This design comes from an exercise in tuning for small area, a short achievable clock period and few clock cycles per item on the open sky130 flow, not from production work. The RTL was checked by simulation tests, not by an equivalence proof against the original design. The series may have gaps, and a smaller design here may also do less where the tests do not look. Power is estimated from default activity; no workload was simulated.

Figure 1. Sizing map (run 1).
Scale: 3 px per um.
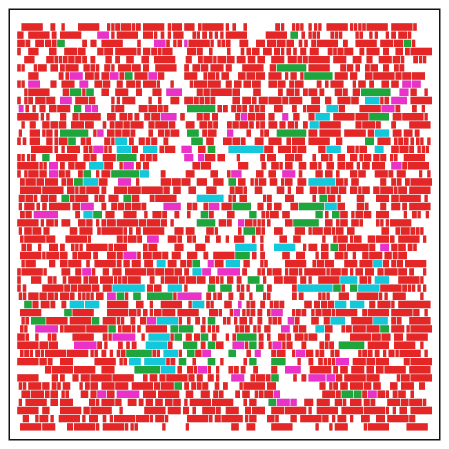
Figure 2. Register map, names as in the netlist (run 1).
Scale: 3 px per um. Other sequential cells in the stronger gray, the rest of the logic in the fainter gray.
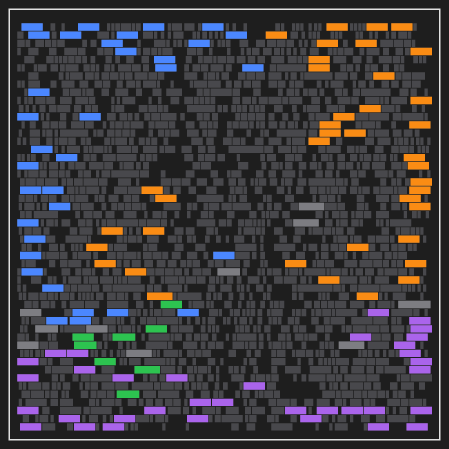
Figure 3. Pin placement (run 1).
Scale: 3 px per um. Pins as bars across the die edge, other pins in gray.
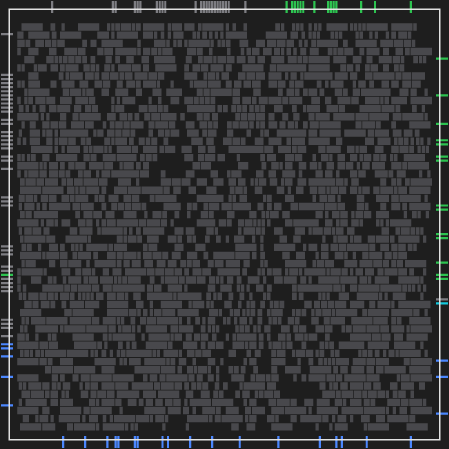
### design/flow/design.v
`default_nettype none
module seqpolar(i_clk, i_reset, i_stb, i_xval, i_yval, i_aux, o_busy,
		o_done, o_mag, o_phase, o_aux);
	input	wire		i_clk, i_reset, i_stb;
	input	wire	[28:0]	i_xval, i_yval;
	input	wire		i_aux;
	output	wire		o_busy;
	output	reg		o_done;
	output	wire	[25:0]	o_mag;
	output	wire	[25:0]	o_phase;
	output	reg		o_aux;
	reg		busy;
	reg		rot;		 
	reg		k5;
	reg	[3:0]	sa;		 
	reg	[7:0]	sc;		 
	reg		kbig;		 
	reg	[33:0]	xv;		 
	reg	[39:1]	yn;		 
	reg	[35:1]	ph;		 
	wire	sx = i_xval[28], sy = i_yval[28];
	wire	[33:0]	ex = { {1{sx}}, i_xval, 4'b0 };
	wire	[39:1]	ey = { {7{sy}}, i_yval, 3'b0 };
	wire	[33:0]	ld_x = sx ? { {2{sx}}, i_xval, 3'b0 } : ex;
	wire	[35:1]	ld_p = { !sx, !(sx^sy), 33'h1c7c6e34f };
	wire		d = yn[39];			 
	wire	[35:0]	y0 = { yn[35:1], 1'b0 };
	wire	[35:0]	ya0 = ({36{sa[0]}} & y0) |
			({36{sa[1]}} & { {2{y0[35]}}, y0[35:2] }) |
			({36{sa[2]}} & { {4{y0[35]}}, y0[35:4] }) |
			({36{sa[3]}} & { {6{y0[35]}}, y0[35:6] });
	wire	[35:0]	yb0 = ({36{sc[0]}} & ya0) |
			({36{sc[1]}} & { {8{ya0[35]}}, ya0[35:8] }) |
			({36{sc[2]}} & { {16{ya0[35]}}, ya0[35:16] }) |
			({36{sc[3]}} & { {24{ya0[35]}}, ya0[35:24] }) |
			({36{sc[4]}} & { {32{ya0[35]}}, ya0[35:32] });
	wire	[33:0]	ysh = kbig ? {34{d}} : yb0[33:0];
	wire	[33:0]	xmask;
	assign	xmask[0] = !k5 & ((sc[0] & sa[0]));
	assign	xmask[1] = !k5 & ((sc[0] & |sa[1:0]));
	assign	xmask[2] = !k5 & ((sc[0] & |sa[2:0]));
	assign	xmask[3] = !k5 & ((sc[0] & |sa[3:0]));
	assign	xmask[4] = !k5 & (sc[0] | (sc[1] & sa[0]));
	assign	xmask[5] = !k5 & (sc[0] | (sc[1] & |sa[1:0]));
	assign	xmask[6] = !k5 & (sc[0] | (sc[1] & |sa[2:0]));
	assign	xmask[7] = !k5 & (sc[0] | (sc[1] & |sa[3:0]));
	assign	xmask[8] = !k5 & (|sc[1:0] | (sc[2] & sa[0]));
	assign	xmask[9] = !k5 & (|sc[1:0] | (sc[2] & |sa[1:0]));
	assign	xmask[10] = !k5 & (|sc[1:0] | (sc[2] & |sa[2:0]));
	assign	xmask[11] = !k5 & (|sc[1:0] | (sc[2] & |sa[3:0]));
	assign	xmask[12] = !k5 & (|sc[2:0] | (sc[3] & sa[0]));
	assign	xmask[13] = !k5 & (|sc[2:0] | (sc[3] & |sa[1:0]));
	assign	xmask[14] = !k5 & (|sc[2:0] | (sc[3] & |sa[2:0]));
	assign	xmask[15] = !k5 & (|sc[2:0] | (sc[3] & |sa[3:0]));
	assign	xmask[16] = !k5 & (|sc[3:0] | (sc[4] & sa[0]));
	assign	xmask[17] = !k5 & (|sc[3:0] | (sc[4] & |sa[1:0]));
	assign	xmask[18] = !k5 & (|sc[3:0] | (sc[4] & |sa[2:0]));
	assign	xmask[19] = !k5 & (|sc[3:0] | (sc[4] & |sa[3:0]));
	assign	xmask[20] = !k5 & (|sc[4:0] | (sc[5] & sa[0]));
	assign	xmask[21] = !k5 & (|sc[4:0] | (sc[5] & |sa[1:0]));
	assign	xmask[22] = !k5 & (|sc[4:0] | (sc[5] & |sa[2:0]));
	assign	xmask[23] = !k5 & (|sc[4:0] | (sc[5] & |sa[3:0]));
	assign	xmask[24] = !k5 & (|sc[5:0] | (sc[6] & sa[0]));
	assign	xmask[25] = !k5 & (|sc[5:0] | (sc[6] & |sa[1:0]));
	assign	xmask[26] = !k5 & (|sc[5:0] | (sc[6] & |sa[2:0]));
	assign	xmask[27] = !k5 & (|sc[5:0] | (sc[6] & |sa[3:0]));
	assign	xmask[28] = !k5 & (|sc[6:0] | (sc[7] & sa[0]));
	assign	xmask[29] = !k5 & (|sc[6:0] | (sc[7] & |sa[1:0]));
	assign	xmask[30] = !k5 & (|sc[6:0] | (sc[7] & |sa[2:0]));
	assign	xmask[31] = !k5 & (|sc[6:0] | (sc[7] & |sa[3:0]));
	assign	xmask[32] = !k5 | sa[0];
	assign	xmask[33] = !k5 | |sa[1:0];
	wire	[33:0]	xm = xv & xmask;
	wire		last = k5 & sa[1];		 
	wire	[9:0]	x34 = xv[9:0] + {9'b0, d};
	wire		rnd = last && (x34[9] || (x34[7:0] != 8'd0));
	wire	[33:0]	xop = (ysh ^ {34{d}}) | {25'b0, rnd, 8'b0};
	wire	[33:0]	xa = xv & {34{!rot}};
	wire	[33:0]	xn_s_a = xa;
	wire	[33:0]	xn_s_b = xop;
	wire	[33:0]	xn_s_p = xn_s_a ^ xn_s_b;
	wire	[33:0]	xn_s_g = xn_s_a & xn_s_b;
	wire	xn_s_ci = d;
	wire xn_s_g0c = xn_s_g[0] | (xn_s_p[0] & xn_s_ci);
	wire xn_s_g0 = xn_s_g[1] | (xn_s_p[1] & xn_s_g0c);
	wire xn_s_p0 = xn_s_p[1] & xn_s_p[0];
	wire xn_s_g1 = xn_s_g[3] | (xn_s_p[3] & xn_s_g[2]);
	wire xn_s_p1 = xn_s_p[3] & xn_s_p[2];
	wire xn_s_g2 = xn_s_g[5] | (xn_s_p[5] & xn_s_g[4]);
	wire xn_s_p2 = xn_s_p[5] & xn_s_p[4];
	wire xn_s_g3 = xn_s_g[7] | (xn_s_p[7] & xn_s_g[6]);
	wire xn_s_p3 = xn_s_p[7] & xn_s_p[6];
	wire xn_s_g4 = xn_s_g[9] | (xn_s_p[9] & xn_s_g[8]);
	wire xn_s_p4 = xn_s_p[9] & xn_s_p[8];
	wire xn_s_g5 = xn_s_g[11] | (xn_s_p[11] & xn_s_g[10]);
	wire xn_s_p5 = xn_s_p[11] & xn_s_p[10];
	wire xn_s_g6 = xn_s_g[13] | (xn_s_p[13] & xn_s_g[12]);
	wire xn_s_p6 = xn_s_p[13] & xn_s_p[12];
	wire xn_s_g7 = xn_s_g[15] | (xn_s_p[15] & xn_s_g[14]);
	wire xn_s_p7 = xn_s_p[15] & xn_s_p[14];
	wire xn_s_g8 = xn_s_g[17] | (xn_s_p[17] & xn_s_g[16]);
	wire xn_s_p8 = xn_s_p[17] & xn_s_p[16];
	wire xn_s_g9 = xn_s_g[19] | (xn_s_p[19] & xn_s_g[18]);
	wire xn_s_p9 = xn_s_p[19] & xn_s_p[18];
	wire xn_s_g10 = xn_s_g[21] | (xn_s_p[21] & xn_s_g[20]);
	wire xn_s_p10 = xn_s_p[21] & xn_s_p[20];
	wire xn_s_g11 = xn_s_g[23] | (xn_s_p[23] & xn_s_g[22]);
	wire xn_s_p11 = xn_s_p[23] & xn_s_p[22];
	wire xn_s_g12 = xn_s_g[25] | (xn_s_p[25] & xn_s_g[24]);
	wire xn_s_p12 = xn_s_p[25] & xn_s_p[24];
	wire xn_s_g13 = xn_s_g[27] | (xn_s_p[27] & xn_s_g[26]);
	wire xn_s_p13 = xn_s_p[27] & xn_s_p[26];
	wire xn_s_g14 = xn_s_g[29] | (xn_s_p[29] & xn_s_g[28]);
	wire xn_s_p14 = xn_s_p[29] & xn_s_p[28];
	wire xn_s_g15 = xn_s_g[31] | (xn_s_p[31] & xn_s_g[30]);
	wire xn_s_p15 = xn_s_p[31] & xn_s_p[30];
	wire xn_s_g16 = xn_s_g[2] | (xn_s_p[2] & xn_s_g0);
	wire xn_s_p16 = xn_s_p[2] & xn_s_p0;
	wire xn_s_g17 = xn_s_g1 | (xn_s_p1 & xn_s_g0);
	wire xn_s_p17 = xn_s_p1 & xn_s_p0;
	wire xn_s_g18 = xn_s_g[6] | (xn_s_p[6] & xn_s_g2);
	wire xn_s_p18 = xn_s_p[6] & xn_s_p2;
	wire xn_s_g19 = xn_s_g3 | (xn_s_p3 & xn_s_g2);
	wire xn_s_p19 = xn_s_p3 & xn_s_p2;
	wire xn_s_g20 = xn_s_g[10] | (xn_s_p[10] & xn_s_g4);
	wire xn_s_p20 = xn_s_p[10] & xn_s_p4;
	wire xn_s_g21 = xn_s_g5 | (xn_s_p5 & xn_s_g4);
	wire xn_s_p21 = xn_s_p5 & xn_s_p4;
	wire xn_s_g22 = xn_s_g[14] | (xn_s_p[14] & xn_s_g6);
	wire xn_s_p22 = xn_s_p[14] & xn_s_p6;
	wire xn_s_g23 = xn_s_g7 | (xn_s_p7 & xn_s_g6);
	wire xn_s_p23 = xn_s_p7 & xn_s_p6;
	wire xn_s_g24 = xn_s_g[18] | (xn_s_p[18] & xn_s_g8);
	wire xn_s_p24 = xn_s_p[18] & xn_s_p8;
	wire xn_s_g25 = xn_s_g9 | (xn_s_p9 & xn_s_g8);
	wire xn_s_p25 = xn_s_p9 & xn_s_p8;
	wire xn_s_g26 = xn_s_g[22] | (xn_s_p[22] & xn_s_g10);
	wire xn_s_p26 = xn_s_p[22] & xn_s_p10;
	wire xn_s_g27 = xn_s_g11 | (xn_s_p11 & xn_s_g10);
	wire xn_s_p27 = xn_s_p11 & xn_s_p10;
	wire xn_s_g28 = xn_s_g[26] | (xn_s_p[26] & xn_s_g12);
	wire xn_s_p28 = xn_s_p[26] & xn_s_p12;
	wire xn_s_g29 = xn_s_g13 | (xn_s_p13 & xn_s_g12);
	wire xn_s_p29 = xn_s_p13 & xn_s_p12;
	wire xn_s_g30 = xn_s_g[30] | (xn_s_p[30] & xn_s_g14);
	wire xn_s_p30 = xn_s_p[30] & xn_s_p14;
	wire xn_s_g31 = xn_s_g15 | (xn_s_p15 & xn_s_g14);
	wire xn_s_p31 = xn_s_p15 & xn_s_p14;
	wire xn_s_g32 = xn_s_g[4] | (xn_s_p[4] & xn_s_g17);
	wire xn_s_p32 = xn_s_p[4] & xn_s_p17;
	wire xn_s_g33 = xn_s_g2 | (xn_s_p2 & xn_s_g17);
	wire xn_s_p33 = xn_s_p2 & xn_s_p17;
	wire xn_s_g34 = xn_s_g18 | (xn_s_p18 & xn_s_g17);
	wire xn_s_p34 = xn_s_p18 & xn_s_p17;
	wire xn_s_g35 = xn_s_g19 | (xn_s_p19 & xn_s_g17);
	wire xn_s_p35 = xn_s_p19 & xn_s_p17;
	wire xn_s_g36 = xn_s_g[12] | (xn_s_p[12] & xn_s_g21);
	wire xn_s_p36 = xn_s_p[12] & xn_s_p21;
	wire xn_s_g37 = xn_s_g6 | (xn_s_p6 & xn_s_g21);
	wire xn_s_p37 = xn_s_p6 & xn_s_p21;
	wire xn_s_g38 = xn_s_g22 | (xn_s_p22 & xn_s_g21);
	wire xn_s_p38 = xn_s_p22 & xn_s_p21;
	wire xn_s_g39 = xn_s_g23 | (xn_s_p23 & xn_s_g21);
	wire xn_s_p39 = xn_s_p23 & xn_s_p21;
	wire xn_s_g40 = xn_s_g[20] | (xn_s_p[20] & xn_s_g25);
	wire xn_s_p40 = xn_s_p[20] & xn_s_p25;
	wire xn_s_g41 = xn_s_g10 | (xn_s_p10 & xn_s_g25);
	wire xn_s_p41 = xn_s_p10 & xn_s_p25;
	wire xn_s_g42 = xn_s_g26 | (xn_s_p26 & xn_s_g25);
	wire xn_s_p42 = xn_s_p26 & xn_s_p25;
	wire xn_s_g43 = xn_s_g27 | (xn_s_p27 & xn_s_g25);
	wire xn_s_p43 = xn_s_p27 & xn_s_p25;
	wire xn_s_g44 = xn_s_g[28] | (xn_s_p[28] & xn_s_g29);
	wire xn_s_p44 = xn_s_p[28] & xn_s_p29;
	wire xn_s_g45 = xn_s_g14 | (xn_s_p14 & xn_s_g29);
	wire xn_s_p45 = xn_s_p14 & xn_s_p29;
	wire xn_s_g46 = xn_s_g30 | (xn_s_p30 & xn_s_g29);
	wire xn_s_p46 = xn_s_p30 & xn_s_p29;
	wire xn_s_g47 = xn_s_g31 | (xn_s_p31 & xn_s_g29);
	wire xn_s_p47 = xn_s_p31 & xn_s_p29;
	wire xn_s_g48 = xn_s_g[8] | (xn_s_p[8] & xn_s_g35);
	wire xn_s_p48 = xn_s_p[8] & xn_s_p35;
	wire xn_s_g49 = xn_s_g4 | (xn_s_p4 & xn_s_g35);
	wire xn_s_p49 = xn_s_p4 & xn_s_p35;
	wire xn_s_g50 = xn_s_g20 | (xn_s_p20 & xn_s_g35);
	wire xn_s_p50 = xn_s_p20 & xn_s_p35;
	wire xn_s_g51 = xn_s_g21 | (xn_s_p21 & xn_s_g35);
	wire xn_s_p51 = xn_s_p21 & xn_s_p35;
	wire xn_s_g52 = xn_s_g36 | (xn_s_p36 & xn_s_g35);
	wire xn_s_p52 = xn_s_p36 & xn_s_p35;
	wire xn_s_g53 = xn_s_g37 | (xn_s_p37 & xn_s_g35);
	wire xn_s_p53 = xn_s_p37 & xn_s_p35;
	wire xn_s_g54 = xn_s_g38 | (xn_s_p38 & xn_s_g35);
	wire xn_s_p54 = xn_s_p38 & xn_s_p35;
	wire xn_s_g55 = xn_s_g39 | (xn_s_p39 & xn_s_g35);
	wire xn_s_p55 = xn_s_p39 & xn_s_p35;
	wire xn_s_g56 = xn_s_g[24] | (xn_s_p[24] & xn_s_g43);
	wire xn_s_p56 = xn_s_p[24] & xn_s_p43;
	wire xn_s_g57 = xn_s_g12 | (xn_s_p12 & xn_s_g43);
	wire xn_s_p57 = xn_s_p12 & xn_s_p43;
	wire xn_s_g58 = xn_s_g28 | (xn_s_p28 & xn_s_g43);
	wire xn_s_p58 = xn_s_p28 & xn_s_p43;
	wire xn_s_g59 = xn_s_g29 | (xn_s_p29 & xn_s_g43);
	wire xn_s_p59 = xn_s_p29 & xn_s_p43;
	wire xn_s_g60 = xn_s_g44 | (xn_s_p44 & xn_s_g43);
	wire xn_s_p60 = xn_s_p44 & xn_s_p43;
	wire xn_s_g61 = xn_s_g45 | (xn_s_p45 & xn_s_g43);
	wire xn_s_p61 = xn_s_p45 & xn_s_p43;
	wire xn_s_g62 = xn_s_g46 | (xn_s_p46 & xn_s_g43);
	wire xn_s_p62 = xn_s_p46 & xn_s_p43;
	wire xn_s_g63 = xn_s_g47 | (xn_s_p47 & xn_s_g43);
	wire xn_s_p63 = xn_s_p47 & xn_s_p43;
	wire xn_s_g64 = xn_s_g[16] | (xn_s_p[16] & xn_s_g55);
	wire xn_s_p64 = xn_s_p[16] & xn_s_p55;
	wire xn_s_g65 = xn_s_g8 | (xn_s_p8 & xn_s_g55);
	wire xn_s_p65 = xn_s_p8 & xn_s_p55;
	wire xn_s_g66 = xn_s_g24 | (xn_s_p24 & xn_s_g55);
	wire xn_s_p66 = xn_s_p24 & xn_s_p55;
	wire xn_s_g67 = xn_s_g25 | (xn_s_p25 & xn_s_g55);
	wire xn_s_p67 = xn_s_p25 & xn_s_p55;
	wire xn_s_g68 = xn_s_g40 | (xn_s_p40 & xn_s_g55);
	wire xn_s_p68 = xn_s_p40 & xn_s_p55;
	wire xn_s_g69 = xn_s_g41 | (xn_s_p41 & xn_s_g55);
	wire xn_s_p69 = xn_s_p41 & xn_s_p55;
	wire xn_s_g70 = xn_s_g42 | (xn_s_p42 & xn_s_g55);
	wire xn_s_p70 = xn_s_p42 & xn_s_p55;
	wire xn_s_g71 = xn_s_g43 | (xn_s_p43 & xn_s_g55);
	wire xn_s_p71 = xn_s_p43 & xn_s_p55;
	wire xn_s_g72 = xn_s_g56 | (xn_s_p56 & xn_s_g55);
	wire xn_s_p72 = xn_s_p56 & xn_s_p55;
	wire xn_s_g73 = xn_s_g57 | (xn_s_p57 & xn_s_g55);
	wire xn_s_p73 = xn_s_p57 & xn_s_p55;
	wire xn_s_g74 = xn_s_g58 | (xn_s_p58 & xn_s_g55);
	wire xn_s_p74 = xn_s_p58 & xn_s_p55;
	wire xn_s_g75 = xn_s_g59 | (xn_s_p59 & xn_s_g55);
	wire xn_s_p75 = xn_s_p59 & xn_s_p55;
	wire xn_s_g76 = xn_s_g60 | (xn_s_p60 & xn_s_g55);
	wire xn_s_p76 = xn_s_p60 & xn_s_p55;
	wire xn_s_g77 = xn_s_g61 | (xn_s_p61 & xn_s_g55);
	wire xn_s_p77 = xn_s_p61 & xn_s_p55;
	wire xn_s_g78 = xn_s_g62 | (xn_s_p62 & xn_s_g55);
	wire xn_s_p78 = xn_s_p62 & xn_s_p55;
	wire xn_s_g79 = xn_s_g63 | (xn_s_p63 & xn_s_g55);
	wire xn_s_p79 = xn_s_p63 & xn_s_p55;
	wire xn_s_g80 = xn_s_g[32] | (xn_s_p[32] & xn_s_g79);
	wire xn_s_p80 = xn_s_p[32] & xn_s_p79;
	wire	[33:0]	xn_s_c = {xn_s_g80, xn_s_g79, xn_s_g78, xn_s_g77, xn_s_g76, xn_s_g75, xn_s_g74, xn_s_g73, xn_s_g72, xn_s_g71, xn_s_g70, xn_s_g69, xn_s_g68, xn_s_g67, xn_s_g66, xn_s_g65, xn_s_g64, xn_s_g55, xn_s_g54, xn_s_g53, xn_s_g52, xn_s_g51, xn_s_g50, xn_s_g49, xn_s_g48, xn_s_g35, xn_s_g34, xn_s_g33, xn_s_g32, xn_s_g17, xn_s_g16, xn_s_g0, xn_s_g0c, xn_s_ci};
	wire	[33:0]	xn_s = xn_s_p ^ xn_s_c;
	wire	[33:0]	xn = xn_s;
	wire	[38:0]	ya = { yn[38:1], 1'b0 } & {39{!rot}};
	wire	[38:0]	yop = { {5{rot & xv[33]}}, xm } ^ {39{!d}};
	wire	[38:0]	ynn_s_a = ya;
	wire	[38:0]	ynn_s_b = yop;
	wire	[38:0]	ynn_s_p = ynn_s_a ^ ynn_s_b;
	wire	[38:0]	ynn_s_g = ynn_s_a & ynn_s_b;
	wire	ynn_s_ci = !d;
	wire ynn_s_g0c = ynn_s_g[0] | (ynn_s_p[0] & ynn_s_ci);
	wire ynn_s_g0 = ynn_s_g[1] | (ynn_s_p[1] & ynn_s_g0c);
	wire ynn_s_p0 = ynn_s_p[1] & ynn_s_p[0];
	wire ynn_s_g1 = ynn_s_g[3] | (ynn_s_p[3] & ynn_s_g[2]);
	wire ynn_s_p1 = ynn_s_p[3] & ynn_s_p[2];
	wire ynn_s_g2 = ynn_s_g[5] | (ynn_s_p[5] & ynn_s_g[4]);
	wire ynn_s_p2 = ynn_s_p[5] & ynn_s_p[4];
	wire ynn_s_g3 = ynn_s_g[7] | (ynn_s_p[7] & ynn_s_g[6]);
	wire ynn_s_p3 = ynn_s_p[7] & ynn_s_p[6];
	wire ynn_s_g4 = ynn_s_g[9] | (ynn_s_p[9] & ynn_s_g[8]);
	wire ynn_s_p4 = ynn_s_p[9] & ynn_s_p[8];
	wire ynn_s_g5 = ynn_s_g[11] | (ynn_s_p[11] & ynn_s_g[10]);
	wire ynn_s_p5 = ynn_s_p[11] & ynn_s_p[10];
	wire ynn_s_g6 = ynn_s_g[13] | (ynn_s_p[13] & ynn_s_g[12]);
	wire ynn_s_p6 = ynn_s_p[13] & ynn_s_p[12];
	wire ynn_s_g7 = ynn_s_g[15] | (ynn_s_p[15] & ynn_s_g[14]);
	wire ynn_s_p7 = ynn_s_p[15] & ynn_s_p[14];
	wire ynn_s_g8 = ynn_s_g[17] | (ynn_s_p[17] & ynn_s_g[16]);
	wire ynn_s_p8 = ynn_s_p[17] & ynn_s_p[16];
	wire ynn_s_g9 = ynn_s_g[19] | (ynn_s_p[19] & ynn_s_g[18]);
	wire ynn_s_p9 = ynn_s_p[19] & ynn_s_p[18];
	wire ynn_s_g10 = ynn_s_g[21] | (ynn_s_p[21] & ynn_s_g[20]);
	wire ynn_s_p10 = ynn_s_p[21] & ynn_s_p[20];
	wire ynn_s_g11 = ynn_s_g[23] | (ynn_s_p[23] & ynn_s_g[22]);
	wire ynn_s_p11 = ynn_s_p[23] & ynn_s_p[22];
	wire ynn_s_g12 = ynn_s_g[25] | (ynn_s_p[25] & ynn_s_g[24]);
	wire ynn_s_p12 = ynn_s_p[25] & ynn_s_p[24];
	wire ynn_s_g13 = ynn_s_g[27] | (ynn_s_p[27] & ynn_s_g[26]);
	wire ynn_s_p13 = ynn_s_p[27] & ynn_s_p[26];
	wire ynn_s_g14 = ynn_s_g[29] | (ynn_s_p[29] & ynn_s_g[28]);
	wire ynn_s_p14 = ynn_s_p[29] & ynn_s_p[28];
	wire ynn_s_g15 = ynn_s_g[31] | (ynn_s_p[31] & ynn_s_g[30]);
	wire ynn_s_p15 = ynn_s_p[31] & ynn_s_p[30];
	wire ynn_s_g16 = ynn_s_g[33] | (ynn_s_p[33] & ynn_s_g[32]);
	wire ynn_s_p16 = ynn_s_p[33] & ynn_s_p[32];
	wire ynn_s_g17 = ynn_s_g[35] | (ynn_s_p[35] & ynn_s_g[34]);
	wire ynn_s_p17 = ynn_s_p[35] & ynn_s_p[34];
	wire ynn_s_g18 = ynn_s_g[37] | (ynn_s_p[37] & ynn_s_g[36]);
	wire ynn_s_p18 = ynn_s_p[37] & ynn_s_p[36];
	wire ynn_s_g19 = ynn_s_g[2] | (ynn_s_p[2] & ynn_s_g0);
	wire ynn_s_p19 = ynn_s_p[2] & ynn_s_p0;
	wire ynn_s_g20 = ynn_s_g1 | (ynn_s_p1 & ynn_s_g0);
	wire ynn_s_p20 = ynn_s_p1 & ynn_s_p0;
	wire ynn_s_g21 = ynn_s_g[6] | (ynn_s_p[6] & ynn_s_g2);
	wire ynn_s_p21 = ynn_s_p[6] & ynn_s_p2;
	wire ynn_s_g22 = ynn_s_g3 | (ynn_s_p3 & ynn_s_g2);
	wire ynn_s_p22 = ynn_s_p3 & ynn_s_p2;
	wire ynn_s_g23 = ynn_s_g[10] | (ynn_s_p[10] & ynn_s_g4);
	wire ynn_s_p23 = ynn_s_p[10] & ynn_s_p4;
	wire ynn_s_g24 = ynn_s_g5 | (ynn_s_p5 & ynn_s_g4);
	wire ynn_s_p24 = ynn_s_p5 & ynn_s_p4;
	wire ynn_s_g25 = ynn_s_g[14] | (ynn_s_p[14] & ynn_s_g6);
	wire ynn_s_p25 = ynn_s_p[14] & ynn_s_p6;
	wire ynn_s_g26 = ynn_s_g7 | (ynn_s_p7 & ynn_s_g6);
	wire ynn_s_p26 = ynn_s_p7 & ynn_s_p6;
	wire ynn_s_g27 = ynn_s_g[18] | (ynn_s_p[18] & ynn_s_g8);
	wire ynn_s_p27 = ynn_s_p[18] & ynn_s_p8;
	wire ynn_s_g28 = ynn_s_g9 | (ynn_s_p9 & ynn_s_g8);
	wire ynn_s_p28 = ynn_s_p9 & ynn_s_p8;
	wire ynn_s_g29 = ynn_s_g[22] | (ynn_s_p[22] & ynn_s_g10);
	wire ynn_s_p29 = ynn_s_p[22] & ynn_s_p10;
	wire ynn_s_g30 = ynn_s_g11 | (ynn_s_p11 & ynn_s_g10);
	wire ynn_s_p30 = ynn_s_p11 & ynn_s_p10;
	wire ynn_s_g31 = ynn_s_g[26] | (ynn_s_p[26] & ynn_s_g12);
	wire ynn_s_p31 = ynn_s_p[26] & ynn_s_p12;
	wire ynn_s_g32 = ynn_s_g13 | (ynn_s_p13 & ynn_s_g12);
	wire ynn_s_p32 = ynn_s_p13 & ynn_s_p12;
	wire ynn_s_g33 = ynn_s_g[30] | (ynn_s_p[30] & ynn_s_g14);
	wire ynn_s_p33 = ynn_s_p[30] & ynn_s_p14;
	wire ynn_s_g34 = ynn_s_g15 | (ynn_s_p15 & ynn_s_g14);
	wire ynn_s_p34 = ynn_s_p15 & ynn_s_p14;
	wire ynn_s_g35 = ynn_s_g[34] | (ynn_s_p[34] & ynn_s_g16);
	wire ynn_s_p35 = ynn_s_p[34] & ynn_s_p16;
	wire ynn_s_g36 = ynn_s_g17 | (ynn_s_p17 & ynn_s_g16);
	wire ynn_s_p36 = ynn_s_p17 & ynn_s_p16;
	wire ynn_s_g37 = ynn_s_g[4] | (ynn_s_p[4] & ynn_s_g20);
	wire ynn_s_p37 = ynn_s_p[4] & ynn_s_p20;
	wire ynn_s_g38 = ynn_s_g2 | (ynn_s_p2 & ynn_s_g20);
	wire ynn_s_p38 = ynn_s_p2 & ynn_s_p20;
	wire ynn_s_g39 = ynn_s_g21 | (ynn_s_p21 & ynn_s_g20);
	wire ynn_s_p39 = ynn_s_p21 & ynn_s_p20;
	wire ynn_s_g40 = ynn_s_g22 | (ynn_s_p22 & ynn_s_g20);
	wire ynn_s_p40 = ynn_s_p22 & ynn_s_p20;
	wire ynn_s_g41 = ynn_s_g[12] | (ynn_s_p[12] & ynn_s_g24);
	wire ynn_s_p41 = ynn_s_p[12] & ynn_s_p24;
	wire ynn_s_g42 = ynn_s_g6 | (ynn_s_p6 & ynn_s_g24);
	wire ynn_s_p42 = ynn_s_p6 & ynn_s_p24;
	wire ynn_s_g43 = ynn_s_g25 | (ynn_s_p25 & ynn_s_g24);
	wire ynn_s_p43 = ynn_s_p25 & ynn_s_p24;
	wire ynn_s_g44 = ynn_s_g26 | (ynn_s_p26 & ynn_s_g24);
	wire ynn_s_p44 = ynn_s_p26 & ynn_s_p24;
	wire ynn_s_g45 = ynn_s_g[20] | (ynn_s_p[20] & ynn_s_g28);
	wire ynn_s_p45 = ynn_s_p[20] & ynn_s_p28;
	wire ynn_s_g46 = ynn_s_g10 | (ynn_s_p10 & ynn_s_g28);
	wire ynn_s_p46 = ynn_s_p10 & ynn_s_p28;
	wire ynn_s_g47 = ynn_s_g29 | (ynn_s_p29 & ynn_s_g28);
	wire ynn_s_p47 = ynn_s_p29 & ynn_s_p28;
	wire ynn_s_g48 = ynn_s_g30 | (ynn_s_p30 & ynn_s_g28);
	wire ynn_s_p48 = ynn_s_p30 & ynn_s_p28;
	wire ynn_s_g49 = ynn_s_g[28] | (ynn_s_p[28] & ynn_s_g32);
	wire ynn_s_p49 = ynn_s_p[28] & ynn_s_p32;
	wire ynn_s_g50 = ynn_s_g14 | (ynn_s_p14 & ynn_s_g32);
	wire ynn_s_p50 = ynn_s_p14 & ynn_s_p32;
	wire ynn_s_g51 = ynn_s_g33 | (ynn_s_p33 & ynn_s_g32);
	wire ynn_s_p51 = ynn_s_p33 & ynn_s_p32;
	wire ynn_s_g52 = ynn_s_g34 | (ynn_s_p34 & ynn_s_g32);
	wire ynn_s_p52 = ynn_s_p34 & ynn_s_p32;
	wire ynn_s_g53 = ynn_s_g[36] | (ynn_s_p[36] & ynn_s_g36);
	wire ynn_s_p53 = ynn_s_p[36] & ynn_s_p36;
	wire ynn_s_g54 = ynn_s_g18 | (ynn_s_p18 & ynn_s_g36);
	wire ynn_s_p54 = ynn_s_p18 & ynn_s_p36;
	wire ynn_s_g55 = ynn_s_g[8] | (ynn_s_p[8] & ynn_s_g40);
	wire ynn_s_p55 = ynn_s_p[8] & ynn_s_p40;
	wire ynn_s_g56 = ynn_s_g4 | (ynn_s_p4 & ynn_s_g40);
	wire ynn_s_p56 = ynn_s_p4 & ynn_s_p40;
	wire ynn_s_g57 = ynn_s_g23 | (ynn_s_p23 & ynn_s_g40);
	wire ynn_s_p57 = ynn_s_p23 & ynn_s_p40;
	wire ynn_s_g58 = ynn_s_g24 | (ynn_s_p24 & ynn_s_g40);
	wire ynn_s_p58 = ynn_s_p24 & ynn_s_p40;
	wire ynn_s_g59 = ynn_s_g41 | (ynn_s_p41 & ynn_s_g40);
	wire ynn_s_p59 = ynn_s_p41 & ynn_s_p40;
	wire ynn_s_g60 = ynn_s_g42 | (ynn_s_p42 & ynn_s_g40);
	wire ynn_s_p60 = ynn_s_p42 & ynn_s_p40;
	wire ynn_s_g61 = ynn_s_g43 | (ynn_s_p43 & ynn_s_g40);
	wire ynn_s_p61 = ynn_s_p43 & ynn_s_p40;
	wire ynn_s_g62 = ynn_s_g44 | (ynn_s_p44 & ynn_s_g40);
	wire ynn_s_p62 = ynn_s_p44 & ynn_s_p40;
	wire ynn_s_g63 = ynn_s_g[24] | (ynn_s_p[24] & ynn_s_g48);
	wire ynn_s_p63 = ynn_s_p[24] & ynn_s_p48;
	wire ynn_s_g64 = ynn_s_g12 | (ynn_s_p12 & ynn_s_g48);
	wire ynn_s_p64 = ynn_s_p12 & ynn_s_p48;
	wire ynn_s_g65 = ynn_s_g31 | (ynn_s_p31 & ynn_s_g48);
	wire ynn_s_p65 = ynn_s_p31 & ynn_s_p48;
	wire ynn_s_g66 = ynn_s_g32 | (ynn_s_p32 & ynn_s_g48);
	wire ynn_s_p66 = ynn_s_p32 & ynn_s_p48;
	wire ynn_s_g67 = ynn_s_g49 | (ynn_s_p49 & ynn_s_g48);
	wire ynn_s_p67 = ynn_s_p49 & ynn_s_p48;
	wire ynn_s_g68 = ynn_s_g50 | (ynn_s_p50 & ynn_s_g48);
	wire ynn_s_p68 = ynn_s_p50 & ynn_s_p48;
	wire ynn_s_g69 = ynn_s_g51 | (ynn_s_p51 & ynn_s_g48);
	wire ynn_s_p69 = ynn_s_p51 & ynn_s_p48;
	wire ynn_s_g70 = ynn_s_g52 | (ynn_s_p52 & ynn_s_g48);
	wire ynn_s_p70 = ynn_s_p52 & ynn_s_p48;
	wire ynn_s_g71 = ynn_s_g[16] | (ynn_s_p[16] & ynn_s_g62);
	wire ynn_s_p71 = ynn_s_p[16] & ynn_s_p62;
	wire ynn_s_g72 = ynn_s_g8 | (ynn_s_p8 & ynn_s_g62);
	wire ynn_s_p72 = ynn_s_p8 & ynn_s_p62;
	wire ynn_s_g73 = ynn_s_g27 | (ynn_s_p27 & ynn_s_g62);
	wire ynn_s_p73 = ynn_s_p27 & ynn_s_p62;
	wire ynn_s_g74 = ynn_s_g28 | (ynn_s_p28 & ynn_s_g62);
	wire ynn_s_p74 = ynn_s_p28 & ynn_s_p62;
	wire ynn_s_g75 = ynn_s_g45 | (ynn_s_p45 & ynn_s_g62);
	wire ynn_s_p75 = ynn_s_p45 & ynn_s_p62;
	wire ynn_s_g76 = ynn_s_g46 | (ynn_s_p46 & ynn_s_g62);
	wire ynn_s_p76 = ynn_s_p46 & ynn_s_p62;
	wire ynn_s_g77 = ynn_s_g47 | (ynn_s_p47 & ynn_s_g62);
	wire ynn_s_p77 = ynn_s_p47 & ynn_s_p62;
	wire ynn_s_g78 = ynn_s_g48 | (ynn_s_p48 & ynn_s_g62);
	wire ynn_s_p78 = ynn_s_p48 & ynn_s_p62;
	wire ynn_s_g79 = ynn_s_g63 | (ynn_s_p63 & ynn_s_g62);
	wire ynn_s_p79 = ynn_s_p63 & ynn_s_p62;
	wire ynn_s_g80 = ynn_s_g64 | (ynn_s_p64 & ynn_s_g62);
	wire ynn_s_p80 = ynn_s_p64 & ynn_s_p62;
	wire ynn_s_g81 = ynn_s_g65 | (ynn_s_p65 & ynn_s_g62);
	wire ynn_s_p81 = ynn_s_p65 & ynn_s_p62;
	wire ynn_s_g82 = ynn_s_g66 | (ynn_s_p66 & ynn_s_g62);
	wire ynn_s_p82 = ynn_s_p66 & ynn_s_p62;
	wire ynn_s_g83 = ynn_s_g67 | (ynn_s_p67 & ynn_s_g62);
	wire ynn_s_p83 = ynn_s_p67 & ynn_s_p62;
	wire ynn_s_g84 = ynn_s_g68 | (ynn_s_p68 & ynn_s_g62);
	wire ynn_s_p84 = ynn_s_p68 & ynn_s_p62;
	wire ynn_s_g85 = ynn_s_g69 | (ynn_s_p69 & ynn_s_g62);
	wire ynn_s_p85 = ynn_s_p69 & ynn_s_p62;
	wire ynn_s_g86 = ynn_s_g70 | (ynn_s_p70 & ynn_s_g62);
	wire ynn_s_p86 = ynn_s_p70 & ynn_s_p62;
	wire ynn_s_g87 = ynn_s_g[32] | (ynn_s_p[32] & ynn_s_g86);
	wire ynn_s_p87 = ynn_s_p[32] & ynn_s_p86;
	wire ynn_s_g88 = ynn_s_g16 | (ynn_s_p16 & ynn_s_g86);
	wire ynn_s_p88 = ynn_s_p16 & ynn_s_p86;
	wire ynn_s_g89 = ynn_s_g35 | (ynn_s_p35 & ynn_s_g86);
	wire ynn_s_p89 = ynn_s_p35 & ynn_s_p86;
	wire ynn_s_g90 = ynn_s_g36 | (ynn_s_p36 & ynn_s_g86);
	wire ynn_s_p90 = ynn_s_p36 & ynn_s_p86;
	wire ynn_s_g91 = ynn_s_g53 | (ynn_s_p53 & ynn_s_g86);
	wire ynn_s_p91 = ynn_s_p53 & ynn_s_p86;
	wire ynn_s_g92 = ynn_s_g54 | (ynn_s_p54 & ynn_s_g86);
	wire ynn_s_p92 = ynn_s_p54 & ynn_s_p86;
	wire	[38:0]	ynn_s_c = {ynn_s_g92, ynn_s_g91, ynn_s_g90, ynn_s_g89, ynn_s_g88, ynn_s_g87, ynn_s_g86, ynn_s_g85, ynn_s_g84, ynn_s_g83, ynn_s_g82, ynn_s_g81, ynn_s_g80, ynn_s_g79, ynn_s_g78, ynn_s_g77, ynn_s_g76, ynn_s_g75, ynn_s_g74, ynn_s_g73, ynn_s_g72, ynn_s_g71, ynn_s_g62, ynn_s_g61, ynn_s_g60, ynn_s_g59, ynn_s_g58, ynn_s_g57, ynn_s_g56, ynn_s_g55, ynn_s_g40, ynn_s_g39, ynn_s_g38, ynn_s_g37, ynn_s_g20, ynn_s_g19, ynn_s_g0, ynn_s_g0c, ynn_s_ci};
	wire	[38:0]	ynn_s = ynn_s_p ^ ynn_s_c;
	wire	[38:0]	ynn = ynn_s;
	wire	[34:0]	ang =
		({35{!k5 & sc[0] & sa[1]}} & 35'h12e4051da) |
		({35{!k5 & sc[0] & sa[2]}} & 35'h09fb385b5) |
		({35{!k5 & sc[0] & sa[3]}} & 35'h051111d41) |
		({35{!k5 & sc[1] & sa[0]}} & 35'h028b0d430) |
		({35{!k5 & sc[1] & sa[1]}} & 35'h0145d7e15) |
		({35{!k5 & sc[1] & sa[2]}} & 35'h00a2f61e5) |
		({35{!k5 & sc[1] & sa[3]}} & 35'h00517c551) |
		({35{!k5 & sc[2] & sa[0]}} & 35'h0028be534) |
		({35{!k5 & sc[2] & sa[1]}} & 35'h00145f2eb) |
		({35{!k5 & sc[2] & sa[2]}} & 35'h000a2f980) |
		({35{!k5 & sc[2] & sa[3]}} & 35'h000517cc1) |
		({35{!k5 & sc[3] & sa[0]}} & 35'h00028be60) |
		({35{!k5 & sc[3] & sa[1]}} & 35'h000145f30) |
		({35{!k5 & sc[3] & sa[2]}} & 35'h0000a2f98) |
		({35{!k5 & sc[3] & sa[3]}} & 35'h0000517cc) |
		({35{!k5 & sc[4] & sa[0]}} & 35'h000028be6) |
		({35{!k5 & sc[4] & sa[1]}} & 35'h0000145f3) |
		({35{!k5 & sc[4] & sa[2]}} & 35'h00000a2f9) |
		({35{!k5 & sc[4] & sa[3]}} & 35'h00000517c) |
		({35{!k5 & sc[5] & sa[0]}} & 35'h0000028be) |
		({35{!k5 & sc[5] & sa[1]}} & 35'h00000145f) |
		({35{!k5 & sc[5] & sa[2]}} & 35'h000000a2f) |
		({35{!k5 & sc[5] & sa[3]}} & 35'h000000517) |
		({35{!k5 & sc[6] & sa[0]}} & 35'h00000028b) |
		({35{!k5 & sc[6] & sa[1]}} & 35'h000000145) |
		({35{!k5 & sc[6] & sa[2]}} & 35'h0000000a2) |
		({35{!k5 & sc[6] & sa[3]}} & 35'h000000051) |
		({35{!k5 & sc[7] & sa[0]}} & 35'h000000028) |
		({35{!k5 & sc[7] & sa[1]}} & 35'h000000014) |
		({35{!k5 & sc[7] & sa[2]}} & 35'h00000000a) |
		({35{!k5 & sc[7] & sa[3]}} & 35'h000000005) |
		({35{k5 & sa[0]}} & 35'h000000002) |
		({35{k5 & sa[1]}} & 35'h000000001);
	wire	[34:0]	pn_s_a = ph;
	wire	[34:0]	pn_s_b = (ang & {35{!d}});
	wire	[34:0]	pn_s_p = pn_s_a ^ pn_s_b;
	wire	[34:0]	pn_s_g = pn_s_a & pn_s_b;
	wire	pn_s_ci = 1'b0;
	wire pn_s_g0c = pn_s_g[0] | (pn_s_p[0] & pn_s_ci);
	wire pn_s_g0 = pn_s_g[1] | (pn_s_p[1] & pn_s_g0c);
	wire pn_s_p0 = pn_s_p[1] & pn_s_p[0];
	wire pn_s_g1 = pn_s_g[3] | (pn_s_p[3] & pn_s_g[2]);
	wire pn_s_p1 = pn_s_p[3] & pn_s_p[2];
	wire pn_s_g2 = pn_s_g[5] | (pn_s_p[5] & pn_s_g[4]);
	wire pn_s_p2 = pn_s_p[5] & pn_s_p[4];
	wire pn_s_g3 = pn_s_g[7] | (pn_s_p[7] & pn_s_g[6]);
	wire pn_s_p3 = pn_s_p[7] & pn_s_p[6];
	wire pn_s_g4 = pn_s_g[9] | (pn_s_p[9] & pn_s_g[8]);
	wire pn_s_p4 = pn_s_p[9] & pn_s_p[8];
	wire pn_s_g5 = pn_s_g[11] | (pn_s_p[11] & pn_s_g[10]);
	wire pn_s_p5 = pn_s_p[11] & pn_s_p[10];
	wire pn_s_g6 = pn_s_g[13] | (pn_s_p[13] & pn_s_g[12]);
	wire pn_s_p6 = pn_s_p[13] & pn_s_p[12];
	wire pn_s_g7 = pn_s_g[15] | (pn_s_p[15] & pn_s_g[14]);
	wire pn_s_p7 = pn_s_p[15] & pn_s_p[14];
	wire pn_s_g8 = pn_s_g[17] | (pn_s_p[17] & pn_s_g[16]);
	wire pn_s_p8 = pn_s_p[17] & pn_s_p[16];
	wire pn_s_g9 = pn_s_g[19] | (pn_s_p[19] & pn_s_g[18]);
	wire pn_s_p9 = pn_s_p[19] & pn_s_p[18];
	wire pn_s_g10 = pn_s_g[21] | (pn_s_p[21] & pn_s_g[20]);
	wire pn_s_p10 = pn_s_p[21] & pn_s_p[20];
	wire pn_s_g11 = pn_s_g[23] | (pn_s_p[23] & pn_s_g[22]);
	wire pn_s_p11 = pn_s_p[23] & pn_s_p[22];
	wire pn_s_g12 = pn_s_g[25] | (pn_s_p[25] & pn_s_g[24]);
	wire pn_s_p12 = pn_s_p[25] & pn_s_p[24];
	wire pn_s_g13 = pn_s_g[27] | (pn_s_p[27] & pn_s_g[26]);
	wire pn_s_p13 = pn_s_p[27] & pn_s_p[26];
	wire pn_s_g14 = pn_s_g[29] | (pn_s_p[29] & pn_s_g[28]);
	wire pn_s_p14 = pn_s_p[29] & pn_s_p[28];
	wire pn_s_g15 = pn_s_g[31] | (pn_s_p[31] & pn_s_g[30]);
	wire pn_s_p15 = pn_s_p[31] & pn_s_p[30];
	wire pn_s_g16 = pn_s_g[33] | (pn_s_p[33] & pn_s_g[32]);
	wire pn_s_p16 = pn_s_p[33] & pn_s_p[32];
	wire pn_s_g17 = pn_s_g1 | (pn_s_p1 & pn_s_g0);
	wire pn_s_p17 = pn_s_p1 & pn_s_p0;
	wire pn_s_g18 = pn_s_g3 | (pn_s_p3 & pn_s_g2);
	wire pn_s_p18 = pn_s_p3 & pn_s_p2;
	wire pn_s_g19 = pn_s_g5 | (pn_s_p5 & pn_s_g4);
	wire pn_s_p19 = pn_s_p5 & pn_s_p4;
	wire pn_s_g20 = pn_s_g7 | (pn_s_p7 & pn_s_g6);
	wire pn_s_p20 = pn_s_p7 & pn_s_p6;
	wire pn_s_g21 = pn_s_g9 | (pn_s_p9 & pn_s_g8);
	wire pn_s_p21 = pn_s_p9 & pn_s_p8;
	wire pn_s_g22 = pn_s_g11 | (pn_s_p11 & pn_s_g10);
	wire pn_s_p22 = pn_s_p11 & pn_s_p10;
	wire pn_s_g23 = pn_s_g13 | (pn_s_p13 & pn_s_g12);
	wire pn_s_p23 = pn_s_p13 & pn_s_p12;
	wire pn_s_g24 = pn_s_g15 | (pn_s_p15 & pn_s_g14);
	wire pn_s_p24 = pn_s_p15 & pn_s_p14;
	wire pn_s_g25 = pn_s_g18 | (pn_s_p18 & pn_s_g17);
	wire pn_s_p25 = pn_s_p18 & pn_s_p17;
	wire pn_s_g26 = pn_s_g20 | (pn_s_p20 & pn_s_g19);
	wire pn_s_p26 = pn_s_p20 & pn_s_p19;
	wire pn_s_g27 = pn_s_g22 | (pn_s_p22 & pn_s_g21);
	wire pn_s_p27 = pn_s_p22 & pn_s_p21;
	wire pn_s_g28 = pn_s_g24 | (pn_s_p24 & pn_s_g23);
	wire pn_s_p28 = pn_s_p24 & pn_s_p23;
	wire pn_s_g29 = pn_s_g26 | (pn_s_p26 & pn_s_g25);
	wire pn_s_p29 = pn_s_p26 & pn_s_p25;
	wire pn_s_g30 = pn_s_g28 | (pn_s_p28 & pn_s_g27);
	wire pn_s_p30 = pn_s_p28 & pn_s_p27;
	wire pn_s_g31 = pn_s_g30 | (pn_s_p30 & pn_s_g29);
	wire pn_s_p31 = pn_s_p30 & pn_s_p29;
	wire pn_s_g32 = pn_s_g27 | (pn_s_p27 & pn_s_g29);
	wire pn_s_p32 = pn_s_p27 & pn_s_p29;
	wire pn_s_g33 = pn_s_g19 | (pn_s_p19 & pn_s_g25);
	wire pn_s_p33 = pn_s_p19 & pn_s_p25;
	wire pn_s_g34 = pn_s_g21 | (pn_s_p21 & pn_s_g29);
	wire pn_s_p34 = pn_s_p21 & pn_s_p29;
	wire pn_s_g35 = pn_s_g23 | (pn_s_p23 & pn_s_g32);
	wire pn_s_p35 = pn_s_p23 & pn_s_p32;
	wire pn_s_g36 = pn_s_g2 | (pn_s_p2 & pn_s_g17);
	wire pn_s_p36 = pn_s_p2 & pn_s_p17;
	wire pn_s_g37 = pn_s_g4 | (pn_s_p4 & pn_s_g25);
	wire pn_s_p37 = pn_s_p4 & pn_s_p25;
	wire pn_s_g38 = pn_s_g6 | (pn_s_p6 & pn_s_g33);
	wire pn_s_p38 = pn_s_p6 & pn_s_p33;
	wire pn_s_g39 = pn_s_g8 | (pn_s_p8 & pn_s_g29);
	wire pn_s_p39 = pn_s_p8 & pn_s_p29;
	wire pn_s_g40 = pn_s_g10 | (pn_s_p10 & pn_s_g34);
	wire pn_s_p40 = pn_s_p10 & pn_s_p34;
	wire pn_s_g41 = pn_s_g12 | (pn_s_p12 & pn_s_g32);
	wire pn_s_p41 = pn_s_p12 & pn_s_p32;
	wire pn_s_g42 = pn_s_g14 | (pn_s_p14 & pn_s_g35);
	wire pn_s_p42 = pn_s_p14 & pn_s_p35;
	wire pn_s_g43 = pn_s_g16 | (pn_s_p16 & pn_s_g31);
	wire pn_s_p43 = pn_s_p16 & pn_s_p31;
	wire pn_s_g44 = pn_s_g[2] | (pn_s_p[2] & pn_s_g0);
	wire pn_s_p44 = pn_s_p[2] & pn_s_p0;
	wire pn_s_g45 = pn_s_g[4] | (pn_s_p[4] & pn_s_g17);
	wire pn_s_p45 = pn_s_p[4] & pn_s_p17;
	wire pn_s_g46 = pn_s_g[6] | (pn_s_p[6] & pn_s_g36);
	wire pn_s_p46 = pn_s_p[6] & pn_s_p36;
	wire pn_s_g47 = pn_s_g[8] | (pn_s_p[8] & pn_s_g25);
	wire pn_s_p47 = pn_s_p[8] & pn_s_p25;
	wire pn_s_g48 = pn_s_g[10] | (pn_s_p[10] & pn_s_g37);
	wire pn_s_p48 = pn_s_p[10] & pn_s_p37;
	wire pn_s_g49 = pn_s_g[12] | (pn_s_p[12] & pn_s_g33);
	wire pn_s_p49 = pn_s_p[12] & pn_s_p33;
	wire pn_s_g50 = pn_s_g[14] | (pn_s_p[14] & pn_s_g38);
	wire pn_s_p50 = pn_s_p[14] & pn_s_p38;
	wire pn_s_g51 = pn_s_g[16] | (pn_s_p[16] & pn_s_g29);
	wire pn_s_p51 = pn_s_p[16] & pn_s_p29;
	wire pn_s_g52 = pn_s_g[18] | (pn_s_p[18] & pn_s_g39);
	wire pn_s_p52 = pn_s_p[18] & pn_s_p39;
	wire pn_s_g53 = pn_s_g[20] | (pn_s_p[20] & pn_s_g34);
	wire pn_s_p53 = pn_s_p[20] & pn_s_p34;
	wire pn_s_g54 = pn_s_g[22] | (pn_s_p[22] & pn_s_g40);
	wire pn_s_p54 = pn_s_p[22] & pn_s_p40;
	wire pn_s_g55 = pn_s_g[24] | (pn_s_p[24] & pn_s_g32);
	wire pn_s_p55 = pn_s_p[24] & pn_s_p32;
	wire pn_s_g56 = pn_s_g[26] | (pn_s_p[26] & pn_s_g41);
	wire pn_s_p56 = pn_s_p[26] & pn_s_p41;
	wire pn_s_g57 = pn_s_g[28] | (pn_s_p[28] & pn_s_g35);
	wire pn_s_p57 = pn_s_p[28] & pn_s_p35;
	wire pn_s_g58 = pn_s_g[30] | (pn_s_p[30] & pn_s_g42);
	wire pn_s_p58 = pn_s_p[30] & pn_s_p42;
	wire pn_s_g59 = pn_s_g[32] | (pn_s_p[32] & pn_s_g31);
	wire pn_s_p59 = pn_s_p[32] & pn_s_p31;
	wire	[34:0]	pn_s_c = {pn_s_g43, pn_s_g59, pn_s_g31, pn_s_g58, pn_s_g42, pn_s_g57, pn_s_g35, pn_s_g56, pn_s_g41, pn_s_g55, pn_s_g32, pn_s_g54, pn_s_g40, pn_s_g53, pn_s_g34, pn_s_g52, pn_s_g39, pn_s_g51, pn_s_g29, pn_s_g50, pn_s_g38, pn_s_g49, pn_s_g33, pn_s_g48, pn_s_g37, pn_s_g47, pn_s_g25, pn_s_g46, pn_s_g36, pn_s_g45, pn_s_g17, pn_s_g44, pn_s_g0, pn_s_g0c, pn_s_ci};
	wire	[34:0]	pn_s = pn_s_p ^ pn_s_c;
	wire	[35:1]	pn = pn_s;
	wire	load = i_stb && !busy;
	wire	[3:0]	san = rot ? sa : { sa[2:0], sa[3] };
	wire	[7:0]	scn = (rot || !sa[3]) ? sc : { sc[6:0], sc[7] };
	wire		k5n = k5 || (!rot && sa[3] && sc[7]);
	always @(posedge i_clk)
	begin
		if (load) begin
			xv <= ld_x;
			yn <= ey;
			rot <= sx;
			ph <= ld_p;
			k5 <= 1'b0;
			sa <= 4'b0001;
			sc <= 8'b00000001;
			kbig <= 1'b0;
		end else begin
			xv <= xn;
			yn <= ynn;
			ph <= pn;
			k5 <= k5n;
			sa <= san;
			sc <= scn;
			kbig <= k5n || (|scn[7:5]) || (scn[4] && (san[2] || san[3]));
			rot <= 1'b0;
		end
	end
	always @(posedge i_clk)
	if (load)
		o_aux <= i_aux;
	always @(posedge i_clk)
	if (i_reset) begin
		busy   <= 1'b0;
		o_done <= 1'b0;
	end else begin
		o_done <= busy && last;
		if (load)
			busy <= 1'b1;
		else if (last)
			busy <= 1'b0;
	end
	assign	o_busy  = busy;
	assign	o_mag   = xv[33:8];
	assign	o_phase = ph[35:10];
endmodule
### design/flow/standard.sh
#!/bin/bash
# synth_recipe.tcl (not shown) runs the flow's synth.tcl, then flattens the netlist and writes it again
# the make line also repeats each setting of config.mk as NAME=value (left out here)
make -C /OpenROAD-flow-scripts/flow DESIGN_CONFIG=/design/flow/config.mk WORK_HOME=/design/flow/orfs CLKGATE_MAP_FILE= SYNTH_SCRIPT=/design/flow/synth_recipe.tcl "${@:-finish}"
### design/flow/config.mk
export PLATFORM = sky130hd
export DESIGN_NAME = seqpolar
export DESIGN_NICKNAME = seqpolar
export VERILOG_FILES = /design/flow/design.v
export SDC_FILE = /design/flow/constraint.sdc
export NUM_CORES = 4
export LEC_CHECK = 0
export CAP_MARGIN = 20
export CORE_MARGIN = 2
export CORE_UTILIZATION = 65
export CTS_BUF_LIST = sky130_fd_sc_hd__clkbuf_8
export SETUP_SLACK_MARGIN = 2.5
export SLEW_MARGIN = 20
### design/flow/flow/run.sh
#!/bin/bash
set -euo pipefail
export BUFFER_PORTS_ARGS="-buffer_cell sky130_fd_sc_hd__buf_1"
bash standard.sh > standard_flow.log 2>&1
### design/flow/constraint.sdc
create_clock -name core_clock -period 7.0 [get_ports {i_clk}]
set_input_delay 1.4000 -clock core_clock [delete_from_list [all_inputs] [get_ports {i_clk}]]
set_output_delay 1.4000 -clock core_clock [all_outputs]
set_load 0.01 [all_outputs]
==> run notes, run 1 <==
- The launch point of the worst reg-to-reg path is sa[1]$_SDFFE_PP0N_.
- For this block, the via count after detailed routing is 12500.
- The number of well-tap cells placed is 260.
- Setup violations remaining at the end of the flow were counted as 0.
- A synthesized cell averages 7.73 um2.
- The yosys synthesis warning count is 1.
- The number of sequential cells in the layout is 126.
- The layout contains a multi-input combinational cell count of 1296.
- The via count of the first global-routing pass is 11500.
- In this run, power in the clock network comes to 0.000678 W.
- The commonest cells after synthesis are nand2_1 (160), a21oi_1 (131), dfxtp_1 (125).
- Counting flops with a built-in enable in the synthesized netlist gives 1.
- The critical path in this run is classified as flip-flop to flip-flop.
- The number of antenna violations at the first check in global routing is 1.
- The critical path goes through buf_4 -> buf_6 -> a22oi_1 -> nand2_1 -> a22oi_1 -> nand3_1 -> xnor2_1 -> nor2_1 -> ha_1 -> o21a_1 -> o211ai_1 -> a211oi_2 -> o21ai_2 -> nand2_2 -> o221ai_4 -> a21oi_2 -> a21oi_2 -> fa_2 -> xnor2_1 -> xnor2_1 -> a21oi_1.
- The count of nets left with antenna violations once routing finished came out at 0.
- In the synthesized netlist the async set-or-reset flop fraction comes to 0%.
- The final weighted congestion of routability-driven global placement is 1.01.
- The internal power is 0.00431 W.
- The number of ports placed on the die boundary is 117.
- The biggest power consumer among the groups is combinational logic.
- The type of the worst min-delay path is flip-flop to flip-flop.
- Across the run, the number of max-cap violations was 0.
- The per-cell via count in the routed design is 6.49.
- After detailed routing, the average wire length per cell comes to 20.6 um.
- In this run, synthesis produced a sequential element count of 126.
- The timing startpoint of the critical path is sa[1]$_SDFFE_PP0N_.
- The power dissipated in combinational cells is 0.00658 W.
- The simple logic cell fraction of the synthesized area is 20.5%.
- The hold violation count in the final report is 0.
- The run finished with no timing, DRC or antenna violations.
- For this run, the slowest stage of the critical path takes 0.37 ns.
- The leading register cell type out of synthesis is dfxtp_1.
- The total negative slack is 0 ns.
- After filler insertion, the fill cell instance count of the layout stands at 1542.
- The starting density of the core is 66.7%.
- After Yosys synthesis, full adders, half adders and majority gates account for 14.7% of the synthesized area.
- Grouping stages by cell kind, the critical path spends the most delay in compound AO/OA/AOI/OAI gates.
- The number of hold buffers added after CTS is 0.
- The pin count of the biggest net entering global routing is 69.
- The share of the synthesized area in compound gates (AO/OA/AOI/OAI) is 26.4%.
- In this run the most critical hold path is launched from busy$_SDFFE_PP0P_.
- The area share of the leading cell type in the synthesized netlist is 19.9%.
- The synthesized area is 12600 um2.
- The unique cell type count in the Yosys netlist is 83.
- The clock tree root buffer cell is clkbuf_8.
- The count of final max-slew check failures is 0.
Testbench counts for the RTL of run 1, summed over its fixed seeds: cycles 18,182, items 512.
Back to the opening pictures, Figure 1:
Red shows x1 and smaller, cells 1472, share 88%, most used nand2_1. Green shows x3 and x4, cells 79, share 4.7%, most used buf_4. Cyan shows x6 and larger, cells 45, share 2.7%, most used clkbuf_8. Magenta shows x2, cells 74, share 4.4%, most used a21oi_2.
Final Worst Setup Slack: 2.61 ns
area growth from synthesis to layout: 10.7%
number of buffers other than clock buffers in the final layout: 175

Back to the opening pictures, Figure 2:
Green shows sc, flops 8, where south-west. Orange shows yn, flops 39. Blue shows xv, flops 34. Purple shows ph, flops 35, where a band across the bottom.
Another 10 sequential cells are not colored.
Sequential Area: 2560 um2
end-of-flow core utilization: 73.9%
sequential share of cell area: 18.4%
total sequential power: 0.00154 W

Back to the opening pictures, Figure 3:
Green shows i_yval, pins 29, direction input, edge 14 east, 14 north, 1 west. Blue shows o_phase, pins 26, direction output, edge 18 south, 5 west, 3 east. Cyan shows i_aux, pins 1, direction input, edge east.
All pins by edge: 43 west, 37 north, 19 east, 18 south.
Chip Height: 143 um
Horiz. Die Dim: 143 um
buffers added on ports: 116

## run 1: path summary, 6_finish.rpt
check                       to  depth (start not counted)
max             xv[33]$_DFF_P_                         21
min          o_done$_SDFF_PP0_                          1
max reg2reg     xv[33]$_DFF_P_                         21
min reg2reg  o_done$_SDFF_PP0_                          1
## run 1: sequential cells by signal, indices dropped and copies added, names as in the netlist
name,flops
sa,4
busy,1
o_done,1
xv,34
yn,39
kbig,1
k5,1
ph,35
o_aux,1
sc,8
rot,1
## run 1: per-layer routing
metal	vias to the layer above	wire length [um]	global-route usage (%)
met5	-	10	0
met4	2	1030	10.9
met3	102	4140	7.71
met2	705	17300	57.1
met1	5887	17300	55.1
li1	5838	-	-
## run 1: through the flow
| step | hold WS, ns | setup WS [ns] |
|---|---|---|
| after global placement | 0.457 | 1.85 |
| after floorplan | 0.486 | 2.50 |
| after global routing | 0.521 | 2.43 |
| after CTS | 0.489 | 2.47 |
| final | 0.512 | 2.61 |
| after detailed placement | 0.465 | 1.75 |
Figure 4. IR drop map (run 1).
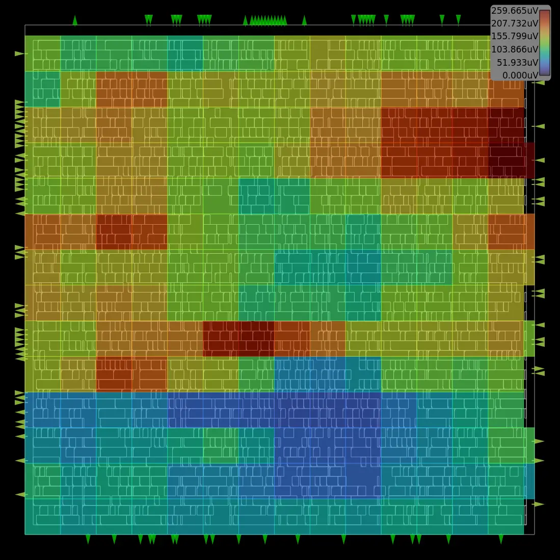

==> run 2, diff against run 1 <==
--- a/design/flow/design.v
+++ b/design/flow/design.v
@@ -17,13 +17,13 @@
 	reg		kbig;		 
 	reg	[33:0]	xv;		 
-	reg	[39:1]	yn;		 
+	reg	[39:4]	yn;		 
 	reg	[35:1]	ph;		 
 	wire	sx = i_xval[28], sy = i_yval[28];
 	wire	[33:0]	ex = { {1{sx}}, i_xval, 4'b0 };
-	wire	[39:1]	ey = { {7{sy}}, i_yval, 3'b0 };
+	wire	[39:4]	ey = { {7{sy}}, i_yval };
 	wire	[33:0]	ld_x = sx ? { {2{sx}}, i_xval, 3'b0 } : ex;
 	wire	[35:1]	ld_p = { !sx, !(sx^sy), 33'h1c7c6e34f };
 	wire		d = yn[39];			 
-	wire	[35:0]	y0 = { yn[35:1], 1'b0 };
+	wire	[35:0]	y0 = { yn[35:4], 4'b0 };
 	wire	[35:0]	ya0 = ({36{sa[0]}} & y0) |
 			({36{sa[1]}} & { {2{y0[35]}}, y0[35:2] }) |
@@ -248,10 +248,10 @@
 	wire	[33:0]	xn_s = xn_s_p ^ xn_s_c;
 	wire	[33:0]	xn = xn_s;
-	wire	[38:0]	ya = { yn[38:1], 1'b0 } & {39{!rot}};
-	wire	[38:0]	yop = { {5{rot & xv[33]}}, xm } ^ {39{!d}};
-	wire	[38:0]	ynn_s_a = ya;
-	wire	[38:0]	ynn_s_b = yop;
-	wire	[38:0]	ynn_s_p = ynn_s_a ^ ynn_s_b;
-	wire	[38:0]	ynn_s_g = ynn_s_a & ynn_s_b;
+	wire	[38:3]	ya = { yn[38:4], 1'b0 } & {36{!rot}};
+	wire	[38:3]	yop = { {5{rot & xv[33]}}, xm[33:3] } ^ {36{!d}};
+	wire	[35:0]	ynn_s_a = ya;
+	wire	[35:0]	ynn_s_b = yop;
+	wire	[35:0]	ynn_s_p = ynn_s_a ^ ynn_s_b;
+	wire	[35:0]	ynn_s_g = ynn_s_a & ynn_s_b;
 	wire	ynn_s_ci = !d;
 	wire ynn_s_g0c = ynn_s_g[0] | (ynn_s_p[0] & ynn_s_ci);
@@ -290,159 +290,143 @@
 	wire ynn_s_g16 = ynn_s_g[33] | (ynn_s_p[33] & ynn_s_g[32]);
 	wire ynn_s_p16 = ynn_s_p[33] & ynn_s_p[32];
-	wire ynn_s_g17 = ynn_s_g[35] | (ynn_s_p[35] & ynn_s_g[34]);
-	wire ynn_s_p17 = ynn_s_p[35] & ynn_s_p[34];
-	wire ynn_s_g18 = ynn_s_g[37] | (ynn_s_p[37] & ynn_s_g[36]);
-	wire ynn_s_p18 = ynn_s_p[37] & ynn_s_p[36];
-	wire ynn_s_g19 = ynn_s_g[2] | (ynn_s_p[2] & ynn_s_g0);
-	wire ynn_s_p19 = ynn_s_p[2] & ynn_s_p0;
-	wire ynn_s_g20 = ynn_s_g1 | (ynn_s_p1 & ynn_s_g0);
-	wire ynn_s_p20 = ynn_s_p1 & ynn_s_p0;
-	wire ynn_s_g21 = ynn_s_g[6] | (ynn_s_p[6] & ynn_s_g2);
-	wire ynn_s_p21 = ynn_s_p[6] & ynn_s_p2;
-	wire ynn_s_g22 = ynn_s_g3 | (ynn_s_p3 & ynn_s_g2);
-	wire ynn_s_p22 = ynn_s_p3 & ynn_s_p2;
-	wire ynn_s_g23 = ynn_s_g[10] | (ynn_s_p[10] & ynn_s_g4);
-	wire ynn_s_p23 = ynn_s_p[10] & ynn_s_p4;
-	wire ynn_s_g24 = ynn_s_g5 | (ynn_s_p5 & ynn_s_g4);
-	wire ynn_s_p24 = ynn_s_p5 & ynn_s_p4;
-	wire ynn_s_g25 = ynn_s_g[14] | (ynn_s_p[14] & ynn_s_g6);
-	wire ynn_s_p25 = ynn_s_p[14] & ynn_s_p6;
-	wire ynn_s_g26 = ynn_s_g7 | (ynn_s_p7 & ynn_s_g6);
-	wire ynn_s_p26 = ynn_s_p7 & ynn_s_p6;
-	wire ynn_s_g27 = ynn_s_g[18] | (ynn_s_p[18] & ynn_s_g8);
-	wire ynn_s_p27 = ynn_s_p[18] & ynn_s_p8;
-	wire ynn_s_g28 = ynn_s_g9 | (ynn_s_p9 & ynn_s_g8);
-	wire ynn_s_p28 = ynn_s_p9 & ynn_s_p8;
-	wire ynn_s_g29 = ynn_s_g[22] | (ynn_s_p[22] & ynn_s_g10);
-	wire ynn_s_p29 = ynn_s_p[22] & ynn_s_p10;
-	wire ynn_s_g30 = ynn_s_g11 | (ynn_s_p11 & ynn_s_g10);
-	wire ynn_s_p30 = ynn_s_p11 & ynn_s_p10;
-	wire ynn_s_g31 = ynn_s_g[26] | (ynn_s_p[26] & ynn_s_g12);
-	wire ynn_s_p31 = ynn_s_p[26] & ynn_s_p12;
-	wire ynn_s_g32 = ynn_s_g13 | (ynn_s_p13 & ynn_s_g12);
-	wire ynn_s_p32 = ynn_s_p13 & ynn_s_p12;
-	wire ynn_s_g33 = ynn_s_g[30] | (ynn_s_p[30] & ynn_s_g14);
-	wire ynn_s_p33 = ynn_s_p[30] & ynn_s_p14;
-	wire ynn_s_g34 = ynn_s_g15 | (ynn_s_p15 & ynn_s_g14);
-	wire ynn_s_p34 = ynn_s_p15 & ynn_s_p14;
-	wire ynn_s_g35 = ynn_s_g[34] | (ynn_s_p[34] & ynn_s_g16);
-	wire ynn_s_p35 = ynn_s_p[34] & ynn_s_p16;
-	wire ynn_s_g36 = ynn_s_g17 | (ynn_s_p17 & ynn_s_g16);
-	wire ynn_s_p36 = ynn_s_p17 & ynn_s_p16;
-	wire ynn_s_g37 = ynn_s_g[4] | (ynn_s_p[4] & ynn_s_g20);
-	wire ynn_s_p37 = ynn_s_p[4] & ynn_s_p20;
-	wire ynn_s_g38 = ynn_s_g2 | (ynn_s_p2 & ynn_s_g20);
-	wire ynn_s_p38 = ynn_s_p2 & ynn_s_p20;
-	wire ynn_s_g39 = ynn_s_g21 | (ynn_s_p21 & ynn_s_g20);
-	wire ynn_s_p39 = ynn_s_p21 & ynn_s_p20;
-	wire ynn_s_g40 = ynn_s_g22 | (ynn_s_p22 & ynn_s_g20);
-	wire ynn_s_p40 = ynn_s_p22 & ynn_s_p20;
-	wire ynn_s_g41 = ynn_s_g[12] | (ynn_s_p[12] & ynn_s_g24);
-	wire ynn_s_p41 = ynn_s_p[12] & ynn_s_p24;
-	wire ynn_s_g42 = ynn_s_g6 | (ynn_s_p6 & ynn_s_g24);
-	wire ynn_s_p42 = ynn_s_p6 & ynn_s_p24;
-	wire ynn_s_g43 = ynn_s_g25 | (ynn_s_p25 & ynn_s_g24);
-	wire ynn_s_p43 = ynn_s_p25 & ynn_s_p24;
-	wire ynn_s_g44 = ynn_s_g26 | (ynn_s_p26 & ynn_s_g24);
-	wire ynn_s_p44 = ynn_s_p26 & ynn_s_p24;
-	wire ynn_s_g45 = ynn_s_g[20] | (ynn_s_p[20] & ynn_s_g28);
-	wire ynn_s_p45 = ynn_s_p[20] & ynn_s_p28;
-	wire ynn_s_g46 = ynn_s_g10 | (ynn_s_p10 & ynn_s_g28);
-	wire ynn_s_p46 = ynn_s_p10 & ynn_s_p28;
-	wire ynn_s_g47 = ynn_s_g29 | (ynn_s_p29 & ynn_s_g28);
-	wire ynn_s_p47 = ynn_s_p29 & ynn_s_p28;
-	wire ynn_s_g48 = ynn_s_g30 | (ynn_s_p30 & ynn_s_g28);
-	wire ynn_s_p48 = ynn_s_p30 & ynn_s_p28;
-	wire ynn_s_g49 = ynn_s_g[28] | (ynn_s_p[28] & ynn_s_g32);
-	wire ynn_s_p49 = ynn_s_p[28] & ynn_s_p32;
-	wire ynn_s_g50 = ynn_s_g14 | (ynn_s_p14 & ynn_s_g32);
-	wire ynn_s_p50 = ynn_s_p14 & ynn_s_p32;
-	wire ynn_s_g51 = ynn_s_g33 | (ynn_s_p33 & ynn_s_g32);
-	wire ynn_s_p51 = ynn_s_p33 & ynn_s_p32;
-	wire ynn_s_g52 = ynn_s_g34 | (ynn_s_p34 & ynn_s_g32);
-	wire ynn_s_p52 = ynn_s_p34 & ynn_s_p32;
-	wire ynn_s_g53 = ynn_s_g[36] | (ynn_s_p[36] & ynn_s_g36);
-	wire ynn_s_p53 = ynn_s_p[36] & ynn_s_p36;
-	wire ynn_s_g54 = ynn_s_g18 | (ynn_s_p18 & ynn_s_g36);
-	wire ynn_s_p54 = ynn_s_p18 & ynn_s_p36;
-	wire ynn_s_g55 = ynn_s_g[8] | (ynn_s_p[8] & ynn_s_g40);
-	wire ynn_s_p55 = ynn_s_p[8] & ynn_s_p40;
-	wire ynn_s_g56 = ynn_s_g4 | (ynn_s_p4 & ynn_s_g40);
-	wire ynn_s_p56 = ynn_s_p4 & ynn_s_p40;
-	wire ynn_s_g57 = ynn_s_g23 | (ynn_s_p23 & ynn_s_g40);
-	wire ynn_s_p57 = ynn_s_p23 & ynn_s_p40;
-	wire ynn_s_g58 = ynn_s_g24 | (ynn_s_p24 & ynn_s_g40);
-	wire ynn_s_p58 = ynn_s_p24 & ynn_s_p40;
-	wire ynn_s_g59 = ynn_s_g41 | (ynn_s_p41 & ynn_s_g40);
-	wire ynn_s_p59 = ynn_s_p41 & ynn_s_p40;
-	wire ynn_s_g60 = ynn_s_g42 | (ynn_s_p42 & ynn_s_g40);
-	wire ynn_s_p60 = ynn_s_p42 & ynn_s_p40;
-	wire ynn_s_g61 = ynn_s_g43 | (ynn_s_p43 & ynn_s_g40);
-	wire ynn_s_p61 = ynn_s_p43 & ynn_s_p40;
-	wire ynn_s_g62 = ynn_s_g44 | (ynn_s_p44 & ynn_s_g40);
-	wire ynn_s_p62 = ynn_s_p44 & ynn_s_p40;
-	wire ynn_s_g63 = ynn_s_g[24] | (ynn_s_p[24] & ynn_s_g48);
-	wire ynn_s_p63 = ynn_s_p[24] & ynn_s_p48;
-	wire ynn_s_g64 = ynn_s_g12 | (ynn_s_p12 & ynn_s_g48);
-	wire ynn_s_p64 = ynn_s_p12 & ynn_s_p48;
-	wire ynn_s_g65 = ynn_s_g31 | (ynn_s_p31 & ynn_s_g48);
-	wire ynn_s_p65 = ynn_s_p31 & ynn_s_p48;
-	wire ynn_s_g66 = ynn_s_g32 | (ynn_s_p32 & ynn_s_g48);
-	wire ynn_s_p66 = ynn_s_p32 & ynn_s_p48;
-	wire ynn_s_g67 = ynn_s_g49 | (ynn_s_p49 & ynn_s_g48);
-	wire ynn_s_p67 = ynn_s_p49 & ynn_s_p48;
-	wire ynn_s_g68 = ynn_s_g50 | (ynn_s_p50 & ynn_s_g48);
-	wire ynn_s_p68 = ynn_s_p50 & ynn_s_p48;
-	wire ynn_s_g69 = ynn_s_g51 | (ynn_s_p51 & ynn_s_g48);
-	wire ynn_s_p69 = ynn_s_p51 & ynn_s_p48;
-	wire ynn_s_g70 = ynn_s_g52 | (ynn_s_p52 & ynn_s_g48);
-	wire ynn_s_p70 = ynn_s_p52 & ynn_s_p48;
-	wire ynn_s_g71 = ynn_s_g[16] | (ynn_s_p[16] & ynn_s_g62);
-	wire ynn_s_p71 = ynn_s_p[16] & ynn_s_p62;
-	wire ynn_s_g72 = ynn_s_g8 | (ynn_s_p8 & ynn_s_g62);
-	wire ynn_s_p72 = ynn_s_p8 & ynn_s_p62;
-	wire ynn_s_g73 = ynn_s_g27 | (ynn_s_p27 & ynn_s_g62);
-	wire ynn_s_p73 = ynn_s_p27 & ynn_s_p62;
-	wire ynn_s_g74 = ynn_s_g28 | (ynn_s_p28 & ynn_s_g62);
-	wire ynn_s_p74 = ynn_s_p28 & ynn_s_p62;
-	wire ynn_s_g75 = ynn_s_g45 | (ynn_s_p45 & ynn_s_g62);
-	wire ynn_s_p75 = ynn_s_p45 & ynn_s_p62;
-	wire ynn_s_g76 = ynn_s_g46 | (ynn_s_p46 & ynn_s_g62);
-	wire ynn_s_p76 = ynn_s_p46 & ynn_s_p62;
-	wire ynn_s_g77 = ynn_s_g47 | (ynn_s_p47 & ynn_s_g62);
-	wire ynn_s_p77 = ynn_s_p47 & ynn_s_p62;
-	wire ynn_s_g78 = ynn_s_g48 | (ynn_s_p48 & ynn_s_g62);
-	wire ynn_s_p78 = ynn_s_p48 & ynn_s_p62;
-	wire ynn_s_g79 = ynn_s_g63 | (ynn_s_p63 & ynn_s_g62);
-	wire ynn_s_p79 = ynn_s_p63 & ynn_s_p62;
-	wire ynn_s_g80 = ynn_s_g64 | (ynn_s_p64 & ynn_s_g62);
-	wire ynn_s_p80 = ynn_s_p64 & ynn_s_p62;
-	wire ynn_s_g81 = ynn_s_g65 | (ynn_s_p65 & ynn_s_g62);
-	wire ynn_s_p81 = ynn_s_p65 & ynn_s_p62;
-	wire ynn_s_g82 = ynn_s_g66 | (ynn_s_p66 & ynn_s_g62);
-	wire ynn_s_p82 = ynn_s_p66 & ynn_s_p62;
-	wire ynn_s_g83 = ynn_s_g67 | (ynn_s_p67 & ynn_s_g62);
-	wire ynn_s_p83 = ynn_s_p67 & ynn_s_p62;
-	wire ynn_s_g84 = ynn_s_g68 | (ynn_s_p68 & ynn_s_g62);
-	wire ynn_s_p84 = ynn_s_p68 & ynn_s_p62;
-	wire ynn_s_g85 = ynn_s_g69 | (ynn_s_p69 & ynn_s_g62);
-	wire ynn_s_p85 = ynn_s_p69 & ynn_s_p62;
-	wire ynn_s_g86 = ynn_s_g70 | (ynn_s_p70 & ynn_s_g62);
-	wire ynn_s_p86 = ynn_s_p70 & ynn_s_p62;
-	wire ynn_s_g87 = ynn_s_g[32] | (ynn_s_p[32] & ynn_s_g86);
-	wire ynn_s_p87 = ynn_s_p[32] & ynn_s_p86;
-	wire ynn_s_g88 = ynn_s_g16 | (ynn_s_p16 & ynn_s_g86);
-	wire ynn_s_p88 = ynn_s_p16 & ynn_s_p86;
-	wire ynn_s_g89 = ynn_s_g35 | (ynn_s_p35 & ynn_s_g86);
-	wire ynn_s_p89 = ynn_s_p35 & ynn_s_p86;
-	wire ynn_s_g90 = ynn_s_g36 | (ynn_s_p36 & ynn_s_g86);
-	wire ynn_s_p90 = ynn_s_p36 & ynn_s_p86;
-	wire ynn_s_g91 = ynn_s_g53 | (ynn_s_p53 & ynn_s_g86);
-	wire ynn_s_p91 = ynn_s_p53 & ynn_s_p86;
-	wire ynn_s_g92 = ynn_s_g54 | (ynn_s_p54 & ynn_s_g86);
-	wire ynn_s_p92 = ynn_s_p54 & ynn_s_p86;
-	wire	[38:0]	ynn_s_c = {ynn_s_g92, ynn_s_g91, ynn_s_g90, ynn_s_g89, ynn_s_g88, ynn_s_g87, ynn_s_g86, ynn_s_g85, ynn_s_g84, ynn_s_g83, ynn_s_g82, ynn_s_g81, ynn_s_g80, ynn_s_g79, ynn_s_g78, ynn_s_g77, ynn_s_g76, ynn_s_g75, ynn_s_g74, ynn_s_g73, ynn_s_g72, ynn_s_g71, ynn_s_g62, ynn_s_g61, ynn_s_g60, ynn_s_g59, ynn_s_g58, ynn_s_g57, ynn_s_g56, ynn_s_g55, ynn_s_g40, ynn_s_g39, ynn_s_g38, ynn_s_g37, ynn_s_g20, ynn_s_g19, ynn_s_g0, ynn_s_g0c, ynn_s_ci};
-	wire	[38:0]	ynn_s = ynn_s_p ^ ynn_s_c;
-	wire	[38:0]	ynn = ynn_s;
+	wire ynn_s_g17 = ynn_s_g[2] | (ynn_s_p[2] & ynn_s_g0);
+	wire ynn_s_p17 = ynn_s_p[2] & ynn_s_p0;
+	wire ynn_s_g18 = ynn_s_g1 | (ynn_s_p1 & ynn_s_g0);
+	wire ynn_s_p18 = ynn_s_p1 & ynn_s_p0;
+	wire ynn_s_g19 = ynn_s_g[6] | (ynn_s_p[6] & ynn_s_g2);
+	wire ynn_s_p19 = ynn_s_p[6] & ynn_s_p2;
+	wire ynn_s_g20 = ynn_s_g3 | (ynn_s_p3 & ynn_s_g2);
+	wire ynn_s_p20 = ynn_s_p3 & ynn_s_p2;
+	wire ynn_s_g21 = ynn_s_g[10] | (ynn_s_p[10] & ynn_s_g4);
+	wire ynn_s_p21 = ynn_s_p[10] & ynn_s_p4;
+	wire ynn_s_g22 = ynn_s_g5 | (ynn_s_p5 & ynn_s_g4);
+	wire ynn_s_p22 = ynn_s_p5 & ynn_s_p4;
+	wire ynn_s_g23 = ynn_s_g[14] | (ynn_s_p[14] & ynn_s_g6);
+	wire ynn_s_p23 = ynn_s_p[14] & ynn_s_p6;
+	wire ynn_s_g24 = ynn_s_g7 | (ynn_s_p7 & ynn_s_g6);
+	wire ynn_s_p24 = ynn_s_p7 & ynn_s_p6;
+	wire ynn_s_g25 = ynn_s_g[18] | (ynn_s_p[18] & ynn_s_g8);
+	wire ynn_s_p25 = ynn_s_p[18] & ynn_s_p8;
+	wire ynn_s_g26 = ynn_s_g9 | (ynn_s_p9 & ynn_s_g8);
+	wire ynn_s_p26 = ynn_s_p9 & ynn_s_p8;
+	wire ynn_s_g27 = ynn_s_g[22] | (ynn_s_p[22] & ynn_s_g10);
+	wire ynn_s_p27 = ynn_s_p[22] & ynn_s_p10;
+	wire ynn_s_g28 = ynn_s_g11 | (ynn_s_p11 & ynn_s_g10);
+	wire ynn_s_p28 = ynn_s_p11 & ynn_s_p10;
+	wire ynn_s_g29 = ynn_s_g[26] | (ynn_s_p[26] & ynn_s_g12);
+	wire ynn_s_p29 = ynn_s_p[26] & ynn_s_p12;
+	wire ynn_s_g30 = ynn_s_g13 | (ynn_s_p13 & ynn_s_g12);
+	wire ynn_s_p30 = ynn_s_p13 & ynn_s_p12;
+	wire ynn_s_g31 = ynn_s_g[30] | (ynn_s_p[30] & ynn_s_g14);
+	wire ynn_s_p31 = ynn_s_p[30] & ynn_s_p14;
+	wire ynn_s_g32 = ynn_s_g15 | (ynn_s_p15 & ynn_s_g14);
+	wire ynn_s_p32 = ynn_s_p15 & ynn_s_p14;
+	wire ynn_s_g33 = ynn_s_g[34] | (ynn_s_p[34] & ynn_s_g16);
+	wire ynn_s_p33 = ynn_s_p[34] & ynn_s_p16;
+	wire ynn_s_g34 = ynn_s_g[4] | (ynn_s_p[4] & ynn_s_g18);
+	wire ynn_s_p34 = ynn_s_p[4] & ynn_s_p18;
+	wire ynn_s_g35 = ynn_s_g2 | (ynn_s_p2 & ynn_s_g18);
+	wire ynn_s_p35 = ynn_s_p2 & ynn_s_p18;
+	wire ynn_s_g36 = ynn_s_g19 | (ynn_s_p19 & ynn_s_g18);
+	wire ynn_s_p36 = ynn_s_p19 & ynn_s_p18;
+	wire ynn_s_g37 = ynn_s_g20 | (ynn_s_p20 & ynn_s_g18);
+	wire ynn_s_p37 = ynn_s_p20 & ynn_s_p18;
+	wire ynn_s_g38 = ynn_s_g[12] | (ynn_s_p[12] & ynn_s_g22);
+	wire ynn_s_p38 = ynn_s_p[12] & ynn_s_p22;
+	wire ynn_s_g39 = ynn_s_g6 | (ynn_s_p6 & ynn_s_g22);
+	wire ynn_s_p39 = ynn_s_p6 & ynn_s_p22;
+	wire ynn_s_g40 = ynn_s_g23 | (ynn_s_p23 & ynn_s_g22);
+	wire ynn_s_p40 = ynn_s_p23 & ynn_s_p22;
+	wire ynn_s_g41 = ynn_s_g24 | (ynn_s_p24 & ynn_s_g22);
+	wire ynn_s_p41 = ynn_s_p24 & ynn_s_p22;
+	wire ynn_s_g42 = ynn_s_g[20] | (ynn_s_p[20] & ynn_s_g26);
+	wire ynn_s_p42 = ynn_s_p[20] & ynn_s_p26;
+	wire ynn_s_g43 = ynn_s_g10 | (ynn_s_p10 & ynn_s_g26);
+	wire ynn_s_p43 = ynn_s_p10 & ynn_s_p26;
+	wire ynn_s_g44 = ynn_s_g27 | (ynn_s_p27 & ynn_s_g26);
+	wire ynn_s_p44 = ynn_s_p27 & ynn_s_p26;
+	wire ynn_s_g45 = ynn_s_g28 | (ynn_s_p28 & ynn_s_g26);
+	wire ynn_s_p45 = ynn_s_p28 & ynn_s_p26;
+	wire ynn_s_g46 = ynn_s_g[28] | (ynn_s_p[28] & ynn_s_g30);
+	wire ynn_s_p46 = ynn_s_p[28] & ynn_s_p30;
+	wire ynn_s_g47 = ynn_s_g14 | (ynn_s_p14 & ynn_s_g30);
+	wire ynn_s_p47 = ynn_s_p14 & ynn_s_p30;
+	wire ynn_s_g48 = ynn_s_g31 | (ynn_s_p31 & ynn_s_g30);
+	wire ynn_s_p48 = ynn_s_p31 & ynn_s_p30;
+	wire ynn_s_g49 = ynn_s_g32 | (ynn_s_p32 & ynn_s_g30);
+	wire ynn_s_p49 = ynn_s_p32 & ynn_s_p30;
+	wire ynn_s_g50 = ynn_s_g[8] | (ynn_s_p[8] & ynn_s_g37);
+	wire ynn_s_p50 = ynn_s_p[8] & ynn_s_p37;
+	wire ynn_s_g51 = ynn_s_g4 | (ynn_s_p4 & ynn_s_g37);
+	wire ynn_s_p51 = ynn_s_p4 & ynn_s_p37;
+	wire ynn_s_g52 = ynn_s_g21 | (ynn_s_p21 & ynn_s_g37);
+	wire ynn_s_p52 = ynn_s_p21 & ynn_s_p37;
+	wire ynn_s_g53 = ynn_s_g22 | (ynn_s_p22 & ynn_s_g37);
+	wire ynn_s_p53 = ynn_s_p22 & ynn_s_p37;
+	wire ynn_s_g54 = ynn_s_g38 | (ynn_s_p38 & ynn_s_g37);
+	wire ynn_s_p54 = ynn_s_p38 & ynn_s_p37;
+	wire ynn_s_g55 = ynn_s_g39 | (ynn_s_p39 & ynn_s_g37);
+	wire ynn_s_p55 = ynn_s_p39 & ynn_s_p37;
+	wire ynn_s_g56 = ynn_s_g40 | (ynn_s_p40 & ynn_s_g37);
+	wire ynn_s_p56 = ynn_s_p40 & ynn_s_p37;
+	wire ynn_s_g57 = ynn_s_g41 | (ynn_s_p41 & ynn_s_g37);
+	wire ynn_s_p57 = ynn_s_p41 & ynn_s_p37;
+	wire ynn_s_g58 = ynn_s_g[24] | (ynn_s_p[24] & ynn_s_g45);
+	wire ynn_s_p58 = ynn_s_p[24] & ynn_s_p45;
+	wire ynn_s_g59 = ynn_s_g12 | (ynn_s_p12 & ynn_s_g45);
+	wire ynn_s_p59 = ynn_s_p12 & ynn_s_p45;
+	wire ynn_s_g60 = ynn_s_g29 | (ynn_s_p29 & ynn_s_g45);
+	wire ynn_s_p60 = ynn_s_p29 & ynn_s_p45;
+	wire ynn_s_g61 = ynn_s_g30 | (ynn_s_p30 & ynn_s_g45);
+	wire ynn_s_p61 = ynn_s_p30 & ynn_s_p45;
+	wire ynn_s_g62 = ynn_s_g46 | (ynn_s_p46 & ynn_s_g45);
+	wire ynn_s_p62 = ynn_s_p46 & ynn_s_p45;
+	wire ynn_s_g63 = ynn_s_g47 | (ynn_s_p47 & ynn_s_g45);
+	wire ynn_s_p63 = ynn_s_p47 & ynn_s_p45;
+	wire ynn_s_g64 = ynn_s_g48 | (ynn_s_p48 & ynn_s_g45);
+	wire ynn_s_p64 = ynn_s_p48 & ynn_s_p45;
+	wire ynn_s_g65 = ynn_s_g49 | (ynn_s_p49 & ynn_s_g45);
+	wire ynn_s_p65 = ynn_s_p49 & ynn_s_p45;
+	wire ynn_s_g66 = ynn_s_g[16] | (ynn_s_p[16] & ynn_s_g57);
+	wire ynn_s_p66 = ynn_s_p[16] & ynn_s_p57;
+	wire ynn_s_g67 = ynn_s_g8 | (ynn_s_p8 & ynn_s_g57);
+	wire ynn_s_p67 = ynn_s_p8 & ynn_s_p57;
+	wire ynn_s_g68 = ynn_s_g25 | (ynn_s_p25 & ynn_s_g57);
+	wire ynn_s_p68 = ynn_s_p25 & ynn_s_p57;
+	wire ynn_s_g69 = ynn_s_g26 | (ynn_s_p26 & ynn_s_g57);
+	wire ynn_s_p69 = ynn_s_p26 & ynn_s_p57;
+	wire ynn_s_g70 = ynn_s_g42 | (ynn_s_p42 & ynn_s_g57);
+	wire ynn_s_p70 = ynn_s_p42 & ynn_s_p57;
+	wire ynn_s_g71 = ynn_s_g43 | (ynn_s_p43 & ynn_s_g57);
+	wire ynn_s_p71 = ynn_s_p43 & ynn_s_p57;
+	wire ynn_s_g72 = ynn_s_g44 | (ynn_s_p44 & ynn_s_g57);
+	wire ynn_s_p72 = ynn_s_p44 & ynn_s_p57;
+	wire ynn_s_g73 = ynn_s_g45 | (ynn_s_p45 & ynn_s_g57);
+	wire ynn_s_p73 = ynn_s_p45 & ynn_s_p57;
+	wire ynn_s_g74 = ynn_s_g58 | (ynn_s_p58 & ynn_s_g57);
+	wire ynn_s_p74 = ynn_s_p58 & ynn_s_p57;
+	wire ynn_s_g75 = ynn_s_g59 | (ynn_s_p59 & ynn_s_g57);
+	wire ynn_s_p75 = ynn_s_p59 & ynn_s_p57;
+	wire ynn_s_g76 = ynn_s_g60 | (ynn_s_p60 & ynn_s_g57);
+	wire ynn_s_p76 = ynn_s_p60 & ynn_s_p57;
+	wire ynn_s_g77 = ynn_s_g61 | (ynn_s_p61 & ynn_s_g57);
+	wire ynn_s_p77 = ynn_s_p61 & ynn_s_p57;
+	wire ynn_s_g78 = ynn_s_g62 | (ynn_s_p62 & ynn_s_g57);
+	wire ynn_s_p78 = ynn_s_p62 & ynn_s_p57;
+	wire ynn_s_g79 = ynn_s_g63 | (ynn_s_p63 & ynn_s_g57);
+	wire ynn_s_p79 = ynn_s_p63 & ynn_s_p57;
+	wire ynn_s_g80 = ynn_s_g64 | (ynn_s_p64 & ynn_s_g57);
+	wire ynn_s_p80 = ynn_s_p64 & ynn_s_p57;
+	wire ynn_s_g81 = ynn_s_g65 | (ynn_s_p65 & ynn_s_g57);
+	wire ynn_s_p81 = ynn_s_p65 & ynn_s_p57;
+	wire ynn_s_g82 = ynn_s_g[32] | (ynn_s_p[32] & ynn_s_g81);
+	wire ynn_s_p82 = ynn_s_p[32] & ynn_s_p81;
+	wire ynn_s_g83 = ynn_s_g16 | (ynn_s_p16 & ynn_s_g81);
+	wire ynn_s_p83 = ynn_s_p16 & ynn_s_p81;
+	wire ynn_s_g84 = ynn_s_g33 | (ynn_s_p33 & ynn_s_g81);
+	wire ynn_s_p84 = ynn_s_p33 & ynn_s_p81;
+	wire	[35:0]	ynn_s_c = {ynn_s_g84, ynn_s_g83, ynn_s_g82, ynn_s_g81, ynn_s_g80, ynn_s_g79, ynn_s_g78, ynn_s_g77, ynn_s_g76, ynn_s_g75, ynn_s_g74, ynn_s_g73, ynn_s_g72, ynn_s_g71, ynn_s_g70, ynn_s_g69, ynn_s_g68, ynn_s_g67, ynn_s_g66, ynn_s_g57, ynn_s_g56, ynn_s_g55, ynn_s_g54, ynn_s_g53, ynn_s_g52, ynn_s_g51, ynn_s_g50, ynn_s_g37, ynn_s_g36, ynn_s_g35, ynn_s_g34, ynn_s_g18, ynn_s_g17, ynn_s_g0, ynn_s_g0c, ynn_s_ci};
+	wire	[35:0]	ynn_s = ynn_s_p ^ ynn_s_c;
+	wire	[38:3]	ynn = ynn_s;
 	wire	[34:0]	ang =
 		({35{!k5 & sc[0] & sa[1]}} & 35'h12e4051da) |
--- a/design/flow/config.mk
+++ b/design/flow/config.mk
@@ -8,5 +8,5 @@
 export CAP_MARGIN = 20
 export CORE_MARGIN = 2
-export CORE_UTILIZATION = 65
+export CORE_UTILIZATION = 40
 export CTS_BUF_LIST = sky130_fd_sc_hd__clkbuf_8
 export SETUP_SLACK_MARGIN = 2.5
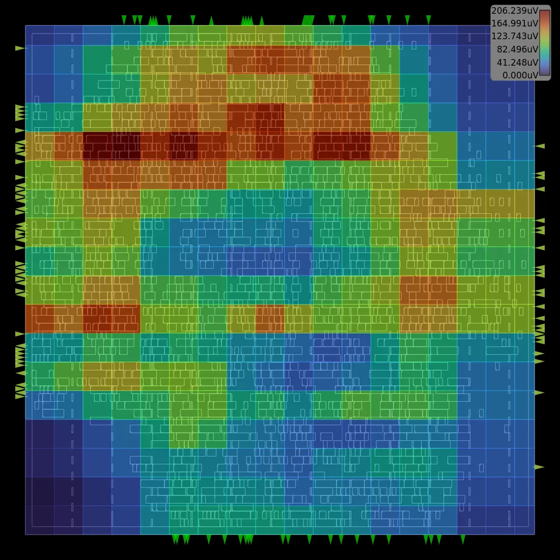
Figure 5: run 2, IR drop map.
power per standard cell area: 599 nW/um2
total power: 0.00848 W
switching power summed over all nets: 0.00414 W

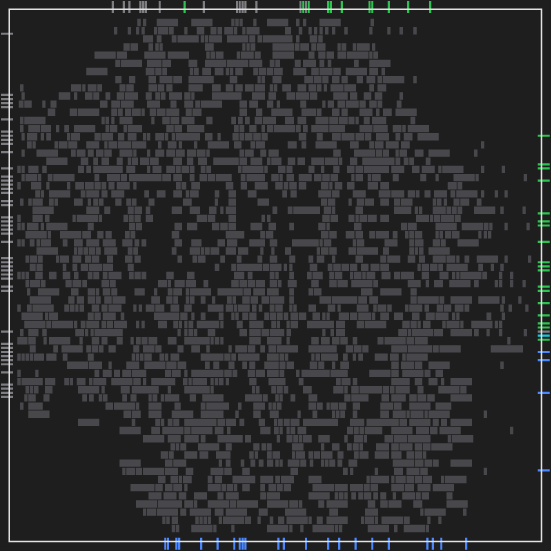
Figure 6: run 2, pin placement.
Scale: 3 px per um. Pins as bars across the die edge, other pins in gray.
Green shows i_yval, pins 29, direction input, edge 18 east, 11 north. Cyan shows i_aux, pins 1, direction input, edge east. Blue shows o_phase, pins 26, direction output, edge 22 south, 4 east.
Horiz. Die Dim: 177 um
Chip Height: 177 um

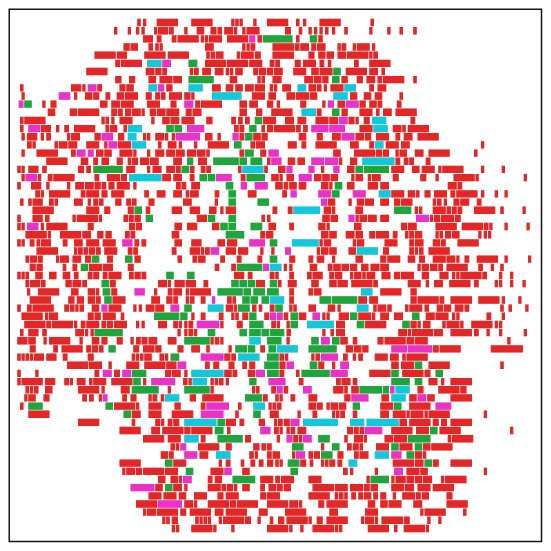
Figure 7: run 2, sizing map.
Scale: 3 px per um.
Red shows x1 and smaller, cells 1372, share 83%, most used nand2_1. Magenta shows x2, cells 90, share 5.5%, most used nand2_2. Green shows x3 and x4, cells 138, share 8.4%, most used buf_4. Cyan shows x6 and larger, cells 44, share 2.7%, most used clkbuf_8.
Final Worst Setup Slack: 2.28 ns
area growth from synthesis to layout: 18.3%

==> run 2 against run 1 <==
Net effect:
- count of clock-buffer cells in the layout did not move
- clock skew rose by 0.0059 ns
- via count fell by 5.8%
- final area rose by 1.7%
- critical path depth rose by 1
- area after synthesis fell by 4.8%
- synthesized cell count fell by 4.9%
==> run notes, run 2 <==
- Outcome: finished clean (unchanged).
- The pin count of the biggest net entering global routing is 56 (was 69).
- The worst slack after detailed placement is 1.32 ns (was 1.75 ns).
- The number of flops mapped to enable cells by yosys came to 1 (unchanged).
- The internal power came to 0.00433 W (was 0.00431 W).
- The sum of routed wire segments on met1 is 18800 um (was 17300 um).
- The met3 wirelength from detailed routing is 3180 um (was 4140 um).
- The unique cell type count in the Yosys netlist is 71 (was 83).
- The filler cell count in the final layout is 2909 (was 1542).
- The setup violation total in the final timing report was 0 (unchanged).
- Worst-path cell chain: buf_12 -> buf_12 -> a22oi_1 -> nand2_1 -> a222oi_1 -> buf_4 -> and3_1 -> nor3_1 -> ha_1 -> nand4_1 -> nor2_2 -> buf_4 -> o2111ai_4 -> a2111oi_4 -> o21bai_1 -> a31oi_1 -> a21o_1 -> a21oi_2 -> fa_2 -> xnor2_2 -> xnor2_1 -> a21oi_1 (was buf_4 -> buf_6 -> a22oi_1 -> nand2_1 -> a22oi_1 -> nand3_1 -> xnor2_1 -> nor2_1 -> ha_1 -> o21a_1 -> o211ai_1 -> a211oi_2 -> o21ai_2 -> nand2_2 -> o221ai_4 -> a21oi_2 -> a21oi_2 -> fa_2 -> xnor2_1 -> xnor2_1 -> a21oi_1).
- The delay of the slowest cell on the worst path is 0.39 ns (was 0.37 ns).
- The power dissipated in combinational cells is 0.00616 W (was 0.00658 W).
- The total negative slack is 0 ns (unchanged).
- The global-route track usage on met3 was 5.15% (was 7.71%).
- The count of vias placed by the detailed router is 11800 (was 12500).
- The register bank with the most flops was yn (unchanged).
- The count of cells along the worst register-to-register path is 22 (was 21).
- Top area cells in the synthesized netlist: dfxtp_1 (20%), ha_1 (10%), xnor2_1 (7.0%) (was dfxtp_1 (20%), ha_1 (10%), xnor2_1 (6.9%)).
- The met1 track utilization from global routing is 35.8% (was 55.1%).
- The category of cells accounting for the largest share of critical-path delay is compound AO/OA/AOI/OAI gates (unchanged).
- The number of hold buffers added after CTS came to 0 (unchanged).
- The total length of routed met2 wires was 16900 um (was 17300 um).
- Regs by FF count: yn: 36 flops, ph: 35 flops, xv: 34 flops (was yn: 39 flops, ph: 35 flops, xv: 34 flops).
- The final weighted congestion of routability-driven global placement is 1.01 (about the same).
- The critical path class was flip-flop to flip-flop (unchanged).
- The count of final max-slew check failures is 0 (unchanged).
- The proportion of synthesized flip-flops having asynchronous set or reset was 0% (unchanged).
- The count of maximum capacitance violations was 0 (unchanged).
- The sequential power came to 0.00153 W (was 0.00154 W).
- The biggest power consumer among the groups is combinational logic (unchanged).
- The synthesized area is 12000 um2 (was 12600 um2).
- The per-cell via count in the routed design was 5.81 (was 6.49).
- The clock group power came to 0.000785 W (was 0.000678 W).
- The starting density of the core is 40.5% (was 66.7%).
- The type of the worst min-delay path is flip-flop to flip-flop (unchanged).
- The leakage power is 6.03 nW (was 6.02 nW).
- The highest signal layer in the routed design is met4 (was met5).
- The number of flip-flops in the largest register is 36 (was 39).
- The clock tree root buffer cell is clkbuf_8 (unchanged).
- The number of antenna violations at the first check in global routing is 0 (was 1).
- The area share of the leading cell type in the synthesized netlist is 20.4% (was 19.9%).
- The yosys synthesis warning count is 1 (unchanged).
- The routing usage on met2 is 35.8% (was 57.1%).
- The flip-flop and latch count after synthesis is 123 (was 126).
- The number of ports placed on the die boundary is 117 (unchanged).
- The quantity of I/O buffers inserted on ports is 116 (unchanged).
- The number of nets still failing antenna checks after routing is 0 (unchanged).
- The post-layout utilization of the core is 47.9% (was 73.9%).
- The hold slack was 0.519 ns (was 0.512 ns).
- The synthesized area per cell is 7.73 um2 (about the same).
Testbench counts for the RTL of run 2, summed over its fixed seeds: cycles 18,182, items 512.
run 2: timing repair:
action	CTS	global route
resized for setup	88	79
pin swaps	27	56
gates cloned	1	3
endpoints found under the setup margin	62	23
buffers inserted	35	46
run 2: cells by family after synthesis:
kind of cell / share of synthesized area, %
fa+ha+maj: 15.1
xor+xnor: 8.64
flops: 20.7
compound gates: 25.7
mux: 2.13
simple gates: 20.3
buf+inv: 7.40
run 2: cell type report:
cell class | instances | area (um2) | share of cell area (%)
sequential | 123 | 2510 | 17.8
clock inverter | 15 | 234 | 1.65
timing repair buffer | 216 | 1370 | 9.65
multi-input combinational | 1240 | 9180 | 64.9
clock buffer | 17 | 234 | 1.65
inverter | 33 | 135 | 0.955
tap | 390 | 488 | 3.45
run 2: final timing paths:
path	end	slack, ns	startpoint
setup / recovery	xv[33]$_DFF_P_	2.28	sa[3]$_SDFF_PP0_
hold / removal	o_done$_SDFF_PP0_	0.52	busy$_SDFFE_PP0P_
setup reg to reg	xv[33]$_DFF_P_	2.28	sa[3]$_SDFF_PP0_
hold reg to reg	o_done$_SDFF_PP0_	0.52	busy$_SDFFE_PP0P_
Figure 8. Register map, names as in the netlist (run 2).
Scale: 3 px per um. Other sequential cells in the stronger gray, the rest of the logic in the fainter gray.
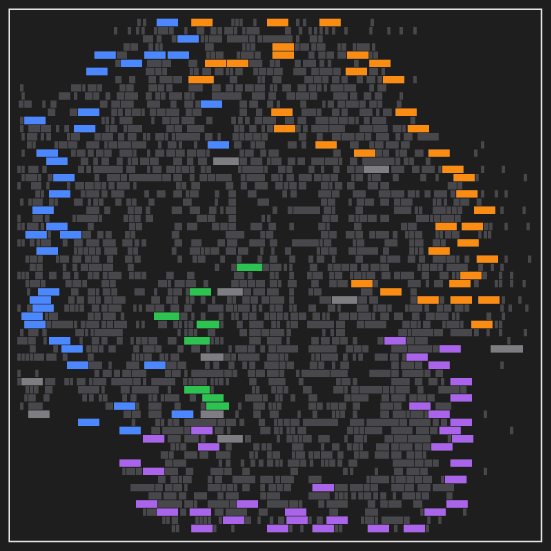

==> run 3, diff against run 2 <==
--- a/design/flow/design.v
+++ b/design/flow/design.v
@@ -14,4 +14,5 @@
 	reg		k5;
 	reg	[3:0]	sa;		 
+	reg	[3:0]	san;		 
 	reg	[7:0]	sc;		 
 	reg		kbig;		 
@@ -26,8 +27,13 @@
 	wire		d = yn[39];			 
 	wire	[35:0]	y0 = { yn[35:4], 4'b0 };
-	wire	[35:0]	ya0 = ({36{sa[0]}} & y0) |
+	wire	[35:0]	ya0a = ({36{sa[0]}} & y0) |
 			({36{sa[1]}} & { {2{y0[35]}}, y0[35:2] }) |
 			({36{sa[2]}} & { {4{y0[35]}}, y0[35:4] }) |
 			({36{sa[3]}} & { {6{y0[35]}}, y0[35:6] });
+	wire	[35:0]	ya0b = ({36{!san[0]}} & y0) |
+			({36{!san[1]}} & { {2{y0[35]}}, y0[35:2] }) |
+			({36{!san[2]}} & { {4{y0[35]}}, y0[35:4] }) |
+			({36{!san[3]}} & { {6{y0[35]}}, y0[35:6] });
+	wire	[35:0]	ya0 = { ya0b[35:18], ya0a[17:0] };
 	wire	[35:0]	yb0 = ({36{sc[0]}} & ya0) |
 			({36{sc[1]}} & { {8{ya0[35]}}, ya0[35:8] }) |
@@ -593,5 +599,5 @@
 	wire	[35:1]	pn = pn_s;
 	wire	load = i_stb && !busy;
-	wire	[3:0]	san = rot ? sa : { sa[2:0], sa[3] };
+	wire	[3:0]	sa_nx = rot ? sa : { sa[2:0], sa[3] };
 	wire	[7:0]	scn = (rot || !sa[3]) ? sc : { sc[6:0], sc[7] };
 	wire		k5n = k5 || (!rot && sa[3] && sc[7]);
@@ -605,4 +611,5 @@
 			k5 <= 1'b0;
 			sa <= 4'b0001;
+			san <= 4'b1110;
 			sc <= 8'b00000001;
 			kbig <= 1'b0;
@@ -612,7 +619,8 @@
 			ph <= pn;
 			k5 <= k5n;
-			sa <= san;
+			sa <= sa_nx;
+			san <= ~sa_nx;
 			sc <= scn;
-			kbig <= k5n || (|scn[7:5]) || (scn[4] && (san[2] || san[3]));
+			kbig <= k5n || (|scn[7:5]) || (scn[4] && (sa_nx[2] || sa_nx[3]));
 			rot <= 1'b0;
 		end
--- a/design/flow/config.mk
+++ b/design/flow/config.mk
@@ -10,4 +10,4 @@
 export CORE_UTILIZATION = 40
 export CTS_BUF_LIST = sky130_fd_sc_hd__clkbuf_8
-export SETUP_SLACK_MARGIN = 2.5
+export SETUP_SLACK_MARGIN = 3.0
 export SLEW_MARGIN = 20
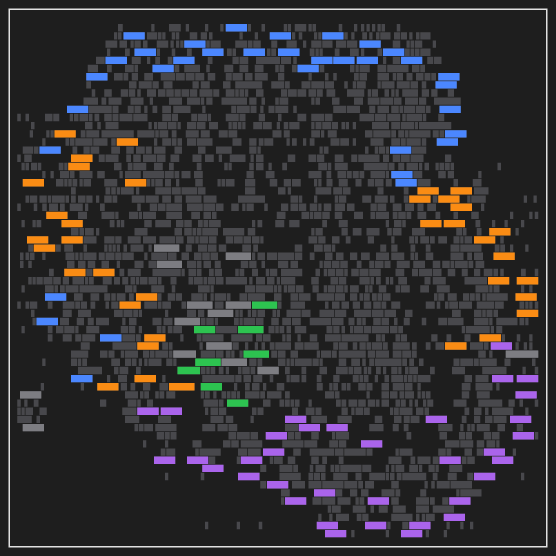
Figure 9: run 3, register map, names as in the netlist.
Scale: 3 px per um. Other sequential cells in the stronger gray, the rest of the logic in the fainter gray.
Blue shows xv, flops 34. Purple shows ph, flops 35. Orange shows yn, flops 36. Green shows sc, flops 8.
Sequential Area: 2610 um2
total sequential power: 0.00150 W
sequential share of cell area: 17.7%
end-of-flow core utilization: 49.5%

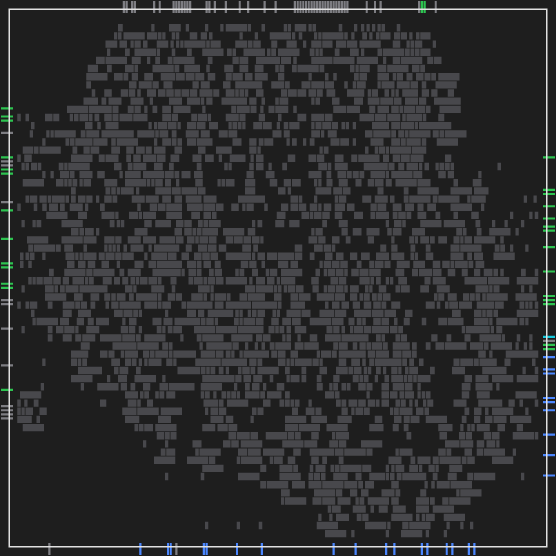
Figure 10: run 3, pin placement.
Scale: 3 px per um. Pins as bars across the die edge, other pins in gray.
Green shows i_yval, pins 29, direction input, edge 14 east, 13 west, 2 north. Blue shows o_phase, pins 26, direction output, edge 17 south, 9 east. Cyan shows i_aux, pins 1, direction input, edge east.
Horiz. Die Dim: 179 um
Chip Height: 179 um

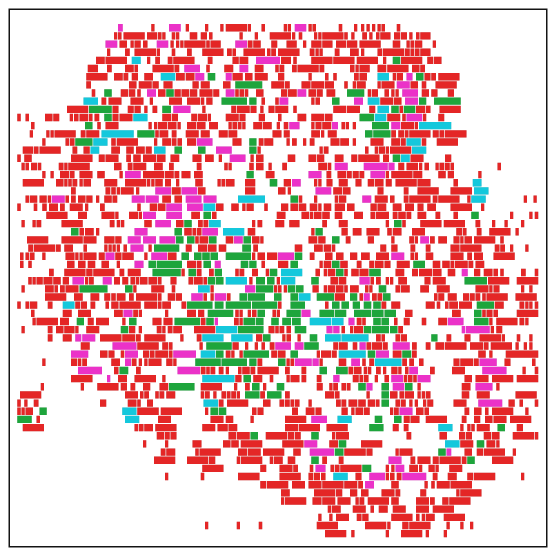
Figure 11: run 3, sizing map.
Scale: 3 px per um.
Green shows x3 and x4, cells 168, share 9.8%, most used buf_4. Red shows x1 and smaller, cells 1376, share 80%, most used nand2_1. Cyan shows x6 and larger, cells 47, share 2.7%, most used clkbuf_8. Magenta shows x2, cells 119, share 7.0%, most used a21oi_2.
post-route design area: 14700 um2
Final Worst Setup Slack: 2.57 ns
area growth from synthesis to layout: 20.9%
number of buffers other than clock buffers in the final layout: 238

==> run 3 against run 2 <==
Net effect:
- area after synthesis up 2.0%
- combinational power up 12%
- critical path depth unchanged
- final cell count up 3.2%
- hold slack worse by 0.012 ns
- sequential power about the same
- critical path type unchanged
- sequential cell count up 4
- clock power down 8.7%
- routed wire length up 4.1%
==> run notes, run 3 <==
- The count of vias placed by the detailed router is 12200 (was 11800).
- The launch point of the worst reg-to-reg path is san[1]$_SDFF_PP1_ (was sa[3]$_SDFF_PP0_).
- The flip-flop and latch count after synthesis is 127 (was 123).
- The leading register cell type out of synthesis is dfxtp_1 (unchanged).
- The count of cells along the worst register-to-register path is 22 (unchanged).
- The count of final max-slew check failures is 0 (unchanged).
- The xor and xnor area share after synthesis is 9.26% (was 8.64%).
- The setup violation total in the final timing report came to 0 (unchanged).
- The number of placement rows is 63 (unchanged).
- The worst hold path endpoint is sc[7]$_SDFF_PP0_ (was o_done$_SDFF_PP0_).
- Outcome: finished clean (unchanged).
- The starting density of the core is 40.9% (was 40.5%).
- The delay of the slowest cell on the worst path is 0.38 ns (was 0.39 ns).
- The number of flops mapped to enable cells by yosys is 1 (unchanged).
- The clock tree root buffer cell is clkbuf_8 (unchanged).
- The number of nets still failing antenna checks after routing is 0 (unchanged).
- The count of maximum capacitance violations was 0 (unchanged).
- The register bank with the most flops is yn (unchanged).
- The timing startpoint of the critical path was san[1]$_SDFF_PP1_ (was sa[3]$_SDFF_PP0_).
- The synthesized area is 12200 um2 (was 12000 um2).
- The area share of the leading cell type in the synthesized netlist is 20.7% (was 20.4%).
- Top area cells in the synthesized netlist: dfxtp_1 (21%), ha_1 (10%), xnor2_1 (7.5%) (was dfxtp_1 (20%), ha_1 (10%), xnor2_1 (7.0%)).
- The net switching power is 0.00452 W (was 0.00414 W).
- The share of synthesized cell area in full adder, half adder and majority cells is 14.8% (was 15.1%).
- The total negative slack is 0 ns (unchanged).
- The reg-to-reg critical path endpoint was xv[33]$_DFF_P_ (unchanged).
- The final weighted congestion of routability-driven global placement is 0.939 (was 1.01).
- The number of ports placed on the die boundary is 117 (unchanged).
- The critical path depth was 22 (unchanged).
- The cell depth of the worst min-delay path was 2 (was 1).
- The critical path class is flip-flop to flip-flop (unchanged).
- The end of the critical path was xv[33]$_DFF_P_ (unchanged).
- The yosys synthesis warning count is 1 (unchanged).
- The simple logic cell fraction of the synthesized area is 19.3% (was 20.3%).
- The category of cells accounting for the largest share of critical-path delay is compound AO/OA/AOI/OAI gates (unchanged).
- The clock group power is 0.000717 W (was 0.000785 W).
- The type of the worst min-delay path is flip-flop to flip-flop (unchanged).
- The number of flip-flops in the largest register came to 36 (unchanged).
- The synthesized area per cell is 7.68 um2 (was 7.73 um2).
- The number of antenna violations at the first check in global routing is 0 (unchanged).
- Commonest cells in the synthesized netlist: nand2_1 (151), nor2_1 (138), a21oi_1 (133) (was nand2_1 (150), a21oi_1 (126), nor2_1 (125)).
- The per-cell via count in the routed design is 5.82 (was 5.81).
- The total power per unit cell area came to 617 nW/um2 (was 599 nW/um2).
- The quantity of I/O buffers inserted on ports came to 116 (unchanged).
- The share of the synthesized area in compound gates (AO/OA/AOI/OAI) came to 25.9% (was 25.7%).
- The mux cell area share after synthesis is 1.88% (was 2.13%).
- The power dissipated in combinational cells was 0.00689 W (was 0.00616 W).
- The pin count of the biggest net entering global routing came to 99 (was 56).
- The global-route wire length before repair is 63100 um (was 60000 um).
- The largest family of logic cells by synthesized area is compound AO/OA/AOI/OAI gates (unchanged).
- The leakage power came to 6.16 nW (was 6.03 nW).
Testbench counts for the RTL of run 3, summed over its fixed seeds: cycles 18,182, items 512.
[run 3: per-stage QoR]
stage / cells / total power (W) / setup WS (ns) / hold slack (ns)
final: 2100 / 0.00911 / 2.57 / 0.507
after global routing: 2100 / 0.00996 / 2.30 / 0.536
after CTS: 2055 / 0.00856 / 2.62 / 0.505
after detailed placement: 1959 / 0.00733 / 1.74 / 0.492
after global placement: 1959 / 0.00724 / 1.83 / 0.482
after floorplan: 1588 / 0.00618 / 2.92 / 0.463
[run 3: per-layer routing]
layer | vias up | track usage, % | wire length (um)
met3 | 90 | 4.69 | 2860
met1 | 5777 | 35.3 | 19000
li1 | 5799 | - | -
met5 | - | 0 | 0
met2 | 548 | 39.3 | 18600
met4 | 0 | 8.20 | 1190
[run 3: worst min-delay path: stages, from the launching register on]
cell	delay, ns
dfxtp_1	0.35
nand2_1	0.07
a21oi_1	0.05
[run 3: cell type report]
cell class	instances	area, um2
clock inverters	15	186
well taps	390	488
repair buffers	238	1560
inverters	58	236
flip-flops and latches	127	2610
multi-input cells	1255	9440
clock buffers	17	234
fillers	2913	15000
[run 3: timing repair]
item,CTS,global route
pin swaps,50,46
buffers inserted,64,40
cloned,0,5
hold buffers,0,0
resized for setup,144,93
setup endpoints to repair,78,45
Figure 12. IR drop map (run 3).
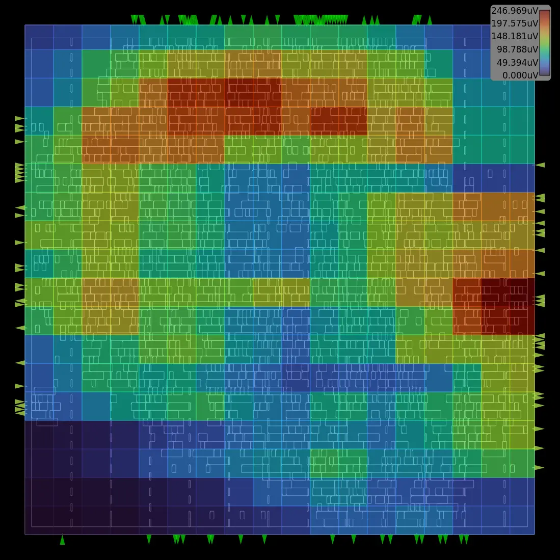

==> run 4, diff against run 3 <==
--- a/design/flow/design.v
+++ b/design/flow/design.v
@@ -14,5 +14,4 @@
 	reg		k5;
 	reg	[3:0]	sa;		 
-	reg	[3:0]	san;		 
 	reg	[7:0]	sc;		 
 	reg		kbig;		 
@@ -27,19 +26,45 @@
 	wire		d = yn[39];			 
 	wire	[35:0]	y0 = { yn[35:4], 4'b0 };
-	wire	[35:0]	ya0a = ({36{sa[0]}} & y0) |
+	wire	[35:0]	ya0 = ({36{sa[0]}} & y0) |
 			({36{sa[1]}} & { {2{y0[35]}}, y0[35:2] }) |
 			({36{sa[2]}} & { {4{y0[35]}}, y0[35:4] }) |
 			({36{sa[3]}} & { {6{y0[35]}}, y0[35:6] });
-	wire	[35:0]	ya0b = ({36{!san[0]}} & y0) |
-			({36{!san[1]}} & { {2{y0[35]}}, y0[35:2] }) |
-			({36{!san[2]}} & { {4{y0[35]}}, y0[35:4] }) |
-			({36{!san[3]}} & { {6{y0[35]}}, y0[35:6] });
-	wire	[35:0]	ya0 = { ya0b[35:18], ya0a[17:0] };
-	wire	[35:0]	yb0 = ({36{sc[0]}} & ya0) |
-			({36{sc[1]}} & { {8{ya0[35]}}, ya0[35:8] }) |
-			({36{sc[2]}} & { {16{ya0[35]}}, ya0[35:16] }) |
-			({36{sc[3]}} & { {24{ya0[35]}}, ya0[35:24] }) |
-			({36{sc[4]}} & { {32{ya0[35]}}, ya0[35:32] });
-	wire	[33:0]	ysh = kbig ? {34{d}} : yb0[33:0];
+	wire		ysg = y0[35];
+	wire	[33:0]	yb0;
+	assign	yb0[0] = (sc[0] & ya0[0]) | (sc[1] & ya0[8]) | (sc[2] & ya0[16]) | (sc[3] & ya0[24]) | (sc[4] & ya0[32]);
+	assign	yb0[1] = (sc[0] & ya0[1]) | (sc[1] & ya0[9]) | (sc[2] & ya0[17]) | (sc[3] & ya0[25]) | (sc[4] & ya0[33]);
+	assign	yb0[2] = (sc[0] & ya0[2]) | (sc[1] & ya0[10]) | (sc[2] & ya0[18]) | (sc[3] & ya0[26]) | (sc[4] & ya0[34]);
+	assign	yb0[3] = (sc[0] & ya0[3]) | (sc[1] & ya0[11]) | (sc[2] & ya0[19]) | (sc[3] & ya0[27]) | (sc[4] & ya0[35]);
+	assign	yb0[4] = (sc[0] & ya0[4]) | (sc[1] & ya0[12]) | (sc[2] & ya0[20]) | (sc[3] & ya0[28]) | (ysg & (sc[4]));
+	assign	yb0[5] = (sc[0] & ya0[5]) | (sc[1] & ya0[13]) | (sc[2] & ya0[21]) | (sc[3] & ya0[29]) | (ysg & (sc[4]));
+	assign	yb0[6] = (sc[0] & ya0[6]) | (sc[1] & ya0[14]) | (sc[2] & ya0[22]) | (sc[3] & ya0[30]) | (ysg & (sc[4]));
+	assign	yb0[7] = (sc[0] & ya0[7]) | (sc[1] & ya0[15]) | (sc[2] & ya0[23]) | (sc[3] & ya0[31]) | (ysg & (sc[4]));
+	assign	yb0[8] = (sc[0] & ya0[8]) | (sc[1] & ya0[16]) | (sc[2] & ya0[24]) | (sc[3] & ya0[32]) | (ysg & (sc[4]));
+	assign	yb0[9] = (sc[0] & ya0[9]) | (sc[1] & ya0[17]) | (sc[2] & ya0[25]) | (sc[3] & ya0[33]) | (ysg & (sc[4]));
+	assign	yb0[10] = (sc[0] & ya0[10]) | (sc[1] & ya0[18]) | (sc[2] & ya0[26]) | (sc[3] & ya0[34]) | (ysg & (sc[4]));
+	assign	yb0[11] = (sc[0] & ya0[11]) | (sc[1] & ya0[19]) | (sc[2] & ya0[27]) | (sc[3] & ya0[35]) | (ysg & (sc[4]));
+	assign	yb0[12] = (sc[0] & ya0[12]) | (sc[1] & ya0[20]) | (sc[2] & ya0[28]) | (ysg & (sc[3] | sc[4]));
+	assign	yb0[13] = (sc[0] & ya0[13]) | (sc[1] & ya0[21]) | (sc[2] & ya0[29]) | (ysg & (sc[3] | sc[4]));
+	assign	yb0[14] = (sc[0] & ya0[14]) | (sc[1] & ya0[22]) | (sc[2] & ya0[30]) | (ysg & (sc[3] | sc[4]));
+	assign	yb0[15] = (sc[0] & ya0[15]) | (sc[1] & ya0[23]) | (sc[2] & ya0[31]) | (ysg & (sc[3] | sc[4]));
+	assign	yb0[16] = (sc[0] & ya0[16]) | (sc[1] & ya0[24]) | (sc[2] & ya0[32]) | (ysg & (sc[3] | sc[4]));
+	assign	yb0[17] = (sc[0] & ya0[17]) | (sc[1] & ya0[25]) | (sc[2] & ya0[33]) | (ysg & (sc[3] | sc[4]));
+	assign	yb0[18] = (sc[0] & ya0[18]) | (sc[1] & ya0[26]) | (sc[2] & ya0[34]) | (ysg & (sc[3] | sc[4]));
+	assign	yb0[19] = (sc[0] & ya0[19]) | (sc[1] & ya0[27]) | (sc[2] & ya0[35]) | (ysg & (sc[3] | sc[4]));
+	assign	yb0[20] = (sc[0] & ya0[20]) | (sc[1] & ya0[28]) | (ysg & (sc[2] | sc[3] | sc[4]));
+	assign	yb0[21] = (sc[0] & ya0[21]) | (sc[1] & ya0[29]) | (ysg & (sc[2] | sc[3] | sc[4]));
+	assign	yb0[22] = (sc[0] & ya0[22]) | (sc[1] & ya0[30]) | (ysg & (sc[2] | sc[3] | sc[4]));
+	assign	yb0[23] = (sc[0] & ya0[23]) | (sc[1] & ya0[31]) | (ysg & (sc[2] | sc[3] | sc[4]));
+	assign	yb0[24] = (sc[0] & ya0[24]) | (sc[1] & ya0[32]) | (ysg & (sc[2] | sc[3] | sc[4]));
+	assign	yb0[25] = (sc[0] & ya0[25]) | (sc[1] & ya0[33]) | (ysg & (sc[2] | sc[3] | sc[4]));
+	assign	yb0[26] = (sc[0] & ya0[26]) | (sc[1] & ya0[34]) | (ysg & (sc[2] | sc[3] | sc[4]));
+	assign	yb0[27] = (sc[0] & ya0[27]) | (sc[1] & ya0[35]) | (ysg & (sc[2] | sc[3] | sc[4]));
+	assign	yb0[28] = (sc[0] & ya0[28]) | (ysg & (sc[1] | sc[2] | sc[3] | sc[4]));
+	assign	yb0[29] = (sc[0] & ya0[29]) | (ysg & (sc[1] | sc[2] | sc[3] | sc[4]));
+	assign	yb0[30] = (sc[0] & ya0[30]) | (ysg & (sc[1] | sc[2] | sc[3] | sc[4]));
+	assign	yb0[31] = (sc[0] & ya0[31]) | (ysg & (sc[1] | sc[2] | sc[3] | sc[4]));
+	assign	yb0[32] = (sc[0] & ya0[32]) | (ysg & (sc[1] | sc[2] | sc[3] | sc[4]));
+	assign	yb0[33] = (sc[0] & ya0[33]) | (ysg & (sc[1] | sc[2] | sc[3] | sc[4]));
+	wire	[33:0]	ysh = kbig ? {34{d}} : yb0;
 	wire	[33:0]	xmask;
 	assign	xmask[0] = !k5 & ((sc[0] & sa[0]));
@@ -599,5 +624,5 @@
 	wire	[35:1]	pn = pn_s;
 	wire	load = i_stb && !busy;
-	wire	[3:0]	sa_nx = rot ? sa : { sa[2:0], sa[3] };
+	wire	[3:0]	san = rot ? sa : { sa[2:0], sa[3] };
 	wire	[7:0]	scn = (rot || !sa[3]) ? sc : { sc[6:0], sc[7] };
 	wire		k5n = k5 || (!rot && sa[3] && sc[7]);
@@ -611,5 +636,4 @@
 			k5 <= 1'b0;
 			sa <= 4'b0001;
-			san <= 4'b1110;
 			sc <= 8'b00000001;
 			kbig <= 1'b0;
@@ -619,8 +643,7 @@
 			ph <= pn;
 			k5 <= k5n;
-			sa <= sa_nx;
-			san <= ~sa_nx;
+			sa <= san;
 			sc <= scn;
-			kbig <= k5n || (|scn[7:5]) || (scn[4] && (sa_nx[2] || sa_nx[3]));
+			kbig <= k5n || (|scn[7:5]) || (scn[4] && (san[2] || san[3]));
 			rot <= 1'b0;
 		end
--- a/design/flow/config.mk
+++ b/design/flow/config.mk
@@ -10,4 +10,4 @@
 export CORE_UTILIZATION = 40
 export CTS_BUF_LIST = sky130_fd_sc_hd__clkbuf_8
-export SETUP_SLACK_MARGIN = 3.0
+export SETUP_SLACK_MARGIN = 2.6
 export SLEW_MARGIN = 20
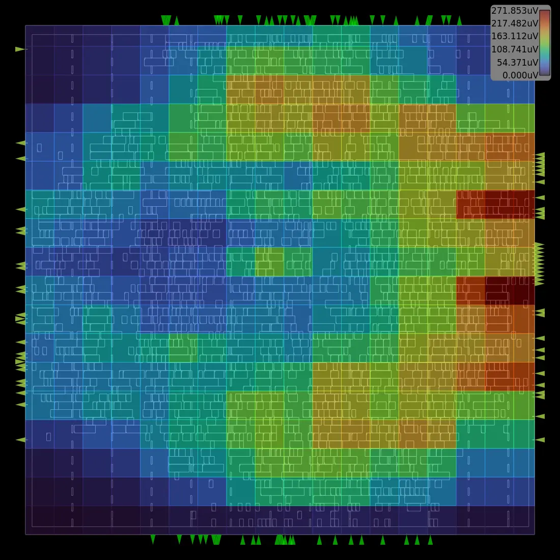
Figure 13: run 4, IR drop map.
switching power summed over all nets: 0.00429 W
total internal power: 0.00436 W
power per standard cell area: 613 nW/um2
total power: 0.00865 W

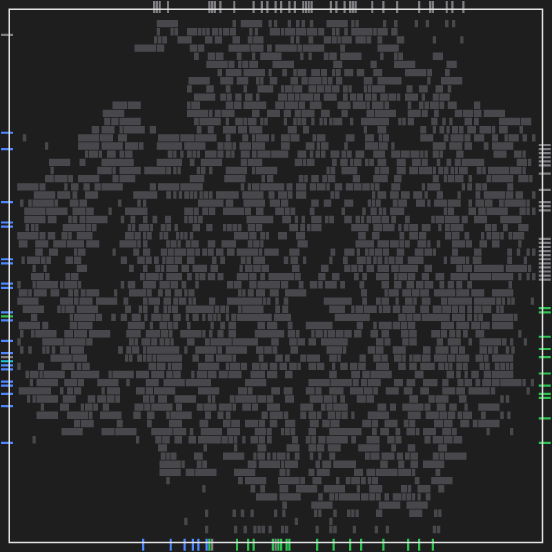
Figure 14: run 4, pin placement.
Scale: 3 px per um. Pins as bars across the die edge, other pins in gray.
Blue shows o_phase, pins 26, direction output, edge 20 west, 6 south. Cyan shows i_aux, pins 1, direction input, edge west. Green shows i_yval, pins 29, direction input, edge 17 south, 11 east, 1 west.
Horiz. Die Dim: 177 um
Chip Height: 177 um

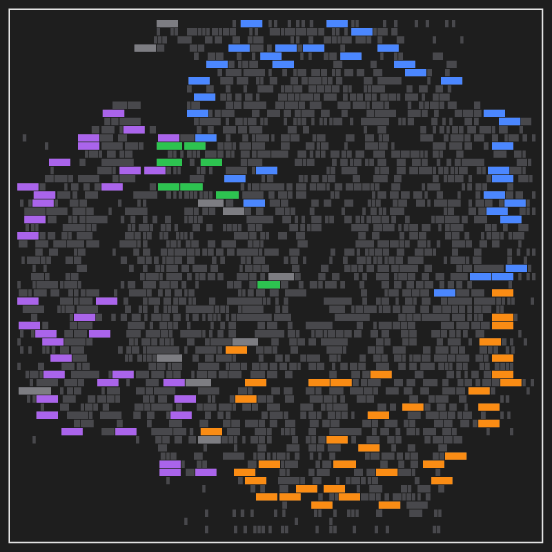
Figure 15: run 4, register map, names as in the netlist.
Scale: 3 px per um. Other sequential cells in the stronger gray, the rest of the logic in the fainter gray.
Green shows sc, flops 8. Purple shows ph, flops 35. Blue shows xv, flops 34. Orange shows yn, flops 36.
Another 10 sequential cells are not colored.
sequential share of cell area: 17.8%
Sequential Area: 2500 um2
end-of-flow core utilization: 47.6%

==> run 4 against run 3 <==
Net effect:
- largest cell class unchanged
- maximum frequency down 0.76%
- sequential cell count down 4
- critical path type unchanged
- first-iteration DRC count up 23%
- count of clock-buffer cells in the layout unchanged
- hold slack better by 0.0018 ns
- highest routed layer unchanged
==> run notes, run 4 <==
- Outcome: finished clean (unchanged).
- The register bank with the most flops is yn (unchanged).
- Regs by FF count: yn: 36 flops, ph: 35 flops, xv: 34 flops (unchanged).
- The filler cell count in the final layout is 3007 (was 2913).
- The hold slack is 0.508 ns (was 0.507 ns).
- The number of flip-flops in the largest register is 36 (unchanged).
- The launch point of the worst reg-to-reg path is sa[3]$_SDFF_PP0_ (was san[1]$_SDFF_PP1_).
- The starting density of the core is 40.5% (was 40.9%).
- The global-route wire length before repair is 61000 um (was 63100 um).
- The proportion of synthesized flip-flops having asynchronous set or reset came to 0% (unchanged).
- The number of antenna violations at the first check in global routing was 0 (unchanged).
- The power dissipated in combinational cells was 0.00645 W (was 0.00689 W).
- The synthesized area per cell is 7.67 um2 (was 7.68 um2).
- The delay of the slowest cell on the worst path is 0.37 ns (was 0.38 ns).
- The worst hold path endpoint is o_done$_SDFF_PP0_ (was sc[7]$_SDFF_PP0_).
- The worst setup slack for register-to-register paths is 2.54 ns (was 2.57 ns).
- The unique cell type count in the Yosys netlist is 71 (was 75).
- Worst-path cell chain: buf_12 -> bufbuf_16 -> a22oi_1 -> nand2_1 -> a22oi_1 -> nand3_1 -> xnor2_1 -> nor2_1 -> ha_1 -> a21oi_1 -> nor2b_1 -> o21ai_0 -> nand2_1 -> o311ai_4 -> a31oi_4 -> o41ai_4 -> inv_1 -> a21oi_2 -> fa_2 -> xnor2_2 -> xnor2_1 -> o21ai_1 (was clkinvlp_4 -> buf_6 -> a2bb2oi_1 -> o211ai_1 -> a22oi_1 -> nand2_1 -> xnor2_1 -> nor2_2 -> ha_4 -> o21ai_0 -> a211oi_2 -> o21ai_4 -> o21ai_4 -> a21oi_4 -> o31ai_4 -> a21oi_4 -> nor2_2 -> a211oi_2 -> fa_2 -> xnor2_2 -> xnor2_1 -> a21oi_1).
- The pin count of the biggest net entering global routing is 57 (was 99).
- The synthesis-to-layout area growth was 17.5% (was 20.9%).
- The number of placement rows was 63 (unchanged).
- The number of nets still failing antenna checks after routing is 0 (unchanged).
- The critical path depth is 22 (unchanged).
- The total non-filler cell area in the finished layout is 14100 um2 (was 14700 um2).
- The total negative slack was 0 ns (unchanged).
- The quantity of I/O buffers inserted on ports is 116 (unchanged).
- The final worst setup slack is 2.54 ns (was 2.57 ns).
- The post-layout instance count excluding filler cells is 2041 (was 2100).
- The synthesized area was 12000 um2 (was 12200 um2).
- The average wire per standard cell is 20.0 um (was 19.8 um).
- The via count of the first global-routing pass is 11200 (was 11400).
- The type of the worst min-delay path is flip-flop to flip-flop (unchanged).
- The critical path class was flip-flop to flip-flop (unchanged).
- The global-route track usage on met3 came to 4.42% (was 4.69%).
- The timing startpoint of the critical path is sa[3]$_SDFF_PP0_ (was san[1]$_SDFF_PP1_).
- The reg-to-reg critical path endpoint is xv[33]$_DFF_P_ (unchanged).
Testbench counts for the RTL of run 4, summed over its fixed seeds: cycles 18,182, items 512.
[run 4: cell count changes in the layout (fill, tap and decap cells not counted), moves of 8 or more]
cell and change:
o31ai_1 +11, nor3b_1 +9, a22oi_1 +17, nand2_2 +13, inv_1 -18, nor2b_1 +12, a21o_1 -19, and2_1 -11
nor2_2 -8, o221ai_2 -9, o21ai_1 -10, buf_4 -30
[run 4: cell families (layout without fill, tap and decap cells)]
group / Yosys count / in the layout / share of synthesized area, %
and+or+nand+nor: 529 / 529 / 21.2
AOI/OAI and AO/OA: 457 / 457 / 24.9
buffers and inverters: 186 / 271 / 7.44
adders and majority gates: 127 / 127 / 15.0
DFF: 123 / 123 / 20.6
xor gates and xnor gates: 121 / 121 / 8.83
muxes: 23 / 23 / 1.94
[run 4: final cells by class]
type | instances | share of cell area, %
clock buffers | 17 | 1.66
clock inverters | 14 | 1.23
inverters | 38 | 1.10
multi-input cells | 1257 | 65.4
flip-flops and latches | 123 | 17.8
well taps | 390 | 3.46
repair buffers | 202 | 9.42
[run 4: timing repair]
action,CTS,global route
pin swaps,31,44
setup endpoints to repair,61,32
cloned,3,2
buffers inserted,32,32
resized for setup,81,95
Figure 16. Sizing map (run 4).
Scale: 3 px per um.
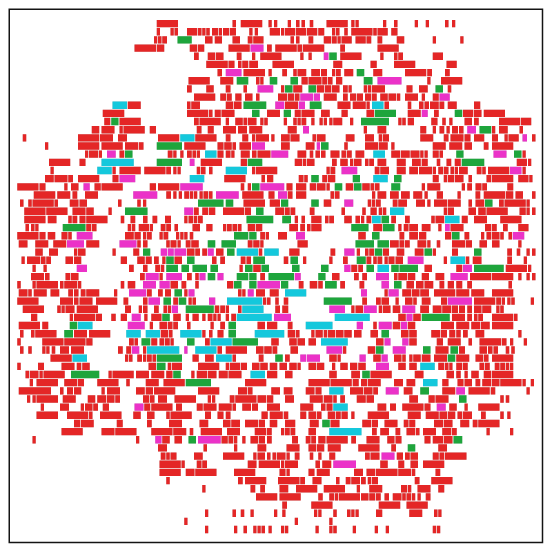

==> run 5, diff against run 4 <==
--- a/design/flow/design.v
+++ b/design/flow/design.v
@@ -15,4 +15,6 @@
 	reg	[3:0]	sa;		 
 	reg	[7:0]	sc;		 
+	reg		sa1x, sa2x;	 
+	reg		sc1x, sc2x, sc3x;	 
 	reg		kbig;		 
 	reg	[33:0]	xv;		 
@@ -26,8 +28,41 @@
 	wire		d = yn[39];			 
 	wire	[35:0]	y0 = { yn[35:4], 4'b0 };
-	wire	[35:0]	ya0 = ({36{sa[0]}} & y0) |
-			({36{sa[1]}} & { {2{y0[35]}}, y0[35:2] }) |
-			({36{sa[2]}} & { {4{y0[35]}}, y0[35:4] }) |
-			({36{sa[3]}} & { {6{y0[35]}}, y0[35:6] });
+	wire	[35:0]	ya0;
+	assign	ya0[0] = (sa[0] & y0[0]) | (sa[1] & y0[2]) | (sa[2] & y0[4]) | (sa[3] & y0[6]);
+	assign	ya0[1] = (sa[0] & y0[1]) | (sa[1] & y0[3]) | (sa[2] & y0[5]) | (sa[3] & y0[7]);
+	assign	ya0[2] = (sa[0] & y0[2]) | (sa[1] & y0[4]) | (sa[2] & y0[6]) | (sa[3] & y0[8]);
+	assign	ya0[3] = (sa[0] & y0[3]) | (sa[1] & y0[5]) | (sa[2] & y0[7]) | (sa[3] & y0[9]);
+	assign	ya0[4] = (sa[0] & y0[4]) | (sa[1] & y0[6]) | (sa[2] & y0[8]) | (sa[3] & y0[10]);
+	assign	ya0[5] = (sa[0] & y0[5]) | (sa[1] & y0[7]) | (sa[2] & y0[9]) | (sa[3] & y0[11]);
+	assign	ya0[6] = (sa[0] & y0[6]) | (sa[1] & y0[8]) | (sa[2] & y0[10]) | (sa[3] & y0[12]);
+	assign	ya0[7] = (sa[0] & y0[7]) | (sa[1] & y0[9]) | (sa[2] & y0[11]) | (sa[3] & y0[13]);
+	assign	ya0[8] = (sa[0] & y0[8]) | (sa[1] & y0[10]) | (sa[2] & y0[12]) | (sa[3] & y0[14]);
+	assign	ya0[9] = (sa[0] & y0[9]) | (sa[1] & y0[11]) | (sa[2] & y0[13]) | (sa[3] & y0[15]);
+	assign	ya0[10] = (sa[0] & y0[10]) | (sa[1] & y0[12]) | (sa[2] & y0[14]) | (sa[3] & y0[16]);
+	assign	ya0[11] = (sa[0] & y0[11]) | (sa[1] & y0[13]) | (sa[2] & y0[15]) | (sa[3] & y0[17]);
+	assign	ya0[12] = (sa[0] & y0[12]) | (sa[1] & y0[14]) | (sa[2] & y0[16]) | (sa[3] & y0[18]);
+	assign	ya0[13] = (sa[0] & y0[13]) | (sa[1] & y0[15]) | (sa[2] & y0[17]) | (sa[3] & y0[19]);
+	assign	ya0[14] = (sa[0] & y0[14]) | (sa[1] & y0[16]) | (sa[2] & y0[18]) | (sa[3] & y0[20]);
+	assign	ya0[15] = (sa[0] & y0[15]) | (sa[1] & y0[17]) | (sa[2] & y0[19]) | (sa[3] & y0[21]);
+	assign	ya0[16] = (sa[0] & y0[16]) | (sa[1] & y0[18]) | (sa[2] & y0[20]) | (sa[3] & y0[22]);
+	assign	ya0[17] = (sa[0] & y0[17]) | (sa[1] & y0[19]) | (sa[2] & y0[21]) | (sa[3] & y0[23]);
+	assign	ya0[18] = (sa[0] & y0[18]) | (sa[1] & y0[20]) | (sa[2] & y0[22]) | (sa[3] & y0[24]);
+	assign	ya0[19] = (sa[0] & y0[19]) | (sa[1] & y0[21]) | (sa[2] & y0[23]) | (sa[3] & y0[25]);
+	assign	ya0[20] = (sa[0] & y0[20]) | (sa[1] & y0[22]) | (sa[2] & y0[24]) | (sa[3] & y0[26]);
+	assign	ya0[21] = (sa[0] & y0[21]) | (sa[1] & y0[23]) | (sa[2] & y0[25]) | (sa[3] & y0[27]);
+	assign	ya0[22] = (sa[0] & y0[22]) | (sa[1] & y0[24]) | (sa[2] & y0[26]) | (sa[3] & y0[28]);
+	assign	ya0[23] = (sa[0] & y0[23]) | (sa[1] & y0[25]) | (sa[2] & y0[27]) | (sa[3] & y0[29]);
+	assign	ya0[24] = (sa[0] & y0[24]) | (sa[1] & y0[26]) | (sa[2] & y0[28]) | (sa[3] & y0[30]);
+	assign	ya0[25] = (sa[0] & y0[25]) | (sa[1] & y0[27]) | (sa[2] & y0[29]) | (sa[3] & y0[31]);
+	assign	ya0[26] = (sa[0] & y0[26]) | (sa[1] & y0[28]) | (sa[2] & y0[30]) | (sa[3] & y0[32]);
+	assign	ya0[27] = (sa[0] & y0[27]) | (sa[1] & y0[29]) | (sa[2] & y0[31]) | (sa[3] & y0[33]);
+	assign	ya0[28] = (sa[0] & y0[28]) | (sa[1] & y0[30]) | (sa[2] & y0[32]) | (sa[3] & y0[34]);
+	assign	ya0[29] = (sa[0] & y0[29]) | (sa[1] & y0[31]) | (sa[2] & y0[33]) | (sa[3] & y0[35]);
+	assign	ya0[30] = (sa[0] & y0[30]) | (sa[1] & y0[32]) | (sa[2] & y0[34]) | (y0[35] & sa[3]);
+	assign	ya0[31] = (sa[0] & y0[31]) | (sa[1] & y0[33]) | (sa[2] & y0[35]) | (y0[35] & sa[3]);
+	assign	ya0[32] = (sa[0] & y0[32]) | (sa[1] & y0[34]) | (y0[35] & sa2x);
+	assign	ya0[33] = (sa[0] & y0[33]) | (sa[1] & y0[35]) | (y0[35] & sa2x);
+	assign	ya0[34] = (sa[0] & y0[34]) | (y0[35] & sa1x);
+	assign	ya0[35] = (sa[0] & y0[35]) | (y0[35] & sa1x);
 	wire		ysg = y0[35];
 	wire	[33:0]	yb0;
@@ -36,34 +71,34 @@
 	assign	yb0[2] = (sc[0] & ya0[2]) | (sc[1] & ya0[10]) | (sc[2] & ya0[18]) | (sc[3] & ya0[26]) | (sc[4] & ya0[34]);
 	assign	yb0[3] = (sc[0] & ya0[3]) | (sc[1] & ya0[11]) | (sc[2] & ya0[19]) | (sc[3] & ya0[27]) | (sc[4] & ya0[35]);
-	assign	yb0[4] = (sc[0] & ya0[4]) | (sc[1] & ya0[12]) | (sc[2] & ya0[20]) | (sc[3] & ya0[28]) | (ysg & (sc[4]));
-	assign	yb0[5] = (sc[0] & ya0[5]) | (sc[1] & ya0[13]) | (sc[2] & ya0[21]) | (sc[3] & ya0[29]) | (ysg & (sc[4]));
-	assign	yb0[6] = (sc[0] & ya0[6]) | (sc[1] & ya0[14]) | (sc[2] & ya0[22]) | (sc[3] & ya0[30]) | (ysg & (sc[4]));
-	assign	yb0[7] = (sc[0] & ya0[7]) | (sc[1] & ya0[15]) | (sc[2] & ya0[23]) | (sc[3] & ya0[31]) | (ysg & (sc[4]));
-	assign	yb0[8] = (sc[0] & ya0[8]) | (sc[1] & ya0[16]) | (sc[2] & ya0[24]) | (sc[3] & ya0[32]) | (ysg & (sc[4]));
-	assign	yb0[9] = (sc[0] & ya0[9]) | (sc[1] & ya0[17]) | (sc[2] & ya0[25]) | (sc[3] & ya0[33]) | (ysg & (sc[4]));
-	assign	yb0[10] = (sc[0] & ya0[10]) | (sc[1] & ya0[18]) | (sc[2] & ya0[26]) | (sc[3] & ya0[34]) | (ysg & (sc[4]));
-	assign	yb0[11] = (sc[0] & ya0[11]) | (sc[1] & ya0[19]) | (sc[2] & ya0[27]) | (sc[3] & ya0[35]) | (ysg & (sc[4]));
-	assign	yb0[12] = (sc[0] & ya0[12]) | (sc[1] & ya0[20]) | (sc[2] & ya0[28]) | (ysg & (sc[3] | sc[4]));
-	assign	yb0[13] = (sc[0] & ya0[13]) | (sc[1] & ya0[21]) | (sc[2] & ya0[29]) | (ysg & (sc[3] | sc[4]));
-	assign	yb0[14] = (sc[0] & ya0[14]) | (sc[1] & ya0[22]) | (sc[2] & ya0[30]) | (ysg & (sc[3] | sc[4]));
-	assign	yb0[15] = (sc[0] & ya0[15]) | (sc[1] & ya0[23]) | (sc[2] & ya0[31]) | (ysg & (sc[3] | sc[4]));
-	assign	yb0[16] = (sc[0] & ya0[16]) | (sc[1] & ya0[24]) | (sc[2] & ya0[32]) | (ysg & (sc[3] | sc[4]));
-	assign	yb0[17] = (sc[0] & ya0[17]) | (sc[1] & ya0[25]) | (sc[2] & ya0[33]) | (ysg & (sc[3] | sc[4]));
-	assign	yb0[18] = (sc[0] & ya0[18]) | (sc[1] & ya0[26]) | (sc[2] & ya0[34]) | (ysg & (sc[3] | sc[4]));
-	assign	yb0[19] = (sc[0] & ya0[19]) | (sc[1] & ya0[27]) | (sc[2] & ya0[35]) | (ysg & (sc[3] | sc[4]));
-	assign	yb0[20] = (sc[0] & ya0[20]) | (sc[1] & ya0[28]) | (ysg & (sc[2] | sc[3] | sc[4]));
-	assign	yb0[21] = (sc[0] & ya0[21]) | (sc[1] & ya0[29]) | (ysg & (sc[2] | sc[3] | sc[4]));
-	assign	yb0[22] = (sc[0] & ya0[22]) | (sc[1] & ya0[30]) | (ysg & (sc[2] | sc[3] | sc[4]));
-	assign	yb0[23] = (sc[0] & ya0[23]) | (sc[1] & ya0[31]) | (ysg & (sc[2] | sc[3] | sc[4]));
-	assign	yb0[24] = (sc[0] & ya0[24]) | (sc[1] & ya0[32]) | (ysg & (sc[2] | sc[3] | sc[4]));
-	assign	yb0[25] = (sc[0] & ya0[25]) | (sc[1] & ya0[33]) | (ysg & (sc[2] | sc[3] | sc[4]));
-	assign	yb0[26] = (sc[0] & ya0[26]) | (sc[1] & ya0[34]) | (ysg & (sc[2] | sc[3] | sc[4]));
-	assign	yb0[27] = (sc[0] & ya0[27]) | (sc[1] & ya0[35]) | (ysg & (sc[2] | sc[3] | sc[4]));
-	assign	yb0[28] = (sc[0] & ya0[28]) | (ysg & (sc[1] | sc[2] | sc[3] | sc[4]));
-	assign	yb0[29] = (sc[0] & ya0[29]) | (ysg & (sc[1] | sc[2] | sc[3] | sc[4]));
-	assign	yb0[30] = (sc[0] & ya0[30]) | (ysg & (sc[1] | sc[2] | sc[3] | sc[4]));
-	assign	yb0[31] = (sc[0] & ya0[31]) | (ysg & (sc[1] | sc[2] | sc[3] | sc[4]));
-	assign	yb0[32] = (sc[0] & ya0[32]) | (ysg & (sc[1] | sc[2] | sc[3] | sc[4]));
-	assign	yb0[33] = (sc[0] & ya0[33]) | (ysg & (sc[1] | sc[2] | sc[3] | sc[4]));
+	assign	yb0[4] = (sc[0] & ya0[4]) | (sc[1] & ya0[12]) | (sc[2] & ya0[20]) | (sc[3] & ya0[28]) | (ysg & sc[4]);
+	assign	yb0[5] = (sc[0] & ya0[5]) | (sc[1] & ya0[13]) | (sc[2] & ya0[21]) | (sc[3] & ya0[29]) | (ysg & sc[4]);
+	assign	yb0[6] = (sc[0] & ya0[6]) | (sc[1] & ya0[14]) | (sc[2] & ya0[22]) | (sc[3] & ya0[30]) | (ysg & sc[4]);
+	assign	yb0[7] = (sc[0] & ya0[7]) | (sc[1] & ya0[15]) | (sc[2] & ya0[23]) | (sc[3] & ya0[31]) | (ysg & sc[4]);
+	assign	yb0[8] = (sc[0] & ya0[8]) | (sc[1] & ya0[16]) | (sc[2] & ya0[24]) | (sc[3] & ya0[32]) | (ysg & sc[4]);
+	assign	yb0[9] = (sc[0] & ya0[9]) | (sc[1] & ya0[17]) | (sc[2] & ya0[25]) | (sc[3] & ya0[33]) | (ysg & sc[4]);
+	assign	yb0[10] = (sc[0] & ya0[10]) | (sc[1] & ya0[18]) | (sc[2] & ya0[26]) | (sc[3] & ya0[34]) | (ysg & sc[4]);
+	assign	yb0[11] = (sc[0] & ya0[11]) | (sc[1] & ya0[19]) | (sc[2] & ya0[27]) | (sc[3] & ya0[35]) | (ysg & sc[4]);
+	assign	yb0[12] = (sc[0] & ya0[12]) | (sc[1] & ya0[20]) | (sc[2] & ya0[28]) | (ysg & sc3x);
+	assign	yb0[13] = (sc[0] & ya0[13]) | (sc[1] & ya0[21]) | (sc[2] & ya0[29]) | (ysg & sc3x);
+	assign	yb0[14] = (sc[0] & ya0[14]) | (sc[1] & ya0[22]) | (sc[2] & ya0[30]) | (ysg & sc3x);
+	assign	yb0[15] = (sc[0] & ya0[15]) | (sc[1] & ya0[23]) | (sc[2] & ya0[31]) | (ysg & sc3x);
+	assign	yb0[16] = (sc[0] & ya0[16]) | (sc[1] & ya0[24]) | (sc[2] & ya0[32]) | (ysg & sc3x);
+	assign	yb0[17] = (sc[0] & ya0[17]) | (sc[1] & ya0[25]) | (sc[2] & ya0[33]) | (ysg & sc3x);
+	assign	yb0[18] = (sc[0] & ya0[18]) | (sc[1] & ya0[26]) | (sc[2] & ya0[34]) | (ysg & sc3x);
+	assign	yb0[19] = (sc[0] & ya0[19]) | (sc[1] & ya0[27]) | (sc[2] & ya0[35]) | (ysg & sc3x);
+	assign	yb0[20] = (sc[0] & ya0[20]) | (sc[1] & ya0[28]) | (ysg & sc2x);
+	assign	yb0[21] = (sc[0] & ya0[21]) | (sc[1] & ya0[29]) | (ysg & sc2x);
+	assign	yb0[22] = (sc[0] & ya0[22]) | (sc[1] & ya0[30]) | (ysg & sc2x);
+	assign	yb0[23] = (sc[0] & ya0[23]) | (sc[1] & ya0[31]) | (ysg & sc2x);
+	assign	yb0[24] = (sc[0] & ya0[24]) | (sc[1] & ya0[32]) | (ysg & sc2x);
+	assign	yb0[25] = (sc[0] & ya0[25]) | (sc[1] & ya0[33]) | (ysg & sc2x);
+	assign	yb0[26] = (sc[0] & ya0[26]) | (sc[1] & ya0[34]) | (ysg & sc2x);
+	assign	yb0[27] = (sc[0] & ya0[27]) | (sc[1] & ya0[35]) | (ysg & sc2x);
+	assign	yb0[28] = (sc[0] & ya0[28]) | (ysg & sc1x);
+	assign	yb0[29] = (sc[0] & ya0[29]) | (ysg & sc1x);
+	assign	yb0[30] = (sc[0] & ya0[30]) | (ysg & sc1x);
+	assign	yb0[31] = (sc[0] & ya0[31]) | (ysg & sc1x);
+	assign	yb0[32] = (sc[0] & ya0[32]) | (ysg & sc1x);
+	assign	yb0[33] = (sc[0] & ya0[33]) | (ysg & sc1x);
 	wire	[33:0]	ysh = kbig ? {34{d}} : yb0;
 	wire	[33:0]	xmask;
@@ -637,4 +672,9 @@
 			sa <= 4'b0001;
 			sc <= 8'b00000001;
+			sa1x <= 1'b0;
+			sa2x <= 1'b0;
+			sc1x <= 1'b0;
+			sc2x <= 1'b0;
+			sc3x <= 1'b0;
 			kbig <= 1'b0;
 		end else begin
@@ -645,4 +685,9 @@
 			sa <= san;
 			sc <= scn;
+			sa1x <= |san[3:1];
+			sa2x <= |san[3:2];
+			sc1x <= |scn[4:1];
+			sc2x <= |scn[4:2];
+			sc3x <= |scn[4:3];
 			kbig <= k5n || (|scn[7:5]) || (scn[4] && (san[2] || san[3]));
 			rot <= 1'b0;
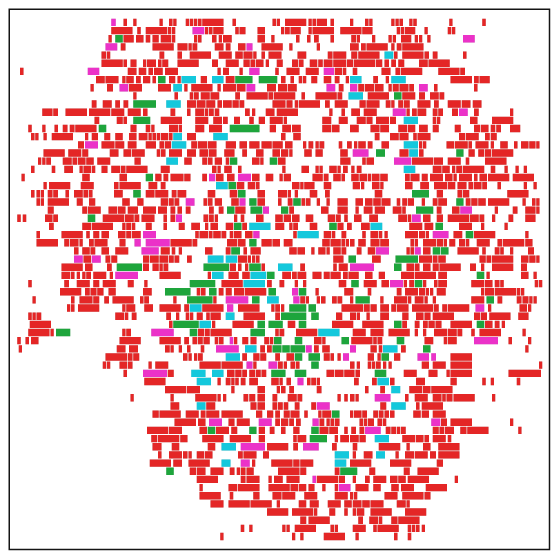
Figure 17: run 5, sizing map.
Scale: 3 px per um.
Green shows x3 and x4, cells 88, share 5.3%, most used buf_4. Magenta shows x2, cells 69, share 4.2%, most used nand2_2. Red shows x1 and smaller, cells 1444, share 88%, most used nand2_1. Cyan shows x6 and larger, cells 47, share 2.9%, most used clkbuf_8.
Final Worst Setup Slack: 2.54 ns
area growth from synthesis to layout: 11.6%
number of buffers other than clock buffers in the final layout: 186
post-route design area: 13800 um2

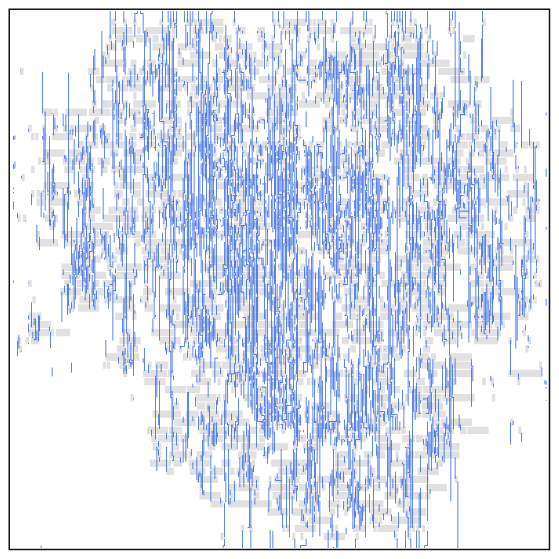
Figure 18: run 5, M2 wires.
Scale: 3 px per um.
1494 nets have wire on it. The layer carries 17100 um of wire.
total vias in the final route: 11900
M2 GR Usage: 36.0%

==> run 5 against run 4 <==
Net effect:
- still clean on timing, DRC and antenna
- routed wire length shrank 4.1%
- sequential cell count increased by 5
- power shrank 3.6%
- critical path type unchanged
- largest cell class unchanged
==> run notes, run 5 <==
- Outcome: finished clean (unchanged).
- The post-layout utilization of the core is 45.1% (was 47.6%).
- The total power per unit cell area is 606 nW/um2 (was 613 nW/um2).
- The clock buffer count in the final layout is 17 (unchanged).
- The inverter count is 36 (was 38).
- The flip-flop and latch share of the layout cell area is 18.9% (was 17.8%).
- The biggest power consumer among the groups is combinational logic (unchanged).
- The hold slack is 0.517 ns (was 0.508 ns).
- The count of final max-slew check failures is 0 (unchanged).
- The sequential power is 0.00151 W (was 0.00150 W).
- The leading cell category by total area is multi-input combinational cells (unchanged).
- The number of flops mapped to enable cells by yosys is 1 (unchanged).
- The global-route wire length before repair was 63000 um (was 61000 um).
- Top area cells in the synthesized netlist: dfxtp_1 (21%), ha_1 (9.9%), xnor2_1 (7.3%) (was dfxtp_1 (20%), ha_1 (10%), xnor2_1 (7.3%)).
- The hold violation count in the final report is 0 (unchanged).
- The internal power came to 0.00416 W (was 0.00436 W).
- The post-layout instance count excluding filler cells came to 2044 (was 2041).
- The area share of the leading cell type in the synthesized netlist is 20.6% (was 20.3%).
- The number of ports placed on the die boundary is 117 (unchanged).
- The number of setup buffers added after CTS came to 28 (was 32).
- The setup violation total in the final timing report is 0 (unchanged).
- The number of well-tap cells placed is 396 (was 390).
- The area occupied by multi-input gates is 9080 um2 (was 9220 um2).
- The number of antenna violations at the first check in global routing came to 0 (unchanged).
- The power dissipated in combinational cells is 0.00616 W (was 0.00645 W).
- The final weighted congestion of routability-driven global placement came to 0.905 (was 0.977).
- The total negative slack was 0 ns (unchanged).
- The yosys synthesis warning count is 1 (unchanged).
- Worst-path cell chain: a22oi_1 -> nand2_1 -> a222oi_1 -> o2111ai_1 -> o21ai_1 -> mux2i_1 -> fa_2 -> nor2b_4 -> o2111a_2 -> o31ai_4 -> a21oi_4 -> o211a_4 -> nor3_4 -> o31ai_4 -> a21oi_4 -> nor2_2 -> a211oi_2 -> fa_2 -> xnor2_2 -> xnor2_1 -> a21oi_1 (was buf_12 -> bufbuf_16 -> a22oi_1 -> nand2_1 -> a22oi_1 -> nand3_1 -> xnor2_1 -> nor2_1 -> ha_1 -> a21oi_1 -> nor2b_1 -> o21ai_0 -> nand2_1 -> o311ai_4 -> a31oi_4 -> o41ai_4 -> inv_1 -> a21oi_2 -> fa_2 -> xnor2_2 -> xnor2_1 -> o21ai_1).
- The leading register cell type out of synthesis is dfxtp_1 (unchanged).
- The quantity of I/O buffers inserted on ports is 116 (unchanged).
- The via count of the first global-routing pass is 11300 (was 11200).
- The clock network area share is 2.76% (was 2.89%).
- The clock group power is 0.000670 W (was 0.000700 W).
- The number of hold buffers added after CTS is 0 (unchanged).
- The average wire per standard cell is 19.2 um (was 20.0 um).
- The filler cell count in the final layout came to 3073 (was 3007).
Testbench counts for the RTL of run 5, summed over its fixed seeds: cycles 18,182, items 512.
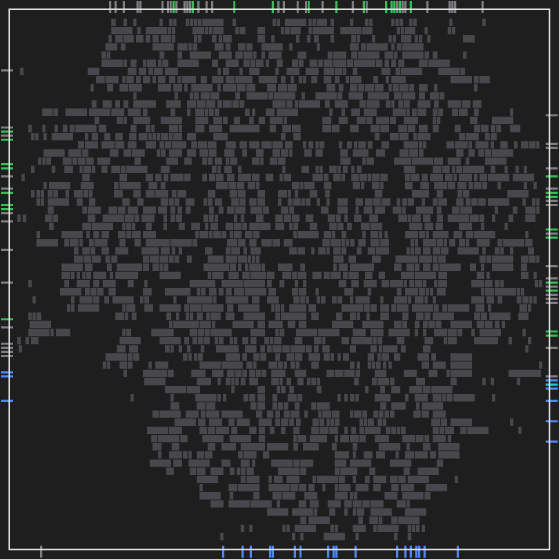
Figure 19: run 5, pin placement.
Scale: 3 px per um. Pins as bars across the die edge, other pins in gray.
Cyan shows i_aux, pins 1, direction input, edge east. Blue shows o_phase, pins 26, direction output, edge 18 south, 5 east, 3 west. Green shows i_yval, pins 29, direction input, edge 12 north, 9 east, 8 west.
Horiz. Die Dim: 180 um
Chip Height: 180 um

## run 5: changes by cell type after synthesis, moves of 7 or more
cell and delta:
a21oi_1 -7, clkbuf_1 +10, a21o_1 +17, a222oi_1 +9
o31ai_1 -7
## run 5: cells by family after synthesis
logic type / after synthesis / synth area share, %
AO/OA/AOI/OAI: 462 / 25.1
XOR/XNOR: 126 / 8.95
adder cells (fa/ha/maj): 127 / 14.7
buffers and inverters: 200 / 7.68
flip-flops: 128 / 20.9
multiplexers: 23 / 1.91
AND/OR/NAND/NOR: 528 / 20.9
## run 5: final timing paths
check                         start                 to  slack, ns  depth (start not counted)
setup / recovery     yn[35]$_DFF_P_     xv[33]$_DFF_P_       2.54                         21
hold / removal    busy$_SDFFE_PP0P_  o_done$_SDFF_PP0_       0.52                          1
setup reg to reg     yn[35]$_DFF_P_     xv[33]$_DFF_P_       2.54                         21
hold reg to reg   busy$_SDFFE_PP0P_  o_done$_SDFF_PP0_       0.52                          1
## run 5: metal layers
layer / track usage [%] / vias up / routed length (um)
li1: - / 5690 / -
met1: 34.8 / 5581 / 18200
met2: 36.0 / 515 / 17100
met3: 3.63 / 68 / 2910
met4: 7.77 / 0 / 1030
met5: 0 / - / 0
Figure 20. IR drop map (run 5).
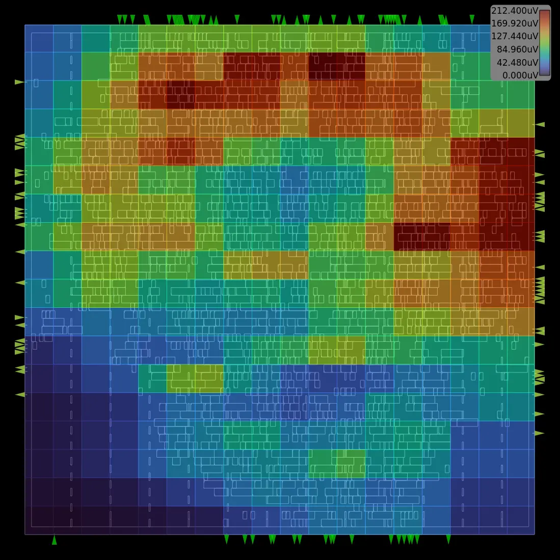

==> run 6, diff against run 5 <==
--- a/design/flow/config.mk
+++ b/design/flow/config.mk
@@ -8,5 +8,5 @@
 export CAP_MARGIN = 20
 export CORE_MARGIN = 2
-export CORE_UTILIZATION = 40
+export CORE_UTILIZATION = 65
 export CTS_BUF_LIST = sky130_fd_sc_hd__clkbuf_8
 export SETUP_SLACK_MARGIN = 2.6
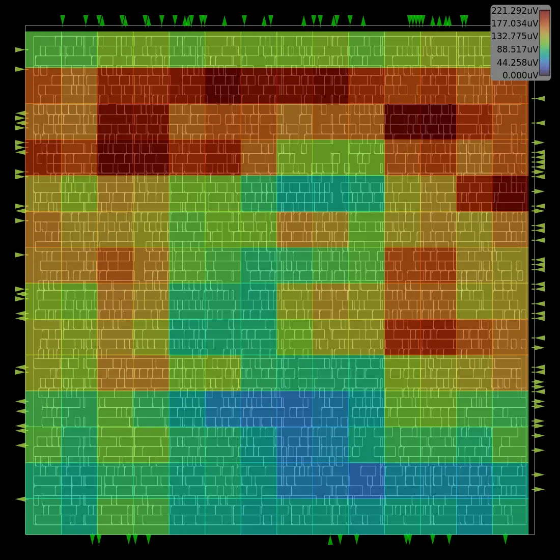
Figure 21: run 6, IR drop map.
power per standard cell area: 612 nW/um2
switching power summed over all nets: 0.00428 W
total power: 0.00860 W
total internal power: 0.00432 W

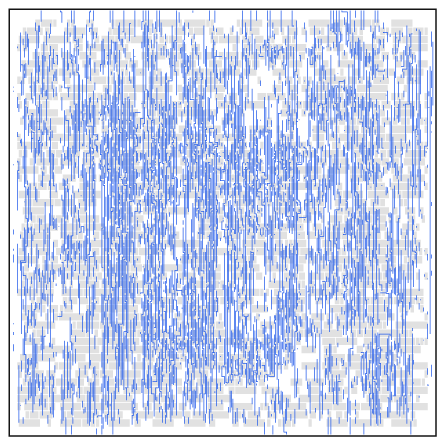
Figure 22: run 6, M2 wires.
Scale: 3 px per um.
The layer holds 43% of the routed length. 1529 nets have wire on it. The layer carries 16500 um of wire. The wires run mostly vertical.
final routed wirelength across all metal layers: 38800 um
M2 GR Usage: 55.3%
total vias in the final route: 12400

==> run 6 against run 5 <==
Net effect:
- clock power decreased by 2%
- sequential cell count unchanged
- first-iteration DRC count up 58%
- power increased by 3.1%
- final cell count down 6.8%
- synthesized cell count unchanged
- hold slack better by 0.0029 ns
- sequential power hardly changed
- still clean
- final area grew 2.1%
- area after synthesis did not move
- largest power group unchanged
==> run notes, run 6 <==
- Outcome: finished clean (unchanged).
- Top area cells in the synthesized netlist: dfxtp_1 (21%), ha_1 (9.9%), xnor2_1 (7.3%) (unchanged).
- The number of hold buffers added after CTS came to 0 (unchanged).
- The area share of the leading cell type in the synthesized netlist is 20.6% (unchanged).
- The area occupied by multi-input gates was 9220 um2 (was 9080 um2).
- The total non-filler cell area in the finished layout is 14100 um2 (was 13800 um2).
- The hold violation count in the final report came to 0 (unchanged).
- Worst-path cell chain: buf_12 -> buf_12 -> a222oi_1 -> o21ai_0 -> a21oi_1 -> nand2_1 -> xnor2_1 -> nor2_1 -> ha_1 -> o2111a_2 -> o31ai_4 -> a21oi_4 -> o211a_4 -> nor3_4 -> o31ai_4 -> a21oi_4 -> nor2_2 -> a211oi_2 -> fa_2 -> xnor2_2 -> xnor2_1 -> a21oi_1 (was a22oi_1 -> nand2_1 -> a222oi_1 -> o2111ai_1 -> o21ai_1 -> mux2i_1 -> fa_2 -> nor2b_4 -> o2111a_2 -> o31ai_4 -> a21oi_4 -> o211a_4 -> nor3_4 -> o31ai_4 -> a21oi_4 -> nor2_2 -> a211oi_2 -> fa_2 -> xnor2_2 -> xnor2_1 -> a21oi_1).
- The category of cells accounting for the largest share of critical-path delay is compound AO/OA/AOI/OAI gates (unchanged).
- The number of setup buffers added after CTS is 48 (was 28).
- The portion of the layout cell area used by non-clock buffers is 9.89% (was 7.71%).
- The clock network area share was 2.80% (was 2.76%).
- The inverter count is 36 (unchanged).
- The yosys synthesis warning count is 1 (unchanged).
- The die span in y was 142 um (was 180 um).
- The count of maximum capacitance violations is 0 (unchanged).
- The global-route wire length before repair is 58900 um (was 63000 um).
- Regs by FF count: yn: 36 flops, ph: 35 flops, xv: 34 flops (unchanged).
- The leading cell category by total area is multi-input combinational cells (unchanged).
- The number of cells in the design after placement was 1798 (was 1960).
- The clock group power is 0.000658 W (was 0.000670 W).
- The busiest metal layer after global routing is met2 (unchanged).
- The biggest power consumer among the groups was combinational logic (unchanged).
- The global-route track usage on met3 is 8.00% (was 3.63%).
- The number of well-tap cells placed is 234 (was 396).
- The proportion of synthesized flip-flops having asynchronous set or reset was 0% (unchanged).
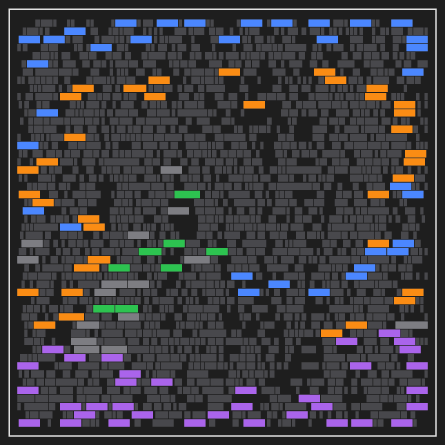
Figure 23: run 6, register map, names as in the netlist.
Scale: 3 px per um. Other sequential cells in the stronger gray, the rest of the logic in the fainter gray.
Green shows sc, flops 8. Orange shows yn, flops 36. Purple shows ph, flops 35, where a band across the bottom. Blue shows xv, flops 34.
Another 15 sequential cells are not colored.
total sequential power: 0.00151 W
end-of-flow core utilization: 75.4%
sequential share of cell area: 18.6%
Sequential Area: 2610 um2

-- run 6: cell count changes in the layout (fill, tap and decap cells not counted), moves of 4 or more --
cell / before / now
buf_4: 55 / 67
a22oi_1: 68 / 58
a22oi_2: 1 / 11
nand2_1: 161 / 154
nand2_2: 8 / 15
ha_1: 97 / 93
ha_2: 1 / 5
nor2_2: 3 / 7
o21ai_0: 76 / 72
-- run 6: cell families (layout without fill, tap and decap cells) --
| family | after synthesis | after routing | synth area share [%] |
|---|---|---|---|
| compound gates | 462 | 462 | 25.1 |
| xor+xnor | 126 | 126 | 8.95 |
| fa+ha+maj | 127 | 127 | 14.7 |
| buf+inv | 200 | 277 | 7.68 |
| flops | 128 | 128 | 20.9 |
| mux | 23 | 23 | 1.91 |
| simple gates | 528 | 529 | 20.9 |
-- run 6: path summary, 6_finish.rpt --
kind | from | end | cells past startpoint
worst max-delay path | sa[3]$_SDFF_PP0_ | xv[33]$_DFF_P_ | 22
worst min-delay path | busy$_SDFFE_PP0P_ | o_done$_SDFF_PP0_ | 1
worst max register to register | sa[3]$_SDFF_PP0_ | xv[33]$_DFF_P_ | 22
worst min register to register | busy$_SDFFE_PP0P_ | o_done$_SDFF_PP0_ | 1
Figure 24. Pin placement (run 6).
Scale: 3 px per um. Pins as bars across the die edge, other pins in gray.
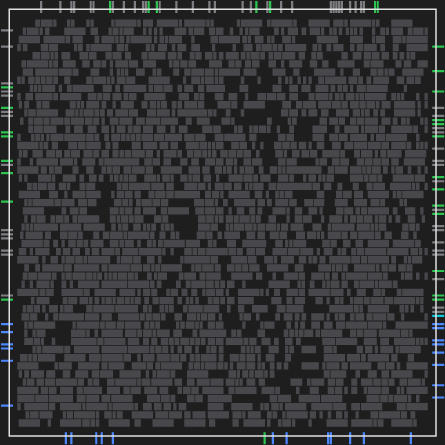

==> run 7, diff against run 6 <==
--- a/design/flow/config.mk
+++ b/design/flow/config.mk
@@ -8,5 +8,5 @@
 export CAP_MARGIN = 20
 export CORE_MARGIN = 2
-export CORE_UTILIZATION = 65
+export CORE_UTILIZATION = 50
 export CTS_BUF_LIST = sky130_fd_sc_hd__clkbuf_8
 export SETUP_SLACK_MARGIN = 2.6
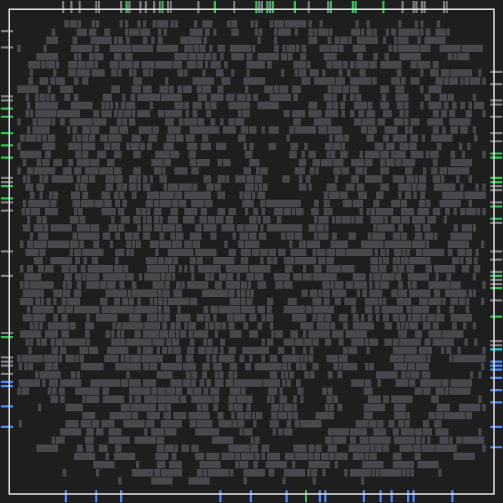
Figure 25: run 7, pin placement.
Scale: 3 px per um. Pins as bars across the die edge, other pins in gray.
Blue shows o_phase, pins 26, direction output, edge 14 south, 8 east, 4 west. Green shows i_yval, pins 29, direction input, edge 11 north, 9 east, 8 west, 1 south. Cyan shows i_aux, pins 1, direction input, edge east.
Chip Height: 161 um
Horiz. Die Dim: 161 um

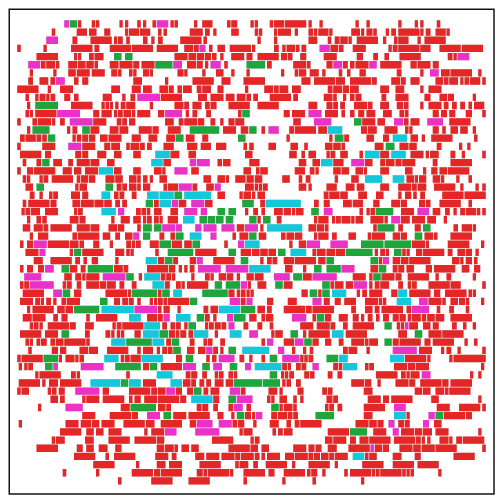
Figure 26: run 7, sizing map.
Scale: 3 px per um.
Green shows x3 and x4, cells 114, share 6.8%, most used buf_4. Red shows x1 and smaller, cells 1403, share 84%, most used nand2_1. Magenta shows x2, cells 108, share 6.4%, most used nand2_2. Cyan shows x6 and larger, cells 55, share 3.3%, most used clkbuf_8.
area growth from synthesis to layout: 15.8%
number of buffers other than clock buffers in the final layout: 218
Final Worst Setup Slack: 2.44 ns
post-route design area: 14300 um2

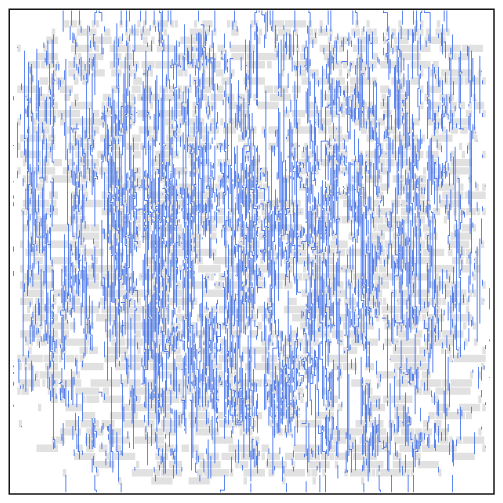
Figure 27: run 7, M2 wires.
Scale: 3 px per um.
The layer carries 17700 um of wire. The layer holds 43% of the routed length.
M2 GR Usage: 46.4%
final routed wirelength across all metal layers: 40800 um

==> run 7 against run 6 <==
Net effect:
- largest power group unchanged
- final cell count increased by 5.1%
- largest cell class unchanged
- clock skew decreased by 0.0062 ns
- area after synthesis unchanged
- still clean
==> run notes, run 7 <==
- The delay of the slowest cell on the worst path is 0.42 ns (was 0.46 ns).
- The area share of the leading cell type in the synthesized netlist is 20.6% (unchanged).
- The synthesized area per cell is 7.74 um2 (unchanged).
- Regs by FF count: yn: 36 flops, ph: 35 flops, xv: 34 flops (unchanged).
- The pin count of the biggest net entering global routing was 92 (was 64).
- The busiest metal layer after global routing was met2 (unchanged).
- The largest family of logic cells by synthesized area was compound AO/OA/AOI/OAI gates (unchanged).
- The clock tree root buffer cell is clkbuf_8 (unchanged).
- The biggest power consumer among the groups is combinational logic (unchanged).
- The average wire per standard cell is 20.4 um (was 20.3 um).
- The per-cell via count in the routed design was 6.03 (was 6.50).
- The starting density of the core was 50.9% (was 66.1%).
- The hold violation count in the final report is 0 (unchanged).
- The flip-flop and latch count after synthesis is 128 (unchanged).
- The met1 track utilization from global routing came to 43.6% (was 52.9%).
- The synthesized area is 12300 um2 (unchanged).
- Worst-path cell chain: a22oi_2 -> nand2_2 -> a222oi_1 -> o2111ai_1 -> o21ai_2 -> mux2i_2 -> fa_2 -> nor2b_4 -> o2111a_2 -> o31ai_4 -> a21oi_4 -> o211a_4 -> nor3_4 -> o31ai_4 -> a21oi_4 -> nor2_2 -> a211oi_2 -> fa_2 -> xnor2_2 -> xnor2_1 -> a21oi_1 (was buf_12 -> buf_12 -> a222oi_1 -> o21ai_0 -> a21oi_1 -> nand2_1 -> xnor2_1 -> nor2_1 -> ha_1 -> o2111a_2 -> o31ai_4 -> a21oi_4 -> o211a_4 -> nor3_4 -> o31ai_4 -> a21oi_4 -> nor2_2 -> a211oi_2 -> fa_2 -> xnor2_2 -> xnor2_1 -> a21oi_1).
- The clock group power is 0.000688 W (was 0.000658 W).
- The setup violation total in the final timing report is 0 (unchanged).
- The yosys synthesis warning count is 1 (unchanged).
- The register bank with the most flops was yn (unchanged).
- The proportion of synthesized flip-flops having asynchronous set or reset is 0% (unchanged).
- The total length of routed met2 wires is 17700 um (was 16500 um).
- The critical path depth is 21 (was 22).
- The number of ports placed on the die boundary was 117 (unchanged).
- The number of hold buffers added after CTS is 0 (unchanged).
- The critical path class was flip-flop to flip-flop (unchanged).
- The power dissipated in combinational cells is 0.00642 W (was 0.00643 W).
- The leakage power came to 6.11 nW (was 6.08 nW).
- Outcome: finished clean (unchanged).
- The mux cell area share after synthesis is 1.91% (unchanged).
- The category of cells accounting for the largest share of critical-path delay is compound AO/OA/AOI/OAI gates (unchanged).
- The internal power came to 0.00435 W (was 0.00432 W).
- The net switching power came to 0.00427 W (was 0.00428 W).
- The type of the worst min-delay path is flip-flop to flip-flop (unchanged).
- The number of placement rows is 57 (was 50).
- The global-route track usage on met3 was 6.11% (was 8.00%).
- The simple logic cell fraction of the synthesized area is 20.9% (unchanged).
-- run 7: cell type report --
class,instances,area [um2]
sequential,128,2610
multi-input combinational,1266,9250
inverter,36,145
timing repair buffer,218,1460
clock inverter,15,169
tap,324,405
fill,2328,9970
clock buffer,17,234
-- run 7: path summary, 6_finish.rpt --
kind | start | endpoint | slack (ns)
hold / removal | busy$_SDFFE_PP0P_ | o_done$_SDFF_PP0_ | 0.52
setup / recovery | sa[3]$_SDFF_PP0_ | xv[33]$_DFF_P_ | 2.44
setup reg to reg | sa[3]$_SDFF_PP0_ | xv[33]$_DFF_P_ | 2.44
hold reg to reg | busy$_SDFFE_PP0P_ | o_done$_SDFF_PP0_ | 0.52
-- run 7: metrics by stage --
| stage | worst slack (ns) | std cells | power (W) | utilization (%) |
|---|---|---|---|---|
| detailed placement | 1.62 | 1889 | 0.00721 | 51.6 |
| global placement | 1.63 | 1889 | 0.00713 | 51.6 |
| floorplan | 2.61 | 1594 | 0.00612 | - |
| CTS | 2.50 | 1977 | 0.00830 | 56.7 |
| global route | 2.18 | 2004 | 0.00948 | 58.9 |
| finish | 2.44 | 2004 | 0.00862 | 58.9 |
Figure 28. IR drop map (run 7).
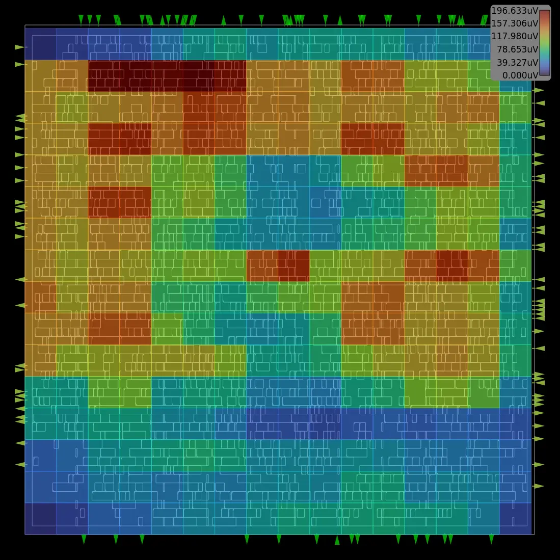

==> run 8, diff against run 7 <==
--- a/design/flow/config.mk
+++ b/design/flow/config.mk
@@ -8,6 +8,6 @@
 export CAP_MARGIN = 20
 export CORE_MARGIN = 2
-export CORE_UTILIZATION = 50
+export CORE_UTILIZATION = 40
 export CTS_BUF_LIST = sky130_fd_sc_hd__clkbuf_8
-export SETUP_SLACK_MARGIN = 2.6
+export SETUP_SLACK_MARGIN = 2.8
 export SLEW_MARGIN = 20
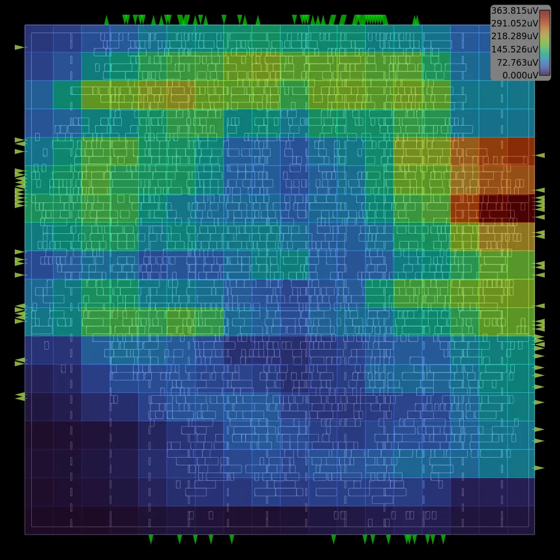
Figure 29: run 8, IR drop map.
total internal power: 0.00439 W
total power: 0.00877 W
switching power summed over all nets: 0.00438 W

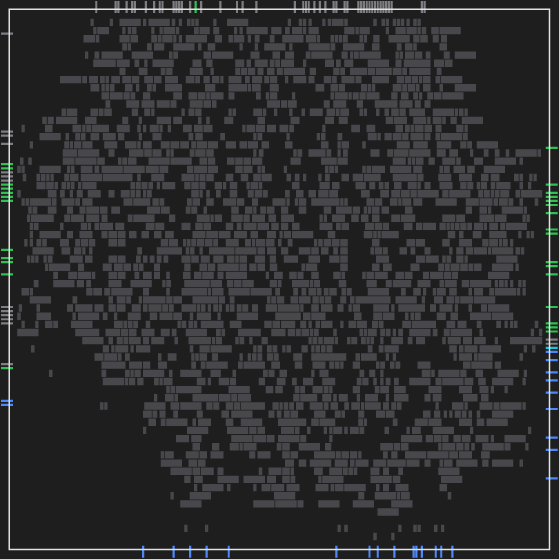
Figure 30: run 8, pin placement.
Scale: 3 px per um. Pins as bars across the die edge, other pins in gray.
Blue shows o_phase, pins 26, direction output, edge 15 south, 9 east, 2 west. Cyan shows i_aux, pins 1, direction input, edge east. Green shows i_yval, pins 29, direction input, edge 16 east, 12 west, 1 north.
All pins by edge: 47 north, 28 east, 27 west, 15 south.
Chip Height: 180 um
Horiz. Die Dim: 180 um

==> run 8 against run 7 <==
Net effect:
- still clean
- final area is 0.68% higher
- combinational power is 2% higher
- maximum frequency is 0.47% higher
- critical path type unchanged
- highest routed layer unchanged
==> run notes, run 8 <==
- Outcome: finished clean (unchanged).
- The filler cell count in the final layout is 3006 (was 2328).
- The sequential power is 0.00157 W (was 0.00151 W).
- The yosys synthesis warning count is 1 (unchanged).
- The leakage power is 6.13 nW (was 6.11 nW).
- The total length of routed met2 wires was 18000 um (was 17700 um).
- The quantity of I/O buffers inserted on ports is 116 (unchanged).
- The leading register cell type out of synthesis is dfxtp_1 (unchanged).
- The sum of routed wire segments on met1 is 18200 um (was 18500 um).
- The count of cells along the worst register-to-register path is 22 (was 21).
- The global-route track usage on met3 is 5.21% (was 6.11%).
- The average wire per standard cell is 19.7 um (was 20.4 um).
- The cell depth of the worst min-delay path is 1 (unchanged).
- The number of flops mapped to enable cells by yosys was 1 (unchanged).
- The highest signal layer in the routed design is met4 (unchanged).
- The post-layout instance count excluding filler cells is 2076 (was 2004).
- The biggest power consumer among the groups is combinational logic (unchanged).
- The starting density of the core was 40.4% (was 50.9%).
- The final weighted congestion of routability-driven global placement is 0.938 (was 0.904).
- The worst hold path endpoint was o_done$_SDFF_PP0_ (unchanged).
- The met3 wirelength from detailed routing came to 3270 um (was 3340 um).
- The total routed wirelength is 40800 um (about the same).
- The hold slack is 0.532 ns (was 0.518 ns).
- The synthesized area per cell is 7.74 um2 (unchanged).
- The number of hold buffers added after CTS is 0 (unchanged).
- The number of placement rows is 64 (was 57).
- The count of final max-slew check failures came to 0 (unchanged).
- The number of flip-flops in the largest register was 36 (unchanged).
- The number of cells in the design after placement is 1961 (was 1889).
- The flip-flop and latch count after synthesis is 128 (unchanged).
- The number of antenna violations at the first check in global routing is 0 (unchanged).
- The global-route wire length before repair is 64300 um (was 63400 um).
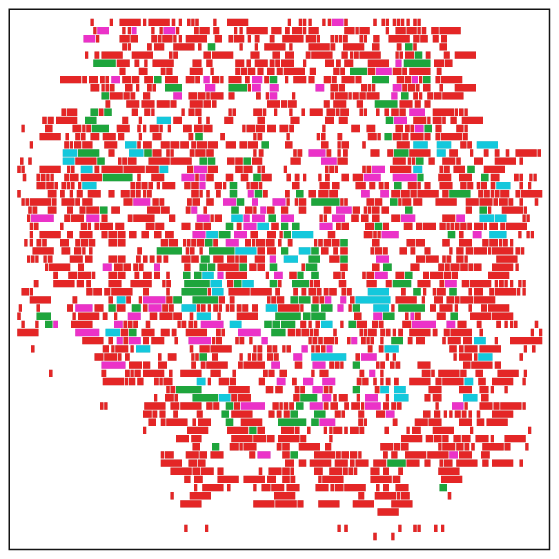
Figure 31: run 8, sizing map.
Scale: 3 px per um.
Green shows x3 and x4, cells 129, share 7.7%, most used buf_4. Magenta shows x2, cells 108, share 6.4%, most used a22oi_2. Cyan shows x6 and larger, cells 50, share 3.0%, most used clkbuf_8. Red shows x1 and smaller, cells 1393, share 83%, most used nand2_1.
Final Worst Setup Slack: 2.46 ns
area growth from synthesis to layout: 16.5%
post-route design area: 14400 um2

==> run 8: cell count changes in the layout (fill, tap and decap cells not counted), moves of 4 or more <==
cell	before	now
buf_4	75	83
nand2_2	19	13
a21oi_1	120	115
a21oi_2	3	8
a22oi_1	58	54
a22oi_2	11	15
buf_8	5	1
clkinvlp_4	4	0
nand2_1	151	155
==> run 8: cell type report <==
cell class / count / area, um2 / area share (%)
Sequential cell: 128 / 2610 / 18.2
Tap cell: 396 / 495 / 3.45
Inverter: 36 / 146 / 1.02
Multi-Input combinational cell: 1266 / 9380 / 65.3
Timing Repair Buffer: 218 / 1360 / 9.43
Clock buffer: 17 / 234 / 1.63
Clock inverter: 15 / 154 / 1.07
==> run 8: kinds of logic after synthesis <==
family          after synthesis  synth area share (%)
simple gates                528                  20.9
compound gates              462                  25.1
buf+inv                     200                  7.68
flops                       128                  20.9
fa+ha+maj                   127                  14.7
xor+xnor                    126                  8.95
mux                          23                  1.91
==> run 8: timing repair <==
| action | CTS | global route |
|---|---|---|
| buffers inserted | 55 | 26 |
| cloned | 2 | 0 |
| resized for setup | 97 | 73 |
| pin swaps | 65 | 67 |
| setup endpoints to repair | 62 | 40 |
Figure 32. Register map, names as in the netlist (run 8).
Scale: 3 px per um. Other sequential cells in the stronger gray, the rest of the logic in the fainter gray.
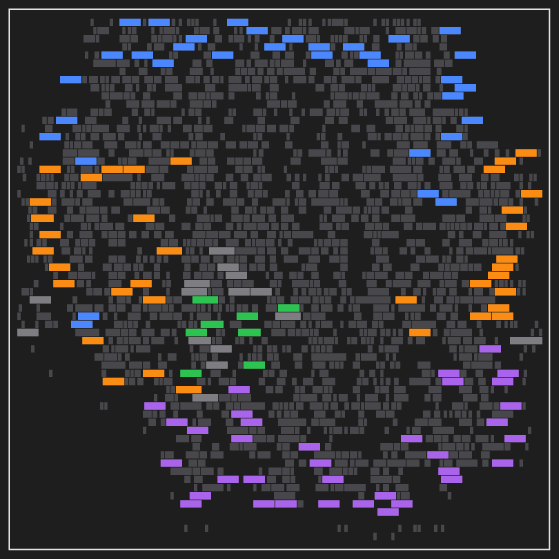

==> run 9, diff against run 8 <==
--- a/design/flow/config.mk
+++ b/design/flow/config.mk
@@ -10,4 +10,5 @@
 export CORE_UTILIZATION = 40
 export CTS_BUF_LIST = sky130_fd_sc_hd__clkbuf_8
-export SETUP_SLACK_MARGIN = 2.8
+export PLACE_DENSITY = 0.7
+export SETUP_SLACK_MARGIN = 2.6
 export SLEW_MARGIN = 20
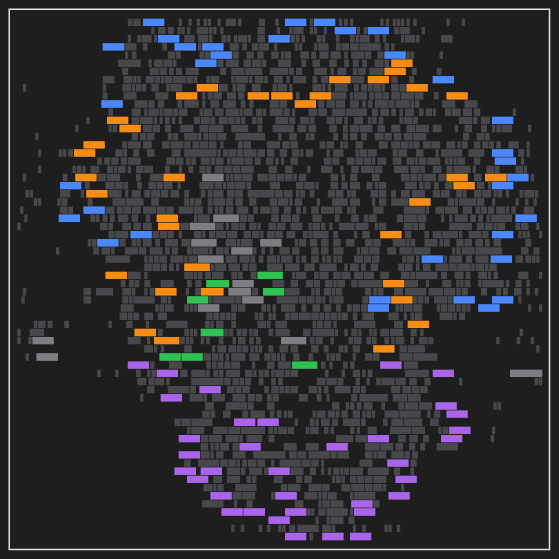
Figure 33: run 9, register map, names as in the netlist.
Scale: 3 px per um. Other sequential cells in the stronger gray, the rest of the logic in the fainter gray.
Blue shows xv, flops 34. Purple shows ph, flops 35. Green shows sc, flops 8. Orange shows yn, flops 36.
Another 15 sequential cells are not colored.
end-of-flow core utilization: 46.6%
Sequential Area: 2610 um2
sequential share of cell area: 18.4%

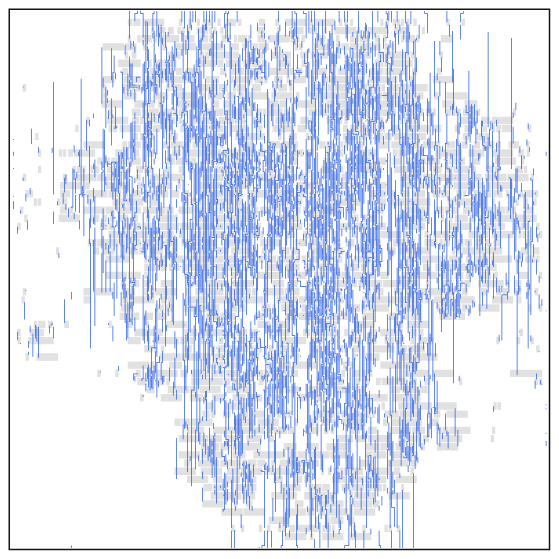
Figure 34: run 9, M2 wires.
Scale: 3 px per um.
The layer carries 17700 um of wire. The longest straight run is 77.9 um.
total vias in the final route: 12200
final routed wirelength across all metal layers: 39500 um
M2 GR Usage: 36.1%

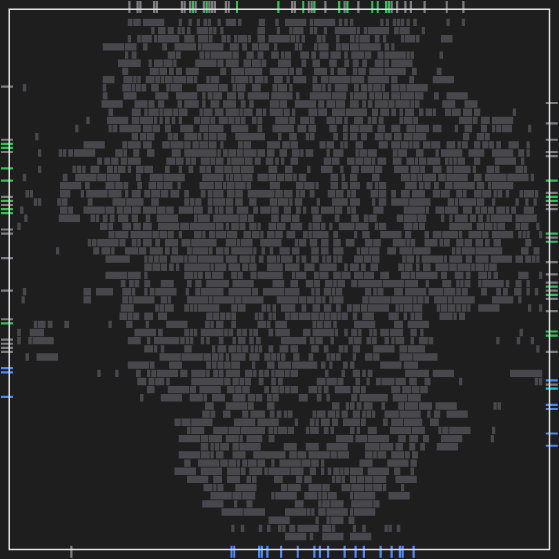
Figure 35: run 9, pin placement.
Scale: 3 px per um. Pins as bars across the die edge, other pins in gray.
Cyan shows i_aux, pins 1, direction input, edge east. Blue shows o_phase, pins 26, direction output, edge 18 south, 5 east, 3 west. Green shows i_yval, pins 29, direction input, edge 12 north, 9 east, 8 west.

==> run 9 against run 8 <==
Net effect:
- combinational power is 2% lower
- utilization shrank 0.53 points
- sequential power fell by 4%
- worst setup slack got worse by 0.023 ns
- sequential share of layout area is 0.22 points higher
- first-iteration DRC count rose by 23%
- routed wire length is 3.1% lower
- clock skew down 0.012 ns
- final cell count shrank 0.14%
- critical path type unchanged
==> run notes, run 9 <==
- The final worst setup slack is 2.44 ns (was 2.46 ns).
- The number of cells in the design after placement came to 1958 (was 1961).
- The net switching power was 0.00424 W (was 0.00438 W).
- The hold violation count in the final report is 0 (unchanged).
- The leading register cell type out of synthesis was dfxtp_1 (unchanged).
- The final weighted congestion of routability-driven global placement came to 0.969 (was 0.938).
- Outcome: finished clean (unchanged).
- The per-cell via count in the routed design was 5.87 (was 5.83).
- The power dissipated in combinational cells is 0.00638 W (was 0.00653 W).
- The sequential power was 0.00151 W (was 0.00157 W).
- The startpoint of the worst hold path is busy$_SDFFE_PP0P_ (unchanged).
- The reg-to-reg critical path endpoint was xv[33]$_DFF_P_ (unchanged).
- The filler cell count in the final layout is 2990 (was 3006).
- The number of nets still failing antenna checks after routing was 0 (unchanged).
- The leakage power is 6.10 nW (was 6.13 nW).
- The starting density of the core is 40.4% (unchanged).
- The launch point of the worst reg-to-reg path is sa[0]$_SDFFE_PP1N_ (was yn[26]$_DFF_P_).
- The worst slack after detailed placement is 1.48 ns (was 1.77 ns).
- The hold slack is 0.521 ns (was 0.532 ns).
- The sum of routed wire segments on met1 is 17300 um (was 18200 um).
- The number of placement rows is 64 (unchanged).
- The area share of the leading cell type in the synthesized netlist came to 20.6% (unchanged).
- Top area cells in the synthesized netlist: dfxtp_1 (21%), ha_1 (9.9%), xnor2_1 (7.3%) (unchanged).
- The highest signal layer in the routed design is met4 (unchanged).
- The register bank with the most flops is yn (unchanged).
- The global-route wire length before repair was 61500 um (was 64300 um).
- The via count of the first global-routing pass is 11400 (was 11500).
- The synthesized area per cell is 7.74 um2 (unchanged).
- The mux cell area share after synthesis came to 1.91% (unchanged).
- The synthesis-to-layout area growth is 15.2% (was 16.5%).
- The delay of the slowest cell on the worst path is 0.40 ns (was 0.43 ns).
- The flip-flop and latch count after synthesis is 128 (unchanged).
- The total non-filler cell area in the finished layout is 14200 um2 (was 14400 um2).
- The type of the worst min-delay path is flip-flop to flip-flop (unchanged).
- The met3 wirelength from detailed routing is 3230 um (was 3270 um).
- The quantity of I/O buffers inserted on ports is 116 (unchanged).
- The critical path class was flip-flop to flip-flop (unchanged).
- Worst-path cell chain: buf_4 -> a22oi_1 -> nand2_1 -> a222oi_1 -> nand3_1 -> xnor2_2 -> o22ai_2 -> ha_4 -> a21o_1 -> a21o_2 -> a21oi_4 -> a21oi_4 -> o211a_4 -> nor3_4 -> o31ai_4 -> a21oi_4 -> nor2_2 -> a211oi_2 -> fa_2 -> xnor2_2 -> xnor2_1 -> a21oi_1 (was a22oi_2 -> nand2_1 -> a22oi_1 -> o21ai_1 -> a221oi_2 -> xnor2_1 -> and2_1 -> ha_1 -> nor2b_4 -> o2111a_2 -> o31ai_4 -> a21oi_4 -> o211a_4 -> nor3_4 -> o31ai_4 -> a21oi_4 -> nor2_4 -> a211oi_4 -> fa_2 -> xnor2_2 -> xnor2_1 -> a21oi_1).
- The global-route track usage on met3 is 4.40% (was 5.21%).
- The die outline width is 180 um (unchanged).
- The total length of routed met2 wires is 17700 um (was 18000 um).
- The count of cells along the worst register-to-register path is 22 (unchanged).
- The yosys synthesis warning count is 1 (unchanged).
- The clock tree root buffer cell is clkbuf_8 (unchanged).
- The category of cells accounting for the largest share of critical-path delay is compound AO/OA/AOI/OAI gates (unchanged).
- The internal power is 0.00436 W (was 0.00439 W).
## run 9: cell counts after synthesis
Identical to the previous run, type by type.
## run 9: final cells by class
cell class	count	share of cell area (%)
Sequential cell	128	18.4
Clock inverter	15	1.31
Inverter	36	1.02
Timing Repair Buffer	215	9.30
Multi-Input combinational cell	1266	64.9
Tap cell	396	3.49
Clock buffer	17	1.65
## run 9: how the worst max path moves through the flow
stage                             from              to  slack [ns]  cells past startpoint
floorplan             sa[2]$_SDFF_PP0_  xv[33]$_DFF_P_        2.61                     22
global placement         k5$_SDFF_PP0_  ph[34]$_DFF_P_        1.60                     18
detailed placement       k5$_SDFF_PP0_  ph[34]$_DFF_P_        1.48                     18
CTS                   sa[3]$_SDFF_PP0_  xv[33]$_DFF_P_        2.55                     22
global route        sa[0]$_SDFFE_PP1N_  xv[32]$_DFF_P_        2.23                     20
finish              sa[0]$_SDFFE_PP1N_  xv[33]$_DFF_P_        2.44                     22
## run 9: what timing repair did
item,in CTS,in global routing
gates resized for setup,67,80
pin swaps,20,43
buffers inserted,33,48
cloned,0,1
endpoints found under the setup margin,60,20
Figure 36. IR drop map (run 9).
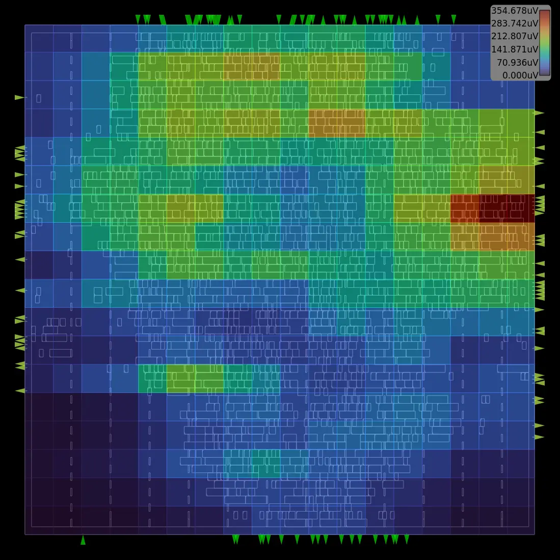

==> run 10, diff against run 9 <==
==> design/flow/run.sh (new file) <==
#!/bin/bash
# synth_recipe.tcl (not shown) runs the flow's synth.tcl, then flattens the netlist and writes it again
# the make line also repeats each setting of config.mk as NAME=value (left out here)
make -C /OpenROAD-flow-scripts/flow DESIGN_CONFIG=/design/flow/config.mk WORK_HOME=/design/flow/orfs CLKGATE_MAP_FILE= SYNTH_SCRIPT=/design/flow/synth_recipe.tcl finish
--- a/design/flow/config.mk
+++ b/design/flow/config.mk
@@ -10,5 +10,4 @@
 export CORE_UTILIZATION = 40
 export CTS_BUF_LIST = sky130_fd_sc_hd__clkbuf_8
-export PLACE_DENSITY = 0.7
 export SETUP_SLACK_MARGIN = 2.6
 export SLEW_MARGIN = 20
removed: design/flow/flow/run.sh
removed: design/flow/standard.sh
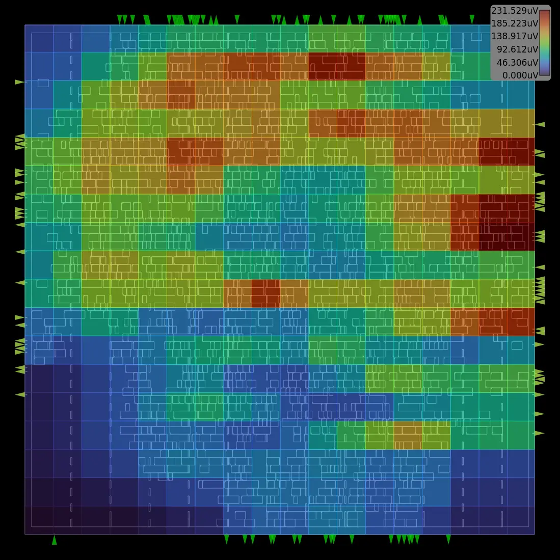
Figure 37: run 10, IR drop map.
power per standard cell area: 588 nW/um2
total internal power: 0.00445 W
total power: 0.00857 W
switching power summed over all nets: 0.00412 W

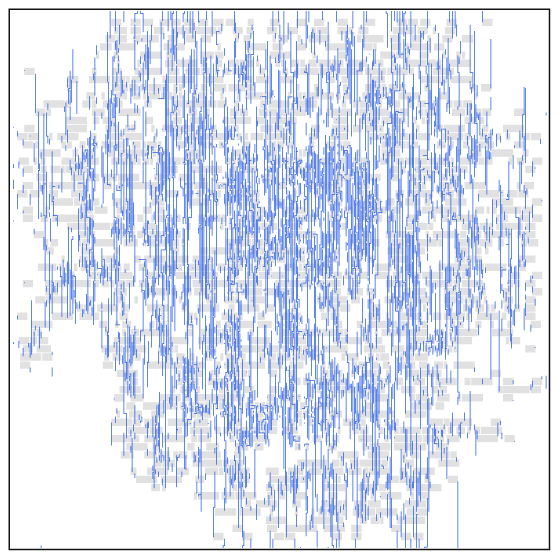
Figure 38: run 10, M2 wires.
Scale: 3 px per um.
The layer holds 43% of the routed length. The wires run mostly vertical. The longest straight run is 57.1 um. 1505 nets have wire on it. The layer carries 16900 um of wire.
M2 GR Usage: 35.2%
total vias in the final route: 11800
final routed wirelength across all metal layers: 39500 um

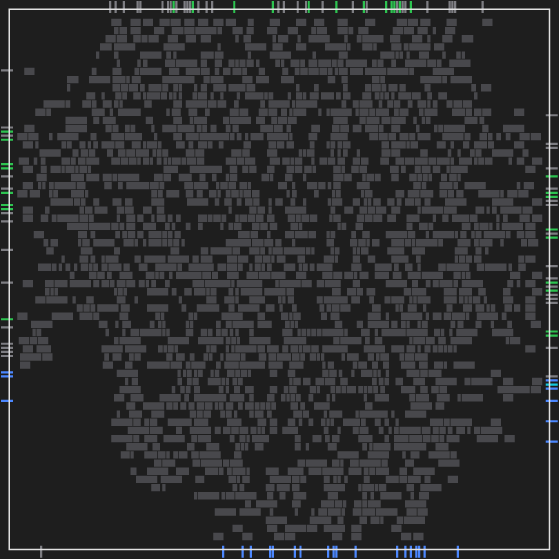
Figure 39: run 10, pin placement.
Scale: 3 px per um. Pins as bars across the die edge, other pins in gray.
Blue shows o_phase, pins 26, direction output, edge 18 south, 5 east, 3 west. Green shows i_yval, pins 29, direction input, edge 12 north, 9 east, 8 west. Cyan shows i_aux, pins 1, direction input, edge east.

==> run 10 against run 9 <==
Net effect:
- still clean
- utilization grew 1.2 points
- combinational power shrank 1%
- worst setup slack gained 0.026 ns
- critical endpoint is now ph[34]$_DFF_P_
- highest routed layer unchanged
==> run notes, run 10 <==
- Worst-path cell chain: buf_6 -> nand2_1 -> inv_1 -> nor2_2 -> nand2_1 -> nor3_1 -> a31oi_1 -> ha_1 -> a211oi_2 -> o21bai_1 -> o211ai_1 -> o21a_1 -> buf_4 -> o21ai_4 -> a31o_2 -> a221o_2 -> fa_1 -> xnor2_1 -> o21ai_0 (was buf_4 -> a22oi_1 -> nand2_1 -> a222oi_1 -> nand3_1 -> xnor2_2 -> o22ai_2 -> ha_4 -> a21o_1 -> a21o_2 -> a21oi_4 -> a21oi_4 -> o211a_4 -> nor3_4 -> o31ai_4 -> a21oi_4 -> nor2_2 -> a211oi_2 -> fa_2 -> xnor2_2 -> xnor2_1 -> a21oi_1).
- The simple logic cell fraction of the synthesized area is 20.9% (unchanged).
- The hold violation count in the final report is 0 (unchanged).
- The number of placement rows is 64 (unchanged).
- The total negative slack came to 0 ns (unchanged).
- The synthesized area was 12300 um2 (unchanged).
- The number of well-tap cells placed is 396 (unchanged).
- The die span in y came to 180 um (unchanged).
- The timing startpoint of the critical path is sa[0]$_SDFFE_PP1N_ (unchanged).
- The number of nets still failing antenna checks after routing is 0 (unchanged).
- The highest signal layer in the routed design is met4 (unchanged).
- The fraction of area in multi-input gates came to 62.7% (was 64.9%).
- The type of the worst min-delay path is flip-flop to flip-flop (unchanged).
- The number of non-clock buffers is 181 (was 215).
- The number of flops mapped to enable cells by yosys was 1 (unchanged).
- The starting density of the core is 40.4% (unchanged).
- The final worst setup slack is 2.47 ns (was 2.44 ns).
- The worst slack after detailed placement is 1.41 ns (was 1.48 ns).
- The busiest metal layer after global routing is met2 (unchanged).
- The leakage power is 6.23 nW (was 6.10 nW).
- The launch point of the worst reg-to-reg path was sa[0]$_SDFFE_PP1N_ (unchanged).
- The share of the synthesized area in compound gates (AO/OA/AOI/OAI) is 25.1% (unchanged).
- The leading cell category by total area is multi-input combinational cells (unchanged).
- Outcome: finished clean (unchanged).
- The via count of the first global-routing pass is 11200 (was 11400).
- The category of cells accounting for the largest share of critical-path delay is compound AO/OA/AOI/OAI gates (unchanged).
- Top area cells in the synthesized netlist: dfxtp_1 (21%), ha_1 (9.9%), xnor2_1 (7.3%) (unchanged).
- The synthesis-to-layout area growth came to 18.2% (was 15.2%).
- The clock tree root buffer cell was clkbuf_8 (unchanged).
- The number of sequential cells in the layout is 128 (unchanged).
- The number of antenna violations at the first check in global routing is 0 (unchanged).
- Commonest cells in the synthesized netlist: nand2_1 (170), dfxtp_1 (127), a21oi_1 (124) (unchanged).
- The mux cell area share after synthesis was 1.91% (unchanged).
- Regs by FF count: yn: 36 flops, ph: 35 flops, xv: 34 flops (unchanged).
- The die outline width is 180 um (unchanged).
- The sum of routed wire segments on met1 came to 18200 um (was 17300 um).
-- run 10: through the flow --
stage	utilization (%)	total power (W)	hold WS, ns	cells
finish	47.8	0.00857	0.514	2040
global route	47.8	0.00940	0.538	2040
CTS	46.7	0.00840	0.517	2018
detailed placement	43.6	0.00740	0.507	1958
global placement	43.6	0.00734	0.503	1958
floorplan	-	0.00612	0.509	1594
-- run 10: path summary, 6_finish.rpt --
kind,slack [ns],end,depth (start not counted)
worst max-delay path,2.47,ph[34]$_DFF_P_,19
worst min-delay path,0.51,o_done$_SDFF_PP0_,1
worst max register to register,2.47,ph[34]$_DFF_P_,19
worst min register to register,0.51,o_done$_SDFF_PP0_,1
-- run 10: power by group --
part / switching [W] / leakage (nW) / internal [W]
Sequential: 0.000444 / 1.08 / 0.00109
Clock: 0.000342 / 0.220 / 0.000407
Combinational: 0.00334 / 4.93 / 0.00295
Total: 0.00412 / 6.23 / 0.00445
-- run 10: repair_timing --
item	CTS	global route
gates cloned	1	0
resized for setup	66	39
pin swaps	22	19
setup endpoints to repair	56	25
buffers inserted	27	21
Figure 40. Sizing map (run 10).
Scale: 3 px per um.
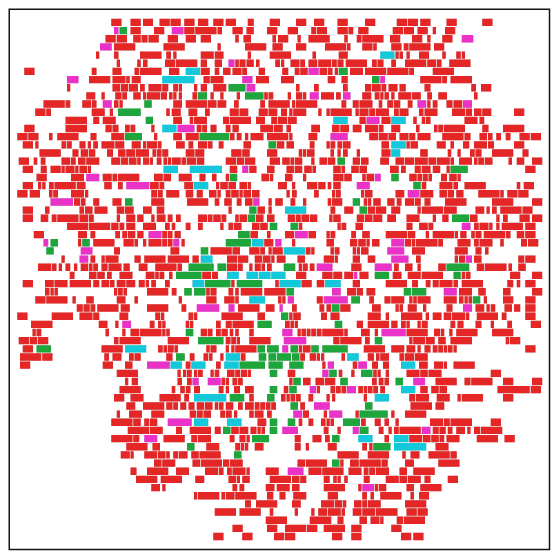

## Run 11: large edit since run 10, in outline
design/flow/design.v: 713 -> 721 lines; modules unchanged: 0
  seqpolar: edited, 712 -> 720 lines
==> design/flow/flow/run.sh (new file) <==
#!/bin/bash
set -euo pipefail
export BUFFER_PORTS_ARGS="-buffer_cell sky130_fd_sc_hd__buf_1"
bash standard.sh > standard_flow.log 2>&1
==> design/flow/standard.sh (new file) <==
#!/bin/bash
# synth_recipe.tcl (not shown) runs the flow's synth.tcl, then flattens the netlist and writes it again
# the make line also repeats each setting of config.mk as NAME=value (left out here)
make -C /OpenROAD-flow-scripts/flow DESIGN_CONFIG=/design/flow/config.mk WORK_HOME=/design/flow/orfs CLKGATE_MAP_FILE= SYNTH_SCRIPT=/design/flow/synth_recipe.tcl "${@:-finish}"
removed: design/flow/run.sh
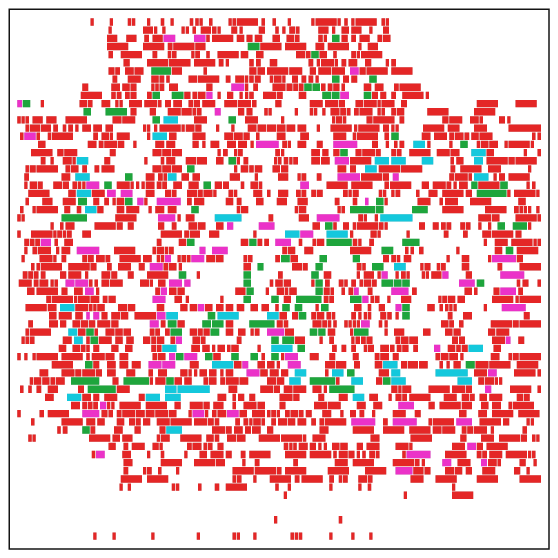
Figure 41: run 11, sizing map.
Scale: 3 px per um.
Magenta shows x2, cells 86, share 5.2%, most used a22oi_2. Red shows x1 and smaller, cells 1421, share 86%, most used nand2_1. Green shows x3 and x4, cells 104, share 6.3%, most used buf_4. Cyan shows x6 and larger, cells 46, share 2.8%, most used clkbuf_8.
number of buffers other than clock buffers in the final layout: 201
Final Worst Setup Slack: 2.56 ns
area growth from synthesis to layout: 14.3%
post-route design area: 14100 um2

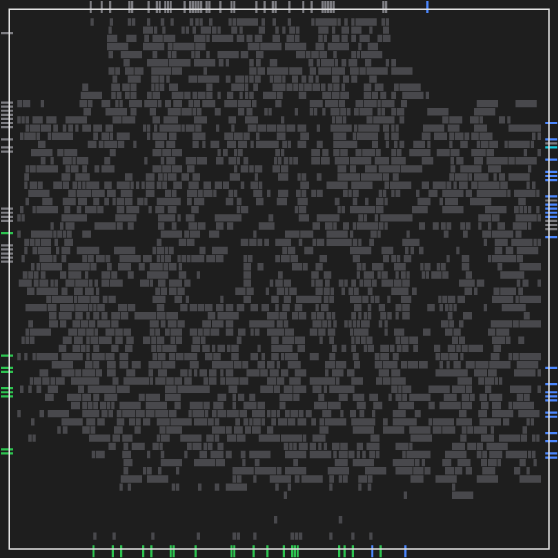
Figure 42: run 11, pin placement.
Scale: 3 px per um. Pins as bars across the die edge, other pins in gray.
Green shows i_yval, pins 29, direction input, edge 20 south, 9 west. Blue shows o_phase, pins 26, direction output, edge 23 east, 2 south, 1 north. Cyan shows i_aux, pins 1, direction input, edge east.
Chip Height: 179 um
Horiz. Die Dim: 179 um

==> run 11 against run 10 <==
Net effect:
- worst setup slack gained 0.091 ns
- synthesized cell count shrank 0.56%
- critical path depth grew 4
- still clean on timing, DRC and antenna
- clock power shrank 2%
- clock skew shrank 0.0022 ns
- hold slack gained 0.00086 ns
- largest cell class unchanged
- register-to-register slack gained 0.09 ns
- final cell count grew 0.64%
- highest routed layer unchanged
- power grew 1.4%
- sequential cell count grew 1
==> run notes, run 11 <==
- The worst slack after detailed placement is 1.55 ns (was 1.41 ns).
- The synthesized area per cell came to 7.77 um2 (was 7.74 um2).
- The xor and xnor area share after synthesis is 8.75% (was 8.95%).
- The sum of routed wire segments on met1 is 18000 um (was 18200 um).
- The total of cells resized after clock tree synthesis was 75 (was 66).
- The unique cell type count in the Yosys netlist came to 73 (was 80).
- The number of flops mapped to enable cells by yosys is 1 (unchanged).
- The number of antenna violations at the first check in global routing is 0 (unchanged).
- The power after layout is 0.00869 W (was 0.00857 W).
- The flip-flop and latch count after synthesis is 129 (was 128).
- The number of placement rows was 64 (unchanged).
- The routing usage on met2 is 42.1% (was 35.2%).
- The leading register cell type out of synthesis is dfxtp_1 (unchanged).
- The post-layout utilization of the core was 46.2% (was 47.8%).
- The quantity of I/O buffers inserted on ports was 116 (unchanged).
- The count of vias placed by the detailed router is 12100 (was 11800).
- Commonest cells in the synthesized netlist: nand2_1 (177), dfxtp_1 (128), a21oi_1 (113) (was nand2_1 (170), dfxtp_1 (127), a21oi_1 (124)).
- The share of the synthesized area in compound gates (AO/OA/AOI/OAI) is 24.8% (was 25.1%).
- Worst-path cell chain: buf_4 -> buf_8 -> a22oi_1 -> nand2_2 -> a222oi_1 -> nand3_1 -> xnor2_1 -> nor2_1 -> ha_1 -> o21ai_0 -> nor2_1 -> o211ai_1 -> buf_4 -> a21boi_4 -> a211oi_4 -> o31ai_2 -> o21ai_2 -> a21boi_2 -> nor2_2 -> fa_2 -> xnor2_2 -> xnor2_1 -> a21oi_1 (was buf_6 -> nand2_1 -> inv_1 -> nor2_2 -> nand2_1 -> nor3_1 -> a31oi_1 -> ha_1 -> a211oi_2 -> o21bai_1 -> o211ai_1 -> o21a_1 -> buf_4 -> o21ai_4 -> a31o_2 -> a221o_2 -> fa_1 -> xnor2_1 -> o21ai_0).
- The per-cell via count in the routed design is 5.89 (was 5.79).
- The internal power is 0.00439 W (was 0.00445 W).
- The clock group power is 0.000734 W (was 0.000750 W).
- The synthesized area came to 12300 um2 (about the same).
- The register bank with the most flops is yn (unchanged).
- The total routed wirelength was 42800 um (was 39500 um).
- Outcome: finished clean (unchanged).
- The pin count of the biggest net entering global routing is 62 (was 93).
- The area occupied by multi-input gates came to 9170 um2 (was 9140 um2).
- Regs by FF count: yn: 36 flops, ph: 35 flops, xv: 34 flops (unchanged).
- The net switching share of the total power was 49.5% (was 48.1%).
- The proportion of synthesized flip-flops having asynchronous set or reset is 0% (unchanged).
- The power dissipated in combinational cells is 0.00633 W (was 0.00629 W).
- The sequential group share of total power is 18.8% (was 17.9%).
- The busiest metal layer after global routing is met2 (unchanged).
- The number of setup buffers added after CTS is 44 (was 27).
- The via count of the first global-routing pass came to 11700 (was 11200).
- The post-layout instance count excluding filler cells is 2053 (was 2040).
- The number of nets still failing antenna checks after routing is 0 (unchanged).
- The area share of the leading cell type in the synthesized netlist is 20.8% (was 20.6%).
- The hold violation count in the final report is 0 (unchanged).
- The count of maximum capacitance violations was 0 (unchanged).
- Top area cells in the synthesized netlist: dfxtp_1 (21%), ha_1 (9.8%), xnor2_1 (7.3%) (was dfxtp_1 (21%), ha_1 (9.9%), xnor2_1 (7.3%)).
- The average wire per standard cell came to 20.8 um (was 19.4 um).
- The number of flip-flops in the largest register is 36 (unchanged).
- The share of synthesized cell area in full adder, half adder and majority cells came to 14.6% (was 14.7%).
- The biggest power consumer among the groups is combinational logic (unchanged).
- The yosys synthesis warning count is 1 (unchanged).
- The mux cell area share after synthesis came to 1.90% (was 1.91%).
- The simple logic cell fraction of the synthesized area is 21.2% (was 20.9%).
- The highest signal layer in the routed design was met4 (unchanged).
- The net switching power is 0.00431 W (was 0.00412 W).
- The met3 wirelength from detailed routing is 2910 um (was 3270 um).
- The leakage power is 5.85 nW (was 6.23 nW).
Testbench counts for the RTL of run 11, summed over its fixed seeds: cycles 18,182, items 512.
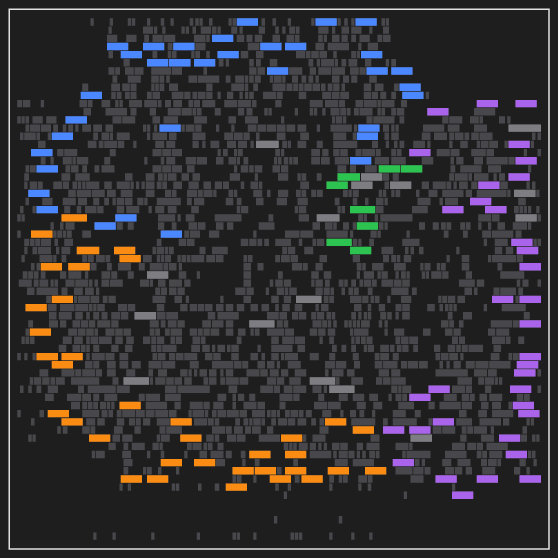
Figure 43: run 11, register map, names as in the netlist.
Scale: 3 px per um. Other sequential cells in the stronger gray, the rest of the logic in the fainter gray.
Orange shows yn, flops 36. Blue shows xv, flops 34. Green shows sc, flops 8. Purple shows ph, flops 35, where a vertical strip on the right.
Another 16 sequential cells are not colored.
total sequential power: 0.00163 W
sequential share of cell area: 18.7%
Sequential Area: 2630 um2

-- run 11: worst max-delay path, delay by kind of cell, from the launching register on --
kind	cells	cell delay [ns]
fa+ha+maj	2	0.68
xor+xnor	3	0.45
buf+inv	3	0.48
simple gates	5	0.61
compound gates	10	1.68
flops	1	0.40
-- run 11: final cells by class --
cell class              count  share of cell area [%]
clock buffers              17                    1.66
flip-flops and latches    129                    18.7
inverters                  36                    1.01
well taps                 396                    3.52
repair buffers            201                    8.54
multi-input cells        1258                    65.2
repair inverters            1                  0.0356
clock inverters            15                    1.39
-- run 11: path summary, 6_finish.rpt --
kind | start | endpoint | slack [ns] | cells past startpoint
min reg2reg | busy$_SDFFE_PP0P_ | o_done$_SDFF_PP0_ | 0.51 | 1
max | sa[1]$_SDFF_PP0_ | xv[33]$_DFF_P_ | 2.56 | 23
max reg2reg | sa[1]$_SDFF_PP0_ | xv[33]$_DFF_P_ | 2.56 | 23
min | busy$_SDFFE_PP0P_ | o_done$_SDFF_PP0_ | 0.51 | 1
-- run 11: cells by family after synthesis --
family	count (synthesis)
AO/OA/AOI/OAI	453
XOR/XNOR	123
adder cells (fa/ha/maj)	126
buffers and inverters	198
flip-flops	129
multiplexers	23
AND/OR/NAND/NOR	533

==> gallery <==
M2 wires.
Scale: 3 px per um.
Plate I
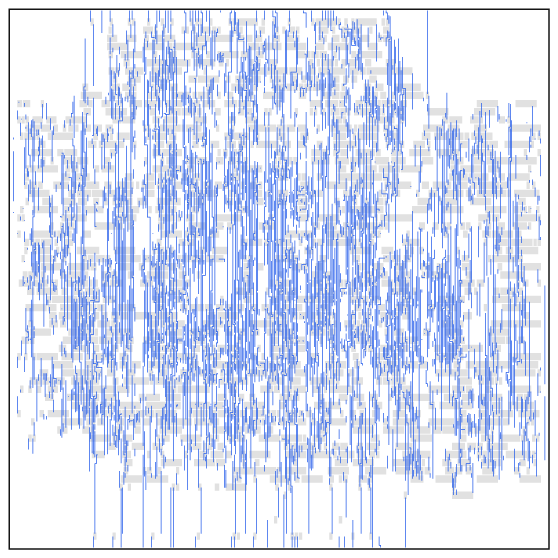
Plate II
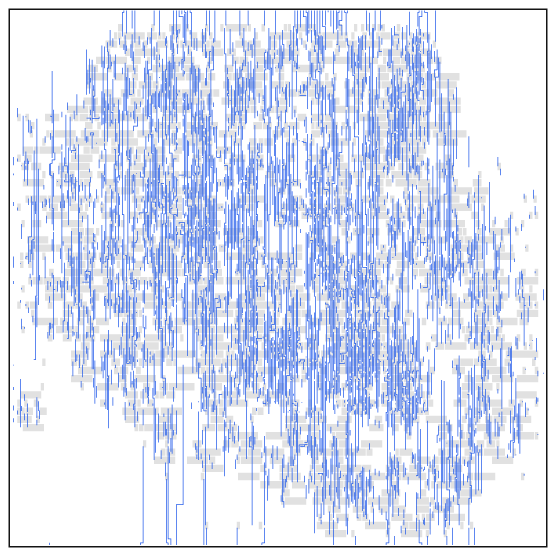
Plate III
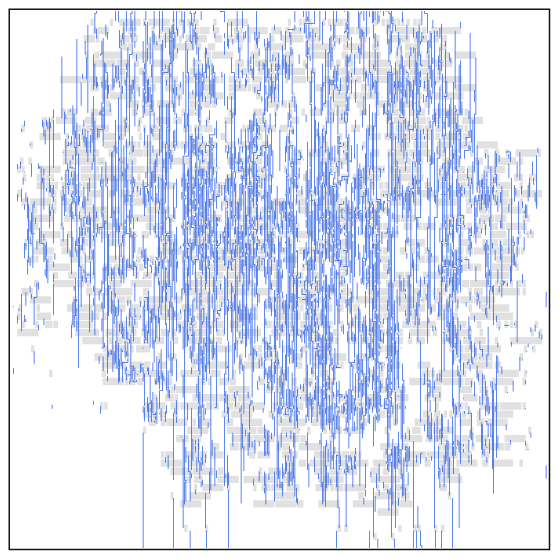
Plate IV
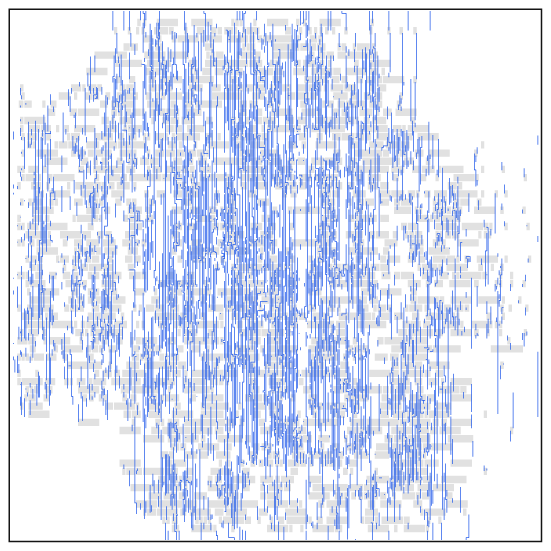
Plate V
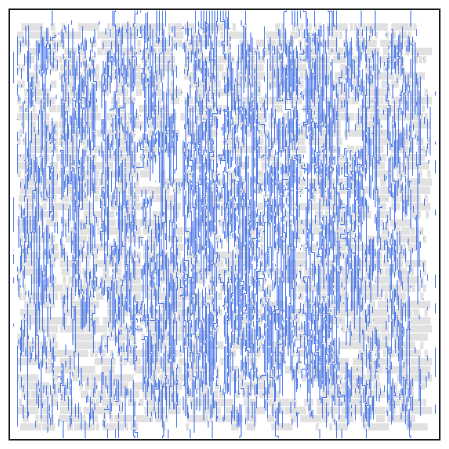
Plate VI
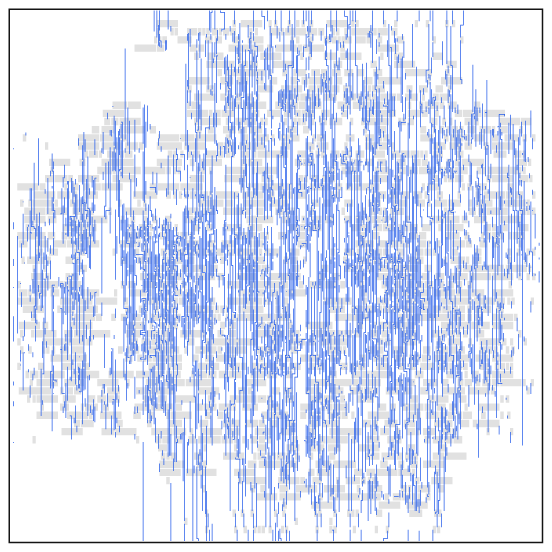
Plate IV: run 2
Plate II: run 3
Plate III: run 8
Plate VI: run 4
Plate I: run 11
Plate V: run 1
The one with the smallest die is Plate V.

Key to Plate I:
The layer carries 19800 um of wire. The wires run mostly vertical. The layer holds 46% of the routed length. 1533 nets have wire on it. The longest straight run is 87.5 um.


==> gallery <==
Register map, names as in the netlist.
Scale: 3 px per um. Other sequential cells in the stronger gray, the rest of the logic in the fainter gray.
shot_01.png
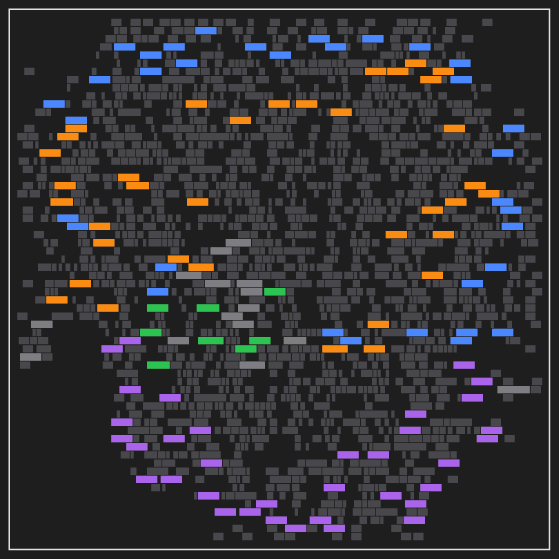
shot_02.png
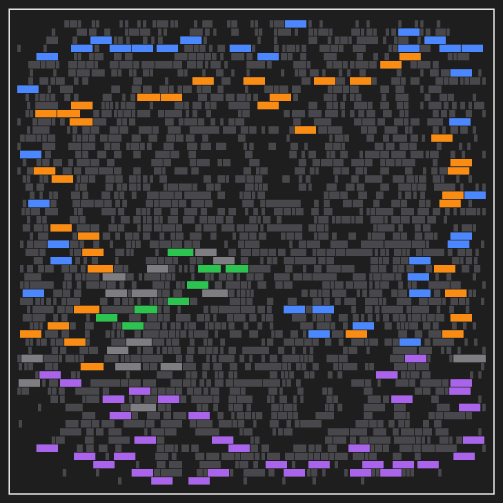
The one with the largest die is shot_01.png.
- shot_01.png = run 10
- shot_02.png = run 7

## re-timing with driven ports
How much do the figures lean on ideal ports? The routed layouts below were timed once more, with nothing changed but the port constraints.
Step 1 assumes that a clkbuf_16 drives the clock port and a buf_2 every other input.
Step 2, shift: input delay + t, output delay - t, t = (earliest + latest rising clock arrival at the registers) / 2. This alone moves slack from input paths to output paths.
a / b / c = ideal / step 1 / step 2; a / b = the first two.
| run | shift t [ns] | slack for setup (ns) | latest minus earliest clock arrival (ns) | worst register clock-pin slew, ns |
|---|---|---|---|---|
| run 1 | 0.518 | 2.615 / 2.615 / 2.615 | 0.021 / 0.021 | 0.10 / 0.10 |
| run 2 | 0.526 | 2.283 / 2.283 / 2.283 | 0.027 / 0.027 | 0.10 / 0.10 |
| run 3 | 0.537 | 2.574 / 2.574 / 2.574 | 0.019 / 0.020 | 0.10 / 0.10 |
| run 4 | 0.536 | 2.540 / 2.540 / 2.540 | 0.032 / 0.033 | 0.11 / 0.11 |
| run 5 | 0.528 | 2.537 / 2.537 / 2.537 | 0.020 / 0.021 | 0.11 / 0.11 |
| run 6 | 0.523 | 2.379 / 2.379 / 2.379 | 0.021 / 0.020 | 0.10 / 0.10 |
| run 7 | 0.518 | 2.442 / 2.442 / 2.442 | 0.016 / 0.015 | 0.10 / 0.10 |
| run 8 | 0.546 | 2.463 / 2.463 / 2.463 | 0.031 / 0.032 | 0.12 / 0.12 |
| run 9 | 0.521 | 2.440 / 2.440 / 2.440 | 0.020 / 0.020 | 0.09 / 0.09 |
| run 10 | 0.526 | 2.466 / 2.466 / 2.466 | 0.020 / 0.021 | 0.10 / 0.10 |
| run 11 | 0.537 | 2.557 / 2.557 / 2.557 | 0.019 / 0.018 | 0.10 / 0.10 |
After both steps setup and hold are still met in every run listed.
